From an optimization exercise on the open Yosys and OpenROAD flow, aimed at small area and a short achievable clock period; shortcuts taken in it are not production practice.
Some runs may be left out. An edit can pass the tests and still lose a function that they never use.
No run shown here included a check of the RTL's function; only the layout flow was run.

`config.mk`:
```
export PLATFORM = sky130hd
export DESIGN_NAME = MACRegister
export DESIGN_NICKNAME = MACRegister
export VERILOG_FILES = /design/flow/design.v
export SDC_FILE = /design/flow/constraint.sdc
export NUM_CORES = 4
export LEC_CHECK = 0
export CAP_MARGIN = 20
export CORE_MARGIN = 2
export CORE_UTILIZATION = 40
export SETUP_SLACK_MARGIN = 1.0
export SLEW_MARGIN = 20
export SYNTH_HIERARCHICAL = 1
export SYNTH_MINIMUM_KEEP_SIZE = 0
```
`standard.sh`:
```
#!/bin/bash
# synth_recipe.tcl (not shown) runs the flow's synth.tcl, then flattens the netlist and writes it again
# the make line also repeats each setting of config.mk as NAME=value (left out here)
make -C /OpenROAD-flow-scripts/flow DESIGN_CONFIG=/design/flow/config.mk WORK_HOME=/design/flow/orfs CLKGATE_MAP_FILE= SYNTH_SCRIPT=/design/flow/synth_recipe.tcl "${@:-finish}"
```
`flow/run.sh`:
```
#!/bin/bash
# Standard ORFS layout, with buf_2 port buffers, and timing repair aiming for 11 ns of
# setup slack at the design's clock period (i.e. a tighter internal target).
set -euo pipefail
bash standard.sh "BUFFER_PORTS_ARGS=-buffer_cell sky130_fd_sc_hd__buf_2" "SETUP_SLACK_MARGIN=11" finish > make_finish.log 2>&1
```
`constraint.sdc`:
```
create_clock -name core_clock -period 19.0 [get_ports {clk}]
set_input_delay 3.8000 -clock core_clock [delete_from_list [all_inputs] [get_ports {clk}]]
set_output_delay 3.8000 -clock core_clock [all_outputs]
set_load 0.01 [all_outputs]
```
`design.v`:
```
`timescale 1ns / 1ps
module HalfAdder(
    input a,
    input b,
    output f,
    output carryOut
    );
    assign f = a ^ b;
    assign carryOut = a & b;
endmodule
`timescale 1ns / 1ps
module FullAdder(
    input a,
    input b,
    input carryIn,
    output sum,
    output carryOut
    );
    assign sum = a ^ b ^ carryIn;
    assign carryOut = (a & b) | (a & carryIn) | (b & carryIn);
endmodule
`timescale 1ns / 1ps
module Inv(input a, output y);
    assign y = ~a;
endmodule
module Nand2(input a, input b, output y);
    assign y = ~(a & b);
endmodule
module Nor2(input a, input b, output y);
    assign y = ~(a | b);
endmodule
module Aoi21(input a, input b, input c, output y);
    assign y = ~((a & b) | c);
endmodule
module Oai21(input a, input b, input c, output y);
    assign y = ~((a | b) & c);
endmodule
module Xor2(input a, input b, output y);
    assign y = a ^ b;
endmodule
`timescale 1ns / 1ps
module MACRegister(
    input clk,
    input rst,
    input [1:0] opcode,
    input [15:0] a,
    input [15:0] b,
    output [31:0] dataOut
    );
    reg [31:0] register;
    assign dataOut = register;
    wire [31:0] rt = ~register;
    wire pp0_0 = ~(a[0] & b[0]), pp0_1 = ~(a[0] & b[1]), pp0_2 = ~(a[0] & b[2]), pp0_3 = ~(a[0] & b[3]), pp0_4 = ~(a[0] & b[4]), pp0_5 = ~(a[0] & b[5]), pp0_6 = ~(a[0] & b[6]), pp0_7 = ~(a[0] & b[7]), pp0_8 = ~(a[0] & b[8]), pp0_9 = ~(a[0] & b[9]), pp0_10 = ~(a[0] & b[10]), pp0_11 = ~(a[0] & b[11]), pp0_12 = ~(a[0] & b[12]), pp0_13 = ~(a[0] & b[13]), pp0_14 = ~(a[0] & b[14]), pp0_15 = ~(a[0] & b[15]);
    wire pp1_0 = ~(a[1] & b[0]), pp1_1 = ~(a[1] & b[1]), pp1_2 = ~(a[1] & b[2]), pp1_3 = ~(a[1] & b[3]), pp1_4 = ~(a[1] & b[4]), pp1_5 = ~(a[1] & b[5]), pp1_6 = ~(a[1] & b[6]), pp1_7 = ~(a[1] & b[7]), pp1_8 = ~(a[1] & b[8]), pp1_9 = ~(a[1] & b[9]), pp1_10 = ~(a[1] & b[10]), pp1_11 = ~(a[1] & b[11]), pp1_12 = ~(a[1] & b[12]), pp1_13 = ~(a[1] & b[13]), pp1_14 = ~(a[1] & b[14]), pp1_15 = ~(a[1] & b[15]);
    wire pp2_0 = ~(a[2] & b[0]), pp2_1 = ~(a[2] & b[1]), pp2_2 = ~(a[2] & b[2]), pp2_3 = ~(a[2] & b[3]), pp2_4 = ~(a[2] & b[4]), pp2_5 = ~(a[2] & b[5]), pp2_6 = ~(a[2] & b[6]), pp2_7 = ~(a[2] & b[7]), pp2_8 = ~(a[2] & b[8]), pp2_9 = ~(a[2] & b[9]), pp2_10 = ~(a[2] & b[10]), pp2_11 = ~(a[2] & b[11]), pp2_12 = ~(a[2] & b[12]), pp2_13 = ~(a[2] & b[13]), pp2_14 = ~(a[2] & b[14]), pp2_15 = ~(a[2] & b[15]);
    wire pp3_0 = ~(a[3] & b[0]), pp3_1 = ~(a[3] & b[1]), pp3_2 = ~(a[3] & b[2]), pp3_3 = ~(a[3] & b[3]), pp3_4 = ~(a[3] & b[4]), pp3_5 = ~(a[3] & b[5]), pp3_6 = ~(a[3] & b[6]), pp3_7 = ~(a[3] & b[7]), pp3_8 = ~(a[3] & b[8]), pp3_9 = ~(a[3] & b[9]), pp3_10 = ~(a[3] & b[10]), pp3_11 = ~(a[3] & b[11]), pp3_12 = ~(a[3] & b[12]), pp3_13 = ~(a[3] & b[13]), pp3_14 = ~(a[3] & b[14]), pp3_15 = ~(a[3] & b[15]);
    wire pp4_0 = ~(a[4] & b[0]), pp4_1 = ~(a[4] & b[1]), pp4_2 = ~(a[4] & b[2]), pp4_3 = ~(a[4] & b[3]), pp4_4 = ~(a[4] & b[4]), pp4_5 = ~(a[4] & b[5]), pp4_6 = ~(a[4] & b[6]), pp4_7 = ~(a[4] & b[7]), pp4_8 = ~(a[4] & b[8]), pp4_9 = ~(a[4] & b[9]), pp4_10 = ~(a[4] & b[10]), pp4_11 = ~(a[4] & b[11]), pp4_12 = ~(a[4] & b[12]), pp4_13 = ~(a[4] & b[13]), pp4_14 = ~(a[4] & b[14]), pp4_15 = ~(a[4] & b[15]);
    wire pp5_0 = ~(a[5] & b[0]), pp5_1 = ~(a[5] & b[1]), pp5_2 = ~(a[5] & b[2]), pp5_3 = ~(a[5] & b[3]), pp5_4 = ~(a[5] & b[4]), pp5_5 = ~(a[5] & b[5]), pp5_6 = ~(a[5] & b[6]), pp5_7 = ~(a[5] & b[7]), pp5_8 = ~(a[5] & b[8]), pp5_9 = ~(a[5] & b[9]), pp5_10 = ~(a[5] & b[10]), pp5_11 = ~(a[5] & b[11]), pp5_12 = ~(a[5] & b[12]), pp5_13 = ~(a[5] & b[13]), pp5_14 = ~(a[5] & b[14]), pp5_15 = ~(a[5] & b[15]);
    wire pp6_0 = ~(a[6] & b[0]), pp6_1 = ~(a[6] & b[1]), pp6_2 = ~(a[6] & b[2]), pp6_3 = ~(a[6] & b[3]), pp6_4 = ~(a[6] & b[4]), pp6_5 = ~(a[6] & b[5]), pp6_6 = ~(a[6] & b[6]), pp6_7 = ~(a[6] & b[7]), pp6_8 = ~(a[6] & b[8]), pp6_9 = ~(a[6] & b[9]), pp6_10 = ~(a[6] & b[10]), pp6_11 = ~(a[6] & b[11]), pp6_12 = ~(a[6] & b[12]), pp6_13 = ~(a[6] & b[13]), pp6_14 = ~(a[6] & b[14]), pp6_15 = ~(a[6] & b[15]);
    wire pp7_0 = ~(a[7] & b[0]), pp7_1 = ~(a[7] & b[1]), pp7_2 = ~(a[7] & b[2]), pp7_3 = ~(a[7] & b[3]), pp7_4 = ~(a[7] & b[4]), pp7_5 = ~(a[7] & b[5]), pp7_6 = ~(a[7] & b[6]), pp7_7 = ~(a[7] & b[7]), pp7_8 = ~(a[7] & b[8]), pp7_9 = ~(a[7] & b[9]), pp7_10 = ~(a[7] & b[10]), pp7_11 = ~(a[7] & b[11]), pp7_12 = ~(a[7] & b[12]), pp7_13 = ~(a[7] & b[13]), pp7_14 = ~(a[7] & b[14]), pp7_15 = ~(a[7] & b[15]);
    wire pp8_0 = ~(a[8] & b[0]), pp8_1 = ~(a[8] & b[1]), pp8_2 = ~(a[8] & b[2]), pp8_3 = ~(a[8] & b[3]), pp8_4 = ~(a[8] & b[4]), pp8_5 = ~(a[8] & b[5]), pp8_6 = ~(a[8] & b[6]), pp8_7 = ~(a[8] & b[7]), pp8_8 = ~(a[8] & b[8]), pp8_9 = ~(a[8] & b[9]), pp8_10 = ~(a[8] & b[10]), pp8_11 = ~(a[8] & b[11]), pp8_12 = ~(a[8] & b[12]), pp8_13 = ~(a[8] & b[13]), pp8_14 = ~(a[8] & b[14]), pp8_15 = ~(a[8] & b[15]);
    wire pp9_0 = ~(a[9] & b[0]), pp9_1 = ~(a[9] & b[1]), pp9_2 = ~(a[9] & b[2]), pp9_3 = ~(a[9] & b[3]), pp9_4 = ~(a[9] & b[4]), pp9_5 = ~(a[9] & b[5]), pp9_6 = ~(a[9] & b[6]), pp9_7 = ~(a[9] & b[7]), pp9_8 = ~(a[9] & b[8]), pp9_9 = ~(a[9] & b[9]), pp9_10 = ~(a[9] & b[10]), pp9_11 = ~(a[9] & b[11]), pp9_12 = ~(a[9] & b[12]), pp9_13 = ~(a[9] & b[13]), pp9_14 = ~(a[9] & b[14]), pp9_15 = ~(a[9] & b[15]);
    wire pp10_0 = ~(a[10] & b[0]), pp10_1 = ~(a[10] & b[1]), pp10_2 = ~(a[10] & b[2]), pp10_3 = ~(a[10] & b[3]), pp10_4 = ~(a[10] & b[4]), pp10_5 = ~(a[10] & b[5]), pp10_6 = ~(a[10] & b[6]), pp10_7 = ~(a[10] & b[7]), pp10_8 = ~(a[10] & b[8]), pp10_9 = ~(a[10] & b[9]), pp10_10 = ~(a[10] & b[10]), pp10_11 = ~(a[10] & b[11]), pp10_12 = ~(a[10] & b[12]), pp10_13 = ~(a[10] & b[13]), pp10_14 = ~(a[10] & b[14]), pp10_15 = ~(a[10] & b[15]);
    wire pp11_0 = ~(a[11] & b[0]), pp11_1 = ~(a[11] & b[1]), pp11_2 = ~(a[11] & b[2]), pp11_3 = ~(a[11] & b[3]), pp11_4 = ~(a[11] & b[4]), pp11_5 = ~(a[11] & b[5]), pp11_6 = ~(a[11] & b[6]), pp11_7 = ~(a[11] & b[7]), pp11_8 = ~(a[11] & b[8]), pp11_9 = ~(a[11] & b[9]), pp11_10 = ~(a[11] & b[10]), pp11_11 = ~(a[11] & b[11]), pp11_12 = ~(a[11] & b[12]), pp11_13 = ~(a[11] & b[13]), pp11_14 = ~(a[11] & b[14]), pp11_15 = ~(a[11] & b[15]);
    wire pp12_0 = ~(a[12] & b[0]), pp12_1 = ~(a[12] & b[1]), pp12_2 = ~(a[12] & b[2]), pp12_3 = ~(a[12] & b[3]), pp12_4 = ~(a[12] & b[4]), pp12_5 = ~(a[12] & b[5]), pp12_6 = ~(a[12] & b[6]), pp12_7 = ~(a[12] & b[7]), pp12_8 = ~(a[12] & b[8]), pp12_9 = ~(a[12] & b[9]), pp12_10 = ~(a[12] & b[10]), pp12_11 = ~(a[12] & b[11]), pp12_12 = ~(a[12] & b[12]), pp12_13 = ~(a[12] & b[13]), pp12_14 = ~(a[12] & b[14]), pp12_15 = ~(a[12] & b[15]);
    wire pp13_0 = ~(a[13] & b[0]), pp13_1 = ~(a[13] & b[1]), pp13_2 = ~(a[13] & b[2]), pp13_3 = ~(a[13] & b[3]), pp13_4 = ~(a[13] & b[4]), pp13_5 = ~(a[13] & b[5]), pp13_6 = ~(a[13] & b[6]), pp13_7 = ~(a[13] & b[7]), pp13_8 = ~(a[13] & b[8]), pp13_9 = ~(a[13] & b[9]), pp13_10 = ~(a[13] & b[10]), pp13_11 = ~(a[13] & b[11]), pp13_12 = ~(a[13] & b[12]), pp13_13 = ~(a[13] & b[13]), pp13_14 = ~(a[13] & b[14]), pp13_15 = ~(a[13] & b[15]);
    wire pp14_0 = ~(a[14] & b[0]), pp14_1 = ~(a[14] & b[1]), pp14_2 = ~(a[14] & b[2]), pp14_3 = ~(a[14] & b[3]), pp14_4 = ~(a[14] & b[4]), pp14_5 = ~(a[14] & b[5]), pp14_6 = ~(a[14] & b[6]), pp14_7 = ~(a[14] & b[7]), pp14_8 = ~(a[14] & b[8]), pp14_9 = ~(a[14] & b[9]), pp14_10 = ~(a[14] & b[10]), pp14_11 = ~(a[14] & b[11]), pp14_12 = ~(a[14] & b[12]), pp14_13 = ~(a[14] & b[13]), pp14_14 = ~(a[14] & b[14]), pp14_15 = ~(a[14] & b[15]);
    wire pp15_0 = ~(a[15] & b[0]), pp15_1 = ~(a[15] & b[1]), pp15_2 = ~(a[15] & b[2]), pp15_3 = ~(a[15] & b[3]), pp15_4 = ~(a[15] & b[4]), pp15_5 = ~(a[15] & b[5]), pp15_6 = ~(a[15] & b[6]), pp15_7 = ~(a[15] & b[7]), pp15_8 = ~(a[15] & b[8]), pp15_9 = ~(a[15] & b[9]), pp15_10 = ~(a[15] & b[10]), pp15_11 = ~(a[15] & b[11]), pp15_12 = ~(a[15] & b[12]), pp15_13 = ~(a[15] & b[13]), pp15_14 = ~(a[15] & b[14]), pp15_15 = ~(a[15] & b[15]);
    wire s1, c2, s3, c4, s5, c6, s7, c8, s9, c10, s11, c12, s13, c14, s15, c16;
    wire s17, c18, s19, c20, s21, c22, s23, c24, s25, c26, s27, c28, s29, c30, s31, c32;
    wire s33, c34, s35, c36, s37, c38, s39, c40, s41, c42, s43, c44, s45, c46, s47, c48;
    wire s49, c50, s51, c52, s53, c54, s55, c56, s57, c58, s59, c60, s61, c62, s63, c64;
    wire s65, c66, s67, c68, s69, c70, s71, c72, s73, c74, s75, c76, s77, c78, s79, c80;
    wire s81, c82, s83, c84, s85, c86, s87, c88, s89, c90, s91, c92, s93, c94, s95, c96;
    wire s97, c98, s99, c100, s101, c102, s103, c104, s105, c106, s107, c108, s109, c110, s111, c112;
    wire s113, c114, s115, c116, s117, c118, s119, c120, s121, c122, s123, c124, s125, c126, s127, c128;
    wire s129, c130, s131, c132, s133, c134, s135, c136, s137, c138, s139, c140, s141, c142, s143, c144;
    wire s145, c146, s147, c148, s149, c150, s151, c152, s153, c154, s155, c156, s157, c158, s159, c160;
    wire s161, c162, s163, c164, s165, c166, s167, c168, s169, c170, s171, c172, s173, c174, s175, c176;
    wire s177, c178, s179, c180, s181, c182, s183, c184, s185, c186, s187, c188, s189, c190, s191, c192;
    wire s193, c194, s195, c196, s197, c198, s199, c200, s201, c202, s203, c204, s205, c206, s207, c208;
    wire s209, c210, s211, c212, s213, c214, s215, c216, s217, c218, s219, c220, s221, c222, s223, c224;
    wire s225, c226, s227, c228, s229, c230, s231, c232, s233, c234, s235, c236, s237, c238, s239, c240;
    wire s241, c242, s243, c244, s245, c246, s247, c248, s249, c250, s251, c252, s253, c254, s255, c256;
    wire s257, c258, s259, c260, s261, c262, s263, c264, s265, c266, s267, c268, s269, c270, s271, c272;
    wire s273, c274, s275, c276, s277, c278, s279, c280, s281, c282, s283, c284, s285, c286, s287, c288;
    wire s289, c290, s291, c292, s293, c294, s295, c296, s297, c298, s299, c300, s301, c302, s303, c304;
    wire s305, c306, s307, c308, s309, c310, s311, c312, s313, c314, s315, c316, s317, c318, s319, c320;
    wire s321, c322, s323, c324, s325, c326, s327, c328, s329, c330, s331, c332, s333, c334, s335, c336;
    wire s337, c338, s339, c340, s341, c342, s343, c344, s345, c346, s347, c348, s349, c350, s351, c352;
    wire s353, c354, s355, c356, s357, c358, s359, c360, s361, c362, s363, c364, s365, c366, s367, c368;
    wire s369, c370, s371, c372, s373, c374, s375, c376, s377, c378, s379, c380, s381, c382, s383, c384;
    wire s385, c386, s387, c388, s389, c390, s391, c392, s393, c394, s395, c396, s397, c398, s399, c400;
    wire s401, c402, s403, c404, s405, c406, s407, c408, s409, c410, s411, c412, s413, c414, s415, c416;
    wire s417, c418, s419, c420, s421, c422, s423, c424, s425, c426, s427, c428, s429, c430, s431, c432;
    wire s433, c434, s435, c436, s437, c438, s439, c440, s441, c442, s443, c444, s445, c446, s447, c448;
    wire s449, c450, s451, c452, s453, c454, s455, c456, s457, c458, s459, c460, s461, c462, s463, c464;
    wire s465, c466, s467, c468, s469, c470, s471, c472, s473, c474, s475, c476, s477, c478, s479, c480;
    wire s481, c482, s483, c484, s485, c486, s487, c488, s489, c490, s491, c492;
    FullAdder fa0(rt[0], pp0_0, 1'b1, s1, c2);
    FullAdder fa1(rt[1], pp0_1, pp1_0, s3, c4);
    FullAdder fa2(c2, s3, 1'b1, s5, c6);
    FullAdder fa3(rt[2], pp0_2, pp1_1, s7, c8);
    FullAdder fa4(pp2_0, c4, s7, s9, c10);
    FullAdder fa5(c6, s9, 1'b1, s11, c12);
    FullAdder fa6(rt[3], pp0_3, pp1_2, s13, c14);
    FullAdder fa7(pp2_1, pp3_0, c8, s15, c16);
    FullAdder fa8(s13, c10, s15, s17, c18);
    FullAdder fa9(s17, c12, 1'b1, s19, c20);
    FullAdder fa10(rt[4], pp0_4, pp1_3, s21, c22);
    FullAdder fa11(pp2_2, pp3_1, pp4_0, s23, c24);
    FullAdder fa12(c14, s21, s23, s25, c26);
    FullAdder fa13(c16, s25, c18, s27, c28);
    FullAdder fa14(s27, c20, 1'b1, s29, c30);
    FullAdder fa15(rt[5], pp0_5, pp1_4, s31, c32);
    FullAdder fa16(pp2_3, pp3_2, pp4_1, s33, c34);
    FullAdder fa17(pp5_0, c22, c24, s35, c36);
    FullAdder fa18(s31, s33, c26, s37, c38);
    FullAdder fa19(s35, s37, c28, s39, c40);
    FullAdder fa20(s39, c30, 1'b1, s41, c42);
    FullAdder fa21(rt[6], pp0_6, pp1_5, s43, c44);
    FullAdder fa22(pp2_4, pp3_3, pp4_2, s45, c46);
    FullAdder fa23(pp5_1, pp6_0, c32, s47, c48);
    FullAdder fa24(c34, s43, s45, s49, c50);
    FullAdder fa25(c36, s47, s49, s51, c52);
    FullAdder fa26(c38, s51, c40, s53, c54);
    FullAdder fa27(rt[7], pp0_7, pp1_6, s55, c56);
    FullAdder fa28(pp2_5, pp3_4, pp4_3, s57, c58);
    FullAdder fa29(pp5_2, pp6_1, pp7_0, s59, c60);
    FullAdder fa30(c44, c46, s55, s61, c62);
    FullAdder fa31(s57, s59, c48, s63, c64);
    FullAdder fa32(c50, s61, s63, s65, c66);
    FullAdder fa33(c52, s65, 1'b1, s67, c68);
    FullAdder fa34(rt[8], pp0_8, pp1_7, s69, c70);
    FullAdder fa35(pp2_6, pp3_5, pp4_4, s71, c72);
    FullAdder fa36(pp5_3, pp6_2, pp7_1, s73, c74);
    FullAdder fa37(pp8_0, c56, c58, s75, c76);
    FullAdder fa38(c60, s69, s71, s77, c78);
    FullAdder fa39(s73, c62, s75, s79, c80);
    FullAdder fa40(s77, c64, s79, s81, c82);
    FullAdder fa41(c66, s81, 1'b1, s83, c84);
    FullAdder fa42(rt[9], pp0_9, pp1_8, s85, c86);
    FullAdder fa43(pp2_7, pp3_6, pp4_5, s87, c88);
    FullAdder fa44(pp5_4, pp6_3, pp7_2, s89, c90);
    FullAdder fa45(pp8_1, pp9_0, c70, s91, c92);
    FullAdder fa46(c72, c74, s85, s93, c94);
    FullAdder fa47(s87, s89, c76, s95, c96);
    FullAdder fa48(s91, c78, s93, s97, c98);
    FullAdder fa49(s95, c80, s97, s99, c100);
    FullAdder fa50(c82, s99, 1'b1, s101, c102);
    FullAdder fa51(rt[10], pp0_10, pp10_0, s103, c104);
    FullAdder fa52(pp1_9, pp2_8, pp3_7, s105, c106);
    FullAdder fa53(pp4_6, pp5_5, pp6_4, s107, c108);
    FullAdder fa54(pp7_3, pp8_2, pp9_1, s109, c110);
    FullAdder fa55(c86, c88, c90, s111, c112);
    FullAdder fa56(s103, s105, s107, s113, c114);
    FullAdder fa57(s109, c92, c94, s115, c116);
    FullAdder fa58(s111, s113, c96, s117, c118);
    FullAdder fa59(c98, s115, s117, s119, c120);
    FullAdder fa60(c100, s119, 1'b1, s121, c122);
    FullAdder fa61(rt[11], pp0_11, pp10_1, s123, c124);
    FullAdder fa62(pp11_0, pp1_10, pp2_9, s125, c126);
    FullAdder fa63(pp3_8, pp4_7, pp5_6, s127, c128);
    FullAdder fa64(pp6_5, pp7_4, pp8_3, s129, c130);
    FullAdder fa65(pp9_2, c104, c106, s131, c132);
    FullAdder fa66(c108, c110, s123, s133, c134);
    FullAdder fa67(s125, s127, s129, s135, c136);
    FullAdder fa68(c112, s131, c114, s137, c138);
    FullAdder fa69(s133, s135, c116, s139, c140);
    FullAdder fa70(s137, c118, s139, s141, c142);
    FullAdder fa71(c120, s141, 1'b1, s143, c144);
    FullAdder fa72(rt[12], pp0_12, pp10_2, s145, c146);
    FullAdder fa73(pp11_1, pp12_0, pp1_11, s147, c148);
    FullAdder fa74(pp2_10, pp3_9, pp4_8, s149, c150);
    FullAdder fa75(pp5_7, pp6_6, pp7_5, s151, c152);
    FullAdder fa76(pp8_4, pp9_3, c124, s153, c154);
    FullAdder fa77(c126, c128, c130, s155, c156);
    FullAdder fa78(s145, s147, s149, s157, c158);
    FullAdder fa79(s151, c132, s153, s159, c160);
    FullAdder fa80(c134, c136, s155, s161, c162);
    FullAdder fa81(s157, s159, c138, s163, c164);
    FullAdder fa82(s161, c140, s163, s165, c166);
    FullAdder fa83(c142, s165, 1'b1, s167, c168);
    FullAdder fa84(rt[13], pp0_13, pp10_3, s169, c170);
    FullAdder fa85(pp11_2, pp12_1, pp13_0, s171, c172);
    FullAdder fa86(pp1_12, pp2_11, pp3_10, s173, c174);
    FullAdder fa87(pp4_9, pp5_8, pp6_7, s175, c176);
    FullAdder fa88(pp7_6, pp8_5, pp9_4, s177, c178);
    FullAdder fa89(c146, c148, c150, s179, c180);
    FullAdder fa90(c152, s169, s171, s181, c182);
    FullAdder fa91(s173, s175, s177, s183, c184);
    FullAdder fa92(c154, c156, c158, s185, c186);
    FullAdder fa93(s179, s181, s183, s187, c188);
    FullAdder fa94(c160, c162, s185, s189, c190);
    FullAdder fa95(s187, c164, s189, s191, c192);
    FullAdder fa96(c166, s191, 1'b1, s193, c194);
    FullAdder fa97(rt[14], pp0_14, pp10_4, s195, c196);
    FullAdder fa98(pp11_3, pp12_2, pp13_1, s197, c198);
    FullAdder fa99(pp14_0, pp1_13, pp2_12, s199, c200);
    FullAdder fa100(pp3_11, pp4_10, pp5_9, s201, c202);
    FullAdder fa101(pp6_8, pp7_7, pp8_6, s203, c204);
    FullAdder fa102(pp9_5, c170, c172, s205, c206);
    FullAdder fa103(c174, c176, c178, s207, c208);
    FullAdder fa104(s195, s197, s199, s209, c210);
    FullAdder fa105(s201, s203, c180, s211, c212);
    FullAdder fa106(s205, c182, c184, s213, c214);
    FullAdder fa107(s207, s209, s211, s215, c216);
    FullAdder fa108(c186, c188, s213, s217, c218);
    FullAdder fa109(s215, c190, s217, s219, c220);
    FullAdder fa110(c192, s219, 1'b1, s221, c222);
    FullAdder fa111(rt[15], pp0_15, pp10_5, s223, c224);
    FullAdder fa112(pp11_4, pp12_3, pp13_2, s225, c226);
    FullAdder fa113(pp14_1, pp15_0, pp1_14, s227, c228);
    FullAdder fa114(pp2_13, pp3_12, pp4_11, s229, c230);
    FullAdder fa115(pp5_10, pp6_9, pp7_8, s231, c232);
    FullAdder fa116(pp8_7, pp9_6, c196, s233, c234);
    FullAdder fa117(c198, c200, c202, s235, c236);
    FullAdder fa118(c204, s223, s225, s237, c238);
    FullAdder fa119(s227, s229, s231, s239, c240);
    FullAdder fa120(c206, s233, c208, s241, c242);
    FullAdder fa121(c210, s235, s237, s243, c244);
    FullAdder fa122(s239, c212, c214, s245, c246);
    FullAdder fa123(s241, s243, c216, s247, c248);
    FullAdder fa124(c218, s245, s247, s249, c250);
    FullAdder fa125(c220, s249, 1'b1, s251, c252);
    FullAdder fa126(rt[16], pp10_6, pp11_5, s253, c254);
    FullAdder fa127(pp12_4, pp13_3, pp14_2, s255, c256);
    FullAdder fa128(pp15_1, pp1_15, pp2_14, s257, c258);
    FullAdder fa129(pp3_13, pp4_12, pp5_11, s259, c260);
    FullAdder fa130(pp6_10, pp7_9, pp8_8, s261, c262);
    FullAdder fa131(pp9_7, c224, c226, s263, c264);
    FullAdder fa132(c228, c230, c232, s265, c266);
    FullAdder fa133(s253, s255, s257, s267, c268);
    FullAdder fa134(s259, s261, c234, s269, c270);
    FullAdder fa135(s263, c236, c238, s271, c272);
    FullAdder fa136(c240, s265, s267, s273, c274);
    FullAdder fa137(s269, c242, c244, s275, c276);
    FullAdder fa138(s271, s273, c246, s277, c278);
    FullAdder fa139(s275, c248, s277, s279, c280);
    FullAdder fa140(c250, s279, 1'b1, s281, c282);
    FullAdder fa141(rt[17], pp10_7, pp11_6, s283, c284);
    FullAdder fa142(pp12_5, pp13_4, pp14_3, s285, c286);
    FullAdder fa143(pp15_2, pp2_15, pp3_14, s287, c288);
    FullAdder fa144(pp4_13, pp5_12, pp6_11, s289, c290);
    FullAdder fa145(pp7_10, pp8_9, pp9_8, s291, c292);
    FullAdder fa146(c254, c256, c258, s293, c294);
    FullAdder fa147(c260, c262, s283, s295, c296);
    FullAdder fa148(s285, s287, s289, s297, c298);
    FullAdder fa149(s291, c264, c266, s299, c300);
    FullAdder fa150(c268, s293, s295, s301, c302);
    FullAdder fa151(s297, c270, c272, s303, c304);
    FullAdder fa152(s299, c274, s301, s305, c306);
    FullAdder fa153(c276, s303, s305, s307, c308);
    FullAdder fa154(c278, s307, c280, s309, c310);
    FullAdder fa155(rt[18], pp10_8, pp11_7, s311, c312);
    FullAdder fa156(pp12_6, pp13_5, pp14_4, s313, c314);
    FullAdder fa157(pp15_3, pp3_15, pp4_14, s315, c316);
    FullAdder fa158(pp5_13, pp6_12, pp7_11, s317, c318);
    FullAdder fa159(pp8_10, pp9_9, c284, s319, c320);
    FullAdder fa160(c286, c288, c290, s321, c322);
    FullAdder fa161(c292, s311, s313, s323, c324);
    FullAdder fa162(s315, s317, s319, s325, c326);
    FullAdder fa163(c294, c296, c298, s327, c328);
    FullAdder fa164(s321, s323, c300, s329, c330);
    FullAdder fa165(s325, c302, s327, s331, c332);
    FullAdder fa166(c304, s329, c306, s333, c334);
    FullAdder fa167(s331, c308, s333, s335, c336);
    FullAdder fa168(rt[19], pp10_9, pp11_8, s337, c338);
    FullAdder fa169(pp12_7, pp13_6, pp14_5, s339, c340);
    FullAdder fa170(pp15_4, pp4_15, pp5_14, s341, c342);
    FullAdder fa171(pp6_13, pp7_12, pp8_11, s343, c344);
    FullAdder fa172(pp9_10, c312, c314, s345, c346);
    FullAdder fa173(c316, c318, s337, s347, c348);
    FullAdder fa174(s339, s341, s343, s349, c350);
    FullAdder fa175(c320, s345, c322, s351, c352);
    FullAdder fa176(c324, s347, s349, s353, c354);
    FullAdder fa177(c326, c328, s351, s355, c356);
    FullAdder fa178(s353, c330, c332, s357, c358);
    FullAdder fa179(s355, c334, s357, s359, c360);
    FullAdder fa180(rt[20], pp10_10, pp11_9, s361, c362);
    FullAdder fa181(pp12_8, pp13_7, pp14_6, s363, c364);
    FullAdder fa182(pp15_5, pp5_15, pp6_14, s365, c366);
    FullAdder fa183(pp7_13, pp8_12, pp9_11, s367, c368);
    FullAdder fa184(c338, c340, c342, s369, c370);
    FullAdder fa185(c344, s361, s363, s371, c372);
    FullAdder fa186(s365, s367, c346, s373, c374);
    FullAdder fa187(c348, s369, c350, s375, c376);
    FullAdder fa188(s371, s373, c352, s377, c378);
    FullAdder fa189(c354, s375, c356, s379, c380);
    FullAdder fa190(s377, c358, s379, s381, c382);
    FullAdder fa191(rt[21], pp10_11, pp11_10, s383, c384);
    FullAdder fa192(pp12_9, pp13_8, pp14_7, s385, c386);
    FullAdder fa193(pp15_6, pp6_15, pp7_14, s387, c388);
    FullAdder fa194(pp8_13, pp9_12, c362, s389, c390);
    FullAdder fa195(c364, c366, c368, s391, c392);
    FullAdder fa196(s383, s385, s387, s393, c394);
    FullAdder fa197(s389, c370, c372, s395, c396);
    FullAdder fa198(s391, s393, c374, s397, c398);
    FullAdder fa199(s395, c376, s397, s399, c400);
    FullAdder fa200(c378, s399, c380, s401, c402);
    FullAdder fa201(rt[22], pp10_12, pp11_11, s403, c404);
    FullAdder fa202(pp12_10, pp13_9, pp14_8, s405, c406);
    FullAdder fa203(pp15_7, pp7_15, pp8_14, s407, c408);
    FullAdder fa204(pp9_13, c384, c386, s409, c410);
    FullAdder fa205(c388, s403, s405, s411, c412);
    FullAdder fa206(s407, c390, s409, s413, c414);
    FullAdder fa207(c392, c394, s411, s415, c416);
    FullAdder fa208(c396, s413, s415, s417, c418);
    FullAdder fa209(c398, s417, c400, s419, c420);
    FullAdder fa210(rt[23], pp10_13, pp11_12, s421, c422);
    FullAdder fa211(pp12_11, pp13_10, pp14_9, s423, c424);
    FullAdder fa212(pp15_8, pp8_15, pp9_14, s425, c426);
    FullAdder fa213(c404, c406, c408, s427, c428);
    FullAdder fa214(s421, s423, s425, s429, c430);
    FullAdder fa215(c410, c412, s427, s431, c432);
    FullAdder fa216(s429, c414, c416, s433, c434);
    FullAdder fa217(s431, c418, s433, s435, c436);
    FullAdder fa218(rt[24], pp10_14, pp11_13, s437, c438);
    FullAdder fa219(pp12_12, pp13_11, pp14_10, s439, c440);
    FullAdder fa220(pp15_9, pp9_15, c422, s441, c442);
    FullAdder fa221(c424, c426, s437, s443, c444);
    FullAdder fa222(s439, s441, c428, s445, c446);
    FullAdder fa223(c430, s443, c432, s447, c448);
    FullAdder fa224(s445, c434, s447, s449, c450);
    FullAdder fa225(rt[25], pp10_15, pp11_14, s451, c452);
    FullAdder fa226(pp12_13, pp13_12, pp14_11, s453, c454);
    FullAdder fa227(pp15_10, c438, c440, s455, c456);
    FullAdder fa228(s451, s453, c442, s457, c458);
    FullAdder fa229(s455, c444, s457, s459, c460);
    FullAdder fa230(c446, s459, c448, s461, c462);
    FullAdder fa231(rt[26], pp11_15, pp12_14, s463, c464);
    FullAdder fa232(pp13_13, pp14_12, pp15_11, s465, c466);
    FullAdder fa233(c452, c454, s463, s467, c468);
    FullAdder fa234(s465, c456, s467, s469, c470);
    FullAdder fa235(c458, s469, c460, s471, c472);
    FullAdder fa236(rt[27], pp12_15, pp13_14, s473, c474);
    FullAdder fa237(pp14_13, pp15_12, c464, s475, c476);
    FullAdder fa238(c466, s473, s475, s477, c478);
    FullAdder fa239(c468, c470, s477, s479, c480);
    FullAdder fa240(rt[28], pp13_15, pp14_14, s481, c482);
    FullAdder fa241(pp15_13, c474, s481, s483, c484);
    FullAdder fa242(c476, s483, c478, s485, c486);
    FullAdder fa243(rt[29], pp14_15, pp15_14, s487, c488);
    FullAdder fa244(c482, s487, c484, s489, c490);
    FullAdder fa245(rt[30], pp15_15, c488, s491, c492);
    wire [31:0] x = {rt[31], s491, s489, s485, s479, s471, s461, c436, s435, s419, s401, c360, c336, s335, s309, c252, c222, c194, c168, c144, c122, c102, c84, c68, s67, s53, s41, s29, s19, s11, s5, s1};
    wire [31:0] y = {c492, c490, c486, c480, c472, c462, c450, s449, c420, c402, c382, s381, s359, c310, c282, s281, s251, s221, s193, s167, s143, s121, s101, s83, c54, c42, 1'b1, 1'b1, 1'b1, 1'b1, 1'b1, 1'b1};
    wire [31:0] st;
    wire n493, n494, n495, n496, n497, n498, n499, n500, n501, n502, n503, n504, n505, n506, n507, n508, n509, n510, n511, n512, n513, n514, n515, n516, n517, n518, n519, n520, n521, n522, n523, n524, n525, n526, n527, n528, n529, n530, n531, n532, n533, n534, n535, n536, n537, n538, n539, n540, n541, n542, n543, n544, n545, n546, n547, n548, n549, n550, n551, n552, n553, n554, n555, n556, n557, n558, n559, n560, n561, n562, n563, n564, n565, n566, n567, n568, n569, n570, n571, n572, n573, n574, n575, n576, n577, n578, n579, n580, n581, n582, n583, n584, n585, n586, n587, n588, n589, n590, n591, n592, n593, n594, n595, n596, n597, n598, n599, n600, n601, n602, n603, n604, n605, n606, n607, n608, n609, n610, n611, n612, n613, n614, n615, n616, n617, n618, n619, n620, n621, n622, n623, n624, n625, n626, n627, n628, n629, n630, n631, n632, n633, n634, n635, n636, n637, n638, n639, n640, n641, n642, n643, n644, n645, n646, n647, n648, n649, n650, n651, n652;
    assign st[5:0] = x[5:0];
    Nor2 u_n493(x[6], y[6], n493);
    Nand2 u_n494(x[7], y[7], n494);
    Nor2 u_n495(x[7], y[7], n495);
    Nand2 u_n496(x[8], y[8], n496);
    Nor2 u_n497(x[8], y[8], n497);
    Nand2 u_n498(x[9], y[9], n498);
    Nor2 u_n499(x[9], y[9], n499);
    Nand2 u_n500(x[10], y[10], n500);
    Nor2 u_n501(x[10], y[10], n501);
    Nand2 u_n502(x[11], y[11], n502);
    Nor2 u_n503(x[11], y[11], n503);
    Nand2 u_n504(x[12], y[12], n504);
    Nor2 u_n505(x[12], y[12], n505);
    Nand2 u_n506(x[13], y[13], n506);
    Nor2 u_n507(x[13], y[13], n507);
    Nand2 u_n508(x[14], y[14], n508);
    Nor2 u_n509(x[14], y[14], n509);
    Nand2 u_n510(x[15], y[15], n510);
    Nor2 u_n511(x[15], y[15], n511);
    Nand2 u_n512(x[16], y[16], n512);
    Nor2 u_n513(x[16], y[16], n513);
    Nand2 u_n514(x[17], y[17], n514);
    Nor2 u_n515(x[17], y[17], n515);
    Nand2 u_n516(x[18], y[18], n516);
    Nor2 u_n517(x[18], y[18], n517);
    Nand2 u_n518(x[19], y[19], n518);
    Nor2 u_n519(x[19], y[19], n519);
    Nand2 u_n520(x[20], y[20], n520);
    Nor2 u_n521(x[20], y[20], n521);
    Nand2 u_n522(x[21], y[21], n522);
    Nor2 u_n523(x[21], y[21], n523);
    Nand2 u_n524(x[22], y[22], n524);
    Nor2 u_n525(x[22], y[22], n525);
    Nand2 u_n526(x[23], y[23], n526);
    Nor2 u_n527(x[23], y[23], n527);
    Nand2 u_n528(x[24], y[24], n528);
    Nor2 u_n529(x[24], y[24], n529);
    Nand2 u_n530(x[25], y[25], n530);
    Nor2 u_n531(x[25], y[25], n531);
    Nand2 u_n532(x[26], y[26], n532);
    Nor2 u_n533(x[26], y[26], n533);
    Nand2 u_n534(x[27], y[27], n534);
    Nor2 u_n535(x[27], y[27], n535);
    Nand2 u_n536(x[28], y[28], n536);
    Nor2 u_n537(x[28], y[28], n537);
    Nand2 u_n538(x[29], y[29], n538);
    Nor2 u_n539(x[29], y[29], n539);
    Nand2 u_n540(x[30], y[30], n540);
    Nor2 u_n541(x[30], y[30], n541);
    Nand2 u_n542(x[31], y[31], n542);
    Nor2 u_n543(x[31], y[31], n543);
    Oai21 u_n544(n495, n493, n494, n544);
    Oai21 u_n545(n499, n496, n498, n545);
    Nor2 u_n546(n499, n497, n546);
    Oai21 u_n547(n503, n500, n502, n547);
    Nor2 u_n548(n503, n501, n548);
    Oai21 u_n549(n507, n504, n506, n549);
    Nor2 u_n550(n507, n505, n550);
    Oai21 u_n551(n511, n508, n510, n551);
    Nor2 u_n552(n511, n509, n552);
    Oai21 u_n553(n515, n512, n514, n553);
    Nor2 u_n554(n515, n513, n554);
    Oai21 u_n555(n519, n516, n518, n555);
    Nor2 u_n556(n519, n517, n556);
    Oai21 u_n557(n523, n520, n522, n557);
    Nor2 u_n558(n523, n521, n558);
    Oai21 u_n559(n527, n524, n526, n559);
    Nor2 u_n560(n527, n525, n560);
    Oai21 u_n561(n531, n528, n530, n561);
    Nor2 u_n562(n531, n529, n562);
    Oai21 u_n563(n535, n532, n534, n563);
    Nor2 u_n564(n535, n533, n564);
    Oai21 u_n565(n539, n536, n538, n565);
    Nor2 u_n566(n539, n537, n566);
    Oai21 u_n567(n543, n540, n542, n567);
    Nor2 u_n568(n543, n541, n568);
    Inv u_n569(n544, n569);
    Oai21 u_n570(n497, n569, n496, n570);
    Aoi21 u_n571(n546, n544, n545, n571);
    Inv u_n572(n547, n572);
    Oai21 u_n573(n505, n572, n504, n573);
    Inv u_n574(n548, n574);
    Nor2 u_n575(n505, n574, n575);
    Aoi21 u_n576(n550, n547, n549, n576);
    Nand2 u_n577(n550, n548, n577);
    Inv u_n578(n551, n578);
    Oai21 u_n579(n513, n578, n512, n579);
    Inv u_n580(n552, n580);
    Nor2 u_n581(n513, n580, n581);
    Aoi21 u_n582(n554, n551, n553, n582);
    Nand2 u_n583(n554, n552, n583);
    Inv u_n584(n555, n584);
    Oai21 u_n585(n521, n584, n520, n585);
    Inv u_n586(n556, n586);
    Nor2 u_n587(n521, n586, n587);
    Aoi21 u_n588(n558, n555, n557, n588);
    Nand2 u_n589(n558, n556, n589);
    Inv u_n590(n559, n590);
    Oai21 u_n591(n529, n590, n528, n591);
    Inv u_n592(n560, n592);
    Nor2 u_n593(n529, n592, n593);
    Aoi21 u_n594(n562, n559, n561, n594);
    Nand2 u_n595(n562, n560, n595);
    Inv u_n596(n563, n596);
    Oai21 u_n597(n537, n596, n536, n597);
    Inv u_n598(n564, n598);
    Nor2 u_n599(n537, n598, n599);
    Aoi21 u_n600(n566, n563, n565, n600);
    Nand2 u_n601(n566, n564, n601);
    Oai21 u_n602(n501, n571, n500, n602);
    Inv u_n603(n571, n603);
    Aoi21 u_n604(n548, n603, n547, n604);
    Aoi21 u_n605(n575, n603, n573, n605);
    Oai21 u_n606(n577, n571, n576, n606);
    Oai21 u_n607(n517, n582, n516, n607);
    Nor2 u_n608(n517, n583, n608);
    Inv u_n609(n582, n609);
    Aoi21 u_n610(n556, n609, n555, n610);
    Inv u_n611(n583, n611);
    Nand2 u_n612(n556, n611, n612);
    Aoi21 u_n613(n587, n609, n585, n613);
    Nand2 u_n614(n587, n611, n614);
    Oai21 u_n615(n589, n582, n588, n615);
    Nor2 u_n616(n589, n583, n616);
    Oai21 u_n617(n533, n594, n532, n617);
    Nor2 u_n618(n533, n595, n618);
    Inv u_n619(n594, n619);
    Aoi21 u_n620(n564, n619, n563, n620);
    Inv u_n621(n595, n621);
    Nand2 u_n622(n564, n621, n622);
    Aoi21 u_n623(n599, n619, n597, n623);
    Nand2 u_n624(n599, n621, n624);
    Oai21 u_n625(n601, n594, n600, n625);
    Nor2 u_n626(n601, n595, n626);
    Inv u_n627(n606, n627);
    Oai21 u_n628(n509, n627, n508, n628);
    Aoi21 u_n629(n552, n606, n551, n629);
    Aoi21 u_n630(n581, n606, n579, n630);
    Oai21 u_n631(n583, n627, n582, n631);
    Aoi21 u_n632(n608, n606, n607, n632);
    Oai21 u_n633(n612, n627, n610, n633);
    Oai21 u_n634(n614, n627, n613, n634);
    Aoi21 u_n635(n616, n606, n615, n635);
    Inv u_n636(n625, n636);
    Oai21 u_n637(n541, n636, n540, n637);
    Inv u_n638(n626, n638);
    Nor2 u_n639(n541, n638, n639);
    Aoi21 u_n640(n568, n625, n567, n640);
    Nand2 u_n641(n568, n626, n641);
    Oai21 u_n642(n525, n635, n524, n642);
    Inv u_n643(n635, n643);
    Aoi21 u_n644(n560, n643, n559, n644);
    Aoi21 u_n645(n593, n643, n591, n645);
    Oai21 u_n646(n595, n635, n594, n646);
    Aoi21 u_n647(n618, n643, n617, n647);
    Oai21 u_n648(n622, n635, n620, n648);
    Oai21 u_n649(n624, n635, n623, n649);
    Aoi21 u_n650(n626, n643, n625, n650);
    Aoi21 u_n651(n639, n643, n637, n651);
    Oai21 u_n652(n641, n635, n640, n652);
    wire [31:6] p;
    Xor2 u_p6(x[6], y[6], p[6]);
    Xor2 u_p7(x[7], y[7], p[7]);
    Xor2 u_p8(x[8], y[8], p[8]);
    Xor2 u_p9(x[9], y[9], p[9]);
    Xor2 u_p10(x[10], y[10], p[10]);
    Xor2 u_p11(x[11], y[11], p[11]);
    Xor2 u_p12(x[12], y[12], p[12]);
    Xor2 u_p13(x[13], y[13], p[13]);
    Xor2 u_p14(x[14], y[14], p[14]);
    Xor2 u_p15(x[15], y[15], p[15]);
    Xor2 u_p16(x[16], y[16], p[16]);
    Xor2 u_p17(x[17], y[17], p[17]);
    Xor2 u_p18(x[18], y[18], p[18]);
    Xor2 u_p19(x[19], y[19], p[19]);
    Xor2 u_p20(x[20], y[20], p[20]);
    Xor2 u_p21(x[21], y[21], p[21]);
    Xor2 u_p22(x[22], y[22], p[22]);
    Xor2 u_p23(x[23], y[23], p[23]);
    Xor2 u_p24(x[24], y[24], p[24]);
    Xor2 u_p25(x[25], y[25], p[25]);
    Xor2 u_p26(x[26], y[26], p[26]);
    Xor2 u_p27(x[27], y[27], p[27]);
    Xor2 u_p28(x[28], y[28], p[28]);
    Xor2 u_p29(x[29], y[29], p[29]);
    Xor2 u_p30(x[30], y[30], p[30]);
    Xor2 u_p31(x[31], y[31], p[31]);
    assign st[6] = p[6] ^ 1'b1;
    assign st[7] = p[7] ^ ~n493;
    assign st[8] = p[8] ^ n544;
    assign st[9] = p[9] ^ n570;
    assign st[10] = p[10] ^ ~n571;
    assign st[11] = p[11] ^ n602;
    assign st[12] = p[12] ^ ~n604;
    assign st[13] = p[13] ^ ~n605;
    assign st[14] = p[14] ^ n606;
    assign st[15] = p[15] ^ n628;
    assign st[16] = p[16] ^ ~n629;
    assign st[17] = p[17] ^ ~n630;
    assign st[18] = p[18] ^ n631;
    assign st[19] = p[19] ^ ~n632;
    assign st[20] = p[20] ^ n633;
    assign st[21] = p[21] ^ n634;
    assign st[22] = p[22] ^ ~n635;
    assign st[23] = p[23] ^ n642;
    assign st[24] = p[24] ^ ~n644;
    assign st[25] = p[25] ^ ~n645;
    assign st[26] = p[26] ^ n646;
    assign st[27] = p[27] ^ ~n647;
    assign st[28] = p[28] ^ n648;
    assign st[29] = p[29] ^ n649;
    assign st[30] = p[30] ^ ~n650;
    assign st[31] = p[31] ^ ~n651;
    always @ (posedge clk) begin
        if (rst)
            register <= 32'd0;
        else case (opcode)
            2'd1:  
                register <= {a, b};
            2'd2:  
                register <= ~st;
        endcase
    end
endmodule
```
==> impl_metrics.yaml, run 1 <==
run_status:
  status: "no timing/DRC/antenna violations"
cells_and_area:
  top_register: "register"
  clock_area_share_pct: 1.24
  seq_share_pct: 5.33
  finish.net_count: 1357
  buffer_area_share_pct: 17.2
  comb.multi_input.count: 806
  finalNonFillerCells: 1360
timing:
  setup_ws_ns: 10.77
  worstMarginPinSlew_ns: 0.777
  min_period_over_period_pct: 43.3
  tns_ns: 0
  rsz0062_at_grt: "true"
  fin_hold_ws_ns: 0.521
  finalHoldViolCount: 0
  timing.slew.headroom_pct: 48.2
  fin_skew_ns: 0.0135
global_routing:
  grt_pass1_vias: 8092
  busiest_layer: "met2"
  grt_pass1_wl_mm: 46.5
  antenna_found_initial: 1
floorplanning:
  ioPinCount: 68
  die_height_um: 155
  core-area_mm2: 0.0226
  tap_cells: 285
  dieArea_mm2: 0.0242
  start_util_pct: 40.6
cts:
  numClockSinks: 32
  clockRootBuffer: "clkbuf_16"
  clk_latency_ns: 0.31
  cts_buffers: 5
  cts_tree: "yes"
synthesis:
  syn_area_mm2: 0.00917
  synth_cells: 960
  synth_top_area_share_pct: 53.7
  avgSynthCellArea_um2: 9.55
critical_path:
  cp.buffers_inverters: 3
  slowest_stage: "fa_2"
  crit_path_start_kind: "input pin"
  slowest_delay_ns: 0.55
place:
  hpwl_mm: 18.6
  numPortBuffers: 67
flow_run:
  maxCapViolations: 0
route:
  ant_nets: 0
-- run 1: cell families (layout without fill, tap and decap cells) --
logic type | Yosys count | after routing | synth area share, %
compound gates | 86 | 86 | 7.95
xor+xnor | 51 | 51 | 4.87
fa+ha+maj | 247 | 247 | 53.8
buf+inv | 137 | 237 | 6.64
flops | 32 | 32 | 6.99
mux | 1 | 1 | 0.109
other cells | 1 | 16 | 0.0409
simple gates | 405 | 405 | 19.6
-- run 1: final timing paths --
path,startpoint,endpoint,slack [ns],cells past startpoint
setup / recovery,b[11],register[24],10.77,19
setup reg to reg,register[15],register[24],13.88,17
hold reg to reg,register[8],register[8],0.52,2
hold / removal,register[8],register[8],0.52,2
-- run 1: per-stage QoR --
| step | area (µm²) |
|---|---|
| after floorplan | 9770 |
| after global placement | 9660 |
| after detailed placement | 9660 |
| after CTS | 11500 |
| after global routing | 12000 |
| final | 12000 |
-- run 1: cell usage after synthesis --
cell type / number
a211oi_1: 1
a21oi_2: 21
a311oi_1: 6
buf_12: 2
buf_2: 5
buf_4: 1
buf_6: 5
clkbuf_1: 64
clkbuf_2: 5
conb_1: 1
dfxtp_1: 32
dlymetal6s2s_1: 1
fa_1: 246
ha_1: 1
inv_1: 53
inv_2: 1
mux2i_1: 1
nand2_1: 302
nand2b_1: 12
nand3b_1: 11
nand3b_2: 1
nor2_1: 46
nor2b_1: 7
o211ai_1: 5
o211ai_2: 7
o21ai_1: 33
o221ai_2: 13
or3b_1: 1
or4b_1: 21
or4b_4: 4
xnor2_1: 13
xor2_1: 38
-- run 1: Yosys stat by module (local to each module, per instance) --
module / flip-flops and latches / cells / copies in the design
Xor2: 0 / 1 / 26
Nor2: 0 / 1 / 46
Oai21: 0 / 1 / 33
Nand2: 0 / 1 / 33
FullAdder: 0 / 1 / 246
MACRegister: 32 / 535 / 1
Inv: 0 / 1 / 20
Aoi21: 0 / 1 / 21
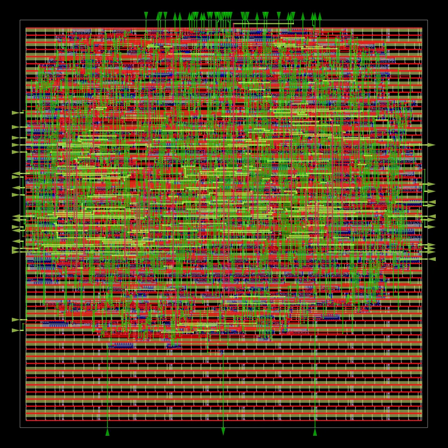
Run 1: wires after detailed routing
Highest Signal Layer: met4
DRT met1 WL: 11.8 mm
routed wire length: 29.4 mm
routed vias: 7524

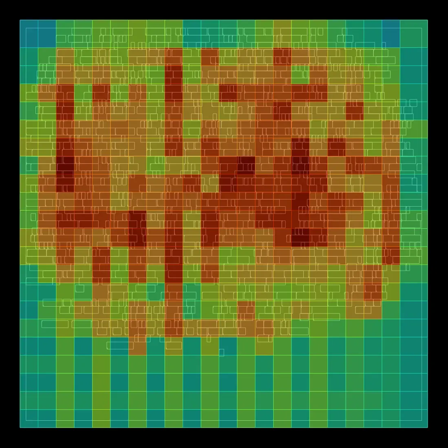
Run 1: congestion heat map
final core occ: 53.3%
met2 GRT Util: 40.7%

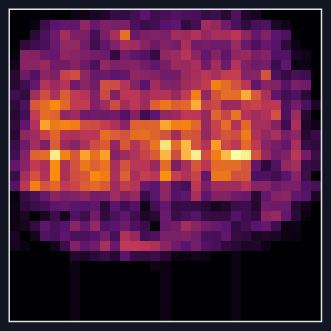
Run 1: wire density map
Scale: 2 px per µm. The die is cut into 31 by 31 equal tiles; black is low, pale yellow is high, scaled to the fullest tile. Values are wire area over tile area, all layers added.
mean over tiles: 0.20
tiles over half the peak: 16%
fullest tile: 0.76
Avg WL per Cell: 21.6 µm
total track usage: 25.6%

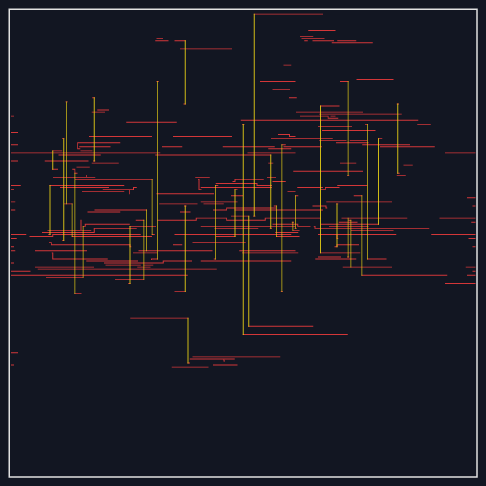
Run 1: metal layers overlaid
Scale: 3 px per µm. Two of the layers only.
[M3] red | wire length: 2290 µm
[M4] yellow | wire length: 932 µm

## Run 2: what changed since run 1
==> flow/run.sh (replaced) <==
#!/bin/bash
# Standard ORFS layout, with buf_2 port buffers, and timing repair aiming for 10 ns of
# setup slack at the design's clock period (i.e. a tighter internal target).
set -euo pipefail
bash standard.sh "BUFFER_PORTS_ARGS=-buffer_cell sky130_fd_sc_hd__buf_2" "SETUP_SLACK_MARGIN=10" finish > make_finish.log 2>&1
==> impl_metrics.yaml, run 2 <==
run_status:
  status: "no timing/DRC/antenna violations"
cts:
  cts_tree: "yes"
  clk_pin_slew_ns: 0.07
  cts_buffers: 5
  numClockSinks: 32
  clk_latency_ns: 0.31
synthesis:
  avgSynthCellArea_um2: 9.55
  synth_edf_count: 0
  synth_top_area_share_pct: 53.7
  syn_area_mm2: 0.00917
  ys_async_sr_fraction_pct: 0
  yosys_most_used_dff: "dfxtp_1"
  synth.most_common_cell: "nand2_1"
  yosys-top-cells-count: "nand2_1 (302), fa_1 (246), clkbuf_1 (64)"
  synth_cells: 960
place:
  place_area_mm2: 0.00954
  hpwl_mm: 18.9
  numPortBuffers: 67
timing:
  tns_ns: 0
  rsz0062_at_grt: "true"
  setup_ws_ns: 10.22
  min_period_over_period_pct: 46.2
  fin_hold_ws_ns: 0.528
  timing.slew.headroom_pct: 50.6
  fin_skew_ns: 0.0162
  finalHoldViolCount: 0
  worstMarginPinSlew_ns: 0.741
cells_and_area:
  final_cell_mix: "nand2_1 (302), fa_1 (246), inv_1 (52)"
  layout_commonest_cell: "nand2_1"
  fin_util_pct: 43.5
  finish.net_count: 1255
  finalNonFillerCells: 1258
  fill_cells: 2211
  top_register: "register"
route:
  ant_nets: 0
critical_path:
  crit_path_start_kind: "input pin"
  slowest_stage: "fa_1"
  crit_top_cell: "fa_1"
  slowest_delay_ns: 0.53
  cp.buffers_inverters: 2
floorplanning:
  core-area_mm2: 0.0226
  ioPinCount: 68
  start_util_pct: 40.6
  dieArea_mm2: 0.0242
global_routing:
  grt_pass1_wl_mm: 41.4
  grt_pass1_vias: 7339
  antenna_found_initial: 0
flow_run:
  maxCapViolations: 0
[run 2: cell counts after synthesis]
Identical to the previous run, type by type.
[run 2: cells by family after synthesis]
kind of cell / synth area share [%]
simple gates: 19.6
fa+ha+maj: 53.8
buf+inv: 6.64
compound gates: 7.95
xor+xnor: 4.87
flops: 6.99
other cells: 0.0409
mux: 0.109
[run 2: repair_timing]
action | 4_1_cts | 5_1_grt
endpoints found under the hold margin | 0 | 0
pin swaps | 0 | 1
setup endpoints to repair | 7 | 9
resized for setup | 5 | 28
buffers inserted | 0 | 2
[run 2: per-layer routing]
layer	wire length [µm]	track usage, %	up-vias	part of all wire (%)
li1	-	-	2971	-
met2	12400	36.4	307	48
met5	0	0	-	0
met4	879	7.30	0	3.4
met1	10700	32.0	3653	42
met3	1600	1.64	59	6.3
[run 2: area by class of cell]
class,instances,share of cell area [%]
flip-flops and latches,32,6.52
clock buffers,7,1.55
multi-input cells,806,81.4
clock inverters,1,0.306
repair buffers,73,4.55
well taps,285,3.63
inverters,54,2.06
[run 2: per-module statistics from Yosys (local to each module, per instance)]
module	area, µm²	cells
MACRegister	3300	535
FullAdder	20.0	1
Aoi21	8.76	1
Xor2	8.76	1
Oai21	5.00	1
Inv	3.75	1
Nand2	3.75	1
Nor2	3.75	1
[run 2: worst paths after layout]
kind,startpoint,endpoint,slack (ns),depth (start not counted)
max reg2reg,register[12],register[31],13.53,17
min reg2reg,register[0],register[0],0.53,2
min,register[0],register[0],0.53,2
max,b[10],register[31],10.22,18
[run 2: worst min-delay path, cell delays in order, from the launching register on]
cell and delay, ns:
dfxtp_1 0.32, nor2b_1 0.11, a311oi_1 0.05
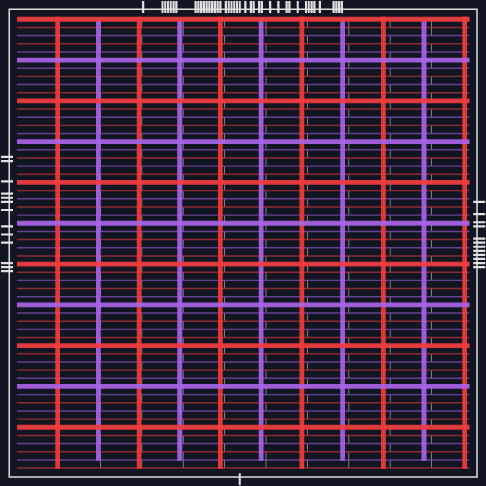
Run 2: PDN straps and rails
Scale: 3 px per µm. Pins as bars on the die edge. Tap cells in grey.
[VSS] red
[VDD] purple
met1 rails: 56
rows: 55
met4 straps: 11
signal pins: 68
die height: 155 µm

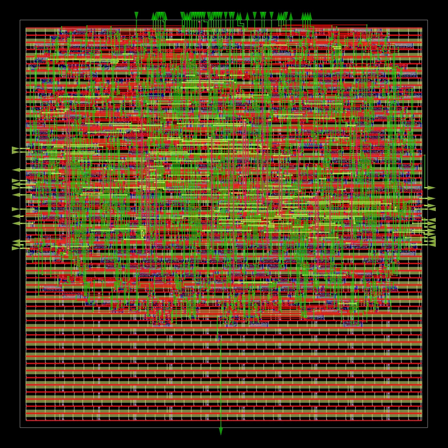
Run 2: wires after detailed routing
Avg WL per Cell: 20.3 µm
total track usage: 22.3%
routed vias: 6990
routed wire length: 25.6 mm
met2 routed WL: 12.4 mm

## Run 3: what changed since run 2
==> flow/run.sh (replaced) <==
#!/bin/bash
# Standard ORFS layout, with the port buffers made of buf_2 cells instead of the default choice.
set -euo pipefail
bash standard.sh "BUFFER_PORTS_ARGS=-buffer_cell sky130_fd_sc_hd__buf_2" finish > make_finish.log 2>&1
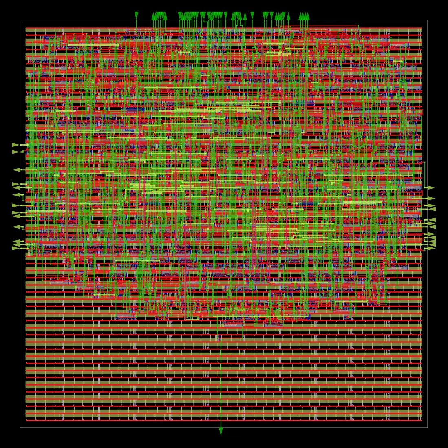
Run 3: wires after detailed routing
WL met3: 1.60 mm
DRT met1 WL: 10.7 mm
total track usage: 22.8%
routed wire length: 25.8 mm

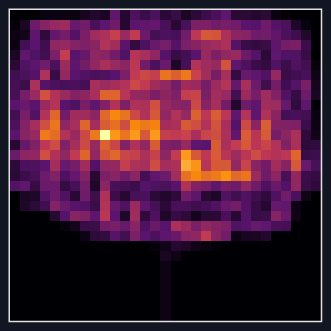
Run 3: wire density map
Scale: 2 px per µm. The die is cut into 31 by 31 equal tiles; black is low, pale yellow is high, scaled to the fullest tile. Values are wire area over tile area, all layers added.
tiles over half the peak: 10%
densest ninth of the die: centre
fullest tile: 0.75

==> impl_metrics.yaml, run 3 <==
timing:
  fin_skew_ns: 0.0152
  rsz0062_at_grt: "false"
  tns_ns: 0
  finalHoldViolCount: 0
critical_path:
  worstSetupStartpoint: "a[11]"
  rr_worst_depth: 17
  regToRegSetupSlack_ns: 13.30
  r2r-end: "register[30]"
  timing.rr.start: "register[12]"
  slowest_delay_ns: 0.53
  slowest_stage: "fa_1"
  crit_end: "register[30]"
flow_run:
  maxCapViolations: 0
cts:
  numClockSinks: 32
  clockRootBuffer: "clkbuf_16"
synthesis:
  ys_async_sr_fraction_pct: 0
  synth_cells: 960
  avgSynthCellArea_um2: 9.55
  syn_area_mm2: 0.00917
  yosys-top-cells-count: "nand2_1 (302), fa_1 (246), clkbuf_1 (64)"
route:
  vias: 6825
place:
  numPortBuffers: 67
  hpwl_mm: 19.0
floorplanning:
  start_util_pct: 40.6
  core-area_mm2: 0.0226
  ioPinCount: 68
  die_height_um: 155
global_routing:
  grt_pass1_vias: 7389
  antenna_found_initial: 0
cells_and_area:
  fill_cells: 2188
  top_register: "register"
run_status:
  status: "no timing/DRC/antenna violations"
## run 3: changes by cell type in the layout (fill, tap and decap cells not counted), sizes merged
cell,delta
buf,+17
clkbuf,-19
## run 3: cell type report
type                       count  area share (%)
multi-input combinational    806            82.0
sequential                    32            6.59
timing repair buffer          71            3.76
tap                          285            3.67
inverter                      54            2.08
clock buffer                   7            1.57
clock inverter                 1           0.309
## run 3: layer usage
metal,up-vias,GRT usage [%]
met5,-,0
met4,0,6.73
met3,49,2.73
met2,261,39.1
met1,3547,30.4
li1,2968,-
## run 3: cell families (layout without fill, tap and decap cells)
| kind of cell | count (synthesis) | count (layout) | synth area share (%) |
|---|---|---|---|
| AO/OA/AOI/OAI | 86 | 86 | 7.95 |
| XOR/XNOR | 51 | 51 | 4.87 |
| adder cells (fa/ha/maj) | 247 | 247 | 53.8 |
| buffers and inverters | 137 | 133 | 6.64 |
| flip-flops | 32 | 32 | 6.99 |
| multiplexers | 1 | 1 | 0.109 |
| other | 1 | 16 | 0.0409 |
| AND/OR/NAND/NOR | 405 | 405 | 19.6 |
## run 3: through the flow
step	setup slack, ns	utilization, %	area (µm²)	std cells
2_1_floorplan	10.0	-	9230	975
3_3_place_gp	9.60	42.3	9540	1248
3_5_place_dp	9.51	42.3	9540	1248
4_1_cts	9.82	43.1	9730	1256
5_1_grt	9.56	43.1	9730	1256
6_report	9.82	43.1	9730	1256
## run 3: worst min-delay path by stage
stage                            start            to  slack, ns  depth (start not counted)
after floorplan            register[8]   register[8]       0.53                          2
after global placement    register[10]  register[10]       0.51                          2
after detailed placement   register[9]   register[9]       0.52                          2
after CTS                 register[10]  register[10]       0.53                          2
after global routing      register[15]  register[15]       0.56                          2
final                     register[10]  register[10]       0.53                          2
## run 3: modules after synthesis, one instance, submodules excluded
module       cells inside  times used
MACRegister           535           1
FullAdder               1         246
Aoi21                   1          21
Xor2                    1          26
Oai21                   1          33
Inv                     1          20
Nand2                   1          33
Nor2                    1          46
## Run 4: what changed since run 3
--- a/design.v
+++ b/design.v
@@ -22,21 +22,2 @@
 `timescale 1ns / 1ps
-module Inv(input a, output y);
-    assign y = ~a;
-endmodule
-module Nand2(input a, input b, output y);
-    assign y = ~(a & b);
-endmodule
-module Nor2(input a, input b, output y);
-    assign y = ~(a | b);
-endmodule
-module Aoi21(input a, input b, input c, output y);
-    assign y = ~((a & b) | c);
-endmodule
-module Oai21(input a, input b, input c, output y);
-    assign y = ~((a | b) & c);
-endmodule
-module Xor2(input a, input b, output y);
-    assign y = a ^ b;
-endmodule
-`timescale 1ns / 1ps
 module MACRegister(
@@ -348,217 +329,95 @@
     wire [31:0] st;
-    wire n493, n494, n495, n496, n497, n498, n499, n500, n501, n502, n503, n504, n505, n506, n507, n508, n509, n510, n511, n512, n513, n514, n515, n516, n517, n518, n519, n520, n521, n522, n523, n524, n525, n526, n527, n528, n529, n530, n531, n532, n533, n534, n535, n536, n537, n538, n539, n540, n541, n542, n543, n544, n545, n546, n547, n548, n549, n550, n551, n552, n553, n554, n555, n556, n557, n558, n559, n560, n561, n562, n563, n564, n565, n566, n567, n568, n569, n570, n571, n572, n573, n574, n575, n576, n577, n578, n579, n580, n581, n582, n583, n584, n585, n586, n587, n588, n589, n590, n591, n592, n593, n594, n595, n596, n597, n598, n599, n600, n601, n602, n603, n604, n605, n606, n607, n608, n609, n610, n611, n612, n613, n614, n615, n616, n617, n618, n619, n620, n621, n622, n623, n624, n625, n626, n627, n628, n629, n630, n631, n632, n633, n634, n635, n636, n637, n638, n639, n640, n641, n642, n643, n644, n645, n646, n647, n648, n649, n650, n651, n652;
     assign st[5:0] = x[5:0];
-    Nor2 u_n493(x[6], y[6], n493);
-    Nand2 u_n494(x[7], y[7], n494);
-    Nor2 u_n495(x[7], y[7], n495);
-    Nand2 u_n496(x[8], y[8], n496);
-    Nor2 u_n497(x[8], y[8], n497);
-    Nand2 u_n498(x[9], y[9], n498);
-    Nor2 u_n499(x[9], y[9], n499);
-    Nand2 u_n500(x[10], y[10], n500);
-    Nor2 u_n501(x[10], y[10], n501);
-    Nand2 u_n502(x[11], y[11], n502);
-    Nor2 u_n503(x[11], y[11], n503);
-    Nand2 u_n504(x[12], y[12], n504);
-    Nor2 u_n505(x[12], y[12], n505);
-    Nand2 u_n506(x[13], y[13], n506);
-    Nor2 u_n507(x[13], y[13], n507);
-    Nand2 u_n508(x[14], y[14], n508);
-    Nor2 u_n509(x[14], y[14], n509);
-    Nand2 u_n510(x[15], y[15], n510);
-    Nor2 u_n511(x[15], y[15], n511);
-    Nand2 u_n512(x[16], y[16], n512);
-    Nor2 u_n513(x[16], y[16], n513);
-    Nand2 u_n514(x[17], y[17], n514);
-    Nor2 u_n515(x[17], y[17], n515);
-    Nand2 u_n516(x[18], y[18], n516);
-    Nor2 u_n517(x[18], y[18], n517);
-    Nand2 u_n518(x[19], y[19], n518);
-    Nor2 u_n519(x[19], y[19], n519);
-    Nand2 u_n520(x[20], y[20], n520);
-    Nor2 u_n521(x[20], y[20], n521);
-    Nand2 u_n522(x[21], y[21], n522);
-    Nor2 u_n523(x[21], y[21], n523);
-    Nand2 u_n524(x[22], y[22], n524);
-    Nor2 u_n525(x[22], y[22], n525);
-    Nand2 u_n526(x[23], y[23], n526);
-    Nor2 u_n527(x[23], y[23], n527);
-    Nand2 u_n528(x[24], y[24], n528);
-    Nor2 u_n529(x[24], y[24], n529);
-    Nand2 u_n530(x[25], y[25], n530);
-    Nor2 u_n531(x[25], y[25], n531);
-    Nand2 u_n532(x[26], y[26], n532);
-    Nor2 u_n533(x[26], y[26], n533);
-    Nand2 u_n534(x[27], y[27], n534);
-    Nor2 u_n535(x[27], y[27], n535);
-    Nand2 u_n536(x[28], y[28], n536);
-    Nor2 u_n537(x[28], y[28], n537);
-    Nand2 u_n538(x[29], y[29], n538);
-    Nor2 u_n539(x[29], y[29], n539);
-    Nand2 u_n540(x[30], y[30], n540);
-    Nor2 u_n541(x[30], y[30], n541);
-    Nand2 u_n542(x[31], y[31], n542);
-    Nor2 u_n543(x[31], y[31], n543);
-    Oai21 u_n544(n495, n493, n494, n544);
-    Oai21 u_n545(n499, n496, n498, n545);
-    Nor2 u_n546(n499, n497, n546);
-    Oai21 u_n547(n503, n500, n502, n547);
-    Nor2 u_n548(n503, n501, n548);
-    Oai21 u_n549(n507, n504, n506, n549);
-    Nor2 u_n550(n507, n505, n550);
-    Oai21 u_n551(n511, n508, n510, n551);
-    Nor2 u_n552(n511, n509, n552);
-    Oai21 u_n553(n515, n512, n514, n553);
-    Nor2 u_n554(n515, n513, n554);
-    Oai21 u_n555(n519, n516, n518, n555);
-    Nor2 u_n556(n519, n517, n556);
-    Oai21 u_n557(n523, n520, n522, n557);
-    Nor2 u_n558(n523, n521, n558);
-    Oai21 u_n559(n527, n524, n526, n559);
-    Nor2 u_n560(n527, n525, n560);
-    Oai21 u_n561(n531, n528, n530, n561);
-    Nor2 u_n562(n531, n529, n562);
-    Oai21 u_n563(n535, n532, n534, n563);
-    Nor2 u_n564(n535, n533, n564);
-    Oai21 u_n565(n539, n536, n538, n565);
-    Nor2 u_n566(n539, n537, n566);
-    Oai21 u_n567(n543, n540, n542, n567);
-    Nor2 u_n568(n543, n541, n568);
-    Inv u_n569(n544, n569);
-    Oai21 u_n570(n497, n569, n496, n570);
-    Aoi21 u_n571(n546, n544, n545, n571);
-    Inv u_n572(n547, n572);
-    Oai21 u_n573(n505, n572, n504, n573);
-    Inv u_n574(n548, n574);
-    Nor2 u_n575(n505, n574, n575);
-    Aoi21 u_n576(n550, n547, n549, n576);
-    Nand2 u_n577(n550, n548, n577);
-    Inv u_n578(n551, n578);
-    Oai21 u_n579(n513, n578, n512, n579);
-    Inv u_n580(n552, n580);
-    Nor2 u_n581(n513, n580, n581);
-    Aoi21 u_n582(n554, n551, n553, n582);
-    Nand2 u_n583(n554, n552, n583);
-    Inv u_n584(n555, n584);
-    Oai21 u_n585(n521, n584, n520, n585);
-    Inv u_n586(n556, n586);
-    Nor2 u_n587(n521, n586, n587);
-    Aoi21 u_n588(n558, n555, n557, n588);
-    Nand2 u_n589(n558, n556, n589);
-    Inv u_n590(n559, n590);
-    Oai21 u_n591(n529, n590, n528, n591);
-    Inv u_n592(n560, n592);
-    Nor2 u_n593(n529, n592, n593);
-    Aoi21 u_n594(n562, n559, n561, n594);
-    Nand2 u_n595(n562, n560, n595);
-    Inv u_n596(n563, n596);
-    Oai21 u_n597(n537, n596, n536, n597);
-    Inv u_n598(n564, n598);
-    Nor2 u_n599(n537, n598, n599);
-    Aoi21 u_n600(n566, n563, n565, n600);
-    Nand2 u_n601(n566, n564, n601);
-    Oai21 u_n602(n501, n571, n500, n602);
-    Inv u_n603(n571, n603);
-    Aoi21 u_n604(n548, n603, n547, n604);
-    Aoi21 u_n605(n575, n603, n573, n605);
-    Oai21 u_n606(n577, n571, n576, n606);
-    Oai21 u_n607(n517, n582, n516, n607);
-    Nor2 u_n608(n517, n583, n608);
-    Inv u_n609(n582, n609);
-    Aoi21 u_n610(n556, n609, n555, n610);
-    Inv u_n611(n583, n611);
-    Nand2 u_n612(n556, n611, n612);
-    Aoi21 u_n613(n587, n609, n585, n613);
-    Nand2 u_n614(n587, n611, n614);
-    Oai21 u_n615(n589, n582, n588, n615);
-    Nor2 u_n616(n589, n583, n616);
-    Oai21 u_n617(n533, n594, n532, n617);
-    Nor2 u_n618(n533, n595, n618);
-    Inv u_n619(n594, n619);
-    Aoi21 u_n620(n564, n619, n563, n620);
-    Inv u_n621(n595, n621);
-    Nand2 u_n622(n564, n621, n622);
-    Aoi21 u_n623(n599, n619, n597, n623);
-    Nand2 u_n624(n599, n621, n624);
-    Oai21 u_n625(n601, n594, n600, n625);
-    Nor2 u_n626(n601, n595, n626);
-    Inv u_n627(n606, n627);
-    Oai21 u_n628(n509, n627, n508, n628);
-    Aoi21 u_n629(n552, n606, n551, n629);
-    Aoi21 u_n630(n581, n606, n579, n630);
-    Oai21 u_n631(n583, n627, n582, n631);
-    Aoi21 u_n632(n608, n606, n607, n632);
-    Oai21 u_n633(n612, n627, n610, n633);
-    Oai21 u_n634(n614, n627, n613, n634);
-    Aoi21 u_n635(n616, n606, n615, n635);
-    Inv u_n636(n625, n636);
-    Oai21 u_n637(n541, n636, n540, n637);
-    Inv u_n638(n626, n638);
-    Nor2 u_n639(n541, n638, n639);
-    Aoi21 u_n640(n568, n625, n567, n640);
-    Nand2 u_n641(n568, n626, n641);
-    Oai21 u_n642(n525, n635, n524, n642);
-    Inv u_n643(n635, n643);
-    Aoi21 u_n644(n560, n643, n559, n644);
-    Aoi21 u_n645(n593, n643, n591, n645);
-    Oai21 u_n646(n595, n635, n594, n646);
-    Aoi21 u_n647(n618, n643, n617, n647);
-    Oai21 u_n648(n622, n635, n620, n648);
-    Oai21 u_n649(n624, n635, n623, n649);
-    Aoi21 u_n650(n626, n643, n625, n650);
-    Aoi21 u_n651(n639, n643, n637, n651);
-    Oai21 u_n652(n641, n635, n640, n652);
-    wire [31:6] p;
-    Xor2 u_p6(x[6], y[6], p[6]);
-    Xor2 u_p7(x[7], y[7], p[7]);
-    Xor2 u_p8(x[8], y[8], p[8]);
-    Xor2 u_p9(x[9], y[9], p[9]);
-    Xor2 u_p10(x[10], y[10], p[10]);
-    Xor2 u_p11(x[11], y[11], p[11]);
-    Xor2 u_p12(x[12], y[12], p[12]);
-    Xor2 u_p13(x[13], y[13], p[13]);
-    Xor2 u_p14(x[14], y[14], p[14]);
-    Xor2 u_p15(x[15], y[15], p[15]);
-    Xor2 u_p16(x[16], y[16], p[16]);
-    Xor2 u_p17(x[17], y[17], p[17]);
-    Xor2 u_p18(x[18], y[18], p[18]);
-    Xor2 u_p19(x[19], y[19], p[19]);
-    Xor2 u_p20(x[20], y[20], p[20]);
-    Xor2 u_p21(x[21], y[21], p[21]);
-    Xor2 u_p22(x[22], y[22], p[22]);
-    Xor2 u_p23(x[23], y[23], p[23]);
-    Xor2 u_p24(x[24], y[24], p[24]);
-    Xor2 u_p25(x[25], y[25], p[25]);
-    Xor2 u_p26(x[26], y[26], p[26]);
-    Xor2 u_p27(x[27], y[27], p[27]);
-    Xor2 u_p28(x[28], y[28], p[28]);
-    Xor2 u_p29(x[29], y[29], p[29]);
-    Xor2 u_p30(x[30], y[30], p[30]);
-    Xor2 u_p31(x[31], y[31], p[31]);
+    wire [31:6] g = x[31:6] & y[31:6];
+    wire [31:6] p = x[31:6] ^ y[31:6];
+    wire gc = g[6] | p[6];   
+    wire G493 = g[7] | (p[7] & gc);
+    wire G494 = g[9] | (p[9] & g[8]);
+    wire P495 = p[9] & p[8];
+    wire G496 = g[11] | (p[11] & g[10]);
+    wire P497 = p[11] & p[10];
+    wire G498 = g[13] | (p[13] & g[12]);
+    wire P499 = p[13] & p[12];
+    wire G500 = g[15] | (p[15] & g[14]);
+    wire P501 = p[15] & p[14];
+    wire G502 = g[17] | (p[17] & g[16]);
+    wire P503 = p[17] & p[16];
+    wire G504 = g[19] | (p[19] & g[18]);
+    wire P505 = p[19] & p[18];
+    wire G506 = g[21] | (p[21] & g[20]);
+    wire P507 = p[21] & p[20];
+    wire G508 = g[23] | (p[23] & g[22]);
+    wire P509 = p[23] & p[22];
+    wire G510 = g[25] | (p[25] & g[24]);
+    wire P511 = p[25] & p[24];
+    wire G512 = g[27] | (p[27] & g[26]);
+    wire P513 = p[27] & p[26];
+    wire G514 = g[29] | (p[29] & g[28]);
+    wire P515 = p[29] & p[28];
+    wire G516 = g[31] | (p[31] & g[30]);
+    wire P517 = p[31] & p[30];
+    wire G518 = G494 | (P495 & G493);
+    wire G519 = G498 | (P499 & G496);
+    wire P520 = P499 & P497;
+    wire G521 = G502 | (P503 & G500);
+    wire P522 = P503 & P501;
+    wire G523 = G506 | (P507 & G504);
+    wire P524 = P507 & P505;
+    wire G525 = G510 | (P511 & G508);
+    wire P526 = P511 & P509;
+    wire G527 = G514 | (P515 & G512);
+    wire P528 = P515 & P513;
+    wire G529 = G519 | (P520 & G518);
+    wire G530 = G523 | (P524 & G521);
+    wire P531 = P524 & P522;
+    wire G532 = G527 | (P528 & G525);
+    wire P533 = P528 & P526;
+    wire G534 = G530 | (P531 & G529);
+    wire G535 = G532 | (P533 & G534);
+    wire G536 = G521 | (P522 & G529);
+    wire G537 = G525 | (P526 & G534);
+    wire G538 = G496 | (P497 & G518);
+    wire G539 = G500 | (P501 & G529);
+    wire G540 = G504 | (P505 & G536);
+    wire G541 = G508 | (P509 & G534);
+    wire G542 = G512 | (P513 & G537);
+    wire G543 = G516 | (P517 & G535);
+    wire G544 = g[8] | (p[8] & G493);
+    wire G545 = g[10] | (p[10] & G518);
+    wire G546 = g[12] | (p[12] & G538);
+    wire G547 = g[14] | (p[14] & G529);
+    wire G548 = g[16] | (p[16] & G539);
+    wire G549 = g[18] | (p[18] & G536);
+    wire G550 = g[20] | (p[20] & G540);
+    wire G551 = g[22] | (p[22] & G534);
+    wire G552 = g[24] | (p[24] & G541);
+    wire G553 = g[26] | (p[26] & G537);
+    wire G554 = g[28] | (p[28] & G542);
+    wire G555 = g[30] | (p[30] & G535);
     assign st[6] = p[6] ^ 1'b1;
-    assign st[7] = p[7] ^ ~n493;
-    assign st[8] = p[8] ^ n544;
-    assign st[9] = p[9] ^ n570;
-    assign st[10] = p[10] ^ ~n571;
-    assign st[11] = p[11] ^ n602;
-    assign st[12] = p[12] ^ ~n604;
-    assign st[13] = p[13] ^ ~n605;
-    assign st[14] = p[14] ^ n606;
-    assign st[15] = p[15] ^ n628;
-    assign st[16] = p[16] ^ ~n629;
-    assign st[17] = p[17] ^ ~n630;
-    assign st[18] = p[18] ^ n631;
-    assign st[19] = p[19] ^ ~n632;
-    assign st[20] = p[20] ^ n633;
-    assign st[21] = p[21] ^ n634;
-    assign st[22] = p[22] ^ ~n635;
-    assign st[23] = p[23] ^ n642;
-    assign st[24] = p[24] ^ ~n644;
-    assign st[25] = p[25] ^ ~n645;
-    assign st[26] = p[26] ^ n646;
-    assign st[27] = p[27] ^ ~n647;
-    assign st[28] = p[28] ^ n648;
-    assign st[29] = p[29] ^ n649;
-    assign st[30] = p[30] ^ ~n650;
-    assign st[31] = p[31] ^ ~n651;
+    assign st[7] = p[7] ^ gc;
+    assign st[8] = p[8] ^ G493;
+    assign st[9] = p[9] ^ G544;
+    assign st[10] = p[10] ^ G518;
+    assign st[11] = p[11] ^ G545;
+    assign st[12] = p[12] ^ G538;
+    assign st[13] = p[13] ^ G546;
+    assign st[14] = p[14] ^ G529;
+    assign st[15] = p[15] ^ G547;
+    assign st[16] = p[16] ^ G539;
+    assign st[17] = p[17] ^ G548;
+    assign st[18] = p[18] ^ G536;
+    assign st[19] = p[19] ^ G549;
+    assign st[20] = p[20] ^ G540;
+    assign st[21] = p[21] ^ G550;
+    assign st[22] = p[22] ^ G534;
+    assign st[23] = p[23] ^ G551;
+    assign st[24] = p[24] ^ G541;
+    assign st[25] = p[25] ^ G552;
+    assign st[26] = p[26] ^ G537;
+    assign st[27] = p[27] ^ G553;
+    assign st[28] = p[28] ^ G542;
+    assign st[29] = p[29] ^ G554;
+    assign st[30] = p[30] ^ G535;
+    assign st[31] = p[31] ^ G555;
     always @ (posedge clk) begin
==> impl_metrics.yaml, run 4 <==
cells_and_area:
  top_register: "register"
  postLayoutCellArea_mm2: 0.00930
place:
  place_ws_ns: 8.79
  numPortBuffers: 67
  hpwl_mm: 18.2
route:
  post_drt_wl_per_cell_um: 20.8
  ant_nets: 0
timing:
  tns_ns: 0
  fin_hold_ws_ns: 0.524
  setup_ws_ns: 9.06
  worstMarginPinSlew_ns: 1.08
  rsz0062_at_grt: "false"
  timing.slew.headroom_pct: 27.4
  min_period_over_period_pct: 52.3
synthesis:
  syn_area_mm2: 0.00870
  yosys-top-cells-count: "nand2_1 (264), fa_1 (259), clkbuf_1 (68)"
  yosys_most_used_dff: "dfxtp_1"
  synth_cells: 882
run_status:
  status: "no timing/DRC/antenna violations"
cts:
  numClockSinks: 32
  cts_setup_buffers: 0
  clk_latency_ns: 0.31
critical_path:
  slowest_stage: "o31ai_1"
  slowest_delay_ns: 0.92
global_routing:
  grt_pass1_vias: 6855
flow_run:
  maxCapViolations: 0
floorplanning:
  die_height_um: 152
## run 4: path summary, 6_finish.rpt
kind	start	endpoint	slack [ns]	cells past startpoint
max	a[0]	register[24]	9.06	21
max reg2reg	register[2]	register[24]	12.60	20
min reg2reg	register[24]	register[24]	0.52	2
min	register[24]	register[24]	0.52	2
## run 4: area by class of cell
class                   count  area, µm²  share of cell area [%]
inverters                  63        236                    2.54
repair buffers             69        350                    3.77
clock buffers               6        139                    1.49
clock inverters             2       10.0                   0.108
well taps                 275        344                    3.70
flip-flops and latches     32        641                    6.89
multi-input cells         722       7580                    81.5
## run 4: cells by family after synthesis
| kind of cell | Yosys count | share of synthesized area (%) |
|---|---|---|
| compound gates | 78 | 6.10 |
| flops | 32 | 7.36 |
| xor+xnor | 12 | 1.21 |
| fa+ha+maj | 283 | 63.0 |
| buf+inv | 143 | 6.22 |
| mux | 11 | 1.27 |
| simple gates | 322 | 14.8 |
| other cells | 1 | 0.0431 |
## run 4: per-stage QoR
stage	std cells	util [%]
after floorplan	897	-
after global placement	1161	43.1
after detailed placement	1161	43.1
after CTS	1169	43.8
after global routing	1169	43.8
final	1169	43.8
## run 4: Yosys stat by module (local to each module, per instance)
module       flip-flops and latches  area (µm²)  copies in the design
MACRegister                      32        3780                     1
FullAdder                         0        20.0                   246
## run 4: critical path: cells and delay by family
| family | cells | cell delay, ns |
|---|---|---|
| simple gates | 5 | 0.70 |
| compound gates | 4 | 1.53 |
| fa+ha+maj | 9 | 3.64 |
| mux | 1 | 0.14 |
| buf+inv | 2 | 0.35 |
## run 4: per-layer routing
layer | up-vias | routed length (µm) | global-route usage [%]
met4 | 0 | 446 | 5.74
met1 | 3383 | 9920 | 31.0
met2 | 247 | 12300 | 39.0
li1 | 2702 | - | -
met3 | 32 | 1600 | 2.75
met5 | - | 0 | 0
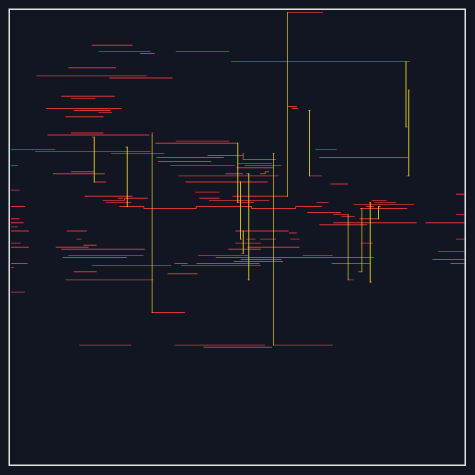
Run 4: metal layers overlaid
Scale: 3 px per µm. Two of the layers only.
[M3] red | wire length: 1600 µm
[M4] yellow | wire length: 446 µm
routed vias: 6364
routed wire length: 24.3 mm
total track usage: 22.8%

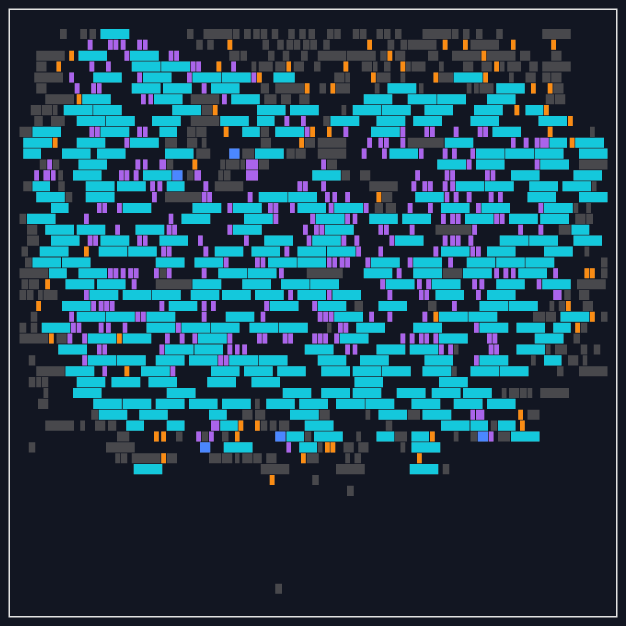
Run 4: gate-type map
Scale: 4 px per µm.
[inv cells] orange | cells: 63 | most used: inv_1 | where: spread over the die
[non-inverting ao/oa cells] blue | cells: 5 | most used: o21a_1
[fa/ha/maj cells] cyan | cells: 283 | most used: fa_1
[nand cells] purple | cells: 273 | most used: nand2_1

## Run 5: what changed since run 4
==> flow/run.sh (replaced) <==
#!/bin/bash
# Standard ORFS layout, with the port buffers made of buf_4 cells instead of the default choice.
set -euo pipefail
bash standard.sh "BUFFER_PORTS_ARGS=-buffer_cell sky130_fd_sc_hd__buf_4" finish > make_finish.log 2>&1
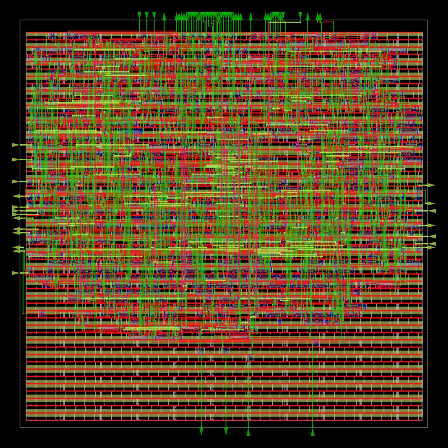
Run 5: wires after detailed routing
routed vias: 6339
total track usage: 23.5%
DRT met1 WL: 9.79 mm
met2 routed WL: 12.4 mm
Avg WL per Cell: 21.2 µm

==> impl_metrics.yaml, run 5 <==
run_status:
  status: "no timing/DRC/antenna violations"
route:
  wirelength_mm: 24.8
  ant_nets: 0
timing:
  min_period_over_period_pct: 51.4
  tns_ns: 0
cts:
  clk_latency_ns: 0.31
  cts_buffers: 5
  cts_setup_buffers: 0
  clk_pin_slew_ns: 0.06
  post_cts_resized: 0
synthesis:
  yosys_most_used_dff: "dfxtp_1"
  yosys-mux-area-fraction_pct: 1.27
  synth_top_family_by_area: "adder cells"
  synth_edf_count: 0
  syn_area_mm2: 0.00870
  yosys-top-cells-count: "nand2_1 (264), fa_1 (259), clkbuf_1 (68)"
  avgSynthCellArea_um2: 9.87
critical_path:
  regToRegSetupSlack_ns: 12.61
  timing.rr.start: "register[2]"
  crit_top_cell: "fa_1"
  worstSetupStartpoint: "a[0]"
  cp_top_family: "adder cells"
  slowest_delay_ns: 0.85
  crit_path_start_kind: "input pin"
place:
  hpwl_mm: 18.4
  dp_cells: 1161
  place_ws_ns: 8.89
global_routing:
  antenna_found_initial: 0
  met1_usage_pct: 30.8
  grt_use_met3_pct: 4.13
  grtUsageMet2_pct: 39.1
cells_and_area:
  final_cell_mix: "nand2_1 (264), fa_1 (259), buf_4 (69)"
  finish.net_count: 1212
  layout_commonest_cell: "nand2_1"
flow_run:
  maxCapViolations: 0
worst_hold_path:
  whs_path_depth: 2
  hp-start: "register[30]"
floorplanning:
  die_height_um: 152
  ioPinCount: 68
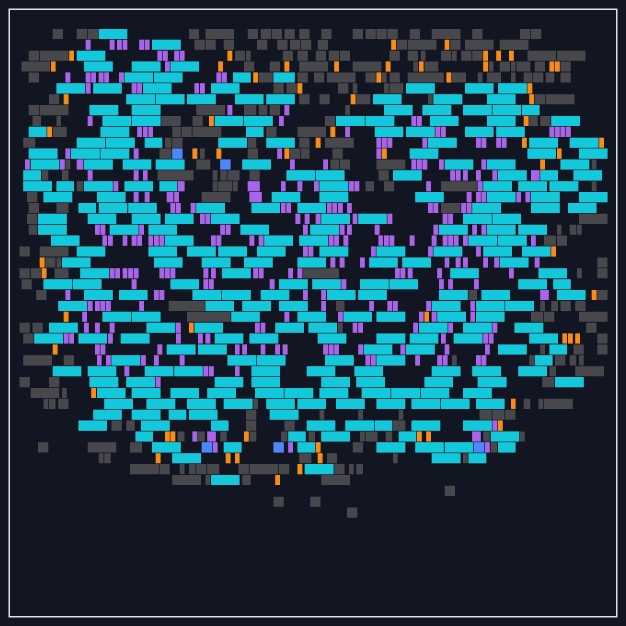
Run 5: gate-type map
Scale: 4 px per µm.
[fa/ha/maj cells] cyan | cells: 283 | most used: fa_1
[nand cells] purple | cells: 273 | most used: nand2_1
[non-inverting ao/oa cells] blue | cells: 5 | most used: o21a_1
[inv cells] orange | cells: 63 | most used: inv_1 | where: spread over the die

[run 5: changes by cell type in the layout (fill, tap and decap cells not counted)]
cell,before,now
buf_2,67,0
buf_4,2,69
bufinv_16,0,1
clkbuf_8,1,2
clkinv_2,2,0
[run 5: area by class of cell]
cell class	count	area, µm²	area share [%]
flip-flops and latches	32	641	6.74
clock buffers	7	153	1.61
repair buffers	69	518	5.45
inverters	63	236	2.49
clock inverters	1	30.0	0.316
multi-input cells	722	7580	79.8
well taps	275	344	3.62
[run 5: metal layers]
| layer | routed length, µm | part of all wire [%] | up-vias |
|---|---|---|---|
| met3 | 1630 | 6.6 | 62 |
| met2 | 12400 | 50 | 253 |
| met4 | 945 | 3.8 | 0 |
| met5 | 0 | 0 | - |
| met1 | 9790 | 39 | 3322 |
| li1 | - | - | 2702 |
[run 5: worst max path at each step]
stage / end / slack [ns] / cells past startpoint
2_1_floorplan: register[31] / 9.29 / 25
3_3_place_gp: register[24] / 8.99 / 21
3_5_place_dp: register[24] / 8.89 / 21
4_1_cts: register[24] / 9.19 / 21
5_1_grt: register[24] / 8.90 / 21
6_report: register[24] / 9.23 / 21
[run 5: stage by stage]
step / hold slack [ns] / cell area, µm²
after detailed placement: 0.522 / 9320
final: 0.526 / 9500
after global placement: 0.504 / 9320
after global routing: 0.561 / 9500
after CTS: 0.532 / 9500
after floorplan: 0.529 / 8760
[run 5: per-module statistics from Yosys (local to each module, per instance)]
module       copies in the design  flops+latches
FullAdder                     246              0
MACRegister                     1             32
[run 5: logic make-up (layout without fill, tap and decap cells)]
family,after synthesis,after routing
AO/OA/AOI/OAI,78,78
XOR/XNOR,12,12
adder cells (fa/ha/maj),283,283
buffers and inverters,143,140
flip-flops,32,32
multiplexers,11,11
other,1,16
AND/OR/NAND/NOR,322,322
## Run 6: what changed since run 5
==> flow/run.sh (replaced) <==
#!/bin/bash
# Standard ORFS layout, with the port buffers made of buf_1 cells instead of the default choice.
set -euo pipefail
bash standard.sh "BUFFER_PORTS_ARGS=-buffer_cell sky130_fd_sc_hd__buf_1" finish > make_finish.log 2>&1
==> impl_metrics.yaml, run 6 <==
run_status:
  status: "no timing/DRC/antenna violations"
synthesis:
  yosys-mux-area-fraction_pct: 1.27
  synthSimpleGateAreaFrac_pct: 14.8
  synth_top_family_by_area: "adder cells"
  syn_area_mm2: 0.00870
  synth_edf_count: 0
  ys_async_sr_fraction_pct: 0
  synth_top_area_share_pct: 59.6
  yosys-top-cells-count: "nand2_1 (264), fa_1 (259), clkbuf_1 (68)"
  synth-compound-area-share_pct: 6.10
  synth_cells: 882
  synthAdderAreaFrac_pct: 63.0
  yosys_most_used_dff: "dfxtp_1"
  avgSynthCellArea_um2: 9.87
critical_path:
  crit_path_start_kind: "input pin"
  cp_top_family: "adder cells"
  slowest_delay_ns: 0.72
  cp.buffers_inverters: 2
  slowest_stage: "buf_1"
  crit_top_cell: "fa_1"
timing:
  fmax_mhz: 96.2
  rsz0062_at_grt: "false"
  min_period_over_period_pct: 54.7
  tns_ns: 0
  fin_skew_ns: 0.0164
  finalHoldViolCount: 0
  worstMarginPinSlew_ns: 1.17
  timing.slew.headroom_pct: 22.1
cts:
  cts_buffers: 5
  clk_latency_ns: 0.30
  post_cts_resized: 0
  clk_pin_slew_ns: 0.06
  numClockSinks: 32
  cts_tree: "yes"
place:
  hpwl_mm: 18.1
  place_area_mm2: 0.00921
  numPortBuffers: 67
  dp_cells: 1180
floorplanning:
  start_util_pct: 41.0
  core-area_mm2: 0.0212
  dieArea_mm2: 0.0230
  die_height_um: 152
  ioPinCount: 68
cells_and_area:
  top_register: "register"
  finalNonFillerCells: 1188
  postLayoutCellArea_mm2: 0.00936
  layout_commonest_cell: "nand2_1"
  finish.net_count: 1231
  final_cell_mix: "nand2_1 (264), fa_1 (259), buf_1 (66)"
global_routing:
  antenna_found_initial: 0
  grt_pass1_vias: 6816
  grt_pass1_wl_mm: 38.9
route:
  viasPerCell: 5.42
  ant_nets: 0
flow_run:
  maxCapViolations: 0
[run 6: worst min-delay path, delay by kind of cell, from the launching register on]
family | cells | cell delay (ns)
compound gates | 1 | 0.08
buf+inv | 1 | 0.09
flops | 1 | 0.31
[run 6: area by class of cell]
class	instances	area [µm²]	area share, %
Tap cell	275	344	3.68
Clock buffer	6	139	1.48
Multi-Input combinational cell	722	7580	81.0
Timing Repair Buffer	88	410	4.38
Sequential cell	32	641	6.84
Clock inverter	2	10.0	0.107
Inverter	63	236	2.53
[run 6: logic make-up after synthesis]
group | after synthesis
multiplexers | 11
adder cells (fa/ha/maj) | 283
other | 1
flip-flops | 32
buffers and inverters | 143
XOR/XNOR | 12
AO/OA/AOI/OAI | 78
AND/OR/NAND/NOR | 322
[run 6: metrics by stage]
stage	worst slack, ns	hold slack [ns]	utilization [%]
2_1_floorplan	9.29	0.529	-
4_1_cts	8.62	0.531	44.1
3_5_place_dp	8.36	0.519	43.4
3_3_place_gp	8.44	0.509	43.4
5_1_grt	8.25	0.562	44.1
6_report	8.61	0.528	44.1
[run 6: modules after synthesis, one instance, submodules excluded]
| module | flip-flops and latches | times used | area, µm² |
|---|---|---|---|
| FullAdder | 0 | 246 | 20.0 |
| MACRegister | 32 | 1 | 3780 |
[run 6: final timing paths]
| path | cells past startpoint | end | slack [ns] | startpoint |
|---|---|---|---|---|
| min | 2 | register[28] | 0.53 | register[28] |
| max | 24 | register[31] | 8.61 | a[1] |
| min reg2reg | 2 | register[28] | 0.53 | register[28] |
| max reg2reg | 23 | register[31] | 12.59 | register[2] |
[run 6: per-layer routing]
metal	track usage [%]	share of wire (%)	vias up
met4	5.88	2.4	0
met2	38.5	50	273
met3	3.29	6.9	43
li1	-	-	2739
met1	31.0	41	3388
met5	0	0	-
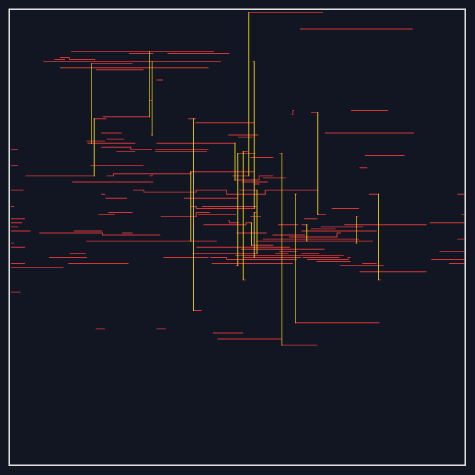
Run 6: metal layers overlaid
Scale: 3 px per µm. Two of the layers only.
[M4] yellow | wire length: 602 µm
[M3] red | wire length: 1720 µm
Avg WL per Cell: 20.9 µm
routed vias: 6443
total track usage: 22.8%
routed wire length: 24.9 mm

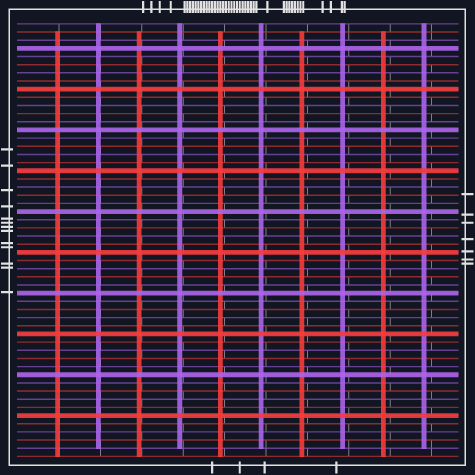
Run 6: PDN straps and rails
Scale: 3 px per µm. Pins as bars on the die edge. Tap cells in grey.
[VSS] red
[VDD] purple
signal pins: 68
met5 straps: 10

## Run 7: what changed since run 6
--- a/design.v
+++ b/design.v
@@ -358,40 +358,66 @@
     wire P517 = p[31] & p[30];
-    wire G518 = G494 | (P495 & G493);
-    wire G519 = G498 | (P499 & G496);
-    wire P520 = P499 & P497;
-    wire G521 = G502 | (P503 & G500);
-    wire P522 = P503 & P501;
-    wire G523 = G506 | (P507 & G504);
-    wire P524 = P507 & P505;
-    wire G525 = G510 | (P511 & G508);
-    wire P526 = P511 & P509;
-    wire G527 = G514 | (P515 & G512);
-    wire P528 = P515 & P513;
-    wire G529 = G519 | (P520 & G518);
-    wire G530 = G523 | (P524 & G521);
-    wire P531 = P524 & P522;
-    wire G532 = G527 | (P528 & G525);
-    wire P533 = P528 & P526;
-    wire G534 = G530 | (P531 & G529);
-    wire G535 = G532 | (P533 & G534);
-    wire G536 = G521 | (P522 & G529);
-    wire G537 = G525 | (P526 & G534);
-    wire G538 = G496 | (P497 & G518);
-    wire G539 = G500 | (P501 & G529);
-    wire G540 = G504 | (P505 & G536);
-    wire G541 = G508 | (P509 & G534);
-    wire G542 = G512 | (P513 & G537);
-    wire G543 = G516 | (P517 & G535);
-    wire G544 = g[8] | (p[8] & G493);
-    wire G545 = g[10] | (p[10] & G518);
-    wire G546 = g[12] | (p[12] & G538);
-    wire G547 = g[14] | (p[14] & G529);
-    wire G548 = g[16] | (p[16] & G539);
-    wire G549 = g[18] | (p[18] & G536);
-    wire G550 = g[20] | (p[20] & G540);
-    wire G551 = g[22] | (p[22] & G534);
-    wire G552 = g[24] | (p[24] & G541);
-    wire G553 = g[26] | (p[26] & G537);
-    wire G554 = g[28] | (p[28] & G542);
-    wire G555 = g[30] | (p[30] & G535);
+    wire G518 = g[8] | (p[8] & G493);
+    wire G519 = G494 | (P495 & G493);
+    wire G520 = g[12] | (p[12] & G496);
+    wire P521 = p[12] & P497;
+    wire G522 = G498 | (P499 & G496);
+    wire P523 = P499 & P497;
+    wire G524 = g[16] | (p[16] & G500);
+    wire P525 = p[16] & P501;
+    wire G526 = G502 | (P503 & G500);
+    wire P527 = P503 & P501;
+    wire G528 = g[20] | (p[20] & G504);
+    wire P529 = p[20] & P505;
+    wire G530 = G506 | (P507 & G504);
+    wire P531 = P507 & P505;
+    wire G532 = g[24] | (p[24] & G508);
+    wire P533 = p[24] & P509;
+    wire G534 = G510 | (P511 & G508);
+    wire P535 = P511 & P509;
+    wire G536 = g[28] | (p[28] & G512);
+    wire P537 = p[28] & P513;
+    wire G538 = G514 | (P515 & G512);
+    wire P539 = P515 & P513;
+    wire G540 = g[10] | (p[10] & G519);
+    wire G541 = G496 | (P497 & G519);
+    wire G542 = G520 | (P521 & G519);
+    wire G543 = G522 | (P523 & G519);
+    wire G544 = g[18] | (p[18] & G526);
+    wire P545 = p[18] & P527;
+    wire G546 = G504 | (P505 & G526);
+    wire P547 = P505 & P527;
+    wire G548 = G528 | (P529 & G526);
+    wire P549 = P529 & P527;
+    wire G550 = G530 | (P531 & G526);
+    wire P551 = P531 & P527;
+    wire G552 = g[26] | (p[26] & G534);
+    wire P553 = p[26] & P535;
+    wire G554 = G512 | (P513 & G534);
+    wire P555 = P513 & P535;
+    wire G556 = G536 | (P537 & G534);
+    wire P557 = P537 & P535;
+    wire G558 = G538 | (P539 & G534);
+    wire P559 = P539 & P535;
+    wire G560 = g[14] | (p[14] & G543);
+    wire G561 = G500 | (P501 & G543);
+    wire G562 = G524 | (P525 & G543);
+    wire G563 = G526 | (P527 & G543);
+    wire G564 = G544 | (P545 & G543);
+    wire G565 = G546 | (P547 & G543);
+    wire G566 = G548 | (P549 & G543);
+    wire G567 = G550 | (P551 & G543);
+    wire G568 = g[30] | (p[30] & G558);
+    wire P569 = p[30] & P559;
+    wire G570 = G516 | (P517 & G558);
+    wire P571 = P517 & P559;
+    wire G572 = g[22] | (p[22] & G567);
+    wire G573 = G508 | (P509 & G567);
+    wire G574 = G532 | (P533 & G567);
+    wire G575 = G534 | (P535 & G567);
+    wire G576 = G552 | (P553 & G567);
+    wire G577 = G554 | (P555 & G567);
+    wire G578 = G556 | (P557 & G567);
+    wire G579 = G558 | (P559 & G567);
+    wire G580 = G568 | (P569 & G567);
+    wire G581 = G570 | (P571 & G567);
     assign st[6] = p[6] ^ 1'b1;
@@ -399,25 +425,25 @@
     assign st[8] = p[8] ^ G493;
-    assign st[9] = p[9] ^ G544;
-    assign st[10] = p[10] ^ G518;
-    assign st[11] = p[11] ^ G545;
-    assign st[12] = p[12] ^ G538;
-    assign st[13] = p[13] ^ G546;
-    assign st[14] = p[14] ^ G529;
-    assign st[15] = p[15] ^ G547;
-    assign st[16] = p[16] ^ G539;
-    assign st[17] = p[17] ^ G548;
-    assign st[18] = p[18] ^ G536;
-    assign st[19] = p[19] ^ G549;
-    assign st[20] = p[20] ^ G540;
-    assign st[21] = p[21] ^ G550;
-    assign st[22] = p[22] ^ G534;
-    assign st[23] = p[23] ^ G551;
-    assign st[24] = p[24] ^ G541;
-    assign st[25] = p[25] ^ G552;
-    assign st[26] = p[26] ^ G537;
-    assign st[27] = p[27] ^ G553;
-    assign st[28] = p[28] ^ G542;
-    assign st[29] = p[29] ^ G554;
-    assign st[30] = p[30] ^ G535;
-    assign st[31] = p[31] ^ G555;
+    assign st[9] = p[9] ^ G518;
+    assign st[10] = p[10] ^ G519;
+    assign st[11] = p[11] ^ G540;
+    assign st[12] = p[12] ^ G541;
+    assign st[13] = p[13] ^ G542;
+    assign st[14] = p[14] ^ G543;
+    assign st[15] = p[15] ^ G560;
+    assign st[16] = p[16] ^ G561;
+    assign st[17] = p[17] ^ G562;
+    assign st[18] = p[18] ^ G563;
+    assign st[19] = p[19] ^ G564;
+    assign st[20] = p[20] ^ G565;
+    assign st[21] = p[21] ^ G566;
+    assign st[22] = p[22] ^ G567;
+    assign st[23] = p[23] ^ G572;
+    assign st[24] = p[24] ^ G573;
+    assign st[25] = p[25] ^ G574;
+    assign st[26] = p[26] ^ G575;
+    assign st[27] = p[27] ^ G576;
+    assign st[28] = p[28] ^ G577;
+    assign st[29] = p[29] ^ G578;
+    assign st[30] = p[30] ^ G579;
+    assign st[31] = p[31] ^ G580;
     always @ (posedge clk) begin
==> flow/run.sh (replaced) <==
#!/bin/bash
# Standard ORFS layout, with the port buffers made of buf_2 cells instead of the default choice.
set -euo pipefail
bash standard.sh "BUFFER_PORTS_ARGS=-buffer_cell sky130_fd_sc_hd__buf_2" finish > make_finish.log 2>&1
==> impl_metrics.yaml, run 7 <==
run_status:
  status: "no timing/DRC/antenna violations"
critical_path:
  crit_top_cell: "fa_1"
  rr_worst_depth: 20
  cp_top_family: "adder cells"
  crit_path_start_kind: "input pin"
  cp.depth: 21
flow_run:
  maxCapViolations: 0
synthesis:
  synth_top_area_share_pct: 57.5
  synth_edf_count: 0
  synth.most_common_cell: "nand2_1"
  yosys-top-cells-count: "nand2_1 (270), fa_1 (251), clkbuf_1 (70)"
  yosys-mux-area-fraction_pct: 0
  ys_async_sr_fraction_pct: 0
  synthSimpleGateAreaFrac_pct: 16.0
  synthAdderAreaFrac_pct: 61.1
  synth_cells: 903
  avgSynthCellArea_um2: 9.67
cts:
  clockRootBuffer: "clkbuf_16"
  cts_buffers: 5
  clk_pin_slew_ns: 0.06
  clk_latency_ns: 0.30
route:
  wirelength_mm: 25.5
  viasPerCell: 5.61
global_routing:
  grt_pass1_vias: 7376
  grt_pass1_wl_mm: 41.7
floorplanning:
  dieArea_mm2: 0.0230
  core-area_mm2: 0.0216
  start_util_pct: 40.4
cells_and_area:
  finish.net_count: 1225
  fill_cells: 2125
  final_cell_mix: "nand2_1 (270), fa_1 (251), buf_2 (67)"
timing:
  fin_skew_ns: 0.00523
  min_period_over_period_pct: 50.8
  finalHoldViolCount: 0
  worstMarginPinSlew_ns: 0.870
place:
  hpwl_mm: 19.0
run 7: cell count changes after synthesis, sizes merged, moves of 4 or more:
cell	delta
a211oi	-11
a21oi	+6
fa	-8
inv	-8
mux2i	-11
nand2	+6
nor2	+7
nor2b	-8
nor3	+9
o32ai	+4
xnor2	-6
xor2	+4
run 7: cell families after synthesis:
group / after synthesis
buf+inv: 136
fa+ha+maj: 276
flops: 32
xor+xnor: 10
simple gates: 345
other cells: 1
compound gates: 103
run 7: how the worst min path moves through the flow:
stage	start	end	slack, ns	depth (start not counted)
2_1_floorplan	register[26]	register[26]	0.50	2
3_3_place_gp	register[25]	register[25]	0.47	2
3_5_place_dp	register[25]	register[25]	0.47	2
4_1_cts	register[25]	register[25]	0.48	2
5_1_grt	register[19]	register[19]	0.51	2
6_report	register[25]	register[25]	0.48	2
run 7: per-layer routing:
metal | vias up | track usage (%) | wire length [µm]
met4 | 0 | 10.3 | 1150
met3 | 72 | 3.35 | 1790
met2 | 304 | 41.2 | 12400
met1 | 3500 | 32.1 | 10100
li1 | 2822 | - | -
met5 | - | 0 | 0
run 7: final cells by class:
cell class              count  area [µm²]  share of cell area, %
well taps                 280         350                   3.75
flip-flops and latches     32         641                   6.86
clock inverters             3        42.5                  0.455
multi-input cells         750        7630                   81.6
inverters                  55         206                   2.21
repair buffers             69         350                   3.75
clock buffers               5         125                   1.34
run 7: stage by stage:
step           hold WS (ns)  std cells  setup WS, ns  instance area [µm²]  utilization (%)
2_1_floorplan         0.498        918          9.40                 8790                -
3_3_place_gp          0.466       1186          9.18                 9180             42.4
3_5_place_dp          0.467       1186          9.11                 9180             42.4
4_1_cts               0.481       1194          9.40                 9340             43.2
5_1_grt               0.505       1194          9.07                 9340             43.2
6_report              0.475       1194          9.36                 9340             43.2
run 7: Yosys stat by module (local to each module, per instance):
module | cells inside | copies in the design | area (µm²)
FullAdder | 1 | 246 | 20.0
MACRegister | 657 | 1 | 3810
run 7: worst reg2reg max path, stage by stage (launching register included):
cell and delay (ns):
dfxtp_1 0.44, inv_1 0.11, fa_1 0.45, fa_1 0.50
fa_1 0.45, fa_1 0.39, fa_1 0.50, fa_1 0.43
fa_1 0.47, ha_1 0.36, nand2_1 0.07, o21ai_0 0.30
a31oi_1 0.18, a31oi_1 0.30, o21a_1 0.17, nor2_1 0.05
fa_1 0.37, xnor2_1 0.14, a211oi_1 0.24, a21oi_1 0.07
nor2_1 0.11
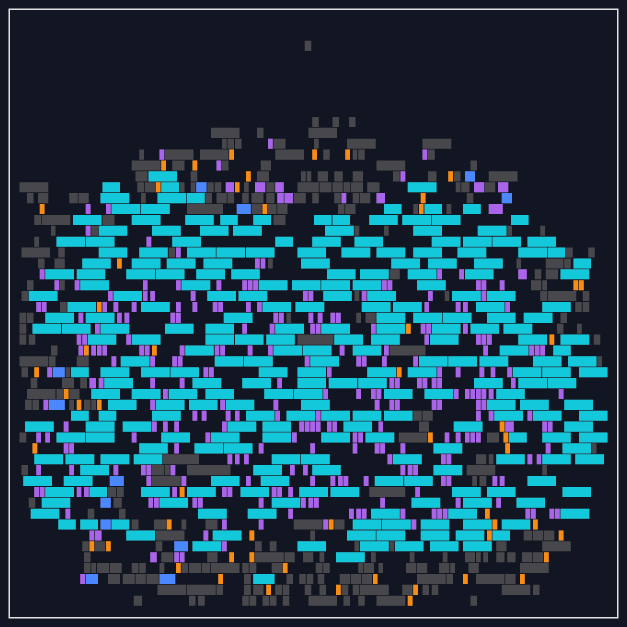
Run 7: gate-type map
Scale: 4 px per µm.
[nand cells] purple | cells: 284 | most used: nand2_1
[fa/ha/maj cells] cyan | cells: 276 | most used: fa_1
[non-inverting ao/oa cells] blue | cells: 12 | most used: o21a_1 | where: spread over the die
[inv cells] orange | cells: 55 | most used: inv_1 | where: spread over the die
multi-input logic portion of the cell area: 81.6%
most common cell after layout, fill and taps aside: nand2_1
Finished Layout Cells: 1194

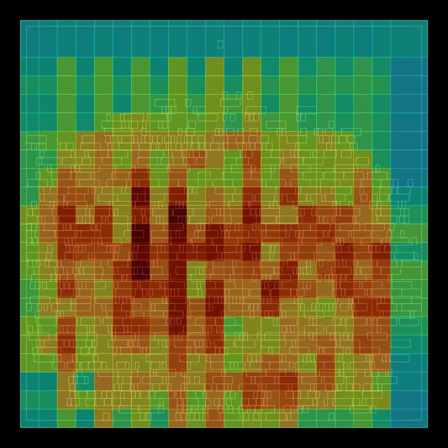
Run 7: congestion heat map
met3 GRT Util: 3.35%
GR peak layer: met2
total track usage: 24.6%
met2 GRT Util: 41.2%
Avg WL per Cell: 21.4 µm

## Run 8: files that changed since run 7, shown whole
==> design.v <==
`timescale 1ns / 1ps
module HalfAdder(
    input a,
    input b,
    output f,
    output carryOut
    );
    assign f = a ^ b;
    assign carryOut = a & b;
endmodule
`timescale 1ns / 1ps
module FullAdder(
    input a,
    input b,
    input carryIn,
    output sum,
    output carryOut
    );
    assign sum = a ^ b ^ carryIn;
    assign carryOut = (a & b) | (a & carryIn) | (b & carryIn);
endmodule
`timescale 1ns / 1ps
module MACRegister(
    input clk,
    input rst,
    input [1:0] opcode,
    input [15:0] a,
    input [15:0] b,
    output [31:0] dataOut
    );
    reg [31:0] register;
    assign dataOut = register;
    wire [31:0] rt = ~register;
    wire pp0_0 = ~(a[0] & b[0]), pp0_1 = ~(a[0] & b[1]), pp0_2 = ~(a[0] & b[2]), pp0_3 = ~(a[0] & b[3]), pp0_4 = ~(a[0] & b[4]), pp0_5 = ~(a[0] & b[5]), pp0_6 = ~(a[0] & b[6]), pp0_7 = ~(a[0] & b[7]), pp0_8 = ~(a[0] & b[8]), pp0_9 = ~(a[0] & b[9]), pp0_10 = ~(a[0] & b[10]), pp0_11 = ~(a[0] & b[11]), pp0_12 = ~(a[0] & b[12]), pp0_13 = ~(a[0] & b[13]), pp0_14 = ~(a[0] & b[14]), pp0_15 = ~(a[0] & b[15]);
    wire pp1_0 = ~(a[1] & b[0]), pp1_1 = ~(a[1] & b[1]), pp1_2 = ~(a[1] & b[2]), pp1_3 = ~(a[1] & b[3]), pp1_4 = ~(a[1] & b[4]), pp1_5 = ~(a[1] & b[5]), pp1_6 = ~(a[1] & b[6]), pp1_7 = ~(a[1] & b[7]), pp1_8 = ~(a[1] & b[8]), pp1_9 = ~(a[1] & b[9]), pp1_10 = ~(a[1] & b[10]), pp1_11 = ~(a[1] & b[11]), pp1_12 = ~(a[1] & b[12]), pp1_13 = ~(a[1] & b[13]), pp1_14 = ~(a[1] & b[14]), pp1_15 = ~(a[1] & b[15]);
    wire pp2_0 = ~(a[2] & b[0]), pp2_1 = ~(a[2] & b[1]), pp2_2 = ~(a[2] & b[2]), pp2_3 = ~(a[2] & b[3]), pp2_4 = ~(a[2] & b[4]), pp2_5 = ~(a[2] & b[5]), pp2_6 = ~(a[2] & b[6]), pp2_7 = ~(a[2] & b[7]), pp2_8 = ~(a[2] & b[8]), pp2_9 = ~(a[2] & b[9]), pp2_10 = ~(a[2] & b[10]), pp2_11 = ~(a[2] & b[11]), pp2_12 = ~(a[2] & b[12]), pp2_13 = ~(a[2] & b[13]), pp2_14 = ~(a[2] & b[14]), pp2_15 = ~(a[2] & b[15]);
    wire pp3_0 = ~(a[3] & b[0]), pp3_1 = ~(a[3] & b[1]), pp3_2 = ~(a[3] & b[2]), pp3_3 = ~(a[3] & b[3]), pp3_4 = ~(a[3] & b[4]), pp3_5 = ~(a[3] & b[5]), pp3_6 = ~(a[3] & b[6]), pp3_7 = ~(a[3] & b[7]), pp3_8 = ~(a[3] & b[8]), pp3_9 = ~(a[3] & b[9]), pp3_10 = ~(a[3] & b[10]), pp3_11 = ~(a[3] & b[11]), pp3_12 = ~(a[3] & b[12]), pp3_13 = ~(a[3] & b[13]), pp3_14 = ~(a[3] & b[14]), pp3_15 = ~(a[3] & b[15]);
    wire pp4_0 = ~(a[4] & b[0]), pp4_1 = ~(a[4] & b[1]), pp4_2 = ~(a[4] & b[2]), pp4_3 = ~(a[4] & b[3]), pp4_4 = ~(a[4] & b[4]), pp4_5 = ~(a[4] & b[5]), pp4_6 = ~(a[4] & b[6]), pp4_7 = ~(a[4] & b[7]), pp4_8 = ~(a[4] & b[8]), pp4_9 = ~(a[4] & b[9]), pp4_10 = ~(a[4] & b[10]), pp4_11 = ~(a[4] & b[11]), pp4_12 = ~(a[4] & b[12]), pp4_13 = ~(a[4] & b[13]), pp4_14 = ~(a[4] & b[14]), pp4_15 = ~(a[4] & b[15]);
    wire pp5_0 = ~(a[5] & b[0]), pp5_1 = ~(a[5] & b[1]), pp5_2 = ~(a[5] & b[2]), pp5_3 = ~(a[5] & b[3]), pp5_4 = ~(a[5] & b[4]), pp5_5 = ~(a[5] & b[5]), pp5_6 = ~(a[5] & b[6]), pp5_7 = ~(a[5] & b[7]), pp5_8 = ~(a[5] & b[8]), pp5_9 = ~(a[5] & b[9]), pp5_10 = ~(a[5] & b[10]), pp5_11 = ~(a[5] & b[11]), pp5_12 = ~(a[5] & b[12]), pp5_13 = ~(a[5] & b[13]), pp5_14 = ~(a[5] & b[14]), pp5_15 = ~(a[5] & b[15]);
    wire pp6_0 = ~(a[6] & b[0]), pp6_1 = ~(a[6] & b[1]), pp6_2 = ~(a[6] & b[2]), pp6_3 = ~(a[6] & b[3]), pp6_4 = ~(a[6] & b[4]), pp6_5 = ~(a[6] & b[5]), pp6_6 = ~(a[6] & b[6]), pp6_7 = ~(a[6] & b[7]), pp6_8 = ~(a[6] & b[8]), pp6_9 = ~(a[6] & b[9]), pp6_10 = ~(a[6] & b[10]), pp6_11 = ~(a[6] & b[11]), pp6_12 = ~(a[6] & b[12]), pp6_13 = ~(a[6] & b[13]), pp6_14 = ~(a[6] & b[14]), pp6_15 = ~(a[6] & b[15]);
    wire pp7_0 = ~(a[7] & b[0]), pp7_1 = ~(a[7] & b[1]), pp7_2 = ~(a[7] & b[2]), pp7_3 = ~(a[7] & b[3]), pp7_4 = ~(a[7] & b[4]), pp7_5 = ~(a[7] & b[5]), pp7_6 = ~(a[7] & b[6]), pp7_7 = ~(a[7] & b[7]), pp7_8 = ~(a[7] & b[8]), pp7_9 = ~(a[7] & b[9]), pp7_10 = ~(a[7] & b[10]), pp7_11 = ~(a[7] & b[11]), pp7_12 = ~(a[7] & b[12]), pp7_13 = ~(a[7] & b[13]), pp7_14 = ~(a[7] & b[14]), pp7_15 = ~(a[7] & b[15]);
    wire pp8_0 = ~(a[8] & b[0]), pp8_1 = ~(a[8] & b[1]), pp8_2 = ~(a[8] & b[2]), pp8_3 = ~(a[8] & b[3]), pp8_4 = ~(a[8] & b[4]), pp8_5 = ~(a[8] & b[5]), pp8_6 = ~(a[8] & b[6]), pp8_7 = ~(a[8] & b[7]), pp8_8 = ~(a[8] & b[8]), pp8_9 = ~(a[8] & b[9]), pp8_10 = ~(a[8] & b[10]), pp8_11 = ~(a[8] & b[11]), pp8_12 = ~(a[8] & b[12]), pp8_13 = ~(a[8] & b[13]), pp8_14 = ~(a[8] & b[14]), pp8_15 = ~(a[8] & b[15]);
    wire pp9_0 = ~(a[9] & b[0]), pp9_1 = ~(a[9] & b[1]), pp9_2 = ~(a[9] & b[2]), pp9_3 = ~(a[9] & b[3]), pp9_4 = ~(a[9] & b[4]), pp9_5 = ~(a[9] & b[5]), pp9_6 = ~(a[9] & b[6]), pp9_7 = ~(a[9] & b[7]), pp9_8 = ~(a[9] & b[8]), pp9_9 = ~(a[9] & b[9]), pp9_10 = ~(a[9] & b[10]), pp9_11 = ~(a[9] & b[11]), pp9_12 = ~(a[9] & b[12]), pp9_13 = ~(a[9] & b[13]), pp9_14 = ~(a[9] & b[14]), pp9_15 = ~(a[9] & b[15]);
    wire pp10_0 = ~(a[10] & b[0]), pp10_1 = ~(a[10] & b[1]), pp10_2 = ~(a[10] & b[2]), pp10_3 = ~(a[10] & b[3]), pp10_4 = ~(a[10] & b[4]), pp10_5 = ~(a[10] & b[5]), pp10_6 = ~(a[10] & b[6]), pp10_7 = ~(a[10] & b[7]), pp10_8 = ~(a[10] & b[8]), pp10_9 = ~(a[10] & b[9]), pp10_10 = ~(a[10] & b[10]), pp10_11 = ~(a[10] & b[11]), pp10_12 = ~(a[10] & b[12]), pp10_13 = ~(a[10] & b[13]), pp10_14 = ~(a[10] & b[14]), pp10_15 = ~(a[10] & b[15]);
    wire pp11_0 = ~(a[11] & b[0]), pp11_1 = ~(a[11] & b[1]), pp11_2 = ~(a[11] & b[2]), pp11_3 = ~(a[11] & b[3]), pp11_4 = ~(a[11] & b[4]), pp11_5 = ~(a[11] & b[5]), pp11_6 = ~(a[11] & b[6]), pp11_7 = ~(a[11] & b[7]), pp11_8 = ~(a[11] & b[8]), pp11_9 = ~(a[11] & b[9]), pp11_10 = ~(a[11] & b[10]), pp11_11 = ~(a[11] & b[11]), pp11_12 = ~(a[11] & b[12]), pp11_13 = ~(a[11] & b[13]), pp11_14 = ~(a[11] & b[14]), pp11_15 = ~(a[11] & b[15]);
    wire pp12_0 = ~(a[12] & b[0]), pp12_1 = ~(a[12] & b[1]), pp12_2 = ~(a[12] & b[2]), pp12_3 = ~(a[12] & b[3]), pp12_4 = ~(a[12] & b[4]), pp12_5 = ~(a[12] & b[5]), pp12_6 = ~(a[12] & b[6]), pp12_7 = ~(a[12] & b[7]), pp12_8 = ~(a[12] & b[8]), pp12_9 = ~(a[12] & b[9]), pp12_10 = ~(a[12] & b[10]), pp12_11 = ~(a[12] & b[11]), pp12_12 = ~(a[12] & b[12]), pp12_13 = ~(a[12] & b[13]), pp12_14 = ~(a[12] & b[14]), pp12_15 = ~(a[12] & b[15]);
    wire pp13_0 = ~(a[13] & b[0]), pp13_1 = ~(a[13] & b[1]), pp13_2 = ~(a[13] & b[2]), pp13_3 = ~(a[13] & b[3]), pp13_4 = ~(a[13] & b[4]), pp13_5 = ~(a[13] & b[5]), pp13_6 = ~(a[13] & b[6]), pp13_7 = ~(a[13] & b[7]), pp13_8 = ~(a[13] & b[8]), pp13_9 = ~(a[13] & b[9]), pp13_10 = ~(a[13] & b[10]), pp13_11 = ~(a[13] & b[11]), pp13_12 = ~(a[13] & b[12]), pp13_13 = ~(a[13] & b[13]), pp13_14 = ~(a[13] & b[14]), pp13_15 = ~(a[13] & b[15]);
    wire pp14_0 = ~(a[14] & b[0]), pp14_1 = ~(a[14] & b[1]), pp14_2 = ~(a[14] & b[2]), pp14_3 = ~(a[14] & b[3]), pp14_4 = ~(a[14] & b[4]), pp14_5 = ~(a[14] & b[5]), pp14_6 = ~(a[14] & b[6]), pp14_7 = ~(a[14] & b[7]), pp14_8 = ~(a[14] & b[8]), pp14_9 = ~(a[14] & b[9]), pp14_10 = ~(a[14] & b[10]), pp14_11 = ~(a[14] & b[11]), pp14_12 = ~(a[14] & b[12]), pp14_13 = ~(a[14] & b[13]), pp14_14 = ~(a[14] & b[14]), pp14_15 = ~(a[14] & b[15]);
    wire pp15_0 = ~(a[15] & b[0]), pp15_1 = ~(a[15] & b[1]), pp15_2 = ~(a[15] & b[2]), pp15_3 = ~(a[15] & b[3]), pp15_4 = ~(a[15] & b[4]), pp15_5 = ~(a[15] & b[5]), pp15_6 = ~(a[15] & b[6]), pp15_7 = ~(a[15] & b[7]), pp15_8 = ~(a[15] & b[8]), pp15_9 = ~(a[15] & b[9]), pp15_10 = ~(a[15] & b[10]), pp15_11 = ~(a[15] & b[11]), pp15_12 = ~(a[15] & b[12]), pp15_13 = ~(a[15] & b[13]), pp15_14 = ~(a[15] & b[14]), pp15_15 = ~(a[15] & b[15]);
    wire s1, c2, s3, c4, s5, c6, s7, c8, s9, c10, s11, c12, s13, c14, s15, c16;
    wire s17, c18, s19, c20, s21, c22, s23, c24, s25, c26, s27, c28, s29, c30, s31, c32;
    wire s33, c34, s35, c36, s37, c38, s39, c40, s41, c42, s43, c44, s45, c46, s47, c48;
    wire s49, c50, s51, c52, s53, c54, s55, c56, s57, c58, s59, c60, s61, c62, s63, c64;
    wire s65, c66, s67, c68, s69, c70, s71, c72, s73, c74, s75, c76, s77, c78, s79, c80;
    wire s81, c82, s83, c84, s85, c86, s87, c88, s89, c90, s91, c92, s93, c94, s95, c96;
    wire s97, c98, s99, c100, s101, c102, s103, c104, s105, c106, s107, c108, s109, c110, s111, c112;
    wire s113, c114, s115, c116, s117, c118, s119, c120, s121, c122, s123, c124, s125, c126, s127, c128;
    wire s129, c130, s131, c132, s133, c134, s135, c136, s137, c138, s139, c140, s141, c142, s143, c144;
    wire s145, c146, s147, c148, s149, c150, s151, c152, s153, c154, s155, c156, s157, c158, s159, c160;
    wire s161, c162, s163, c164, s165, c166, s167, c168, s169, c170, s171, c172, s173, c174, s175, c176;
    wire s177, c178, s179, c180, s181, c182, s183, c184, s185, c186, s187, c188, s189, c190, s191, c192;
    wire s193, c194, s195, c196, s197, c198, s199, c200, s201, c202, s203, c204, s205, c206, s207, c208;
    wire s209, c210, s211, c212, s213, c214, s215, c216, s217, c218, s219, c220, s221, c222, s223, c224;
    wire s225, c226, s227, c228, s229, c230, s231, c232, s233, c234, s235, c236, s237, c238, s239, c240;
    wire s241, c242, s243, c244, s245, c246, s247, c248, s249, c250, s251, c252, s253, c254, s255, c256;
    wire s257, c258, s259, c260, s261, c262, s263, c264, s265, c266, s267, c268, s269, c270, s271, c272;
    wire s273, c274, s275, c276, s277, c278, s279, c280, s281, c282, s283, c284, s285, c286, s287, c288;
    wire s289, c290, s291, c292, s293, c294, s295, c296, s297, c298, s299, c300, s301, c302, s303, c304;
    wire s305, c306, s307, c308, s309, c310, s311, c312, s313, c314, s315, c316, s317, c318, s319, c320;
    wire s321, c322, s323, c324, s325, c326, s327, c328, s329, c330, s331, c332, s333, c334, s335, c336;
    wire s337, c338, s339, c340, s341, c342, s343, c344, s345, c346, s347, c348, s349, c350, s351, c352;
    wire s353, c354, s355, c356, s357, c358, s359, c360, s361, c362, s363, c364, s365, c366, s367, c368;
    wire s369, c370, s371, c372, s373, c374, s375, c376, s377, c378, s379, c380, s381, c382, s383, c384;
    wire s385, c386, s387, c388, s389, c390, s391, c392, s393, c394, s395, c396, s397, c398, s399, c400;
    wire s401, c402, s403, c404, s405, c406, s407, c408, s409, c410, s411, c412, s413, c414, s415, c416;
    wire s417, c418, s419, c420, s421, c422, s423, c424, s425, c426, s427, c428, s429, c430, s431, c432;
    wire s433, c434, s435, c436, s437, c438, s439, c440, s441, c442, s443, c444, s445, c446, s447, c448;
    wire s449, c450, s451, c452, s453, c454, s455, c456, s457, c458, s459, c460, s461, c462, s463, c464;
    wire s465, c466, s467, c468, s469, c470, s471, c472, s473, c474, s475, c476, s477, c478, s479, c480;
    FullAdder fa0(rt[1], pp0_1, 1'b1, s1, c2);
    FullAdder fa1(rt[2], pp0_2, pp1_1, s3, c4);
    FullAdder fa2(pp2_0, c2, 1'b1, s5, c6);
    FullAdder fa3(rt[3], pp0_3, pp1_2, s7, c8);
    FullAdder fa4(pp2_1, pp3_0, c4, s9, c10);
    FullAdder fa5(s7, c6, 1'b1, s11, c12);
    FullAdder fa6(rt[4], pp0_4, pp1_3, s13, c14);
    FullAdder fa7(pp2_2, pp3_1, pp4_0, s15, c16);
    FullAdder fa8(c8, s13, s15, s17, c18);
    FullAdder fa9(c10, s17, 1'b1, s19, c20);
    FullAdder fa10(rt[5], pp0_5, pp1_4, s21, c22);
    FullAdder fa11(pp2_3, pp3_2, pp4_1, s23, c24);
    FullAdder fa12(pp5_0, c14, c16, s25, c26);
    FullAdder fa13(s21, s23, c18, s27, c28);
    FullAdder fa14(s25, s27, 1'b1, s29, c30);
    FullAdder fa15(rt[6], pp0_6, pp1_5, s31, c32);
    FullAdder fa16(pp2_4, pp3_3, pp4_2, s33, c34);
    FullAdder fa17(pp5_1, pp6_0, c22, s35, c36);
    FullAdder fa18(c24, s31, s33, s37, c38);
    FullAdder fa19(c26, s35, s37, s39, c40);
    FullAdder fa20(c28, s39, 1'b1, s41, c42);
    FullAdder fa21(rt[7], pp0_7, pp1_6, s43, c44);
    FullAdder fa22(pp2_5, pp3_4, pp4_3, s45, c46);
    FullAdder fa23(pp5_2, pp6_1, pp7_0, s47, c48);
    FullAdder fa24(c32, c34, s43, s49, c50);
    FullAdder fa25(s45, s47, c36, s51, c52);
    FullAdder fa26(c38, s49, s51, s53, c54);
    FullAdder fa27(c40, s53, 1'b1, s55, c56);
    FullAdder fa28(rt[8], pp0_8, pp1_7, s57, c58);
    FullAdder fa29(pp2_6, pp3_5, pp4_4, s59, c60);
    FullAdder fa30(pp5_3, pp6_2, pp7_1, s61, c62);
    FullAdder fa31(pp8_0, c44, c46, s63, c64);
    FullAdder fa32(c48, s57, s59, s65, c66);
    FullAdder fa33(s61, c50, s63, s67, c68);
    FullAdder fa34(s65, c52, s67, s69, c70);
    FullAdder fa35(c54, s69, 1'b1, s71, c72);
    FullAdder fa36(rt[9], pp0_9, pp1_8, s73, c74);
    FullAdder fa37(pp2_7, pp3_6, pp4_5, s75, c76);
    FullAdder fa38(pp5_4, pp6_3, pp7_2, s77, c78);
    FullAdder fa39(pp8_1, pp9_0, c58, s79, c80);
    FullAdder fa40(c60, c62, s73, s81, c82);
    FullAdder fa41(s75, s77, c64, s83, c84);
    FullAdder fa42(s79, c66, s81, s85, c86);
    FullAdder fa43(s83, c68, s85, s87, c88);
    FullAdder fa44(c70, s87, 1'b1, s89, c90);
    FullAdder fa45(rt[10], pp0_10, pp10_0, s91, c92);
    FullAdder fa46(pp1_9, pp2_8, pp3_7, s93, c94);
    FullAdder fa47(pp4_6, pp5_5, pp6_4, s95, c96);
    FullAdder fa48(pp7_3, pp8_2, pp9_1, s97, c98);
    FullAdder fa49(c74, c76, c78, s99, c100);
    FullAdder fa50(s91, s93, s95, s101, c102);
    FullAdder fa51(s97, c80, c82, s103, c104);
    FullAdder fa52(s99, s101, c84, s105, c106);
    FullAdder fa53(c86, s103, s105, s107, c108);
    FullAdder fa54(c88, s107, 1'b1, s109, c110);
    FullAdder fa55(rt[11], pp0_11, pp10_1, s111, c112);
    FullAdder fa56(pp11_0, pp1_10, pp2_9, s113, c114);
    FullAdder fa57(pp3_8, pp4_7, pp5_6, s115, c116);
    FullAdder fa58(pp6_5, pp7_4, pp8_3, s117, c118);
    FullAdder fa59(pp9_2, c92, c94, s119, c120);
    FullAdder fa60(c96, c98, s111, s121, c122);
    FullAdder fa61(s113, s115, s117, s123, c124);
    FullAdder fa62(c100, s119, c102, s125, c126);
    FullAdder fa63(s121, s123, c104, s127, c128);
    FullAdder fa64(s125, c106, s127, s129, c130);
    FullAdder fa65(c108, s129, 1'b1, s131, c132);
    FullAdder fa66(rt[12], pp0_12, pp10_2, s133, c134);
    FullAdder fa67(pp11_1, pp12_0, pp1_11, s135, c136);
    FullAdder fa68(pp2_10, pp3_9, pp4_8, s137, c138);
    FullAdder fa69(pp5_7, pp6_6, pp7_5, s139, c140);
    FullAdder fa70(pp8_4, pp9_3, c112, s141, c142);
    FullAdder fa71(c114, c116, c118, s143, c144);
    FullAdder fa72(s133, s135, s137, s145, c146);
    FullAdder fa73(s139, c120, s141, s147, c148);
    FullAdder fa74(c122, c124, s143, s149, c150);
    FullAdder fa75(s145, s147, c126, s151, c152);
    FullAdder fa76(s149, c128, s151, s153, c154);
    FullAdder fa77(c130, s153, 1'b1, s155, c156);
    FullAdder fa78(rt[13], pp0_13, pp10_3, s157, c158);
    FullAdder fa79(pp11_2, pp12_1, pp13_0, s159, c160);
    FullAdder fa80(pp1_12, pp2_11, pp3_10, s161, c162);
    FullAdder fa81(pp4_9, pp5_8, pp6_7, s163, c164);
    FullAdder fa82(pp7_6, pp8_5, pp9_4, s165, c166);
    FullAdder fa83(c134, c136, c138, s167, c168);
    FullAdder fa84(c140, s157, s159, s169, c170);
    FullAdder fa85(s161, s163, s165, s171, c172);
    FullAdder fa86(c142, c144, c146, s173, c174);
    FullAdder fa87(s167, s169, s171, s175, c176);
    FullAdder fa88(c148, c150, s173, s177, c178);
    FullAdder fa89(s175, c152, s177, s179, c180);
    FullAdder fa90(c154, s179, 1'b1, s181, c182);
    FullAdder fa91(rt[14], pp0_14, pp10_4, s183, c184);
    FullAdder fa92(pp11_3, pp12_2, pp13_1, s185, c186);
    FullAdder fa93(pp14_0, pp1_13, pp2_12, s187, c188);
    FullAdder fa94(pp3_11, pp4_10, pp5_9, s189, c190);
    FullAdder fa95(pp6_8, pp7_7, pp8_6, s191, c192);
    FullAdder fa96(pp9_5, c158, c160, s193, c194);
    FullAdder fa97(c162, c164, c166, s195, c196);
    FullAdder fa98(s183, s185, s187, s197, c198);
    FullAdder fa99(s189, s191, c168, s199, c200);
    FullAdder fa100(s193, c170, c172, s201, c202);
    FullAdder fa101(s195, s197, s199, s203, c204);
    FullAdder fa102(c174, c176, s201, s205, c206);
    FullAdder fa103(s203, c178, s205, s207, c208);
    FullAdder fa104(c180, s207, 1'b1, s209, c210);
    FullAdder fa105(rt[15], pp0_15, pp10_5, s211, c212);
    FullAdder fa106(pp11_4, pp12_3, pp13_2, s213, c214);
    FullAdder fa107(pp14_1, pp15_0, pp1_14, s215, c216);
    FullAdder fa108(pp2_13, pp3_12, pp4_11, s217, c218);
    FullAdder fa109(pp5_10, pp6_9, pp7_8, s219, c220);
    FullAdder fa110(pp8_7, pp9_6, c184, s221, c222);
    FullAdder fa111(c186, c188, c190, s223, c224);
    FullAdder fa112(c192, s211, s213, s225, c226);
    FullAdder fa113(s215, s217, s219, s227, c228);
    FullAdder fa114(c194, s221, c196, s229, c230);
    FullAdder fa115(c198, s223, s225, s231, c232);
    FullAdder fa116(s227, c200, c202, s233, c234);
    FullAdder fa117(s229, s231, c204, s235, c236);
    FullAdder fa118(c206, s233, s235, s237, c238);
    FullAdder fa119(c208, s237, 1'b1, s239, c240);
    FullAdder fa120(rt[16], pp10_6, pp11_5, s241, c242);
    FullAdder fa121(pp12_4, pp13_3, pp14_2, s243, c244);
    FullAdder fa122(pp15_1, pp1_15, pp2_14, s245, c246);
    FullAdder fa123(pp3_13, pp4_12, pp5_11, s247, c248);
    FullAdder fa124(pp6_10, pp7_9, pp8_8, s249, c250);
    FullAdder fa125(pp9_7, c212, c214, s251, c252);
    FullAdder fa126(c216, c218, c220, s253, c254);
    FullAdder fa127(s241, s243, s245, s255, c256);
    FullAdder fa128(s247, s249, c222, s257, c258);
    FullAdder fa129(s251, c224, c226, s259, c260);
    FullAdder fa130(c228, s253, s255, s261, c262);
    FullAdder fa131(s257, c230, c232, s263, c264);
    FullAdder fa132(s259, s261, c234, s265, c266);
    FullAdder fa133(s263, c236, s265, s267, c268);
    FullAdder fa134(c238, s267, 1'b1, s269, c270);
    FullAdder fa135(rt[17], pp10_7, pp11_6, s271, c272);
    FullAdder fa136(pp12_5, pp13_4, pp14_3, s273, c274);
    FullAdder fa137(pp15_2, pp2_15, pp3_14, s275, c276);
    FullAdder fa138(pp4_13, pp5_12, pp6_11, s277, c278);
    FullAdder fa139(pp7_10, pp8_9, pp9_8, s279, c280);
    FullAdder fa140(c242, c244, c246, s281, c282);
    FullAdder fa141(c248, c250, s271, s283, c284);
    FullAdder fa142(s273, s275, s277, s285, c286);
    FullAdder fa143(s279, c252, c254, s287, c288);
    FullAdder fa144(c256, s281, s283, s289, c290);
    FullAdder fa145(s285, c258, c260, s291, c292);
    FullAdder fa146(s287, c262, s289, s293, c294);
    FullAdder fa147(c264, s291, s293, s295, c296);
    FullAdder fa148(c266, s295, c268, s297, c298);
    FullAdder fa149(rt[18], pp10_8, pp11_7, s299, c300);
    FullAdder fa150(pp12_6, pp13_5, pp14_4, s301, c302);
    FullAdder fa151(pp15_3, pp3_15, pp4_14, s303, c304);
    FullAdder fa152(pp5_13, pp6_12, pp7_11, s305, c306);
    FullAdder fa153(pp8_10, pp9_9, c272, s307, c308);
    FullAdder fa154(c274, c276, c278, s309, c310);
    FullAdder fa155(c280, s299, s301, s311, c312);
    FullAdder fa156(s303, s305, s307, s313, c314);
    FullAdder fa157(c282, c284, c286, s315, c316);
    FullAdder fa158(s309, s311, c288, s317, c318);
    FullAdder fa159(s313, c290, s315, s319, c320);
    FullAdder fa160(c292, s317, c294, s321, c322);
    FullAdder fa161(s319, c296, s321, s323, c324);
    FullAdder fa162(rt[19], pp10_9, pp11_8, s325, c326);
    FullAdder fa163(pp12_7, pp13_6, pp14_5, s327, c328);
    FullAdder fa164(pp15_4, pp4_15, pp5_14, s329, c330);
    FullAdder fa165(pp6_13, pp7_12, pp8_11, s331, c332);
    FullAdder fa166(pp9_10, c300, c302, s333, c334);
    FullAdder fa167(c304, c306, s325, s335, c336);
    FullAdder fa168(s327, s329, s331, s337, c338);
    FullAdder fa169(c308, s333, c310, s339, c340);
    FullAdder fa170(c312, s335, s337, s341, c342);
    FullAdder fa171(c314, c316, s339, s343, c344);
    FullAdder fa172(s341, c318, c320, s345, c346);
    FullAdder fa173(s343, c322, s345, s347, c348);
    FullAdder fa174(rt[20], pp10_10, pp11_9, s349, c350);
    FullAdder fa175(pp12_8, pp13_7, pp14_6, s351, c352);
    FullAdder fa176(pp15_5, pp5_15, pp6_14, s353, c354);
    FullAdder fa177(pp7_13, pp8_12, pp9_11, s355, c356);
    FullAdder fa178(c326, c328, c330, s357, c358);
    FullAdder fa179(c332, s349, s351, s359, c360);
    FullAdder fa180(s353, s355, c334, s361, c362);
    FullAdder fa181(c336, s357, c338, s363, c364);
    FullAdder fa182(s359, s361, c340, s365, c366);
    FullAdder fa183(c342, s363, c344, s367, c368);
    FullAdder fa184(s365, c346, s367, s369, c370);
    FullAdder fa185(rt[21], pp10_11, pp11_10, s371, c372);
    FullAdder fa186(pp12_9, pp13_8, pp14_7, s373, c374);
    FullAdder fa187(pp15_6, pp6_15, pp7_14, s375, c376);
    FullAdder fa188(pp8_13, pp9_12, c350, s377, c378);
    FullAdder fa189(c352, c354, c356, s379, c380);
    FullAdder fa190(s371, s373, s375, s381, c382);
    FullAdder fa191(s377, c358, c360, s383, c384);
    FullAdder fa192(s379, s381, c362, s385, c386);
    FullAdder fa193(s383, c364, s385, s387, c388);
    FullAdder fa194(c366, s387, c368, s389, c390);
    FullAdder fa195(rt[22], pp10_12, pp11_11, s391, c392);
    FullAdder fa196(pp12_10, pp13_9, pp14_8, s393, c394);
    FullAdder fa197(pp15_7, pp7_15, pp8_14, s395, c396);
    FullAdder fa198(pp9_13, c372, c374, s397, c398);
    FullAdder fa199(c376, s391, s393, s399, c400);
    FullAdder fa200(s395, c378, s397, s401, c402);
    FullAdder fa201(c380, c382, s399, s403, c404);
    FullAdder fa202(c384, s401, s403, s405, c406);
    FullAdder fa203(c386, s405, c388, s407, c408);
    FullAdder fa204(rt[23], pp10_13, pp11_12, s409, c410);
    FullAdder fa205(pp12_11, pp13_10, pp14_9, s411, c412);
    FullAdder fa206(pp15_8, pp8_15, pp9_14, s413, c414);
    FullAdder fa207(c392, c394, c396, s415, c416);
    FullAdder fa208(s409, s411, s413, s417, c418);
    FullAdder fa209(c398, c400, s415, s419, c420);
    FullAdder fa210(s417, c402, c404, s421, c422);
    FullAdder fa211(s419, c406, s421, s423, c424);
    FullAdder fa212(rt[24], pp10_14, pp11_13, s425, c426);
    FullAdder fa213(pp12_12, pp13_11, pp14_10, s427, c428);
    FullAdder fa214(pp15_9, pp9_15, c410, s429, c430);
    FullAdder fa215(c412, c414, s425, s431, c432);
    FullAdder fa216(s427, s429, c416, s433, c434);
    FullAdder fa217(c418, s431, c420, s435, c436);
    FullAdder fa218(s433, c422, s435, s437, c438);
    FullAdder fa219(rt[25], pp10_15, pp11_14, s439, c440);
    FullAdder fa220(pp12_13, pp13_12, pp14_11, s441, c442);
    FullAdder fa221(pp15_10, c426, c428, s443, c444);
    FullAdder fa222(s439, s441, c430, s445, c446);
    FullAdder fa223(s443, c432, s445, s447, c448);
    FullAdder fa224(c434, s447, c436, s449, c450);
    FullAdder fa225(rt[26], pp11_15, pp12_14, s451, c452);
    FullAdder fa226(pp13_13, pp14_12, pp15_11, s453, c454);
    FullAdder fa227(c440, c442, s451, s455, c456);
    FullAdder fa228(s453, c444, s455, s457, c458);
    FullAdder fa229(c446, s457, c448, s459, c460);
    FullAdder fa230(rt[27], pp12_15, pp13_14, s461, c462);
    FullAdder fa231(pp14_13, pp15_12, c452, s463, c464);
    FullAdder fa232(c454, s461, s463, s465, c466);
    FullAdder fa233(c456, c458, s465, s467, c468);
    FullAdder fa234(rt[28], pp13_15, pp14_14, s469, c470);
    FullAdder fa235(pp15_13, c462, s469, s471, c472);
    FullAdder fa236(c464, s471, c466, s473, c474);
    FullAdder fa237(rt[29], pp14_15, pp15_14, s475, c476);
    FullAdder fa238(c470, s475, c472, s477, c478);
    FullAdder fa239(rt[30], pp15_15, c476, s479, c480);
    wire [31:0] x = {rt[31], s479, s477, s473, s467, s459, s449, c424, s423, s407, s389, c348, c324, s323, s297, c240, c210, c182, c156, c132, c110, c90, c72, c56, c42, c30, c20, c12, s9, s3, pp1_0, rt[0]};
    wire [31:0] y = {c480, c478, c474, c468, c460, c450, c438, s437, c408, c390, c370, s369, s347, c298, c270, s269, s239, s209, s181, s155, s131, s109, s89, s71, s55, s41, s29, s19, s11, s5, s1, pp0_0};
    wire [31:0] st;
    wire [31:0] g = x[31:0] & y[31:0];
    wire [31:0] p = x[31:0] ^ y[31:0];
    wire gc = g[0] | p[0];   
    wire G481 = g[1] | (p[1] & gc);
    wire G482 = g[3] | (p[3] & g[2]);
    wire P483 = p[3] & p[2];
    wire G484 = g[5] | (p[5] & g[4]);
    wire P485 = p[5] & p[4];
    wire G486 = g[7] | (p[7] & g[6]);
    wire P487 = p[7] & p[6];
    wire G488 = g[9] | (p[9] & g[8]);
    wire P489 = p[9] & p[8];
    wire G490 = g[11] | (p[11] & g[10]);
    wire P491 = p[11] & p[10];
    wire G492 = g[13] | (p[13] & g[12]);
    wire P493 = p[13] & p[12];
    wire G494 = g[15] | (p[15] & g[14]);
    wire P495 = p[15] & p[14];
    wire G496 = g[17] | (p[17] & g[16]);
    wire P497 = p[17] & p[16];
    wire G498 = g[19] | (p[19] & g[18]);
    wire P499 = p[19] & p[18];
    wire G500 = g[21] | (p[21] & g[20]);
    wire P501 = p[21] & p[20];
    wire G502 = g[23] | (p[23] & g[22]);
    wire P503 = p[23] & p[22];
    wire G504 = g[25] | (p[25] & g[24]);
    wire P505 = p[25] & p[24];
    wire G506 = g[27] | (p[27] & g[26]);
    wire P507 = p[27] & p[26];
    wire G508 = g[29] | (p[29] & g[28]);
    wire P509 = p[29] & p[28];
    wire G510 = g[31] | (p[31] & g[30]);
    wire P511 = p[31] & p[30];
    wire G512 = G482 | (P483 & G481);
    wire G513 = G486 | (P487 & G484);
    wire P514 = P487 & P485;
    wire G515 = G490 | (P491 & G488);
    wire P516 = P491 & P489;
    wire G517 = G494 | (P495 & G492);
    wire P518 = P495 & P493;
    wire G519 = G498 | (P499 & G496);
    wire P520 = P499 & P497;
    wire G521 = G502 | (P503 & G500);
    wire P522 = P503 & P501;
    wire G523 = G506 | (P507 & G504);
    wire P524 = P507 & P505;
    wire G525 = G510 | (P511 & G508);
    wire P526 = P511 & P509;
    wire G527 = G513 | (P514 & G512);
    wire G528 = G517 | (P518 & G515);
    wire P529 = P518 & P516;
    wire G530 = G521 | (P522 & G519);
    wire P531 = P522 & P520;
    wire G532 = G525 | (P526 & G523);
    wire P533 = P526 & P524;
    wire G534 = G528 | (P529 & G527);
    wire G535 = G532 | (P533 & G530);
    wire P536 = P533 & P531;
    wire G537 = G535 | (P536 & G534);
    wire G538 = G530 | (P531 & G534);
    wire G539 = G515 | (P516 & G527);
    wire G540 = G519 | (P520 & G534);
    wire G541 = G523 | (P524 & G538);
    wire G542 = G484 | (P485 & G512);
    wire G543 = G488 | (P489 & G527);
    wire G544 = G492 | (P493 & G539);
    wire G545 = G496 | (P497 & G534);
    wire G546 = G500 | (P501 & G540);
    wire G547 = G504 | (P505 & G538);
    wire G548 = G508 | (P509 & G541);
    wire G549 = g[2] | (p[2] & G481);
    wire G550 = g[4] | (p[4] & G512);
    wire G551 = g[6] | (p[6] & G542);
    wire G552 = g[8] | (p[8] & G527);
    wire G553 = g[10] | (p[10] & G543);
    wire G554 = g[12] | (p[12] & G539);
    wire G555 = g[14] | (p[14] & G544);
    wire G556 = g[16] | (p[16] & G534);
    wire G557 = g[18] | (p[18] & G545);
    wire G558 = g[20] | (p[20] & G540);
    wire G559 = g[22] | (p[22] & G546);
    wire G560 = g[24] | (p[24] & G538);
    wire G561 = g[26] | (p[26] & G547);
    wire G562 = g[28] | (p[28] & G541);
    wire G563 = g[30] | (p[30] & G548);
    assign st[0] = p[0] ^ 1'b1;
    assign st[1] = p[1] ^ gc;
    assign st[2] = p[2] ^ G481;
    assign st[3] = p[3] ^ G549;
    assign st[4] = p[4] ^ G512;
    assign st[5] = p[5] ^ G550;
    assign st[6] = p[6] ^ G542;
    assign st[7] = p[7] ^ G551;
    assign st[8] = p[8] ^ G527;
    assign st[9] = p[9] ^ G552;
    assign st[10] = p[10] ^ G543;
    assign st[11] = p[11] ^ G553;
    assign st[12] = p[12] ^ G539;
    assign st[13] = p[13] ^ G554;
    assign st[14] = p[14] ^ G544;
    assign st[15] = p[15] ^ G555;
    assign st[16] = p[16] ^ G534;
    assign st[17] = p[17] ^ G556;
    assign st[18] = p[18] ^ G545;
    assign st[19] = p[19] ^ G557;
    assign st[20] = p[20] ^ G540;
    assign st[21] = p[21] ^ G558;
    assign st[22] = p[22] ^ G546;
    assign st[23] = p[23] ^ G559;
    assign st[24] = p[24] ^ G538;
    assign st[25] = p[25] ^ G560;
    assign st[26] = p[26] ^ G547;
    assign st[27] = p[27] ^ G561;
    assign st[28] = p[28] ^ G541;
    assign st[29] = p[29] ^ G562;
    assign st[30] = p[30] ^ G548;
    assign st[31] = p[31] ^ G563;
    always @ (posedge clk) begin
        if (rst)
            register <= 32'd0;
        else case (opcode)
            2'd1:  
                register <= {a, b};
            2'd2:  
                register <= ~st;
        endcase
    end
endmodule
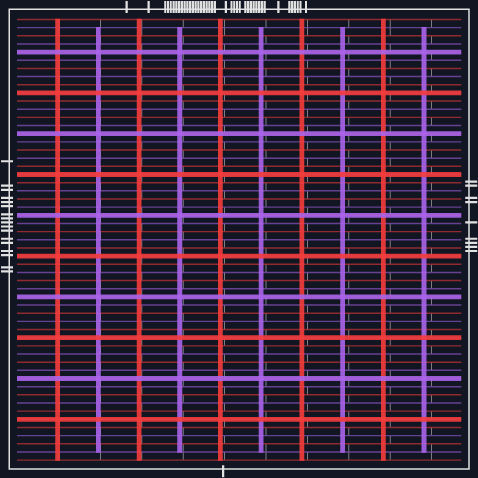
Run 8: PDN straps and rails
Scale: 3 px per µm. Pins as bars on the die edge. Tap cells in grey.
[VSS] red
[VDD] purple
signal pins: 68
rows: 54
tap cells: 280
met1 rails: 55
Core Region: 0.0218 mm²
Die W: 153 µm

==> impl_metrics.yaml, run 8 <==
route:
  wirelength_mm: 23.8
  vias: 6412
  route.met2.wl_mm: 11.4
  ant_nets: 0
synthesis:
  synth.most_common_cell: "nand2_1"
  synth_top_area_share_pct: 57.9
  synth-compound-area-share_pct: 8.00
  synthSimpleGateAreaFrac_pct: 14.3
  syn_area_mm2: 0.00885
  yosys-top-cells-count: "nand2_1 (263), fa_1 (256), clkbuf_1 (72)"
  synth_top_family_by_area: "adder cells"
critical_path:
  crit_path_start_kind: "input pin"
  cp_top_family: "adder cells"
  cp.buffers_inverters: 1
  slowest_delay_ns: 0.52
  rr_worst_depth: 23
  r2r-end: "register[31]"
cts:
  clockRootBuffer: "clkbuf_16"
  cts_tree: "yes"
  numClockSinks: 32
  clk_pin_slew_ns: 0.06
  post_cts_resized: 0
worst_hold_path:
  hp-start: "register[15]"
  whs_endpoint: "register[15]"
  whs_path_depth: 2
place:
  hpwl_mm: 18.4
  place_area_mm2: 0.00931
cells_and_area:
  postLayoutCellArea_mm2: 0.00944
  finish.net_count: 1237
  top_register: "register"
  fill_cells: 2123
global_routing:
  grt_util_all_layers_pct: 21.7
  busiest_layer: "met2"
  grtUsageMet2_pct: 35.1
  grt_pass1_vias: 7074
  antenna_found_initial: 0
  grt_pass1_wl_mm: 39.4
floorplanning:
  dieArea_mm2: 0.0233
  ioPinCount: 68
timing:
  worstMarginPinSlew_ns: 0.797
  tns_ns: 0
  min_period_over_period_pct: 53.3
  timing.slew.headroom_pct: 46.9
run_status:
  status: "no timing/DRC/antenna violations"
flow_run:
  maxCapViolations: 0
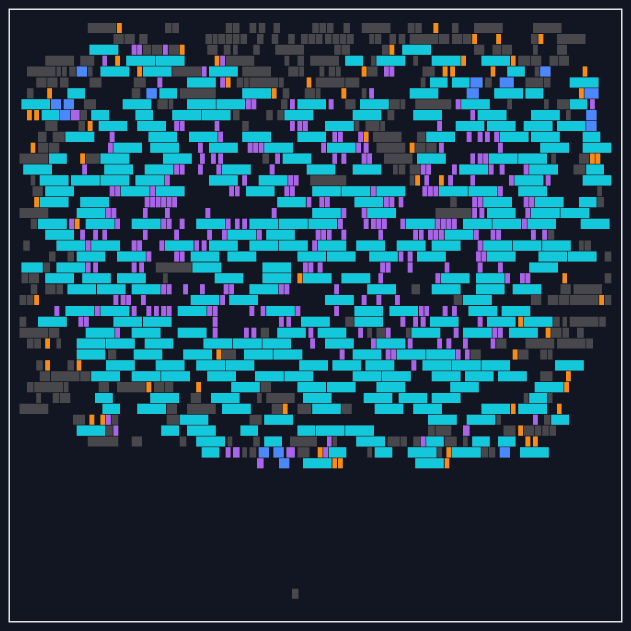
Run 8: gate-type map
Scale: 4 px per µm.
[inv cells] orange | cells: 64 | most used: inv_1 | where: spread over the die
[non-inverting ao/oa cells] blue | cells: 16 | most used: a21o_1 | where: spread over the die
[fa/ha/maj cells] cyan | cells: 286 | most used: fa_1
[nand cells] purple | cells: 268 | most used: nand2_1
multi-input logic portion of the cell area: 81.8%
Finished Layout Cells: 1195

## run 8: modules after synthesis (local to each module, per instance)
module | flip-flops and latches | cells inside | copies in the design | area [µm²]
MACRegister | 32 | 664 | 1 | 4050
FullAdder | 0 | 1 | 240 | 20.0
## run 8: how the worst max path moves through the flow
stage	start	to	cells past startpoint
after floorplan	a[11]	register[31]	25
after global placement	b[1]	register[31]	24
after detailed placement	a[10]	register[31]	24
after CTS	a[10]	register[31]	24
after global routing	a[10]	register[31]	24
final	a[10]	register[31]	24
## run 8: layout make-up
| class | instances | area (µm²) | share of cell area (%) |
|---|---|---|---|
| Clock buffer | 6 | 129 | 1.36 |
| Clock inverter | 1 | 5.00 | 0.0530 |
| Inverter | 64 | 240 | 2.54 |
| Multi-Input combinational cell | 743 | 7730 | 81.8 |
| Sequential cell | 32 | 641 | 6.78 |
| Tap cell | 280 | 350 | 3.71 |
| Timing Repair Buffer | 69 | 350 | 3.71 |
## run 8: worst register-to-register path, cell delays in order (launching register included)
cell and delay (ns):
dfxtp_1 0.31, inv_1 0.10, fa_1 0.46, fa_1 0.45, fa_1 0.46, fa_1 0.39, fa_1 0.52, fa_1 0.44
fa_1 0.46, ha_1 0.35, and4_1 0.22, nand3_1 0.09, or3_4 0.43, a21boi_4 0.21, o31ai_4 0.11, o21ai_1 0.25
a31oi_1 0.14, fa_1 0.39, xor2_1 0.18, nor2_1 0.06, mux2i_1 0.14, nor2_1 0.05, a21oi_1 0.14, nor2_1 0.05
## run 8: through the flow
step                worst slack (ns)  cells  hold WS [ns]
finish                          8.88   1195         0.523
floorplan                       8.93    919         0.532
CTS                             8.87   1195         0.528
global placement                8.74   1188         0.503
global route                    8.51   1195         0.565
detailed placement              8.59   1188         0.510
## run 8: logic make-up after synthesis
| group | after synthesis |
|---|---|
| buf+inv | 144 |
| xor+xnor | 15 |
| flops | 32 |
| mux | 6 |
| compound gates | 100 |
| simple gates | 320 |
| other cells | 1 |
| fa+ha+maj | 286 |
## Run 9: what changed since run 8
--- a/design.v
+++ b/design.v
@@ -356,54 +356,100 @@
     wire P511 = p[31] & p[30];
-    wire G512 = G482 | (P483 & G481);
-    wire G513 = G486 | (P487 & G484);
-    wire P514 = P487 & P485;
-    wire G515 = G490 | (P491 & G488);
-    wire P516 = P491 & P489;
-    wire G517 = G494 | (P495 & G492);
-    wire P518 = P495 & P493;
-    wire G519 = G498 | (P499 & G496);
-    wire P520 = P499 & P497;
-    wire G521 = G502 | (P503 & G500);
-    wire P522 = P503 & P501;
-    wire G523 = G506 | (P507 & G504);
-    wire P524 = P507 & P505;
-    wire G525 = G510 | (P511 & G508);
-    wire P526 = P511 & P509;
-    wire G527 = G513 | (P514 & G512);
-    wire G528 = G517 | (P518 & G515);
-    wire P529 = P518 & P516;
-    wire G530 = G521 | (P522 & G519);
-    wire P531 = P522 & P520;
-    wire G532 = G525 | (P526 & G523);
-    wire P533 = P526 & P524;
-    wire G534 = G528 | (P529 & G527);
-    wire G535 = G532 | (P533 & G530);
-    wire P536 = P533 & P531;
-    wire G537 = G535 | (P536 & G534);
-    wire G538 = G530 | (P531 & G534);
-    wire G539 = G515 | (P516 & G527);
-    wire G540 = G519 | (P520 & G534);
-    wire G541 = G523 | (P524 & G538);
-    wire G542 = G484 | (P485 & G512);
-    wire G543 = G488 | (P489 & G527);
-    wire G544 = G492 | (P493 & G539);
-    wire G545 = G496 | (P497 & G534);
-    wire G546 = G500 | (P501 & G540);
-    wire G547 = G504 | (P505 & G538);
-    wire G548 = G508 | (P509 & G541);
-    wire G549 = g[2] | (p[2] & G481);
-    wire G550 = g[4] | (p[4] & G512);
-    wire G551 = g[6] | (p[6] & G542);
-    wire G552 = g[8] | (p[8] & G527);
-    wire G553 = g[10] | (p[10] & G543);
-    wire G554 = g[12] | (p[12] & G539);
-    wire G555 = g[14] | (p[14] & G544);
-    wire G556 = g[16] | (p[16] & G534);
-    wire G557 = g[18] | (p[18] & G545);
-    wire G558 = g[20] | (p[20] & G540);
-    wire G559 = g[22] | (p[22] & G546);
-    wire G560 = g[24] | (p[24] & G538);
-    wire G561 = g[26] | (p[26] & G547);
-    wire G562 = g[28] | (p[28] & G541);
-    wire G563 = g[30] | (p[30] & G548);
+    wire G512 = g[2] | (p[2] & G481);
+    wire G513 = G482 | (P483 & G481);
+    wire G514 = g[6] | (p[6] & G484);
+    wire P515 = p[6] & P485;
+    wire G516 = G486 | (P487 & G484);
+    wire P517 = P487 & P485;
+    wire G518 = g[10] | (p[10] & G488);
+    wire P519 = p[10] & P489;
+    wire G520 = G490 | (P491 & G488);
+    wire P521 = P491 & P489;
+    wire G522 = g[14] | (p[14] & G492);
+    wire P523 = p[14] & P493;
+    wire G524 = G494 | (P495 & G492);
+    wire P525 = P495 & P493;
+    wire G526 = g[18] | (p[18] & G496);
+    wire P527 = p[18] & P497;
+    wire G528 = G498 | (P499 & G496);
+    wire P529 = P499 & P497;
+    wire G530 = g[22] | (p[22] & G500);
+    wire P531 = p[22] & P501;
+    wire G532 = G502 | (P503 & G500);
+    wire P533 = P503 & P501;
+    wire G534 = g[26] | (p[26] & G504);
+    wire P535 = p[26] & P505;
+    wire G536 = G506 | (P507 & G504);
+    wire P537 = P507 & P505;
+    wire G538 = g[30] | (p[30] & G508);
+    wire P539 = p[30] & P509;
+    wire G540 = G510 | (P511 & G508);
+    wire P541 = P511 & P509;
+    wire G542 = g[4] | (p[4] & G513);
+    wire G543 = G484 | (P485 & G513);
+    wire G544 = G514 | (P515 & G513);
+    wire G545 = G516 | (P517 & G513);
+    wire G546 = g[12] | (p[12] & G520);
+    wire P547 = p[12] & P521;
+    wire G548 = G492 | (P493 & G520);
+    wire P549 = P493 & P521;
+    wire G550 = G522 | (P523 & G520);
+    wire P551 = P523 & P521;
+    wire G552 = G524 | (P525 & G520);
+    wire P553 = P525 & P521;
+    wire G554 = g[20] | (p[20] & G528);
+    wire P555 = p[20] & P529;
+    wire G556 = G500 | (P501 & G528);
+    wire P557 = P501 & P529;
+    wire G558 = G530 | (P531 & G528);
+    wire P559 = P531 & P529;
+    wire G560 = G532 | (P533 & G528);
+    wire P561 = P533 & P529;
+    wire G562 = g[28] | (p[28] & G536);
+    wire P563 = p[28] & P537;
+    wire G564 = G508 | (P509 & G536);
+    wire P565 = P509 & P537;
+    wire G566 = G538 | (P539 & G536);
+    wire P567 = P539 & P537;
+    wire G568 = G540 | (P541 & G536);
+    wire P569 = P541 & P537;
+    wire G570 = g[8] | (p[8] & G545);
+    wire G571 = G488 | (P489 & G545);
+    wire G572 = G518 | (P519 & G545);
+    wire G573 = G520 | (P521 & G545);
+    wire G574 = G546 | (P547 & G545);
+    wire G575 = G548 | (P549 & G545);
+    wire G576 = G550 | (P551 & G545);
+    wire G577 = G552 | (P553 & G545);
+    wire G578 = g[24] | (p[24] & G560);
+    wire P579 = p[24] & P561;
+    wire G580 = G504 | (P505 & G560);
+    wire P581 = P505 & P561;
+    wire G582 = G534 | (P535 & G560);
+    wire P583 = P535 & P561;
+    wire G584 = G536 | (P537 & G560);
+    wire P585 = P537 & P561;
+    wire G586 = G562 | (P563 & G560);
+    wire P587 = P563 & P561;
+    wire G588 = G564 | (P565 & G560);
+    wire P589 = P565 & P561;
+    wire G590 = G566 | (P567 & G560);
+    wire P591 = P567 & P561;
+    wire G592 = G568 | (P569 & G560);
+    wire P593 = P569 & P561;
+    wire G594 = g[16] | (p[16] & G577);
+    wire G595 = G496 | (P497 & G577);
+    wire G596 = G526 | (P527 & G577);
+    wire G597 = G528 | (P529 & G577);
+    wire G598 = G554 | (P555 & G577);
+    wire G599 = G556 | (P557 & G577);
+    wire G600 = G558 | (P559 & G577);
+    wire G601 = G560 | (P561 & G577);
+    wire G602 = G578 | (P579 & G577);
+    wire G603 = G580 | (P581 & G577);
+    wire G604 = G582 | (P583 & G577);
+    wire G605 = G584 | (P585 & G577);
+    wire G606 = G586 | (P587 & G577);
+    wire G607 = G588 | (P589 & G577);
+    wire G608 = G590 | (P591 & G577);
+    wire G609 = G592 | (P593 & G577);
     assign st[0] = p[0] ^ 1'b1;
@@ -411,31 +457,31 @@
     assign st[2] = p[2] ^ G481;
-    assign st[3] = p[3] ^ G549;
-    assign st[4] = p[4] ^ G512;
-    assign st[5] = p[5] ^ G550;
-    assign st[6] = p[6] ^ G542;
-    assign st[7] = p[7] ^ G551;
-    assign st[8] = p[8] ^ G527;
-    assign st[9] = p[9] ^ G552;
-    assign st[10] = p[10] ^ G543;
-    assign st[11] = p[11] ^ G553;
-    assign st[12] = p[12] ^ G539;
-    assign st[13] = p[13] ^ G554;
-    assign st[14] = p[14] ^ G544;
-    assign st[15] = p[15] ^ G555;
-    assign st[16] = p[16] ^ G534;
-    assign st[17] = p[17] ^ G556;
-    assign st[18] = p[18] ^ G545;
-    assign st[19] = p[19] ^ G557;
-    assign st[20] = p[20] ^ G540;
-    assign st[21] = p[21] ^ G558;
-    assign st[22] = p[22] ^ G546;
-    assign st[23] = p[23] ^ G559;
-    assign st[24] = p[24] ^ G538;
-    assign st[25] = p[25] ^ G560;
-    assign st[26] = p[26] ^ G547;
-    assign st[27] = p[27] ^ G561;
-    assign st[28] = p[28] ^ G541;
-    assign st[29] = p[29] ^ G562;
-    assign st[30] = p[30] ^ G548;
-    assign st[31] = p[31] ^ G563;
+    assign st[3] = p[3] ^ G512;
+    assign st[4] = p[4] ^ G513;
+    assign st[5] = p[5] ^ G542;
+    assign st[6] = p[6] ^ G543;
+    assign st[7] = p[7] ^ G544;
+    assign st[8] = p[8] ^ G545;
+    assign st[9] = p[9] ^ G570;
+    assign st[10] = p[10] ^ G571;
+    assign st[11] = p[11] ^ G572;
+    assign st[12] = p[12] ^ G573;
+    assign st[13] = p[13] ^ G574;
+    assign st[14] = p[14] ^ G575;
+    assign st[15] = p[15] ^ G576;
+    assign st[16] = p[16] ^ G577;
+    assign st[17] = p[17] ^ G594;
+    assign st[18] = p[18] ^ G595;
+    assign st[19] = p[19] ^ G596;
+    assign st[20] = p[20] ^ G597;
+    assign st[21] = p[21] ^ G598;
+    assign st[22] = p[22] ^ G599;
+    assign st[23] = p[23] ^ G600;
+    assign st[24] = p[24] ^ G601;
+    assign st[25] = p[25] ^ G602;
+    assign st[26] = p[26] ^ G603;
+    assign st[27] = p[27] ^ G604;
+    assign st[28] = p[28] ^ G605;
+    assign st[29] = p[29] ^ G606;
+    assign st[30] = p[30] ^ G607;
+    assign st[31] = p[31] ^ G608;
     always @ (posedge clk) begin
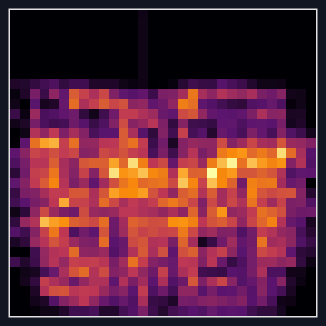
Run 9: wire density map
Scale: 2 px per µm. The die is cut into 31 by 31 equal tiles; black is low, pale yellow is high, scaled to the fullest tile. Values are wire area over tile area, all layers added.
nearly empty tiles: 25%
tiles over half the peak: 22%
mean over tiles: 0.19

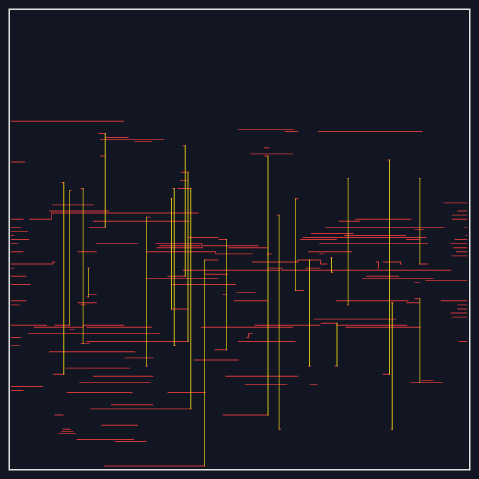
Run 9: metal layers overlaid
Scale: 3 px per µm. Two of the layers only.
[M3] red | wire length: 1790 µm
[M4] yellow | wire length: 1070 µm

==> impl_metrics.yaml, run 9 <==
place:
  numPortBuffers: 67
route:
  vias: 6959
  wirelength_mm: 26.6
run_status:
  status: "no timing/DRC/antenna violations"
global_routing:
  grt_util_all_layers_pct: 24.0
  busiest_layer: "met2"
  antenna_found_initial: 0
  grtUsageMet2_pct: 38.4
synthesis:
  synth_top_area_share_pct: 55.2
  avgSynthCellArea_um2: 9.47
  syn_area_mm2: 0.00888
  yosys_most_used_dff: "dfxtp_1"
  ys_async_sr_fraction_pct: 0
  synth_cells: 938
timing:
  finalHoldViolCount: 0
  fin_skew_ns: 0.0104
  timing.slew.headroom_pct: 38.2
  fmax_mhz: 106
cts:
  clk_latency_ns: 0.31
  post_cts_resized: 0
  cts_setup_buffers: 0
  clockRootBuffer: "clkbuf_16"
  numClockSinks: 32
cells_and_area:
  final_cell_mix: "nand2_1 (275), fa_1 (245), buf_2 (67)"
  layout_commonest_cell: "nand2_1"
  finish.net_count: 1262
floorplanning:
  ioPinCount: 68
  core-area_mm2: 0.0218
critical_path:
  crit_path_start_kind: "input pin"
run 9: per-module statistics from Yosys (local to each module, per instance):
module,flops+latches,area [µm²]
MACRegister,32,4080
FullAdder,0,20.0
run 9: final timing paths:
kind	from	endpoint	slack, ns	cells after the start
max reg2reg	register[12]	register[30]	13.01	17
min reg2reg	register[15]	register[15]	0.48	2
max	b[12]	register[30]	9.59	18
min	register[15]	register[15]	0.48	2
run 9: cells by family after synthesis:
| logic type | after synthesis | share of synthesized area, % |
|---|---|---|
| AO/OA/AOI/OAI | 125 | 9.69 |
| XOR/XNOR | 13 | 1.28 |
| adder cells (fa/ha/maj) | 276 | 59.6 |
| buffers and inverters | 127 | 5.37 |
| flip-flops | 32 | 7.21 |
| multiplexers | 1 | 0.113 |
| other | 1 | 0.0422 |
| AND/OR/NAND/NOR | 363 | 16.7 |
run 9: cell type report:
cell class | instances | area [µm²]
well taps | 280 | 350
repair buffers | 70 | 358
multi-input cells | 794 | 7830
clock buffers | 6 | 129
inverters | 47 | 176
fillers | 2144 | 12300
diodes | 1 | 2.50
flip-flops and latches | 32 | 641
clock inverters | 1 | 5.00
run 9: critical path, cell delays in order:
cell      delay, ns
buf_2          0.36
nand2_1        0.14
fa_1           0.44
fa_1           0.44
fa_1           0.45
fa_1           0.39
fa_1           0.53
fa_1           0.44
fa_1           0.46
ha_1           0.35
a21oi_1        0.17
o21a_1         0.15
o21ai_0        0.16
o211ai_1       0.51
nand3_1        0.25
and3_1         0.24
nor3_1         0.17
o22ai_1        0.10
run 9: through the flow:
stage | hold slack [ns] | utilization [%] | cells | worst slack [ns]
global route | 0.524 | 43.5 | 1230 | 9.35
global placement | 0.468 | 42.8 | 1223 | 9.40
CTS | 0.483 | 43.5 | 1230 | 9.65
finish | 0.481 | 43.5 | 1231 | 9.59
floorplan | 0.498 | - | 953 | 9.54
detailed placement | 0.471 | 42.8 | 1223 | 9.33
## Run 10: what changed since run 9
--- a/design.v
+++ b/design.v
@@ -22,2 +22,21 @@
 `timescale 1ns / 1ps
+module Inv(input a, output y);
+    assign y = ~a;
+endmodule
+module Nand2(input a, input b, output y);
+    assign y = ~(a & b);
+endmodule
+module Nor2(input a, input b, output y);
+    assign y = ~(a | b);
+endmodule
+module Aoi21(input a, input b, input c, output y);
+    assign y = ~((a & b) | c);
+endmodule
+module Oai21(input a, input b, input c, output y);
+    assign y = ~((a | b) & c);
+endmodule
+module Xor2(input a, input b, output y);
+    assign y = a ^ b;
+endmodule
+`timescale 1ns / 1ps
 module MACRegister(
@@ -322,166 +341,286 @@
     wire [31:0] st;
-    wire [31:0] g = x[31:0] & y[31:0];
-    wire [31:0] p = x[31:0] ^ y[31:0];
-    wire gc = g[0] | p[0];   
-    wire G481 = g[1] | (p[1] & gc);
-    wire G482 = g[3] | (p[3] & g[2]);
-    wire P483 = p[3] & p[2];
-    wire G484 = g[5] | (p[5] & g[4]);
-    wire P485 = p[5] & p[4];
-    wire G486 = g[7] | (p[7] & g[6]);
-    wire P487 = p[7] & p[6];
-    wire G488 = g[9] | (p[9] & g[8]);
-    wire P489 = p[9] & p[8];
-    wire G490 = g[11] | (p[11] & g[10]);
-    wire P491 = p[11] & p[10];
-    wire G492 = g[13] | (p[13] & g[12]);
-    wire P493 = p[13] & p[12];
-    wire G494 = g[15] | (p[15] & g[14]);
-    wire P495 = p[15] & p[14];
-    wire G496 = g[17] | (p[17] & g[16]);
-    wire P497 = p[17] & p[16];
-    wire G498 = g[19] | (p[19] & g[18]);
-    wire P499 = p[19] & p[18];
-    wire G500 = g[21] | (p[21] & g[20]);
-    wire P501 = p[21] & p[20];
-    wire G502 = g[23] | (p[23] & g[22]);
-    wire P503 = p[23] & p[22];
-    wire G504 = g[25] | (p[25] & g[24]);
-    wire P505 = p[25] & p[24];
-    wire G506 = g[27] | (p[27] & g[26]);
-    wire P507 = p[27] & p[26];
-    wire G508 = g[29] | (p[29] & g[28]);
-    wire P509 = p[29] & p[28];
-    wire G510 = g[31] | (p[31] & g[30]);
-    wire P511 = p[31] & p[30];
-    wire G512 = g[2] | (p[2] & G481);
-    wire G513 = G482 | (P483 & G481);
-    wire G514 = g[6] | (p[6] & G484);
-    wire P515 = p[6] & P485;
-    wire G516 = G486 | (P487 & G484);
-    wire P517 = P487 & P485;
-    wire G518 = g[10] | (p[10] & G488);
-    wire P519 = p[10] & P489;
-    wire G520 = G490 | (P491 & G488);
-    wire P521 = P491 & P489;
-    wire G522 = g[14] | (p[14] & G492);
-    wire P523 = p[14] & P493;
-    wire G524 = G494 | (P495 & G492);
-    wire P525 = P495 & P493;
-    wire G526 = g[18] | (p[18] & G496);
-    wire P527 = p[18] & P497;
-    wire G528 = G498 | (P499 & G496);
-    wire P529 = P499 & P497;
-    wire G530 = g[22] | (p[22] & G500);
-    wire P531 = p[22] & P501;
-    wire G532 = G502 | (P503 & G500);
-    wire P533 = P503 & P501;
-    wire G534 = g[26] | (p[26] & G504);
-    wire P535 = p[26] & P505;
-    wire G536 = G506 | (P507 & G504);
-    wire P537 = P507 & P505;
-    wire G538 = g[30] | (p[30] & G508);
-    wire P539 = p[30] & P509;
-    wire G540 = G510 | (P511 & G508);
-    wire P541 = P511 & P509;
-    wire G542 = g[4] | (p[4] & G513);
-    wire G543 = G484 | (P485 & G513);
-    wire G544 = G514 | (P515 & G513);
-    wire G545 = G516 | (P517 & G513);
-    wire G546 = g[12] | (p[12] & G520);
-    wire P547 = p[12] & P521;
-    wire G548 = G492 | (P493 & G520);
-    wire P549 = P493 & P521;
-    wire G550 = G522 | (P523 & G520);
-    wire P551 = P523 & P521;
-    wire G552 = G524 | (P525 & G520);
-    wire P553 = P525 & P521;
-    wire G554 = g[20] | (p[20] & G528);
-    wire P555 = p[20] & P529;
-    wire G556 = G500 | (P501 & G528);
-    wire P557 = P501 & P529;
-    wire G558 = G530 | (P531 & G528);
-    wire P559 = P531 & P529;
-    wire G560 = G532 | (P533 & G528);
-    wire P561 = P533 & P529;
-    wire G562 = g[28] | (p[28] & G536);
-    wire P563 = p[28] & P537;
-    wire G564 = G508 | (P509 & G536);
-    wire P565 = P509 & P537;
-    wire G566 = G538 | (P539 & G536);
-    wire P567 = P539 & P537;
-    wire G568 = G540 | (P541 & G536);
-    wire P569 = P541 & P537;
-    wire G570 = g[8] | (p[8] & G545);
-    wire G571 = G488 | (P489 & G545);
-    wire G572 = G518 | (P519 & G545);
-    wire G573 = G520 | (P521 & G545);
-    wire G574 = G546 | (P547 & G545);
-    wire G575 = G548 | (P549 & G545);
-    wire G576 = G550 | (P551 & G545);
-    wire G577 = G552 | (P553 & G545);
-    wire G578 = g[24] | (p[24] & G560);
-    wire P579 = p[24] & P561;
-    wire G580 = G504 | (P505 & G560);
-    wire P581 = P505 & P561;
-    wire G582 = G534 | (P535 & G560);
-    wire P583 = P535 & P561;
-    wire G584 = G536 | (P537 & G560);
-    wire P585 = P537 & P561;
-    wire G586 = G562 | (P563 & G560);
-    wire P587 = P563 & P561;
-    wire G588 = G564 | (P565 & G560);
-    wire P589 = P565 & P561;
-    wire G590 = G566 | (P567 & G560);
-    wire P591 = P567 & P561;
-    wire G592 = G568 | (P569 & G560);
-    wire P593 = P569 & P561;
-    wire G594 = g[16] | (p[16] & G577);
-    wire G595 = G496 | (P497 & G577);
-    wire G596 = G526 | (P527 & G577);
-    wire G597 = G528 | (P529 & G577);
-    wire G598 = G554 | (P555 & G577);
-    wire G599 = G556 | (P557 & G577);
-    wire G600 = G558 | (P559 & G577);
-    wire G601 = G560 | (P561 & G577);
-    wire G602 = G578 | (P579 & G577);
-    wire G603 = G580 | (P581 & G577);
-    wire G604 = G582 | (P583 & G577);
-    wire G605 = G584 | (P585 & G577);
-    wire G606 = G586 | (P587 & G577);
-    wire G607 = G588 | (P589 & G577);
-    wire G608 = G590 | (P591 & G577);
-    wire G609 = G592 | (P593 & G577);
+    wire n481, n482, n483, n484, n485, n486, n487, n488, n489, n490, n491, n492, n493, n494, n495, n496, n497, n498, n499, n500, n501, n502, n503, n504, n505, n506, n507, n508, n509, n510, n511, n512, n513, n514, n515, n516, n517, n518, n519, n520, n521, n522, n523, n524, n525, n526, n527, n528, n529, n530, n531, n532, n533, n534, n535, n536, n537, n538, n539, n540, n541, n542, n543, n544, n545, n546, n547, n548, n549, n550, n551, n552, n553, n554, n555, n556, n557, n558, n559, n560, n561, n562, n563, n564, n565, n566, n567, n568, n569, n570, n571, n572, n573, n574, n575, n576, n577, n578, n579, n580, n581, n582, n583, n584, n585, n586, n587, n588, n589, n590, n591, n592, n593, n594, n595, n596, n597, n598, n599, n600, n601, n602, n603, n604, n605, n606, n607, n608, n609, n610, n611, n612, n613, n614, n615, n616, n617, n618, n619, n620, n621, n622, n623, n624, n625, n626, n627, n628, n629, n630, n631, n632, n633, n634, n635, n636, n637, n638, n639, n640, n641, n642, n643, n644, n645, n646, n647, n648, n649, n650, n651, n652, n653, n654, n655, n656, n657, n658, n659, n660, n661, n662, n663, n664, n665, n666, n667, n668, n669, n670, n671, n672, n673, n674, n675, n676, n677, n678, n679, n680, n681, n682, n683, n684, n685, n686, n687, n688, n689, n690, n691, n692, n693, n694, n695, n696, n697, n698;
+    Nor2 u_n481(x[0], y[0], n481);
+    Nand2 u_n482(x[1], y[1], n482);
+    Nor2 u_n483(x[1], y[1], n483);
+    Nand2 u_n484(x[2], y[2], n484);
+    Nor2 u_n485(x[2], y[2], n485);
+    Nand2 u_n486(x[3], y[3], n486);
+    Nor2 u_n487(x[3], y[3], n487);
+    Nand2 u_n488(x[4], y[4], n488);
+    Nor2 u_n489(x[4], y[4], n489);
+    Nand2 u_n490(x[5], y[5], n490);
+    Nor2 u_n491(x[5], y[5], n491);
+    Nand2 u_n492(x[6], y[6], n492);
+    Nor2 u_n493(x[6], y[6], n493);
+    Nand2 u_n494(x[7], y[7], n494);
+    Nor2 u_n495(x[7], y[7], n495);
+    Nand2 u_n496(x[8], y[8], n496);
+    Nor2 u_n497(x[8], y[8], n497);
+    Nand2 u_n498(x[9], y[9], n498);
+    Nor2 u_n499(x[9], y[9], n499);
+    Nand2 u_n500(x[10], y[10], n500);
+    Nor2 u_n501(x[10], y[10], n501);
+    Nand2 u_n502(x[11], y[11], n502);
+    Nor2 u_n503(x[11], y[11], n503);
+    Nand2 u_n504(x[12], y[12], n504);
+    Nor2 u_n505(x[12], y[12], n505);
+    Nand2 u_n506(x[13], y[13], n506);
+    Nor2 u_n507(x[13], y[13], n507);
+    Nand2 u_n508(x[14], y[14], n508);
+    Nor2 u_n509(x[14], y[14], n509);
+    Nand2 u_n510(x[15], y[15], n510);
+    Nor2 u_n511(x[15], y[15], n511);
+    Nand2 u_n512(x[16], y[16], n512);
+    Nor2 u_n513(x[16], y[16], n513);
+    Nand2 u_n514(x[17], y[17], n514);
+    Nor2 u_n515(x[17], y[17], n515);
+    Nand2 u_n516(x[18], y[18], n516);
+    Nor2 u_n517(x[18], y[18], n517);
+    Nand2 u_n518(x[19], y[19], n518);
+    Nor2 u_n519(x[19], y[19], n519);
+    Nand2 u_n520(x[20], y[20], n520);
+    Nor2 u_n521(x[20], y[20], n521);
+    Nand2 u_n522(x[21], y[21], n522);
+    Nor2 u_n523(x[21], y[21], n523);
+    Nand2 u_n524(x[22], y[22], n524);
+    Nor2 u_n525(x[22], y[22], n525);
+    Nand2 u_n526(x[23], y[23], n526);
+    Nor2 u_n527(x[23], y[23], n527);
+    Nand2 u_n528(x[24], y[24], n528);
+    Nor2 u_n529(x[24], y[24], n529);
+    Nand2 u_n530(x[25], y[25], n530);
+    Nor2 u_n531(x[25], y[25], n531);
+    Nand2 u_n532(x[26], y[26], n532);
+    Nor2 u_n533(x[26], y[26], n533);
+    Nand2 u_n534(x[27], y[27], n534);
+    Nor2 u_n535(x[27], y[27], n535);
+    Nand2 u_n536(x[28], y[28], n536);
+    Nor2 u_n537(x[28], y[28], n537);
+    Nand2 u_n538(x[29], y[29], n538);
+    Nor2 u_n539(x[29], y[29], n539);
+    Nand2 u_n540(x[30], y[30], n540);
+    Nor2 u_n541(x[30], y[30], n541);
+    Nand2 u_n542(x[31], y[31], n542);
+    Nor2 u_n543(x[31], y[31], n543);
+    Oai21 u_n544(n483, n481, n482, n544);
+    Oai21 u_n545(n487, n484, n486, n545);
+    Nor2 u_n546(n487, n485, n546);
+    Oai21 u_n547(n491, n488, n490, n547);
+    Nor2 u_n548(n491, n489, n548);
+    Oai21 u_n549(n495, n492, n494, n549);
+    Nor2 u_n550(n495, n493, n550);
+    Oai21 u_n551(n499, n496, n498, n551);
+    Nor2 u_n552(n499, n497, n552);
+    Oai21 u_n553(n503, n500, n502, n553);
+    Nor2 u_n554(n503, n501, n554);
+    Oai21 u_n555(n507, n504, n506, n555);
+    Nor2 u_n556(n507, n505, n556);
+    Oai21 u_n557(n511, n508, n510, n557);
+    Nor2 u_n558(n511, n509, n558);
+    Oai21 u_n559(n515, n512, n514, n559);
+    Nor2 u_n560(n515, n513, n560);
+    Oai21 u_n561(n519, n516, n518, n561);
+    Nor2 u_n562(n519, n517, n562);
+    Oai21 u_n563(n523, n520, n522, n563);
+    Nor2 u_n564(n523, n521, n564);
+    Oai21 u_n565(n527, n524, n526, n565);
+    Nor2 u_n566(n527, n525, n566);
+    Oai21 u_n567(n531, n528, n530, n567);
+    Nor2 u_n568(n531, n529, n568);
+    Oai21 u_n569(n535, n532, n534, n569);
+    Nor2 u_n570(n535, n533, n570);
+    Oai21 u_n571(n539, n536, n538, n571);
+    Nor2 u_n572(n539, n537, n572);
+    Oai21 u_n573(n543, n540, n542, n573);
+    Nor2 u_n574(n543, n541, n574);
+    Inv u_n575(n544, n575);
+    Oai21 u_n576(n485, n575, n484, n576);
+    Aoi21 u_n577(n546, n544, n545, n577);
+    Inv u_n578(n547, n578);
+    Oai21 u_n579(n493, n578, n492, n579);
+    Inv u_n580(n548, n580);
+    Nor2 u_n581(n493, n580, n581);
+    Aoi21 u_n582(n550, n547, n549, n582);
+    Nand2 u_n583(n550, n548, n583);
+    Inv u_n584(n551, n584);
+    Oai21 u_n585(n501, n584, n500, n585);
+    Inv u_n586(n552, n586);
+    Nor2 u_n587(n501, n586, n587);
+    Aoi21 u_n588(n554, n551, n553, n588);
+    Nand2 u_n589(n554, n552, n589);
+    Inv u_n590(n555, n590);
+    Oai21 u_n591(n509, n590, n508, n591);
+    Inv u_n592(n556, n592);
+    Nor2 u_n593(n509, n592, n593);
+    Aoi21 u_n594(n558, n555, n557, n594);
+    Nand2 u_n595(n558, n556, n595);
+    Inv u_n596(n559, n596);
+    Oai21 u_n597(n517, n596, n516, n597);
+    Inv u_n598(n560, n598);
+    Nor2 u_n599(n517, n598, n599);
+    Aoi21 u_n600(n562, n559, n561, n600);
+    Nand2 u_n601(n562, n560, n601);
+    Inv u_n602(n563, n602);
+    Oai21 u_n603(n525, n602, n524, n603);
+    Inv u_n604(n564, n604);
+    Nor2 u_n605(n525, n604, n605);
+    Aoi21 u_n606(n566, n563, n565, n606);
+    Nand2 u_n607(n566, n564, n607);
+    Inv u_n608(n567, n608);
+    Oai21 u_n609(n533, n608, n532, n609);
+    Inv u_n610(n568, n610);
+    Nor2 u_n611(n533, n610, n611);
+    Aoi21 u_n612(n570, n567, n569, n612);
+    Nand2 u_n613(n570, n568, n613);
+    Inv u_n614(n571, n614);
+    Oai21 u_n615(n541, n614, n540, n615);
+    Inv u_n616(n572, n616);
+    Nor2 u_n617(n541, n616, n617);
+    Aoi21 u_n618(n574, n571, n573, n618);
+    Nand2 u_n619(n574, n572, n619);
+    Oai21 u_n620(n489, n577, n488, n620);
+    Inv u_n621(n577, n621);
+    Aoi21 u_n622(n548, n621, n547, n622);
+    Aoi21 u_n623(n581, n621, n579, n623);
+    Oai21 u_n624(n583, n577, n582, n624);
+    Oai21 u_n625(n505, n588, n504, n625);
+    Nor2 u_n626(n505, n589, n626);
+    Inv u_n627(n588, n627);
+    Aoi21 u_n628(n556, n627, n555, n628);
+    Inv u_n629(n589, n629);
+    Nand2 u_n630(n556, n629, n630);
+    Aoi21 u_n631(n593, n627, n591, n631);
+    Nand2 u_n632(n593, n629, n632);
+    Oai21 u_n633(n595, n588, n594, n633);
+    Nor2 u_n634(n595, n589, n634);
+    Oai21 u_n635(n521, n600, n520, n635);
+    Nor2 u_n636(n521, n601, n636);
+    Inv u_n637(n600, n637);
+    Aoi21 u_n638(n564, n637, n563, n638);
+    Inv u_n639(n601, n639);
+    Nand2 u_n640(n564, n639, n640);
+    Aoi21 u_n641(n605, n637, n603, n641);
+    Nand2 u_n642(n605, n639, n642);
+    Oai21 u_n643(n607, n600, n606, n643);
+    Nor2 u_n644(n607, n601, n644);
+    Oai21 u_n645(n537, n612, n536, n645);
+    Nor2 u_n646(n537, n613, n646);
+    Inv u_n647(n612, n647);
+    Aoi21 u_n648(n572, n647, n571, n648);
+    Inv u_n649(n613, n649);
+    Nand2 u_n650(n572, n649, n650);
+    Aoi21 u_n651(n617, n647, n615, n651);
+    Nand2 u_n652(n617, n649, n652);
+    Oai21 u_n653(n619, n612, n618, n653);
+    Nor2 u_n654(n619, n613, n654);
+    Inv u_n655(n624, n655);
+    Oai21 u_n656(n497, n655, n496, n656);
+    Aoi21 u_n657(n552, n624, n551, n657);
+    Aoi21 u_n658(n587, n624, n585, n658);
+    Oai21 u_n659(n589, n655, n588, n659);
+    Aoi21 u_n660(n626, n624, n625, n660);
+    Oai21 u_n661(n630, n655, n628, n661);
+    Oai21 u_n662(n632, n655, n631, n662);
+    Aoi21 u_n663(n634, n624, n633, n663);
+    Inv u_n664(n643, n664);
+    Oai21 u_n665(n529, n664, n528, n665);
+    Inv u_n666(n644, n666);
+    Nor2 u_n667(n529, n666, n667);
+    Aoi21 u_n668(n568, n643, n567, n668);
+    Nand2 u_n669(n568, n644, n669);
+    Aoi21 u_n670(n611, n643, n609, n670);
+    Nand2 u_n671(n611, n644, n671);
+    Oai21 u_n672(n613, n664, n612, n672);
+    Nor2 u_n673(n613, n666, n673);
+    Aoi21 u_n674(n646, n643, n645, n674);
+    Nand2 u_n675(n646, n644, n675);
+    Oai21 u_n676(n650, n664, n648, n676);
+    Nor2 u_n677(n650, n666, n677);
+    Oai21 u_n678(n652, n664, n651, n678);
+    Nor2 u_n679(n652, n666, n679);
+    Aoi21 u_n680(n654, n643, n653, n680);
+    Nand2 u_n681(n654, n644, n681);
+    Oai21 u_n682(n513, n663, n512, n682);
+    Inv u_n683(n663, n683);
+    Aoi21 u_n684(n560, n683, n559, n684);
+    Aoi21 u_n685(n599, n683, n597, n685);
+    Oai21 u_n686(n601, n663, n600, n686);
+    Aoi21 u_n687(n636, n683, n635, n687);
+    Oai21 u_n688(n640, n663, n638, n688);
+    Oai21 u_n689(n642, n663, n641, n689);
+    Aoi21 u_n690(n644, n683, n643, n690);
+    Aoi21 u_n691(n667, n683, n665, n691);
+    Oai21 u_n692(n669, n663, n668, n692);
+    Oai21 u_n693(n671, n663, n670, n693);
+    Aoi21 u_n694(n673, n683, n672, n694);
+    Oai21 u_n695(n675, n663, n674, n695);
+    Aoi21 u_n696(n677, n683, n676, n696);
+    Aoi21 u_n697(n679, n683, n678, n697);
+    Oai21 u_n698(n681, n663, n680, n698);
+    wire [31:0] p;
+    Xor2 u_p0(x[0], y[0], p[0]);
+    Xor2 u_p1(x[1], y[1], p[1]);
+    Xor2 u_p2(x[2], y[2], p[2]);
+    Xor2 u_p3(x[3], y[3], p[3]);
+    Xor2 u_p4(x[4], y[4], p[4]);
+    Xor2 u_p5(x[5], y[5], p[5]);
+    Xor2 u_p6(x[6], y[6], p[6]);
+    Xor2 u_p7(x[7], y[7], p[7]);
+    Xor2 u_p8(x[8], y[8], p[8]);
+    Xor2 u_p9(x[9], y[9], p[9]);
+    Xor2 u_p10(x[10], y[10], p[10]);
+    Xor2 u_p11(x[11], y[11], p[11]);
+    Xor2 u_p12(x[12], y[12], p[12]);
+    Xor2 u_p13(x[13], y[13], p[13]);
+    Xor2 u_p14(x[14], y[14], p[14]);
+    Xor2 u_p15(x[15], y[15], p[15]);
+    Xor2 u_p16(x[16], y[16], p[16]);
+    Xor2 u_p17(x[17], y[17], p[17]);
+    Xor2 u_p18(x[18], y[18], p[18]);
+    Xor2 u_p19(x[19], y[19], p[19]);
+    Xor2 u_p20(x[20], y[20], p[20]);
+    Xor2 u_p21(x[21], y[21], p[21]);
+    Xor2 u_p22(x[22], y[22], p[22]);
+    Xor2 u_p23(x[23], y[23], p[23]);
+    Xor2 u_p24(x[24], y[24], p[24]);
+    Xor2 u_p25(x[25], y[25], p[25]);
+    Xor2 u_p26(x[26], y[26], p[26]);
+    Xor2 u_p27(x[27], y[27], p[27]);
+    Xor2 u_p28(x[28], y[28], p[28]);
+    Xor2 u_p29(x[29], y[29], p[29]);
+    Xor2 u_p30(x[30], y[30], p[30]);
+    Xor2 u_p31(x[31], y[31], p[31]);
     assign st[0] = p[0] ^ 1'b1;
-    assign st[1] = p[1] ^ gc;
-    assign st[2] = p[2] ^ G481;
-    assign st[3] = p[3] ^ G512;
-    assign st[4] = p[4] ^ G513;
-    assign st[5] = p[5] ^ G542;
-    assign st[6] = p[6] ^ G543;
-    assign st[7] = p[7] ^ G544;
-    assign st[8] = p[8] ^ G545;
-    assign st[9] = p[9] ^ G570;
-    assign st[10] = p[10] ^ G571;
-    assign st[11] = p[11] ^ G572;
-    assign st[12] = p[12] ^ G573;
-    assign st[13] = p[13] ^ G574;
-    assign st[14] = p[14] ^ G575;
-    assign st[15] = p[15] ^ G576;
-    assign st[16] = p[16] ^ G577;
-    assign st[17] = p[17] ^ G594;
-    assign st[18] = p[18] ^ G595;
-    assign st[19] = p[19] ^ G596;
-    assign st[20] = p[20] ^ G597;
-    assign st[21] = p[21] ^ G598;
-    assign st[22] = p[22] ^ G599;
-    assign st[23] = p[23] ^ G600;
-    assign st[24] = p[24] ^ G601;
-    assign st[25] = p[25] ^ G602;
-    assign st[26] = p[26] ^ G603;
-    assign st[27] = p[27] ^ G604;
-    assign st[28] = p[28] ^ G605;
-    assign st[29] = p[29] ^ G606;
-    assign st[30] = p[30] ^ G607;
-    assign st[31] = p[31] ^ G608;
+    assign st[1] = p[1] ^ ~n481;
+    assign st[2] = p[2] ^ n544;
+    assign st[3] = p[3] ^ n576;
+    assign st[4] = p[4] ^ ~n577;
+    assign st[5] = p[5] ^ n620;
+    assign st[6] = p[6] ^ ~n622;
+    assign st[7] = p[7] ^ ~n623;
+    assign st[8] = p[8] ^ n624;
+    assign st[9] = p[9] ^ n656;
+    assign st[10] = p[10] ^ ~n657;
+    assign st[11] = p[11] ^ ~n658;
+    assign st[12] = p[12] ^ n659;
+    assign st[13] = p[13] ^ ~n660;
+    assign st[14] = p[14] ^ n661;
+    assign st[15] = p[15] ^ n662;
+    assign st[16] = p[16] ^ ~n663;
+    assign st[17] = p[17] ^ n682;
+    assign st[18] = p[18] ^ ~n684;
+    assign st[19] = p[19] ^ ~n685;
+    assign st[20] = p[20] ^ n686;
+    assign st[21] = p[21] ^ ~n687;
+    assign st[22] = p[22] ^ n688;
+    assign st[23] = p[23] ^ n689;
+    assign st[24] = p[24] ^ ~n690;
+    assign st[25] = p[25] ^ ~n691;
+    assign st[26] = p[26] ^ n692;
+    assign st[27] = p[27] ^ n693;
+    assign st[28] = p[28] ^ ~n694;
+    assign st[29] = p[29] ^ n695;
+    assign st[30] = p[30] ^ ~n696;
+    assign st[31] = p[31] ^ ~n697;
     always @ (posedge clk) begin
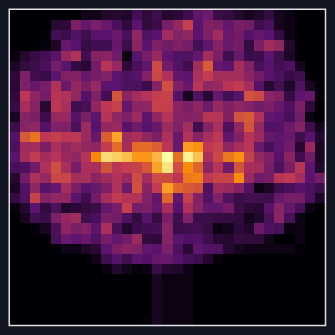
Run 10: wire density map
Scale: 2 px per µm. The die is cut into 31 by 31 equal tiles; black is low, pale yellow is high, scaled to the fullest tile. Values are wire area over tile area, all layers added.
emptiest ninth of the die: lower right
mean over tiles: 0.18
nearly empty tiles: 25%

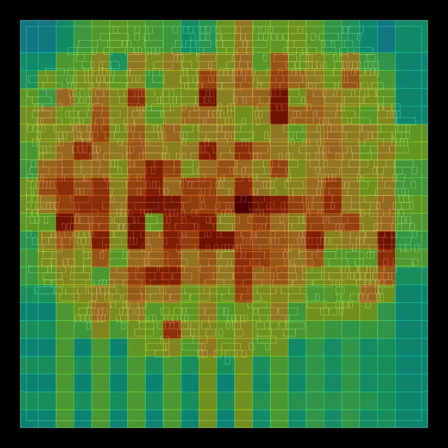
Run 10: congestion heat map
met3 GRT Util: 2.64%
final core occ: 43.0%
met1 usage: 30.3%

==> impl_metrics.yaml, run 10 <==
floorplanning:
  die_w_um: 157
  start_util_pct: 40.4
global_routing:
  grt_pass1_vias: 7698
  grt_pass1_wl_mm: 42.5
  antenna_found_initial: 0
timing:
  min_period_over_period_pct: 49.5
  tns_ns: 0
  fin_skew_ns: 0.00811
  fmax_mhz: 106
  fin_hold_ws_ns: 0.529
place:
  dp_cells: 1336
  hpwl_mm: 20.2
synthesis:
  synthAdderAreaFrac_pct: 51.2
  synth-compound-area-share_pct: 9.76
  avgSynthCellArea_um2: 9.27
  synth_cells: 1015
  yosys_most_used_dff: "dfxtp_1"
  synthXorXnorAreaFrac_pct: 5.87
  yosys-top-cells-count: "nand2_1 (317), fa_1 (240), clkbuf_1 (65)"
worst_hold_path:
  whs_path_depth: 2
  hp-start: "register[1]"
  whs_endpoint: "register[1]"
cts:
  cts_buffers: 5
  numClockSinks: 32
  post_cts_resized: 0
  cts_setup_buffers: 0
  clk_latency_ns: 0.29
  cts_tree: "yes"
  clk_pin_slew_ns: 0.06
route:
  ant_nets: 0
  vias: 7251
cells_and_area:
  layout_commonest_cell: "nand2_1"
  finalNonFillerCells: 1344
  finish.net_count: 1301
run_status:
  status: "no timing/DRC/antenna violations"
critical_path:
  regToRegSetupSlack_ns: 13.12
## run 10: cell families after synthesis
group,after synthesis
xor+xnor,63
simple gates,426
other cells,1
mux,1
flops,32
fa+ha+maj,241
compound gates,107
buf+inv,144
## run 10: modules after synthesis (local to each module, per instance)
module       cells inside  flip-flops and latches  area (µm²)
Oai21                   1                       0        5.00
FullAdder               1                       0        20.0
Xor2                    1                       0        8.76
Nand2                   1                       0        3.75
Nor2                    1                       0        3.75
Aoi21                   1                       0        8.76
MACRegister           536                      32        3340
Inv                     1                       0        3.75
## run 10: cell type report
class	instances	area (µm²)
inverter	60	225
clock buffer	8	146
sequential	32	641
timing repair buffer	71	365
tap	319	399
multi-input combinational	854	8220
fill	2351	13300
## run 10: worst max path at each step
stage                   end  cells after the start
2_1_floorplan  register[28]                     19
3_3_place_gp   register[24]                     18
6_report       register[24]                     18
5_1_grt        register[31]                     18
4_1_cts        register[25]                     18
3_5_place_dp   register[25]                     18
## run 10: worst max-delay path: stages
cell	delay, ns
buf_2	0.35
nand2_1	0.14
fa_1	0.44
fa_1	0.48
fa_1	0.48
fa_1	0.39
fa_1	0.51
fa_1	0.44
fa_1	0.53
nor2_1	0.17
nor2_1	0.08
a21oi_2	0.13
o21ai_1	0.08
a21oi_2	0.52
inv_1	0.46
a21oi_2	0.24
xnor2_1	0.17
o221ai_2	0.13
## run 10: metal layers
metal | wire (µm) | GRT usage (%) | vias to the layer above
li1 | - | - | 3170
met1 | 11000 | 30.3 | 3709
met2 | 13100 | 37.7 | 299
met3 | 1600 | 2.64 | 73
met4 | 1140 | 9.13 | 0
met5 | 0 | 0 | -
## run 10: per-stage QoR
stage,setup WS [ns],instance area (µm²)
floorplan,9.83,9460
global placement,9.34,9850
detailed placement,9.32,9850
CTS,9.61,9990
global route,9.28,9990
finish,9.60,9990
Run 10, gate-type map:
Scale: 4 px per µm.
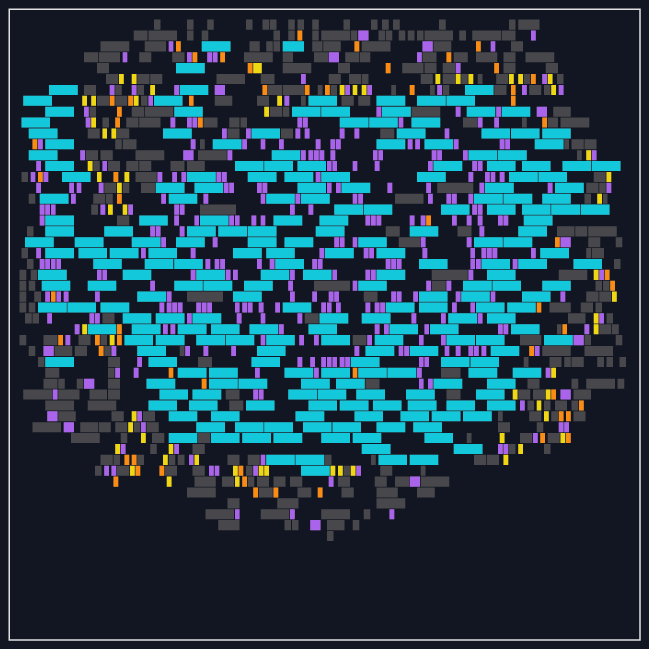

==> run 11: a larger rewrite; changed files in full <==
==> design.v <==
`timescale 1ns / 1ps
module HalfAdder(
    input a,
    input b,
    output f,
    output carryOut
    );
    assign f = a ^ b;
    assign carryOut = a & b;
endmodule
`timescale 1ns / 1ps
module FullAdder(
    input a,
    input b,
    input carryIn,
    output sum,
    output carryOut
    );
    assign sum = a ^ b ^ carryIn;
    assign carryOut = (a & b) | (a & carryIn) | (b & carryIn);
endmodule
`timescale 1ns / 1ps
module MACRegister(
    input clk,
    input rst,
    input [1:0] opcode,
    input [15:0] a,
    input [15:0] b,
    output [31:0] dataOut
    );
    reg [31:0] register;
    assign dataOut = register;
    wire [31:0] rt = ~register;
    wire pp0_0 = ~(a[0] & b[0]), pp0_1 = ~(a[0] & b[1]), pp0_2 = ~(a[0] & b[2]), pp0_3 = ~(a[0] & b[3]), pp0_4 = ~(a[0] & b[4]), pp0_5 = ~(a[0] & b[5]), pp0_6 = ~(a[0] & b[6]), pp0_7 = ~(a[0] & b[7]), pp0_8 = ~(a[0] & b[8]), pp0_9 = ~(a[0] & b[9]), pp0_10 = ~(a[0] & b[10]), pp0_11 = ~(a[0] & b[11]), pp0_12 = ~(a[0] & b[12]), pp0_13 = ~(a[0] & b[13]), pp0_14 = ~(a[0] & b[14]), pp0_15 = ~(a[0] & b[15]);
    wire pp1_0 = ~(a[1] & b[0]), pp1_1 = ~(a[1] & b[1]), pp1_2 = ~(a[1] & b[2]), pp1_3 = ~(a[1] & b[3]), pp1_4 = ~(a[1] & b[4]), pp1_5 = ~(a[1] & b[5]), pp1_6 = ~(a[1] & b[6]), pp1_7 = ~(a[1] & b[7]), pp1_8 = ~(a[1] & b[8]), pp1_9 = ~(a[1] & b[9]), pp1_10 = ~(a[1] & b[10]), pp1_11 = ~(a[1] & b[11]), pp1_12 = ~(a[1] & b[12]), pp1_13 = ~(a[1] & b[13]), pp1_14 = ~(a[1] & b[14]), pp1_15 = ~(a[1] & b[15]);
    wire pp2_0 = ~(a[2] & b[0]), pp2_1 = ~(a[2] & b[1]), pp2_2 = ~(a[2] & b[2]), pp2_3 = ~(a[2] & b[3]), pp2_4 = ~(a[2] & b[4]), pp2_5 = ~(a[2] & b[5]), pp2_6 = ~(a[2] & b[6]), pp2_7 = ~(a[2] & b[7]), pp2_8 = ~(a[2] & b[8]), pp2_9 = ~(a[2] & b[9]), pp2_10 = ~(a[2] & b[10]), pp2_11 = ~(a[2] & b[11]), pp2_12 = ~(a[2] & b[12]), pp2_13 = ~(a[2] & b[13]), pp2_14 = ~(a[2] & b[14]), pp2_15 = ~(a[2] & b[15]);
    wire pp3_0 = ~(a[3] & b[0]), pp3_1 = ~(a[3] & b[1]), pp3_2 = ~(a[3] & b[2]), pp3_3 = ~(a[3] & b[3]), pp3_4 = ~(a[3] & b[4]), pp3_5 = ~(a[3] & b[5]), pp3_6 = ~(a[3] & b[6]), pp3_7 = ~(a[3] & b[7]), pp3_8 = ~(a[3] & b[8]), pp3_9 = ~(a[3] & b[9]), pp3_10 = ~(a[3] & b[10]), pp3_11 = ~(a[3] & b[11]), pp3_12 = ~(a[3] & b[12]), pp3_13 = ~(a[3] & b[13]), pp3_14 = ~(a[3] & b[14]), pp3_15 = ~(a[3] & b[15]);
    wire pp4_0 = ~(a[4] & b[0]), pp4_1 = ~(a[4] & b[1]), pp4_2 = ~(a[4] & b[2]), pp4_3 = ~(a[4] & b[3]), pp4_4 = ~(a[4] & b[4]), pp4_5 = ~(a[4] & b[5]), pp4_6 = ~(a[4] & b[6]), pp4_7 = ~(a[4] & b[7]), pp4_8 = ~(a[4] & b[8]), pp4_9 = ~(a[4] & b[9]), pp4_10 = ~(a[4] & b[10]), pp4_11 = ~(a[4] & b[11]), pp4_12 = ~(a[4] & b[12]), pp4_13 = ~(a[4] & b[13]), pp4_14 = ~(a[4] & b[14]), pp4_15 = ~(a[4] & b[15]);
    wire pp5_0 = ~(a[5] & b[0]), pp5_1 = ~(a[5] & b[1]), pp5_2 = ~(a[5] & b[2]), pp5_3 = ~(a[5] & b[3]), pp5_4 = ~(a[5] & b[4]), pp5_5 = ~(a[5] & b[5]), pp5_6 = ~(a[5] & b[6]), pp5_7 = ~(a[5] & b[7]), pp5_8 = ~(a[5] & b[8]), pp5_9 = ~(a[5] & b[9]), pp5_10 = ~(a[5] & b[10]), pp5_11 = ~(a[5] & b[11]), pp5_12 = ~(a[5] & b[12]), pp5_13 = ~(a[5] & b[13]), pp5_14 = ~(a[5] & b[14]), pp5_15 = ~(a[5] & b[15]);
    wire pp6_0 = ~(a[6] & b[0]), pp6_1 = ~(a[6] & b[1]), pp6_2 = ~(a[6] & b[2]), pp6_3 = ~(a[6] & b[3]), pp6_4 = ~(a[6] & b[4]), pp6_5 = ~(a[6] & b[5]), pp6_6 = ~(a[6] & b[6]), pp6_7 = ~(a[6] & b[7]), pp6_8 = ~(a[6] & b[8]), pp6_9 = ~(a[6] & b[9]), pp6_10 = ~(a[6] & b[10]), pp6_11 = ~(a[6] & b[11]), pp6_12 = ~(a[6] & b[12]), pp6_13 = ~(a[6] & b[13]), pp6_14 = ~(a[6] & b[14]), pp6_15 = ~(a[6] & b[15]);
    wire pp7_0 = ~(a[7] & b[0]), pp7_1 = ~(a[7] & b[1]), pp7_2 = ~(a[7] & b[2]), pp7_3 = ~(a[7] & b[3]), pp7_4 = ~(a[7] & b[4]), pp7_5 = ~(a[7] & b[5]), pp7_6 = ~(a[7] & b[6]), pp7_7 = ~(a[7] & b[7]), pp7_8 = ~(a[7] & b[8]), pp7_9 = ~(a[7] & b[9]), pp7_10 = ~(a[7] & b[10]), pp7_11 = ~(a[7] & b[11]), pp7_12 = ~(a[7] & b[12]), pp7_13 = ~(a[7] & b[13]), pp7_14 = ~(a[7] & b[14]), pp7_15 = ~(a[7] & b[15]);
    wire pp8_0 = ~(a[8] & b[0]), pp8_1 = ~(a[8] & b[1]), pp8_2 = ~(a[8] & b[2]), pp8_3 = ~(a[8] & b[3]), pp8_4 = ~(a[8] & b[4]), pp8_5 = ~(a[8] & b[5]), pp8_6 = ~(a[8] & b[6]), pp8_7 = ~(a[8] & b[7]), pp8_8 = ~(a[8] & b[8]), pp8_9 = ~(a[8] & b[9]), pp8_10 = ~(a[8] & b[10]), pp8_11 = ~(a[8] & b[11]), pp8_12 = ~(a[8] & b[12]), pp8_13 = ~(a[8] & b[13]), pp8_14 = ~(a[8] & b[14]), pp8_15 = ~(a[8] & b[15]);
    wire pp9_0 = ~(a[9] & b[0]), pp9_1 = ~(a[9] & b[1]), pp9_2 = ~(a[9] & b[2]), pp9_3 = ~(a[9] & b[3]), pp9_4 = ~(a[9] & b[4]), pp9_5 = ~(a[9] & b[5]), pp9_6 = ~(a[9] & b[6]), pp9_7 = ~(a[9] & b[7]), pp9_8 = ~(a[9] & b[8]), pp9_9 = ~(a[9] & b[9]), pp9_10 = ~(a[9] & b[10]), pp9_11 = ~(a[9] & b[11]), pp9_12 = ~(a[9] & b[12]), pp9_13 = ~(a[9] & b[13]), pp9_14 = ~(a[9] & b[14]), pp9_15 = ~(a[9] & b[15]);
    wire pp10_0 = ~(a[10] & b[0]), pp10_1 = ~(a[10] & b[1]), pp10_2 = ~(a[10] & b[2]), pp10_3 = ~(a[10] & b[3]), pp10_4 = ~(a[10] & b[4]), pp10_5 = ~(a[10] & b[5]), pp10_6 = ~(a[10] & b[6]), pp10_7 = ~(a[10] & b[7]), pp10_8 = ~(a[10] & b[8]), pp10_9 = ~(a[10] & b[9]), pp10_10 = ~(a[10] & b[10]), pp10_11 = ~(a[10] & b[11]), pp10_12 = ~(a[10] & b[12]), pp10_13 = ~(a[10] & b[13]), pp10_14 = ~(a[10] & b[14]), pp10_15 = ~(a[10] & b[15]);
    wire pp11_0 = ~(a[11] & b[0]), pp11_1 = ~(a[11] & b[1]), pp11_2 = ~(a[11] & b[2]), pp11_3 = ~(a[11] & b[3]), pp11_4 = ~(a[11] & b[4]), pp11_5 = ~(a[11] & b[5]), pp11_6 = ~(a[11] & b[6]), pp11_7 = ~(a[11] & b[7]), pp11_8 = ~(a[11] & b[8]), pp11_9 = ~(a[11] & b[9]), pp11_10 = ~(a[11] & b[10]), pp11_11 = ~(a[11] & b[11]), pp11_12 = ~(a[11] & b[12]), pp11_13 = ~(a[11] & b[13]), pp11_14 = ~(a[11] & b[14]), pp11_15 = ~(a[11] & b[15]);
    wire pp12_0 = ~(a[12] & b[0]), pp12_1 = ~(a[12] & b[1]), pp12_2 = ~(a[12] & b[2]), pp12_3 = ~(a[12] & b[3]), pp12_4 = ~(a[12] & b[4]), pp12_5 = ~(a[12] & b[5]), pp12_6 = ~(a[12] & b[6]), pp12_7 = ~(a[12] & b[7]), pp12_8 = ~(a[12] & b[8]), pp12_9 = ~(a[12] & b[9]), pp12_10 = ~(a[12] & b[10]), pp12_11 = ~(a[12] & b[11]), pp12_12 = ~(a[12] & b[12]), pp12_13 = ~(a[12] & b[13]), pp12_14 = ~(a[12] & b[14]), pp12_15 = ~(a[12] & b[15]);
    wire pp13_0 = ~(a[13] & b[0]), pp13_1 = ~(a[13] & b[1]), pp13_2 = ~(a[13] & b[2]), pp13_3 = ~(a[13] & b[3]), pp13_4 = ~(a[13] & b[4]), pp13_5 = ~(a[13] & b[5]), pp13_6 = ~(a[13] & b[6]), pp13_7 = ~(a[13] & b[7]), pp13_8 = ~(a[13] & b[8]), pp13_9 = ~(a[13] & b[9]), pp13_10 = ~(a[13] & b[10]), pp13_11 = ~(a[13] & b[11]), pp13_12 = ~(a[13] & b[12]), pp13_13 = ~(a[13] & b[13]), pp13_14 = ~(a[13] & b[14]), pp13_15 = ~(a[13] & b[15]);
    wire pp14_0 = ~(a[14] & b[0]), pp14_1 = ~(a[14] & b[1]), pp14_2 = ~(a[14] & b[2]), pp14_3 = ~(a[14] & b[3]), pp14_4 = ~(a[14] & b[4]), pp14_5 = ~(a[14] & b[5]), pp14_6 = ~(a[14] & b[6]), pp14_7 = ~(a[14] & b[7]), pp14_8 = ~(a[14] & b[8]), pp14_9 = ~(a[14] & b[9]), pp14_10 = ~(a[14] & b[10]), pp14_11 = ~(a[14] & b[11]), pp14_12 = ~(a[14] & b[12]), pp14_13 = ~(a[14] & b[13]), pp14_14 = ~(a[14] & b[14]), pp14_15 = ~(a[14] & b[15]);
    wire pp15_0 = ~(a[15] & b[0]), pp15_1 = ~(a[15] & b[1]), pp15_2 = ~(a[15] & b[2]), pp15_3 = ~(a[15] & b[3]), pp15_4 = ~(a[15] & b[4]), pp15_5 = ~(a[15] & b[5]), pp15_6 = ~(a[15] & b[6]), pp15_7 = ~(a[15] & b[7]), pp15_8 = ~(a[15] & b[8]), pp15_9 = ~(a[15] & b[9]), pp15_10 = ~(a[15] & b[10]), pp15_11 = ~(a[15] & b[11]), pp15_12 = ~(a[15] & b[12]), pp15_13 = ~(a[15] & b[13]), pp15_14 = ~(a[15] & b[14]), pp15_15 = ~(a[15] & b[15]);
    wire s1, c2, s3, c4, s5, c6, s7, c8, s9, c10, s11, c12, s13, c14, s15, c16;
    wire s17, c18, s19, c20, s21, c22, s23, c24, s25, c26, s27, c28, s29, c30, s31, c32;
    wire s33, c34, s35, c36, s37, c38, s39, c40, s41, c42, s43, c44, s45, c46, s47, c48;
    wire s49, c50, s51, c52, s53, c54, s55, c56, s57, c58, s59, c60, s61, c62, s63, c64;
    wire s65, c66, s67, c68, s69, c70, s71, c72, s73, c74, s75, c76, s77, c78, s79, c80;
    wire s81, c82, s83, c84, s85, c86, s87, c88, s89, c90, s91, c92, s93, c94, s95, c96;
    wire s97, c98, s99, c100, s101, c102, s103, c104, s105, c106, s107, c108, s109, c110, s111, c112;
    wire s113, c114, s115, c116, s117, c118, s119, c120, s121, c122, s123, c124, s125, c126, s127, c128;
    wire s129, c130, s131, c132, s133, c134, s135, c136, s137, c138, s139, c140, s141, c142, s143, c144;
    wire s145, c146, s147, c148, s149, c150, s151, c152, s153, c154, s155, c156, s157, c158, s159, c160;
    wire s161, c162, s163, c164, s165, c166, s167, c168, s169, c170, s171, c172, s173, c174, s175, c176;
    wire s177, c178, s179, c180, s181, c182, s183, c184, s185, c186, s187, c188, s189, c190, s191, c192;
    wire s193, c194, s195, c196, s197, c198, s199, c200, s201, c202, s203, c204, s205, c206, s207, c208;
    wire s209, c210, s211, c212, s213, c214, s215, c216, s217, c218, s219, c220, s221, c222, s223, c224;
    wire s225, c226, s227, c228, s229, c230, s231, c232, s233, c234, s235, c236, s237, c238, s239, c240;
    wire s241, c242, s243, c244, s245, c246, s247, c248, s249, c250, s251, c252, s253, c254, s255, c256;
    wire s257, c258, s259, c260, s261, c262, s263, c264, s265, c266, s267, c268, s269, c270, s271, c272;
    wire s273, c274, s275, c276, s277, c278, s279, c280, s281, c282, s283, c284, s285, c286, s287, c288;
    wire s289, c290, s291, c292, s293, c294, s295, c296, s297, c298, s299, c300, s301, c302, s303, c304;
    wire s305, c306, s307, c308, s309, c310, s311, c312, s313, c314, s315, c316, s317, c318, s319, c320;
    wire s321, c322, s323, c324, s325, c326, s327, c328, s329, c330, s331, c332, s333, c334, s335, c336;
    wire s337, c338, s339, c340, s341, c342, s343, c344, s345, c346, s347, c348, s349, c350, s351, c352;
    wire s353, c354, s355, c356, s357, c358, s359, c360, s361, c362, s363, c364, s365, c366, s367, c368;
    wire s369, c370, s371, c372, s373, c374, s375, c376, s377, c378, s379, c380, s381, c382, s383, c384;
    wire s385, c386, s387, c388, s389, c390, s391, c392, s393, c394, s395, c396, s397, c398, s399, c400;
    wire s401, c402, s403, c404, s405, c406, s407, c408, s409, c410, s411, c412, s413, c414, s415, c416;
    wire s417, c418, s419, c420, s421, c422, s423, c424, s425, c426, s427, c428, s429, c430, s431, c432;
    wire s433, c434, s435, c436, s437, c438, s439, c440, s441, c442, s443, c444, s445, c446, s447, c448;
    wire s449, c450, s451, c452, s453, c454, s455, c456, s457, c458, s459, c460, s461, c462, s463, c464;
    wire s465, c466, s467, c468, s469, c470, s471, c472, s473, c474, s475, c476, s477, c478, s479, c480;
    wire s481, c482, s483, c484, s485, c486, s487, c488, s489, c490, s491, c492, s493, c494, s495, c496;
    FullAdder fa0(rt[0], pp0_0, 1'b1, s1, c2);
    FullAdder fa1(rt[1], pp0_1, pp1_0, s3, c4);
    FullAdder fa2(c2, s3, 1'b1, s5, c6);
    FullAdder fa3(rt[2], pp0_2, pp1_1, s7, c8);
    FullAdder fa4(pp2_0, c4, s7, s9, c10);
    FullAdder fa5(c6, s9, 1'b1, s11, c12);
    FullAdder fa6(rt[3], pp0_3, pp1_2, s13, c14);
    FullAdder fa7(pp2_1, pp3_0, c8, s15, c16);
    FullAdder fa8(s13, c10, s15, s17, c18);
    FullAdder fa9(s17, c12, 1'b1, s19, c20);
    FullAdder fa10(rt[4], pp0_4, pp1_3, s21, c22);
    FullAdder fa11(pp2_2, pp3_1, pp4_0, s23, c24);
    FullAdder fa12(c14, s21, s23, s25, c26);
    FullAdder fa13(c16, s25, c18, s27, c28);
    FullAdder fa14(s27, c20, 1'b1, s29, c30);
    FullAdder fa15(rt[5], pp0_5, pp1_4, s31, c32);
    FullAdder fa16(pp2_3, pp3_2, pp4_1, s33, c34);
    FullAdder fa17(pp5_0, c22, c24, s35, c36);
    FullAdder fa18(s31, s33, c26, s37, c38);
    FullAdder fa19(s35, s37, c28, s39, c40);
    FullAdder fa20(s39, c30, 1'b1, s41, c42);
    FullAdder fa21(rt[6], pp0_6, pp1_5, s43, c44);
    FullAdder fa22(pp2_4, pp3_3, pp4_2, s45, c46);
    FullAdder fa23(pp5_1, pp6_0, c32, s47, c48);
    FullAdder fa24(c34, s43, s45, s49, c50);
    FullAdder fa25(c36, s47, s49, s51, c52);
    FullAdder fa26(c38, s51, c40, s53, c54);
    FullAdder fa27(s53, c42, 1'b1, s55, c56);
    FullAdder fa28(rt[7], pp0_7, pp1_6, s57, c58);
    FullAdder fa29(pp2_5, pp3_4, pp4_3, s59, c60);
    FullAdder fa30(pp5_2, pp6_1, pp7_0, s61, c62);
    FullAdder fa31(c44, c46, s57, s63, c64);
    FullAdder fa32(s59, s61, c48, s65, c66);
    FullAdder fa33(c50, s63, s65, s67, c68);
    FullAdder fa34(c52, s67, c54, s69, c70);
    FullAdder fa35(s69, c56, 1'b1, s71, c72);
    FullAdder fa36(rt[8], pp0_8, pp1_7, s73, c74);
    FullAdder fa37(pp2_6, pp3_5, pp4_4, s75, c76);
    FullAdder fa38(pp5_3, pp6_2, pp7_1, s77, c78);
    FullAdder fa39(pp8_0, c58, c60, s79, c80);
    FullAdder fa40(c62, s73, s75, s81, c82);
    FullAdder fa41(s77, c64, s79, s83, c84);
    FullAdder fa42(s81, c66, s83, s85, c86);
    FullAdder fa43(c68, s85, c70, s87, c88);
    FullAdder fa44(rt[9], pp0_9, pp1_8, s89, c90);
    FullAdder fa45(pp2_7, pp3_6, pp4_5, s91, c92);
    FullAdder fa46(pp5_4, pp6_3, pp7_2, s93, c94);
    FullAdder fa47(pp8_1, pp9_0, c74, s95, c96);
    FullAdder fa48(c76, c78, s89, s97, c98);
    FullAdder fa49(s91, s93, c80, s99, c100);
    FullAdder fa50(s95, c82, s97, s101, c102);
    FullAdder fa51(s99, c84, s101, s103, c104);
    FullAdder fa52(c86, s103, 1'b1, s105, c106);
    FullAdder fa53(rt[10], pp0_10, pp10_0, s107, c108);
    FullAdder fa54(pp1_9, pp2_8, pp3_7, s109, c110);
    FullAdder fa55(pp4_6, pp5_5, pp6_4, s111, c112);
    FullAdder fa56(pp7_3, pp8_2, pp9_1, s113, c114);
    FullAdder fa57(c90, c92, c94, s115, c116);
    FullAdder fa58(s107, s109, s111, s117, c118);
    FullAdder fa59(s113, c96, c98, s119, c120);
    FullAdder fa60(s115, s117, c100, s121, c122);
    FullAdder fa61(c102, s119, s121, s123, c124);
    FullAdder fa62(c104, s123, 1'b1, s125, c126);
    FullAdder fa63(rt[11], pp0_11, pp10_1, s127, c128);
    FullAdder fa64(pp11_0, pp1_10, pp2_9, s129, c130);
    FullAdder fa65(pp3_8, pp4_7, pp5_6, s131, c132);
    FullAdder fa66(pp6_5, pp7_4, pp8_3, s133, c134);
    FullAdder fa67(pp9_2, c108, c110, s135, c136);
    FullAdder fa68(c112, c114, s127, s137, c138);
    FullAdder fa69(s129, s131, s133, s139, c140);
    FullAdder fa70(c116, s135, c118, s141, c142);
    FullAdder fa71(s137, s139, c120, s143, c144);
    FullAdder fa72(s141, c122, s143, s145, c146);
    FullAdder fa73(c124, s145, 1'b1, s147, c148);
    FullAdder fa74(rt[12], pp0_12, pp10_2, s149, c150);
    FullAdder fa75(pp11_1, pp12_0, pp1_11, s151, c152);
    FullAdder fa76(pp2_10, pp3_9, pp4_8, s153, c154);
    FullAdder fa77(pp5_7, pp6_6, pp7_5, s155, c156);
    FullAdder fa78(pp8_4, pp9_3, c128, s157, c158);
    FullAdder fa79(c130, c132, c134, s159, c160);
    FullAdder fa80(s149, s151, s153, s161, c162);
    FullAdder fa81(s155, c136, s157, s163, c164);
    FullAdder fa82(c138, c140, s159, s165, c166);
    FullAdder fa83(s161, s163, c142, s167, c168);
    FullAdder fa84(s165, c144, s167, s169, c170);
    FullAdder fa85(c146, s169, 1'b1, s171, c172);
    FullAdder fa86(rt[13], pp0_13, pp10_3, s173, c174);
    FullAdder fa87(pp11_2, pp12_1, pp13_0, s175, c176);
    FullAdder fa88(pp1_12, pp2_11, pp3_10, s177, c178);
    FullAdder fa89(pp4_9, pp5_8, pp6_7, s179, c180);
    FullAdder fa90(pp7_6, pp8_5, pp9_4, s181, c182);
    FullAdder fa91(c150, c152, c154, s183, c184);
    FullAdder fa92(c156, s173, s175, s185, c186);
    FullAdder fa93(s177, s179, s181, s187, c188);
    FullAdder fa94(c158, c160, c162, s189, c190);
    FullAdder fa95(s183, s185, s187, s191, c192);
    FullAdder fa96(c164, c166, s189, s193, c194);
    FullAdder fa97(s191, c168, s193, s195, c196);
    FullAdder fa98(c170, s195, 1'b1, s197, c198);
    FullAdder fa99(rt[14], pp0_14, pp10_4, s199, c200);
    FullAdder fa100(pp11_3, pp12_2, pp13_1, s201, c202);
    FullAdder fa101(pp14_0, pp1_13, pp2_12, s203, c204);
    FullAdder fa102(pp3_11, pp4_10, pp5_9, s205, c206);
    FullAdder fa103(pp6_8, pp7_7, pp8_6, s207, c208);
    FullAdder fa104(pp9_5, c174, c176, s209, c210);
    FullAdder fa105(c178, c180, c182, s211, c212);
    FullAdder fa106(s199, s201, s203, s213, c214);
    FullAdder fa107(s205, s207, c184, s215, c216);
    FullAdder fa108(s209, c186, c188, s217, c218);
    FullAdder fa109(s211, s213, s215, s219, c220);
    FullAdder fa110(c190, c192, s217, s221, c222);
    FullAdder fa111(s219, c194, s221, s223, c224);
    FullAdder fa112(c196, s223, 1'b1, s225, c226);
    FullAdder fa113(rt[15], pp0_15, pp10_5, s227, c228);
    FullAdder fa114(pp11_4, pp12_3, pp13_2, s229, c230);
    FullAdder fa115(pp14_1, pp15_0, pp1_14, s231, c232);
    FullAdder fa116(pp2_13, pp3_12, pp4_11, s233, c234);
    FullAdder fa117(pp5_10, pp6_9, pp7_8, s235, c236);
    FullAdder fa118(pp8_7, pp9_6, c200, s237, c238);
    FullAdder fa119(c202, c204, c206, s239, c240);
    FullAdder fa120(c208, s227, s229, s241, c242);
    FullAdder fa121(s231, s233, s235, s243, c244);
    FullAdder fa122(c210, s237, c212, s245, c246);
    FullAdder fa123(c214, s239, s241, s247, c248);
    FullAdder fa124(s243, c216, c218, s249, c250);
    FullAdder fa125(s245, s247, c220, s251, c252);
    FullAdder fa126(c222, s249, s251, s253, c254);
    FullAdder fa127(c224, s253, 1'b1, s255, c256);
    FullAdder fa128(rt[16], pp10_6, pp11_5, s257, c258);
    FullAdder fa129(pp12_4, pp13_3, pp14_2, s259, c260);
    FullAdder fa130(pp15_1, pp1_15, pp2_14, s261, c262);
    FullAdder fa131(pp3_13, pp4_12, pp5_11, s263, c264);
    FullAdder fa132(pp6_10, pp7_9, pp8_8, s265, c266);
    FullAdder fa133(pp9_7, c228, c230, s267, c268);
    FullAdder fa134(c232, c234, c236, s269, c270);
    FullAdder fa135(s257, s259, s261, s271, c272);
    FullAdder fa136(s263, s265, c238, s273, c274);
    FullAdder fa137(s267, c240, c242, s275, c276);
    FullAdder fa138(c244, s269, s271, s277, c278);
    FullAdder fa139(s273, c246, c248, s279, c280);
    FullAdder fa140(s275, s277, c250, s281, c282);
    FullAdder fa141(s279, c252, s281, s283, c284);
    FullAdder fa142(c254, s283, 1'b1, s285, c286);
    FullAdder fa143(rt[17], pp10_7, pp11_6, s287, c288);
    FullAdder fa144(pp12_5, pp13_4, pp14_3, s289, c290);
    FullAdder fa145(pp15_2, pp2_15, pp3_14, s291, c292);
    FullAdder fa146(pp4_13, pp5_12, pp6_11, s293, c294);
    FullAdder fa147(pp7_10, pp8_9, pp9_8, s295, c296);
    FullAdder fa148(c258, c260, c262, s297, c298);
    FullAdder fa149(c264, c266, s287, s299, c300);
    FullAdder fa150(s289, s291, s293, s301, c302);
    FullAdder fa151(s295, c268, c270, s303, c304);
    FullAdder fa152(c272, s297, s299, s305, c306);
    FullAdder fa153(s301, c274, c276, s307, c308);
    FullAdder fa154(s303, c278, s305, s309, c310);
    FullAdder fa155(c280, s307, s309, s311, c312);
    FullAdder fa156(c282, s311, c284, s313, c314);
    FullAdder fa157(rt[18], pp10_8, pp11_7, s315, c316);
    FullAdder fa158(pp12_6, pp13_5, pp14_4, s317, c318);
    FullAdder fa159(pp15_3, pp3_15, pp4_14, s319, c320);
    FullAdder fa160(pp5_13, pp6_12, pp7_11, s321, c322);
    FullAdder fa161(pp8_10, pp9_9, c288, s323, c324);
    FullAdder fa162(c290, c292, c294, s325, c326);
    FullAdder fa163(c296, s315, s317, s327, c328);
    FullAdder fa164(s319, s321, s323, s329, c330);
    FullAdder fa165(c298, c300, c302, s331, c332);
    FullAdder fa166(s325, s327, c304, s333, c334);
    FullAdder fa167(s329, c306, s331, s335, c336);
    FullAdder fa168(c308, s333, c310, s337, c338);
    FullAdder fa169(s335, c312, s337, s339, c340);
    FullAdder fa170(rt[19], pp10_9, pp11_8, s341, c342);
    FullAdder fa171(pp12_7, pp13_6, pp14_5, s343, c344);
    FullAdder fa172(pp15_4, pp4_15, pp5_14, s345, c346);
    FullAdder fa173(pp6_13, pp7_12, pp8_11, s347, c348);
    FullAdder fa174(pp9_10, c316, c318, s349, c350);
    FullAdder fa175(c320, c322, s341, s351, c352);
    FullAdder fa176(s343, s345, s347, s353, c354);
    FullAdder fa177(c324, s349, c326, s355, c356);
    FullAdder fa178(c328, s351, s353, s357, c358);
    FullAdder fa179(c330, c332, s355, s359, c360);
    FullAdder fa180(s357, c334, c336, s361, c362);
    FullAdder fa181(s359, c338, s361, s363, c364);
    FullAdder fa182(rt[20], pp10_10, pp11_9, s365, c366);
    FullAdder fa183(pp12_8, pp13_7, pp14_6, s367, c368);
    FullAdder fa184(pp15_5, pp5_15, pp6_14, s369, c370);
    FullAdder fa185(pp7_13, pp8_12, pp9_11, s371, c372);
    FullAdder fa186(c342, c344, c346, s373, c374);
    FullAdder fa187(c348, s365, s367, s375, c376);
    FullAdder fa188(s369, s371, c350, s377, c378);
    FullAdder fa189(c352, s373, c354, s379, c380);
    FullAdder fa190(s375, s377, c356, s381, c382);
    FullAdder fa191(c358, s379, c360, s383, c384);
    FullAdder fa192(s381, c362, s383, s385, c386);
    FullAdder fa193(rt[21], pp10_11, pp11_10, s387, c388);
    FullAdder fa194(pp12_9, pp13_8, pp14_7, s389, c390);
    FullAdder fa195(pp15_6, pp6_15, pp7_14, s391, c392);
    FullAdder fa196(pp8_13, pp9_12, c366, s393, c394);
    FullAdder fa197(c368, c370, c372, s395, c396);
    FullAdder fa198(s387, s389, s391, s397, c398);
    FullAdder fa199(s393, c374, c376, s399, c400);
    FullAdder fa200(s395, s397, c378, s401, c402);
    FullAdder fa201(s399, c380, s401, s403, c404);
    FullAdder fa202(c382, s403, c384, s405, c406);
    FullAdder fa203(rt[22], pp10_12, pp11_11, s407, c408);
    FullAdder fa204(pp12_10, pp13_9, pp14_8, s409, c410);
    FullAdder fa205(pp15_7, pp7_15, pp8_14, s411, c412);
    FullAdder fa206(pp9_13, c388, c390, s413, c414);
    FullAdder fa207(c392, s407, s409, s415, c416);
    FullAdder fa208(s411, c394, s413, s417, c418);
    FullAdder fa209(c396, c398, s415, s419, c420);
    FullAdder fa210(c400, s417, s419, s421, c422);
    FullAdder fa211(c402, s421, c404, s423, c424);
    FullAdder fa212(rt[23], pp10_13, pp11_12, s425, c426);
    FullAdder fa213(pp12_11, pp13_10, pp14_9, s427, c428);
    FullAdder fa214(pp15_8, pp8_15, pp9_14, s429, c430);
    FullAdder fa215(c408, c410, c412, s431, c432);
    FullAdder fa216(s425, s427, s429, s433, c434);
    FullAdder fa217(c414, c416, s431, s435, c436);
    FullAdder fa218(s433, c418, c420, s437, c438);
    FullAdder fa219(s435, c422, s437, s439, c440);
    FullAdder fa220(rt[24], pp10_14, pp11_13, s441, c442);
    FullAdder fa221(pp12_12, pp13_11, pp14_10, s443, c444);
    FullAdder fa222(pp15_9, pp9_15, c426, s445, c446);
    FullAdder fa223(c428, c430, s441, s447, c448);
    FullAdder fa224(s443, s445, c432, s449, c450);
    FullAdder fa225(c434, s447, c436, s451, c452);
    FullAdder fa226(s449, c438, s451, s453, c454);
    FullAdder fa227(rt[25], pp10_15, pp11_14, s455, c456);
    FullAdder fa228(pp12_13, pp13_12, pp14_11, s457, c458);
    FullAdder fa229(pp15_10, c442, c444, s459, c460);
    FullAdder fa230(s455, s457, c446, s461, c462);
    FullAdder fa231(s459, c448, s461, s463, c464);
    FullAdder fa232(c450, s463, c452, s465, c466);
    FullAdder fa233(rt[26], pp11_15, pp12_14, s467, c468);
    FullAdder fa234(pp13_13, pp14_12, pp15_11, s469, c470);
    FullAdder fa235(c456, c458, s467, s471, c472);
    FullAdder fa236(s469, c460, s471, s473, c474);
    FullAdder fa237(c462, s473, c464, s475, c476);
    FullAdder fa238(rt[27], pp12_15, pp13_14, s477, c478);
    FullAdder fa239(pp14_13, pp15_12, c468, s479, c480);
    FullAdder fa240(c470, s477, s479, s481, c482);
    FullAdder fa241(c472, c474, s481, s483, c484);
    FullAdder fa242(rt[28], pp13_15, pp14_14, s485, c486);
    FullAdder fa243(pp15_13, c478, s485, s487, c488);
    FullAdder fa244(c480, s487, c482, s489, c490);
    FullAdder fa245(rt[29], pp14_15, pp15_14, s491, c492);
    FullAdder fa246(c486, s491, c488, s493, c494);
    FullAdder fa247(rt[30], pp15_15, c492, s495, c496);
    wire [31:0] x = {rt[31], s495, s493, s489, s483, s475, s465, c440, s439, s423, s405, c364, c340, s339, s313, c256, c226, c198, c172, c148, c126, c106, s105, s87, s71, s55, s41, s29, s19, s11, s5, s1};
    wire [31:0] y = {c496, c494, c490, c484, c476, c466, c454, s453, c424, c406, c386, s385, s363, c314, c286, s285, s255, s225, s197, s171, s147, s125, c88, c72, 1'b1, 1'b1, 1'b1, 1'b1, 1'b1, 1'b1, 1'b1, 1'b1};
    wire [31:0] st;
    assign st[7:0] = x[7:0];
    wire [31:8] g = x[31:8] & y[31:8];
    wire [31:8] p = x[31:8] ^ y[31:8];
    wire gc = g[8] | p[8];   
    wire G497 = g[9] | (p[9] & gc);
    wire G498 = g[11] | (p[11] & g[10]);
    wire P499 = p[11] & p[10];
    wire G500 = g[13] | (p[13] & g[12]);
    wire P501 = p[13] & p[12];
    wire G502 = g[15] | (p[15] & g[14]);
    wire P503 = p[15] & p[14];
    wire G504 = g[17] | (p[17] & g[16]);
    wire P505 = p[17] & p[16];
    wire G506 = g[19] | (p[19] & g[18]);
    wire P507 = p[19] & p[18];
    wire G508 = g[21] | (p[21] & g[20]);
    wire P509 = p[21] & p[20];
    wire G510 = g[23] | (p[23] & g[22]);
    wire P511 = p[23] & p[22];
    wire G512 = g[25] | (p[25] & g[24]);
    wire P513 = p[25] & p[24];
    wire G514 = g[27] | (p[27] & g[26]);
    wire P515 = p[27] & p[26];
    wire G516 = g[29] | (p[29] & g[28]);
    wire P517 = p[29] & p[28];
    wire G518 = g[31] | (p[31] & g[30]);
    wire P519 = p[31] & p[30];
    wire G520 = G498 | (P499 & G497);
    wire G521 = G502 | (P503 & G500);
    wire P522 = P503 & P501;
    wire G523 = G506 | (P507 & G504);
    wire P524 = P507 & P505;
    wire G525 = G510 | (P511 & G508);
    wire P526 = P511 & P509;
    wire G527 = G514 | (P515 & G512);
    wire P528 = P515 & P513;
    wire G529 = G518 | (P519 & G516);
    wire P530 = P519 & P517;
    wire G531 = G521 | (P522 & G520);
    wire G532 = G525 | (P526 & G523);
    wire P533 = P526 & P524;
    wire G534 = G529 | (P530 & G527);
    wire P535 = P530 & P528;
    wire G536 = G532 | (P533 & G531);
    wire G537 = G534 | (P535 & G536);
    wire G538 = G523 | (P524 & G531);
    wire G539 = G527 | (P528 & G536);
    wire G540 = G500 | (P501 & G520);
    wire G541 = G504 | (P505 & G531);
    wire G542 = G508 | (P509 & G538);
    wire G543 = G512 | (P513 & G536);
    wire G544 = G516 | (P517 & G539);
    wire G545 = g[10] | (p[10] & G497);
    wire G546 = g[12] | (p[12] & G520);
    wire G547 = g[14] | (p[14] & G540);
    wire G548 = g[16] | (p[16] & G531);
    wire G549 = g[18] | (p[18] & G541);
    wire G550 = g[20] | (p[20] & G538);
    wire G551 = g[22] | (p[22] & G542);
    wire G552 = g[24] | (p[24] & G536);
    wire G553 = g[26] | (p[26] & G543);
    wire G554 = g[28] | (p[28] & G539);
    wire G555 = g[30] | (p[30] & G544);
    assign st[8] = p[8] ^ 1'b1;
    assign st[9] = p[9] ^ gc;
    assign st[10] = p[10] ^ G497;
    assign st[11] = p[11] ^ G545;
    assign st[12] = p[12] ^ G520;
    assign st[13] = p[13] ^ G546;
    assign st[14] = p[14] ^ G540;
    assign st[15] = p[15] ^ G547;
    assign st[16] = p[16] ^ G531;
    assign st[17] = p[17] ^ G548;
    assign st[18] = p[18] ^ G541;
    assign st[19] = p[19] ^ G549;
    assign st[20] = p[20] ^ G538;
    assign st[21] = p[21] ^ G550;
    assign st[22] = p[22] ^ G542;
    assign st[23] = p[23] ^ G551;
    assign st[24] = p[24] ^ G536;
    assign st[25] = p[25] ^ G552;
    assign st[26] = p[26] ^ G543;
    assign st[27] = p[27] ^ G553;
    assign st[28] = p[28] ^ G539;
    assign st[29] = p[29] ^ G554;
    assign st[30] = p[30] ^ G544;
    assign st[31] = p[31] ^ G555;
    always @ (posedge clk) begin
        if (rst)
            register <= 32'd0;
        else case (opcode)
            2'd1:  
                register <= {a, b};
            2'd2:  
                register <= ~st;
        endcase
    end
endmodule
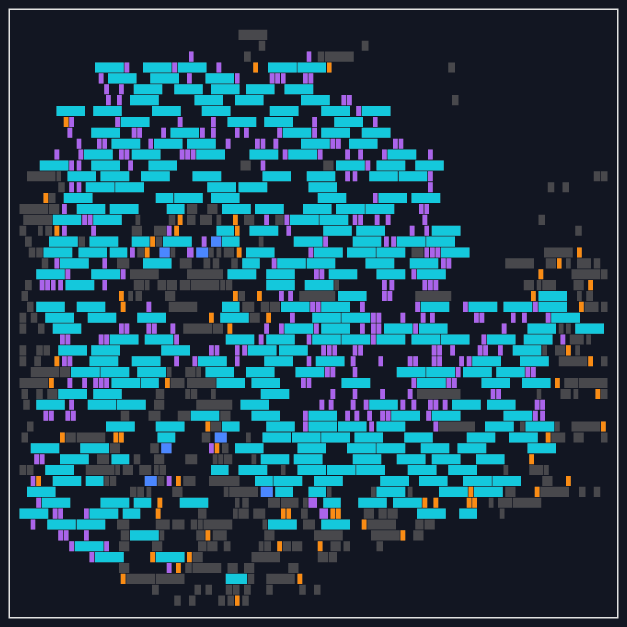
Run 11: gate-type map
Scale: 4 px per µm.
[nand cells] purple | cells: 264 | most used: nand2_1
[fa/ha/maj cells] cyan | cells: 282 | most used: fa_1
[non-inverting ao/oa cells] blue | cells: 7
[inv cells] orange | cells: 66 | most used: inv_1

==> impl_metrics.yaml, run 11 <==
cts:
  clk_pin_slew_ns: 0.07
  clockRootBuffer: "clkbuf_16"
  cts_setup_buffers: 0
  cts_buffers: 5
  clk_latency_ns: 0.30
  numClockSinks: 32
  post_cts_resized: 0
critical_path:
  path_cells: "buf_2 > nand2_1 > fa_1 > fa_1 > fa_1 > fa_1 > fa_1 > fa_1 > fa_1 > fa_1 > inv_1 > ha_1 > fa_1 > nand2b_1 > a21oi_2 > o31ai_4 > o21ai_2 > a211o_1 > fa_1 > xnor2_1 > a211oi_1 > a211oi_1"
  crit_path_start_kind: "input pin"
  slowest_delay_ns: 0.52
  slowest_stage: "fa_1"
  cp_top_family: "adder cells"
  cp.buffers_inverters: 2
  regToRegSetupSlack_ns: 12.50
  worstSetupStartpoint: "a[1]"
  crit_end: "register[29]"
  rr_worst_depth: 21
  timing.rr.start: "register[2]"
synthesis:
  yosys-top-cells-count: "nand2_1 (261), fa_1 (260), clkbuf_1 (67)"
  ys_async_sr_fraction_pct: 0
  avgSynthCellArea_um2: 9.88
  synth_cells: 884
  synth_edf_count: 0
  synth_top_area_share_pct: 59.6
  syn_area_mm2: 0.00873
route:
  route.met2.wl_mm: 12.0
  wirelength_mm: 24.8
  top_layer_used: "met5"
  viasPerCell: 5.47
  dr_wl_met3_mm: 2.21
  ant_nets: 0
  met1Wirelength_mm: 9.75
cells_and_area:
  final_cell_mix: "nand2_1 (261), fa_1 (260), buf_2 (67)"
  finish.net_count: 1213
  antennaDiodeCount: 0
  top_register: "register"
  fill_cells: 2135
  layout_commonest_cell: "nand2_1"
timing:
  timing.slew.headroom_pct: 45.6
  rsz0062_at_grt: "false"
  fin_skew_ns: 0.00908
  fmax_mhz: 100
  min_period_over_period_pct: 52.6
global_routing:
  grt_util_all_layers_pct: 23.8
  grt_pass1_wl_mm: 40.2
  antenna_found_initial: 1
  grt_pass1_vias: 7148
floorplanning:
  die_w_um: 152
  ioPinCount: 68
  core-area_mm2: 0.0216
  die_height_um: 152
flow_run:
  maxCapViolations: 0
run_status:
  status: "no timing/DRC/antenna violations"
place:
  hpwl_mm: 18.2
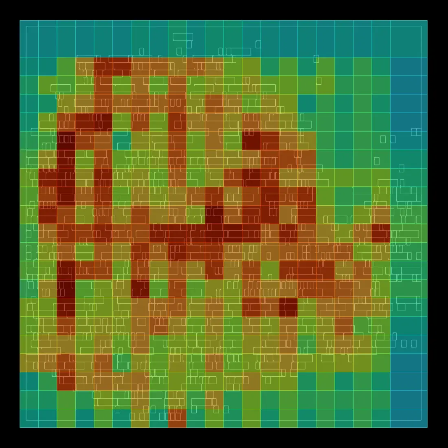
Run 11: congestion heat map
met3 GRT Util: 7.22%
Avg WL per Cell: 21.1 µm
final core occ: 43.3%

-- run 11: cell types whose count changed in the layout (fill, tap and decap cells not counted), sizes merged, moves of 13 or more --
cell,delta
nor2b,+13
nand3b,-15
nand2,-56
a211oi,+44
nor2,-24
ha,+21
fa,+20
o21ai,-40
or4b,-31
o221ai,-16
xor2,-46
-- run 11: final cells by class --
cell class / instances / area [µm²] / area share (%)
Inverter: 66 / 248 / 2.65
Tap cell: 280 / 350 / 3.75
Sequential cell: 32 / 641 / 6.85
Clock buffer: 5 / 125 / 1.34
Timing Repair Buffer: 69 / 350 / 3.75
Multi-Input combinational cell: 721 / 7590 / 81.2
Clock inverter: 3 / 46.3 / 0.495
-- run 11: logic make-up (layout without fill, tap and decap cells) --
group / Yosys count / in the layout / share of synthesized area, %
AOI/OAI and AO/OA: 82 / 82 / 6.78
xor gates and xnor gates: 11 / 11 / 1.10
adders and majority gates: 282 / 282 / 62.8
buffers and inverters: 146 / 143 / 6.36
DFF: 32 / 32 / 7.34
muxes: 11 / 11 / 1.26
other: 1 / 16 / 0.0430
and+or+nand+nor: 319 / 319 / 14.3
-- run 11: worst min path at each step --
stage | startpoint | to | slack (ns) | cells after the start
final | register[11] | register[11] | 0.52 | 2
after global routing | register[25] | register[25] | 0.56 | 2
after CTS | register[0] | register[0] | 0.53 | 2
after detailed placement | register[11] | register[11] | 0.51 | 2
after global placement | register[21] | register[21] | 0.51 | 2
after floorplan | register[28] | register[28] | 0.53 | 2
-- run 11: stage by stage --
stage / utilization [%] / setup slack (ns) / cell area, µm² / instances
finish: 43.3 / 9.00 / 9350 / 1176
global route: 43.3 / 8.67 / 9350 / 1176
CTS: 43.3 / 8.96 / 9350 / 1176
detailed placement: 42.5 / 8.64 / 9180 / 1168
global placement: 42.5 / 8.73 / 9180 / 1168
floorplan: - / 8.92 / 8790 / 899
-- run 11: layer usage --
metal / vias up / global-route usage, %
met5: - / 0
met4: 2 / 7.55
met3: 71 / 7.22
met2: 301 / 39.1
met1: 3359 / 30.4
li1: 2699 / -
## Run 12: what changed since run 11
--- a/design.v
+++ b/design.v
@@ -358,38 +358,60 @@
     wire P519 = p[31] & p[30];
-    wire G520 = G498 | (P499 & G497);
-    wire G521 = G502 | (P503 & G500);
-    wire P522 = P503 & P501;
-    wire G523 = G506 | (P507 & G504);
-    wire P524 = P507 & P505;
-    wire G525 = G510 | (P511 & G508);
-    wire P526 = P511 & P509;
-    wire G527 = G514 | (P515 & G512);
-    wire P528 = P515 & P513;
-    wire G529 = G518 | (P519 & G516);
-    wire P530 = P519 & P517;
-    wire G531 = G521 | (P522 & G520);
-    wire G532 = G525 | (P526 & G523);
-    wire P533 = P526 & P524;
-    wire G534 = G529 | (P530 & G527);
-    wire P535 = P530 & P528;
-    wire G536 = G532 | (P533 & G531);
-    wire G537 = G534 | (P535 & G536);
-    wire G538 = G523 | (P524 & G531);
-    wire G539 = G527 | (P528 & G536);
-    wire G540 = G500 | (P501 & G520);
-    wire G541 = G504 | (P505 & G531);
-    wire G542 = G508 | (P509 & G538);
-    wire G543 = G512 | (P513 & G536);
-    wire G544 = G516 | (P517 & G539);
-    wire G545 = g[10] | (p[10] & G497);
-    wire G546 = g[12] | (p[12] & G520);
-    wire G547 = g[14] | (p[14] & G540);
-    wire G548 = g[16] | (p[16] & G531);
-    wire G549 = g[18] | (p[18] & G541);
-    wire G550 = g[20] | (p[20] & G538);
-    wire G551 = g[22] | (p[22] & G542);
-    wire G552 = g[24] | (p[24] & G536);
-    wire G553 = g[26] | (p[26] & G543);
-    wire G554 = g[28] | (p[28] & G539);
-    wire G555 = g[30] | (p[30] & G544);
+    wire G520 = g[10] | (p[10] & G497);
+    wire G521 = G498 | (P499 & G497);
+    wire G522 = g[14] | (p[14] & G500);
+    wire P523 = p[14] & P501;
+    wire G524 = G502 | (P503 & G500);
+    wire P525 = P503 & P501;
+    wire G526 = g[18] | (p[18] & G504);
+    wire P527 = p[18] & P505;
+    wire G528 = G506 | (P507 & G504);
+    wire P529 = P507 & P505;
+    wire G530 = g[22] | (p[22] & G508);
+    wire P531 = p[22] & P509;
+    wire G532 = G510 | (P511 & G508);
+    wire P533 = P511 & P509;
+    wire G534 = g[26] | (p[26] & G512);
+    wire P535 = p[26] & P513;
+    wire G536 = G514 | (P515 & G512);
+    wire P537 = P515 & P513;
+    wire G538 = g[30] | (p[30] & G516);
+    wire P539 = p[30] & P517;
+    wire G540 = G518 | (P519 & G516);
+    wire P541 = P519 & P517;
+    wire G542 = g[12] | (p[12] & G521);
+    wire G543 = G500 | (P501 & G521);
+    wire G544 = G522 | (P523 & G521);
+    wire G545 = G524 | (P525 & G521);
+    wire G546 = g[20] | (p[20] & G528);
+    wire P547 = p[20] & P529;
+    wire G548 = G508 | (P509 & G528);
+    wire P549 = P509 & P529;
+    wire G550 = G530 | (P531 & G528);
+    wire P551 = P531 & P529;
+    wire G552 = G532 | (P533 & G528);
+    wire P553 = P533 & P529;
+    wire G554 = g[28] | (p[28] & G536);
+    wire P555 = p[28] & P537;
+    wire G556 = G516 | (P517 & G536);
+    wire P557 = P517 & P537;
+    wire G558 = G538 | (P539 & G536);
+    wire P559 = P539 & P537;
+    wire G560 = G540 | (P541 & G536);
+    wire P561 = P541 & P537;
+    wire G562 = g[16] | (p[16] & G545);
+    wire G563 = G504 | (P505 & G545);
+    wire G564 = G526 | (P527 & G545);
+    wire G565 = G528 | (P529 & G545);
+    wire G566 = G546 | (P547 & G545);
+    wire G567 = G548 | (P549 & G545);
+    wire G568 = G550 | (P551 & G545);
+    wire G569 = G552 | (P553 & G545);
+    wire G570 = g[24] | (p[24] & G569);
+    wire G571 = G512 | (P513 & G569);
+    wire G572 = G534 | (P535 & G569);
+    wire G573 = G536 | (P537 & G569);
+    wire G574 = G554 | (P555 & G569);
+    wire G575 = G556 | (P557 & G569);
+    wire G576 = G558 | (P559 & G569);
+    wire G577 = G560 | (P561 & G569);
     assign st[8] = p[8] ^ 1'b1;
@@ -397,23 +419,23 @@
     assign st[10] = p[10] ^ G497;
-    assign st[11] = p[11] ^ G545;
-    assign st[12] = p[12] ^ G520;
-    assign st[13] = p[13] ^ G546;
-    assign st[14] = p[14] ^ G540;
-    assign st[15] = p[15] ^ G547;
-    assign st[16] = p[16] ^ G531;
-    assign st[17] = p[17] ^ G548;
-    assign st[18] = p[18] ^ G541;
-    assign st[19] = p[19] ^ G549;
-    assign st[20] = p[20] ^ G538;
-    assign st[21] = p[21] ^ G550;
-    assign st[22] = p[22] ^ G542;
-    assign st[23] = p[23] ^ G551;
-    assign st[24] = p[24] ^ G536;
-    assign st[25] = p[25] ^ G552;
-    assign st[26] = p[26] ^ G543;
-    assign st[27] = p[27] ^ G553;
-    assign st[28] = p[28] ^ G539;
-    assign st[29] = p[29] ^ G554;
-    assign st[30] = p[30] ^ G544;
-    assign st[31] = p[31] ^ G555;
+    assign st[11] = p[11] ^ G520;
+    assign st[12] = p[12] ^ G521;
+    assign st[13] = p[13] ^ G542;
+    assign st[14] = p[14] ^ G543;
+    assign st[15] = p[15] ^ G544;
+    assign st[16] = p[16] ^ G545;
+    assign st[17] = p[17] ^ G562;
+    assign st[18] = p[18] ^ G563;
+    assign st[19] = p[19] ^ G564;
+    assign st[20] = p[20] ^ G565;
+    assign st[21] = p[21] ^ G566;
+    assign st[22] = p[22] ^ G567;
+    assign st[23] = p[23] ^ G568;
+    assign st[24] = p[24] ^ G569;
+    assign st[25] = p[25] ^ G570;
+    assign st[26] = p[26] ^ G571;
+    assign st[27] = p[27] ^ G572;
+    assign st[28] = p[28] ^ G573;
+    assign st[29] = p[29] ^ G574;
+    assign st[30] = p[30] ^ G575;
+    assign st[31] = p[31] ^ G576;
     always @ (posedge clk) begin
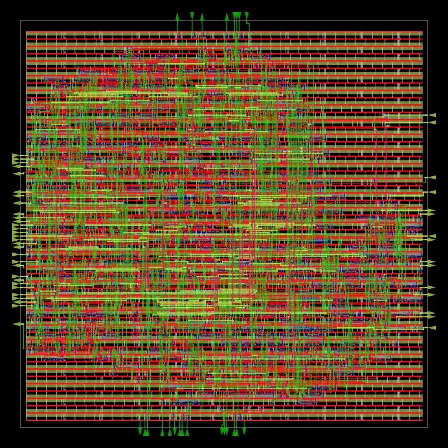
Run 12: wires after detailed routing
total track usage: 24.4%
routed wire length: 25.5 mm
met2 routed WL: 12.1 mm

==> impl_metrics.yaml, run 12 <==
global_routing:
  met1_usage_pct: 33.0
  grtUsageMet2_pct: 40.5
  grt_use_met3_pct: 5.00
  grt_pass1_vias: 7190
  busiest_layer: "met2"
floorplanning:
  dieArea_mm2: 0.0228
  die_height_um: 151
  start_util_pct: 40.9
  ioPinCount: 68
  core-area_mm2: 0.0212
cells_and_area:
  finalNonFillerCells: 1172
  multi_input_area_mm2: 0.00759
  top_register: "register"
  final_cell_mix: "nand2_1 (270), fa_1 (253), buf_2 (67)"
  regArea_um2: 641
  postLayoutCellArea_mm2: 0.00927
  fill_cells: 2055
timing:
  rsz0062_at_grt: "false"
  finalHoldViolCount: 0
  tns_ns: 0
  min_period_over_period_pct: 52.1
  fin_skew_ns: 0.00649
worst_hold_path:
  whs_endpoint: "register[27]"
  hp-start: "register[27]"
place:
  place_area_mm2: 0.00909
  dp_cells: 1164
cts:
  post_cts_resized: 0
  numClockSinks: 32
  clockRootBuffer: "clkbuf_16"
  cts_tree: "yes"
  cts_buffers: 5
  clk_pin_slew_ns: 0.07
  cts_setup_buffers: 0
route:
  ant_nets: 0
  top_layer_used: "met4"
  vias: 6489
  viasPerCell: 5.54
  dr_wl_met3_mm: 2.27
run_status:
  status: "no timing/DRC/antenna violations"
synthesis:
  synth.most_common_cell: "nand2_1"
critical_path:
  worstSetupStartpoint: "a[1]"
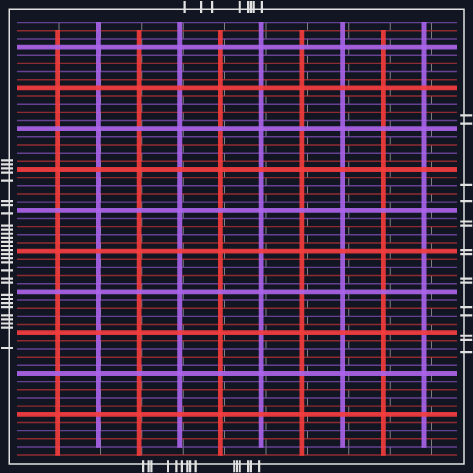
Run 12: PDN straps and rails
Scale: 3 px per µm. Pins as bars on the die edge. Tap cells in grey.
[VDD] purple
[VSS] red
tap cells: 275
signal pins: 68
met1 rails: 54

-- run 12: changes by cell type in the layout (fill, tap and decap cells not counted), moves of 7 or more --
cell,delta
inv_1,-17
mux2i_1,-11
a211oi_1,-10
nand2_1,+9
fa_1,-7
nor2b_1,-7
nor3_1,+7
-- run 12: critical path, cell delays in order --
cell and delay [ns]:
buf_2 0.37, nand2_1 0.12, fa_1 0.46, fa_1 0.40, fa_1 0.50, fa_1 0.46
fa_1 0.44, fa_1 0.44, fa_1 0.43, fa_1 0.40, inv_1 0.07, ha_1 0.16
fa_1 0.23, nand2b_1 0.22, a211oi_2 0.13, o21ai_2 0.23, a21oi_2 0.10, o2111a_1 0.29
or4_4 0.49, a211o_1 0.30, o31ai_1 0.06
-- run 12: how the worst max path moves through the flow --
stage | depth (start not counted) | slack, ns | end
floorplan | 22 | 9.08 | register[31]
global placement | 21 | 8.90 | register[31]
detailed placement | 21 | 8.80 | register[31]
CTS | 21 | 9.11 | register[31]
global route | 21 | 8.78 | register[31]
finish | 21 | 9.09 | register[31]
-- run 12: cell type report --
type / count / share of cell area (%)
tap: 275 / 3.71
clock inverter: 3 / 0.459
sequential: 32 / 6.91
timing repair buffer: 67 / 3.62
inverter: 50 / 2.02
clock buffer: 5 / 1.35
multi-input combinational: 740 / 81.9
-- run 12: Yosys stat by module, one instance, submodules excluded --
module       copies in the design  cells  cell area, µm²
MACRegister                     1    639            3690
FullAdder                     248      1            20.0
-- run 12: stage by stage --
step                setup slack (ns)  hold slack (ns)
global route                    8.78            0.520
global placement                8.90            0.474
CTS                             9.11            0.486
detailed placement              8.80            0.470
finish                          9.09            0.491
floorplan                       9.08            0.498
-- run 12: logic make-up after synthesis --
group,after synthesis,share of synthesized area [%]
simple gates,341,15.7
compound gates,96,8.26
xor+xnor,11,1.11
other cells,1,0.0433
buf+inv,130,5.64
fa+ha+maj,276,61.9
flops,32,7.40
==> run 13: too many edits to list; what changed since run 12 <==
design.v: 451 -> 367 lines; modules unchanged: 2
  HalfAdderN: new, 9 lines
  Xnor2: new, 3 lines
  Or2: new, 3 lines
  Inv: new, 3 lines
  Nand2: new, 3 lines
  Nor2: new, 3 lines
  Aoi21: new, 3 lines
  Oai21: new, 3 lines
  Xor2: new, 3 lines
  MACRegister: edited, 429 -> 311 lines
==> module Inv as of run 13 <==
module Inv(input a, output y);
    assign y = ~a;
endmodule
==> module Xnor2 as of run 13 <==
module Xnor2(input a, input b, output y);
    assign y = ~(a ^ b);
endmodule
==> module Oai21 as of run 13 <==
module Oai21(input a, input b, input c, output y);
    assign y = ~((a | b) & c);
endmodule
==> module Nand2 as of run 13 <==
module Nand2(input a, input b, output y);
    assign y = ~(a & b);
endmodule
==> module Aoi21 as of run 13 <==
module Aoi21(input a, input b, input c, output y);
    assign y = ~((a & b) | c);
endmodule
==> module Or2 as of run 13 <==
module Or2(input a, input b, output y);
    assign y = a | b;
endmodule
==> module Nor2 as of run 13 <==
module Nor2(input a, input b, output y);
    assign y = ~(a | b);
endmodule
==> module Xor2 as of run 13 <==
module Xor2(input a, input b, output y);
    assign y = a ^ b;
endmodule
==> module HalfAdderN as of run 13 <==
module HalfAdderN(
    input an,
    input bn,
    output fn,
    output carryOutN
    );
    Xnor2 x(an, bn, fn);
    Or2 o(an, bn, carryOutN);
endmodule
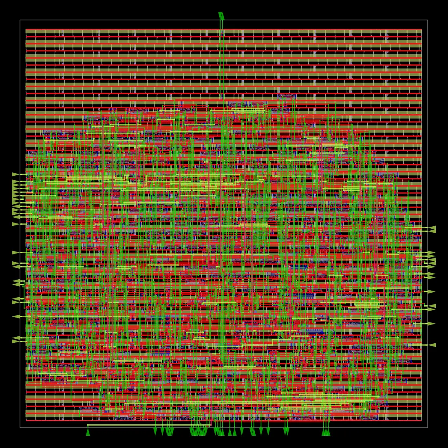
Run 13: wires after detailed routing
total track usage: 23.6%
WL met3: 1.86 mm
routed wire length: 26.9 mm
routed vias: 7437
met2 routed WL: 13.4 mm

==> impl_metrics.yaml, run 13 <==
critical_path:
  path_cells: "buf_2 > nand2_1 > fa_1 > fa_1 > fa_1 > fa_1 > fa_1 > fa_1 > ha_1 > a21oi_2 > o21ai_0 > a21oi_1 > nor2_1 > a211oi_1 > o41ai_2 > a221o_1 > xor2_1 > o221ai_1"
  crit_top_cell: "fa_1"
  worstSetupStartpoint: "b[14]"
  slowest_delay_ns: 0.52
  crit_end: "register[30]"
  slowest_stage: "fa_1"
  crit_path_start_kind: "input pin"
  rr_worst_depth: 17
  regToRegSetupSlack_ns: 13.52
  timing.rr.start: "register[14]"
place:
  hpwl_mm: 20.6
  dp_cells: 1293
  numPortBuffers: 67
synthesis:
  synth-compound-area-share_pct: 11.1
  yosys_most_used_dff: "dfxtp_1"
  synth_edf_count: 0
  synth.most_common_cell: "nand2_1"
  synthSimpleGateAreaFrac_pct: 18.9
  synth_cells: 1025
  synth_top_family_by_area: "adder cells"
  yosys-top-cells-count: "nand2_1 (298), fa_1 (225), clkbuf_1 (77)"
  syn_area_mm2: 0.00924
  synthAdderAreaFrac_pct: 53.2
run_status:
  status: "no timing/DRC/antenna violations"
floorplanning:
  start_util_pct: 40.8
  dieArea_mm2: 0.0243
  die_height_um: 156
  die_w_um: 156
  ioPinCount: 68
cells_and_area:
  finalNonFillerCells: 1301
  layout_commonest_cell: "nand2_1"
  regArea_um2: 641
  fill_cells: 2240
  multi_input_area_mm2: 0.00809
  top_register: "register"
  final_cell_mix: "nand2_1 (298), fa_1 (225), buf_2 (67)"
route:
  post_drt_wl_per_cell_um: 20.7
  viasPerCell: 5.72
timing:
  fmax_mhz: 111
  timing.slew.headroom_pct: 48.6
  rsz0062_at_grt: "false"
  fin_skew_ns: 0.0100
  worstMarginPinSlew_ns: 0.771
flow_run:
  maxCapViolations: 0
global_routing:
  grt_pass1_wl_mm: 44.2
cts:
  clk_pin_slew_ns: 0.06
  clockRootBuffer: "clkbuf_16"
  numClockSinks: 32
  clk_latency_ns: 0.29
  cts_buffers: 5
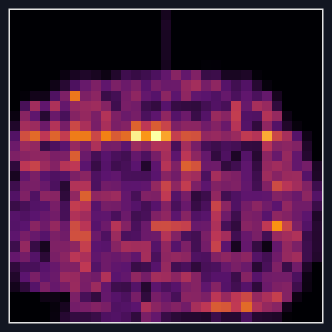
Run 13: wire density map
Scale: 2 px per µm. The die is cut into 31 by 31 equal tiles; black is low, pale yellow is high, scaled to the fullest tile. Values are wire area over tile area, all layers added.
mean over tiles: 0.18
tiles over half the peak: 6.1%
nearly empty tiles: 26%
emptiest ninth of the die: upper right
fullest tile: 0.80

run 13: cell count changes after synthesis, sizes merged, moves of 8 or more:
| cell | change |
|---|---|
| a211oi | -13 |
| or2 | +17 |
| nand3 | +8 |
| nand2 | +29 |
| xnor2 | +27 |
| fa | -28 |
| nor2 | +10 |
| a21oi | +17 |
| inv | -10 |
| ha | +10 |
| a21o | +10 |
| o21ai | +19 |
run 13: routing by layer:
metal,vias up,GRT usage (%),wire [µm]
li1,3264,-,-
met1,3840,30.8,11000
met2,287,41.0,13400
met3,46,4.19,1860
met4,0,5.72,676
met5,-,0,0
run 13: worst min-delay path by stage:
stage | endpoint | slack (ns) | depth (start not counted) | from
final | register[18] | 0.49 | 2 | register[18]
after global routing | register[17] | 0.54 | 2 | register[17]
after CTS | register[18] | 0.49 | 2 | register[18]
after detailed placement | register[18] | 0.48 | 2 | register[18]
after global placement | register[18] | 0.48 | 2 | register[18]
after floorplan | register[12] | 0.50 | 2 | register[12]
run 13: kinds of logic (layout without fill, tap and decap cells):
logic type                 Yosys count  in the layout
AOI/OAI and AO/OA                  148            148
xor gates and xnor gates            42             42
adders and majority gates          258            258
buffers and inverters              125            116
DFF                                 32             32
muxes                                3              3
and+or+nand+nor                    417            417
run 13: critical path, delay by kind of cell:
family / cells / cell delay [ns]
AO/OA/AOI/OAI: 7 / 1.46
XOR/XNOR: 1 / 0.13
buffers and inverters: 1 / 0.36
AND/OR/NAND/NOR: 2 / 0.21
adder cells (fa/ha/maj): 7 / 3.17
run 13: cell type report:
class	count	area share [%]
inverters	39	1.50
repair buffers	69	3.59
flip-flops and latches	32	6.57
clock inverters	3	0.436
multi-input cells	868	83.0
well taps	285	3.66
clock buffers	5	1.28
run 13: per-module statistics from Yosys (local to each module, per instance), excerpt:
module       flops+latches  times used  cell area, µm²
MACRegister             32           1            4510
FullAdder                0         224            20.0
Xnor2                    0          16            8.76
Or2                      0          16            6.26
run 13: per-stage QoR:
stage,instance area [µm²],setup slack (ns)
final,9750,9.98
after CTS,9750,10.0
after floorplan,9240,10.01
after global routing,9750,9.69
after detailed placement,9590,9.72
after global placement,9590,9.79
## Run 14: what changed since run 13
==> flow/run.sh (replaced) <==
#!/bin/bash
# Standard ORFS layout, with buf_2 port buffers, and timing repair aiming for 10.5 ns of
# setup slack at the design's clock period (i.e. a tighter internal target).
set -euo pipefail
bash standard.sh "BUFFER_PORTS_ARGS=-buffer_cell sky130_fd_sc_hd__buf_2" "SETUP_SLACK_MARGIN=10.5" finish > make_finish.log 2>&1
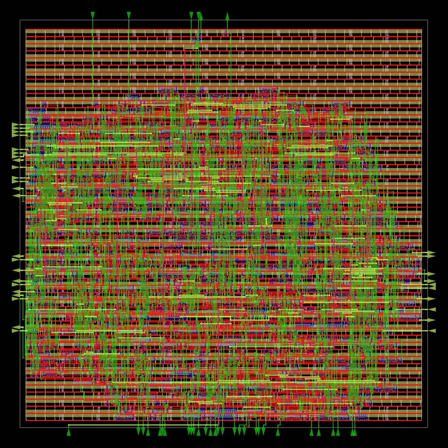
Run 14: wires after detailed routing
total track usage: 24.3%
WL met3: 1.80 mm
routed wire length: 28.2 mm
Avg WL per Cell: 21.2 µm

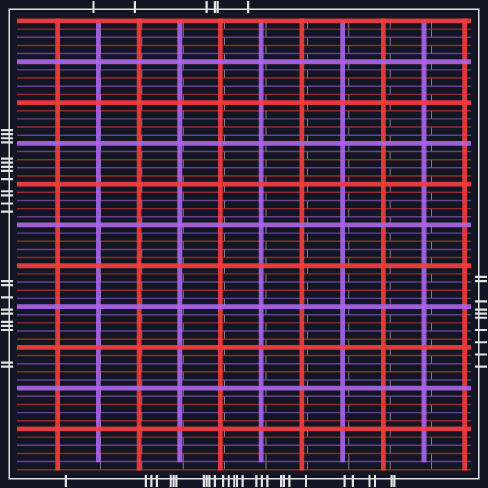
Run 14: PDN straps and rails
Scale: 3 px per µm. Pins as bars on the die edge. Tap cells in grey.
[VDD] purple
[VSS] red
met1 rails: 56
rows: 55
met5 straps: 11
met4 straps: 11
Core Region: 0.0226 mm²
die height: 156 µm
Die W: 156 µm

==> impl_metrics.yaml, run 14 <==
route:
  ant_nets: 0
  viasPerCell: 5.67
  vias: 7518
floorplanning:
  start_util_pct: 40.8
  ioPinCount: 68
  dieArea_mm2: 0.0243
synthesis:
  synth_cells: 1025
  avgSynthCellArea_um2: 9.01
  synth_edf_count: 0
  yosys-mux-area-fraction_pct: 0.325
  ys_async_sr_fraction_pct: 0
  synth.most_common_cell: "nand2_1"
  yosys-top-cells-count: "nand2_1 (298), fa_1 (225), clkbuf_1 (77)"
  synthXorXnorAreaFrac_pct: 3.98
  synth-compound-area-share_pct: 11.1
  synth_top_area_share_pct: 48.8
  yosys_most_used_dff: "dfxtp_1"
  synth_top_family_by_area: "adder cells"
  syn_area_mm2: 0.00924
cts:
  numClockSinks: 32
  clockRootBuffer: "clkbuf_16"
  cts_tree: "yes"
  clk_pin_slew_ns: 0.06
  cts_buffers: 5
critical_path:
  path_cells: "buf_16 > buf_4 > nand2_2 > fa_1 > fa_1 > fa_2 > fa_2 > fa_2 > fa_1 > ha_4 > a211oi_2 > o211ai_1 > o21ai_1 > o22ai_1 > a21o_1 > buf_4 > nand4_1 > o21ai_0 > a221oi_1 > o32ai_1"
  cp.buffers_inverters: 3
  cp_top_family: "adder cells"
  slowest_stage: "fa_1"
  slowest_delay_ns: 0.54
timing:
  tns_ns: 0
  fmax_mhz: 118
  min_period_over_period_pct: 44.5
  fin_skew_ns: 0.00671
  rsz0062_at_grt: "true"
  finalHoldViolCount: 0
cells_and_area:
  postLayoutCellArea_mm2: 0.0106
  final_cell_mix: "nand2_1 (291), fa_1 (215), nor2_1 (47)"
  finish.net_count: 1333
  finalNonFillerCells: 1325
  layout_commonest_cell: "nand2_1"
  top_register: "register"
global_routing:
  grt_pass1_wl_mm: 45.4
  grt_pass1_vias: 8101
place:
  numPortBuffers: 67
  place_area_mm2: 0.00969
  hpwl_mm: 20.9
  dp_cells: 1292
run_status:
  status: "no timing/DRC/antenna violations"
flow_run:
  maxCapViolations: 0
## run 14: changes by cell type in the layout (fill, tap and decap cells not counted), sizes merged
cell,before,now
clkbuf,5,6
buf,69,93
clkinvlp,1,0
## run 14: layout make-up
type | count | area (µm²) | area share, %
Clock buffer | 6 | 129 | 1.21
Multi-Input combinational cell | 868 | 8440 | 79.5
Sequential cell | 32 | 641 | 6.04
Timing Repair Buffer | 93 | 862 | 8.13
Inverter | 39 | 146 | 1.38
Tap cell | 285 | 357 | 3.36
Clock inverter | 2 | 35.0 | 0.330
## run 14: per-module statistics from Yosys, one instance, submodules excluded, a selection
| module | copies in the design | cells inside | flip-flops and latches |
|---|---|---|---|
| Xnor2 | 16 | 1 | 0 |
| FullAdder | 224 | 1 | 0 |
| MACRegister | 1 | 769 | 32 |
| Or2 | 16 | 1 | 0 |
## run 14: metrics by stage
stage               hold WS (ns)  util [%]  worst slack [ns]
finish                     0.492      46.9             10.54
global route               0.523      46.9             10.35
CTS                        0.486      45.5             10.48
detailed placement         0.489      42.8              9.86
global placement           0.479      42.8              9.92
floorplan                  0.498         -             10.40
## run 14: kinds of logic after synthesis
logic type | after synthesis
buffers and inverters | 125
and+or+nand+nor | 417
xor gates and xnor gates | 42
AOI/OAI and AO/OA | 148
adders and majority gates | 258
DFF | 32
muxes | 3
## run 14: layer usage
| layer | vias up | GRT usage [%] | wire (µm) |
|---|---|---|---|
| met1 | 3856 | 31.3 | 11400 |
| met5 | - | 0 | 0 |
| met4 | 0 | 6.64 | 701 |
| li1 | 3318 | - | - |
| met3 | 48 | 3.78 | 1800 |
| met2 | 296 | 42.5 | 14200 |
## run 14: worst paths after layout
kind / from / end / slack [ns] / cells past startpoint
max: a[10] / register[31] / 10.54 / 20
min: register[10] / register[10] / 0.49 / 2
max reg2reg: register[16] / register[31] / 13.78 / 18
min reg2reg: register[10] / register[10] / 0.49 / 2
## run 14: repair_timing
| action | in CTS | in global routing |
|---|---|---|
| endpoints found under the setup margin | 15 | 15 |
| gates resized for setup | 84 | 49 |
| hold buffers | 0 | 0 |
| hold endpoints to repair | 0 | 0 |
| setup buffers | 17 | 8 |
| pin swaps | 20 | 17 |
## run 14: tightest hold or removal path, stage by stage (launching register included)
cell	delay, ns
dfxtp_1	0.33
nand2_1	0.06
o22ai_1	0.06

==> screenshots <==
Metal layers overlaid.
Scale: 3 px per µm. Two of the layers only.
shot_01.png
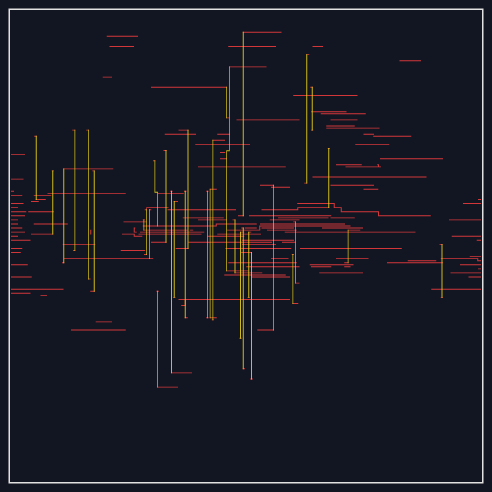
shot_02.png
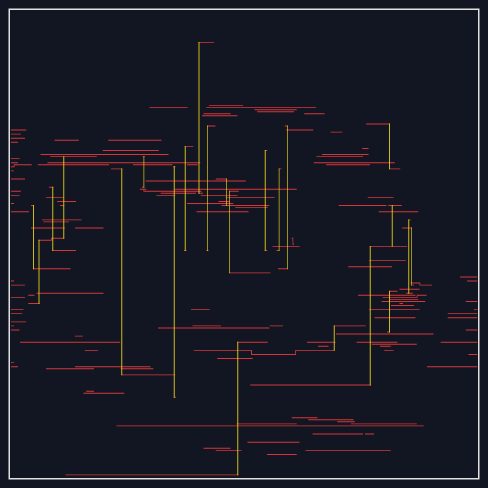
shot_03.png
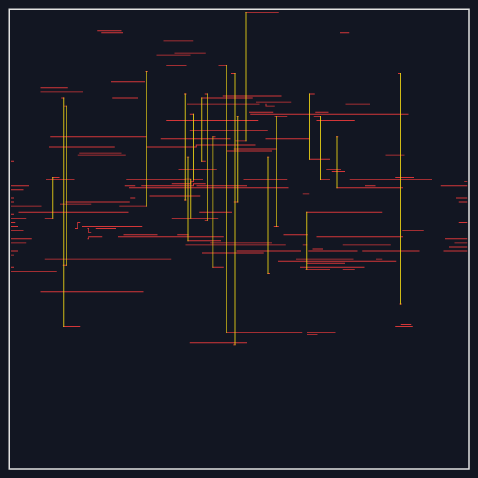
shot_04.png
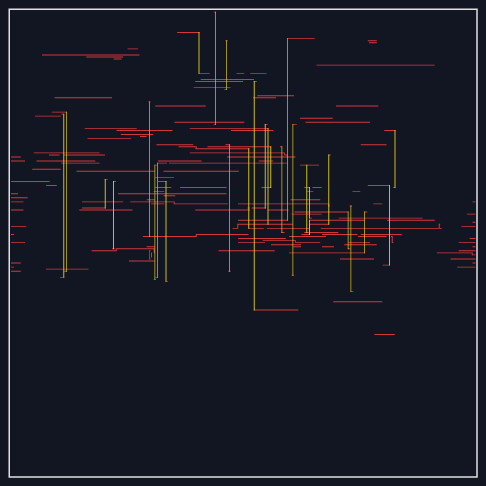
shot_05.png
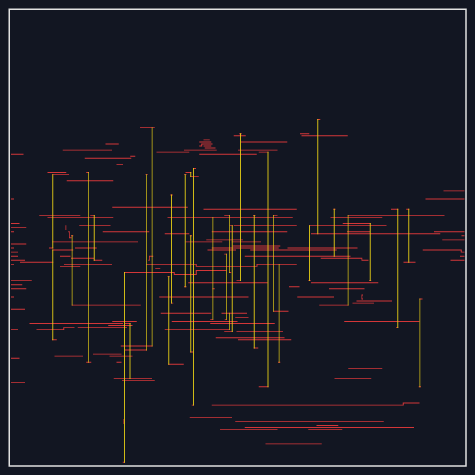
shot_06.png
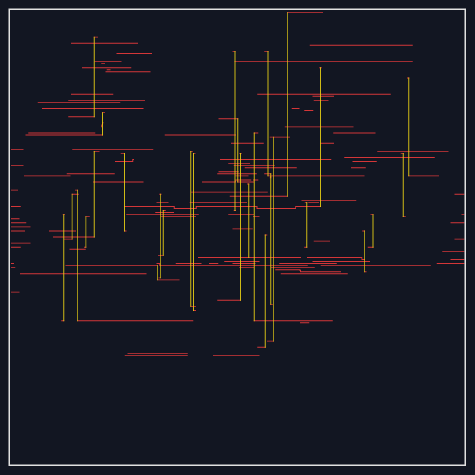
For run 2, see shot_04.png.
For run 7, see shot_05.png.
For run 5, see shot_06.png.
For run 10, see shot_01.png.
For run 8, see shot_03.png.
For run 14, see shot_02.png.

Key to shot_05.png:
[M3] red | wire length: 1790 µm
[M4] yellow | wire length: 1150 µm

[separate check: timing with driven ports]
In the flow no input, the clock included, has a driving cell. The finished layouts below were timed again as built, in two steps.
Step 1 (the two cells are an assumption about what drives the block):
set clk [get_ports {clk}]
set_driving_cell -lib_cell sky130_fd_sc_hd__clkbuf_16 $clk
set_driving_cell -lib_cell sky130_fd_sc_hd__buf_2 [delete_from_list [all_inputs] $clk]
Step 2 adds t to the input delays and takes it off the output delays; t is the mean of the earliest and latest rising clock arrival at the registers after step 1. Input paths then give back, and output paths get back, about the clock's delay inside the block.
a / b / c = no drivers / after step 1 / after step 2; a / b = the first two.
run	shift t [ns]	slack for setup (ns)	hold WS [ns]	worst slew at a driven data input, ns
run 1	0.344	10.771 / 10.601 / 10.257	0.521 / 0.521 / 0.521	0.22
run 2	0.338	10.223 / 10.204 / 9.866	0.528 / 0.528 / 0.528	0.06
run 3	0.338	9.819 / 9.834 / 9.496	0.526 / 0.526 / 0.526	0.03
run 4	0.337	9.064 / 9.076 / 8.740	0.524 / 0.524 / 0.524	0.04
run 5	0.342	9.227 / 9.242 / 8.900	0.526 / 0.526 / 0.526	0.04
run 6	0.335	8.610 / 8.617 / 8.283	0.528 / 0.528 / 0.528	0.04
run 7	0.343	9.355 / 9.377 / 9.035	0.475 / 0.475 / 0.475	0.03
run 8	0.323	8.878 / 8.884 / 8.561	0.523 / 0.523 / 0.523	0.04
run 9	0.343	9.589 / 9.608 / 9.266	0.481 / 0.481 / 0.481	0.03
run 10	0.327	9.604 / 9.622 / 9.295	0.529 / 0.529 / 0.529	0.04
run 11	0.345	8.999 / 8.985 / 8.640	0.521 / 0.521 / 0.521	0.07
run 12	0.334	9.093 / 9.082 / 8.749	0.491 / 0.491 / 0.491	0.06
run 13	0.316	9.978 / 9.990 / 9.674	0.490 / 0.490 / 0.490	0.04
run 14	0.324	10.538 / 10.493 / 10.169	0.492 / 0.492 / 0.492	0.08
After both steps every run listed still meets setup and hold. The setup slack of run 1, which loses most, moves by -0.170 ns with the drivers and by -0.514 ns with both steps.
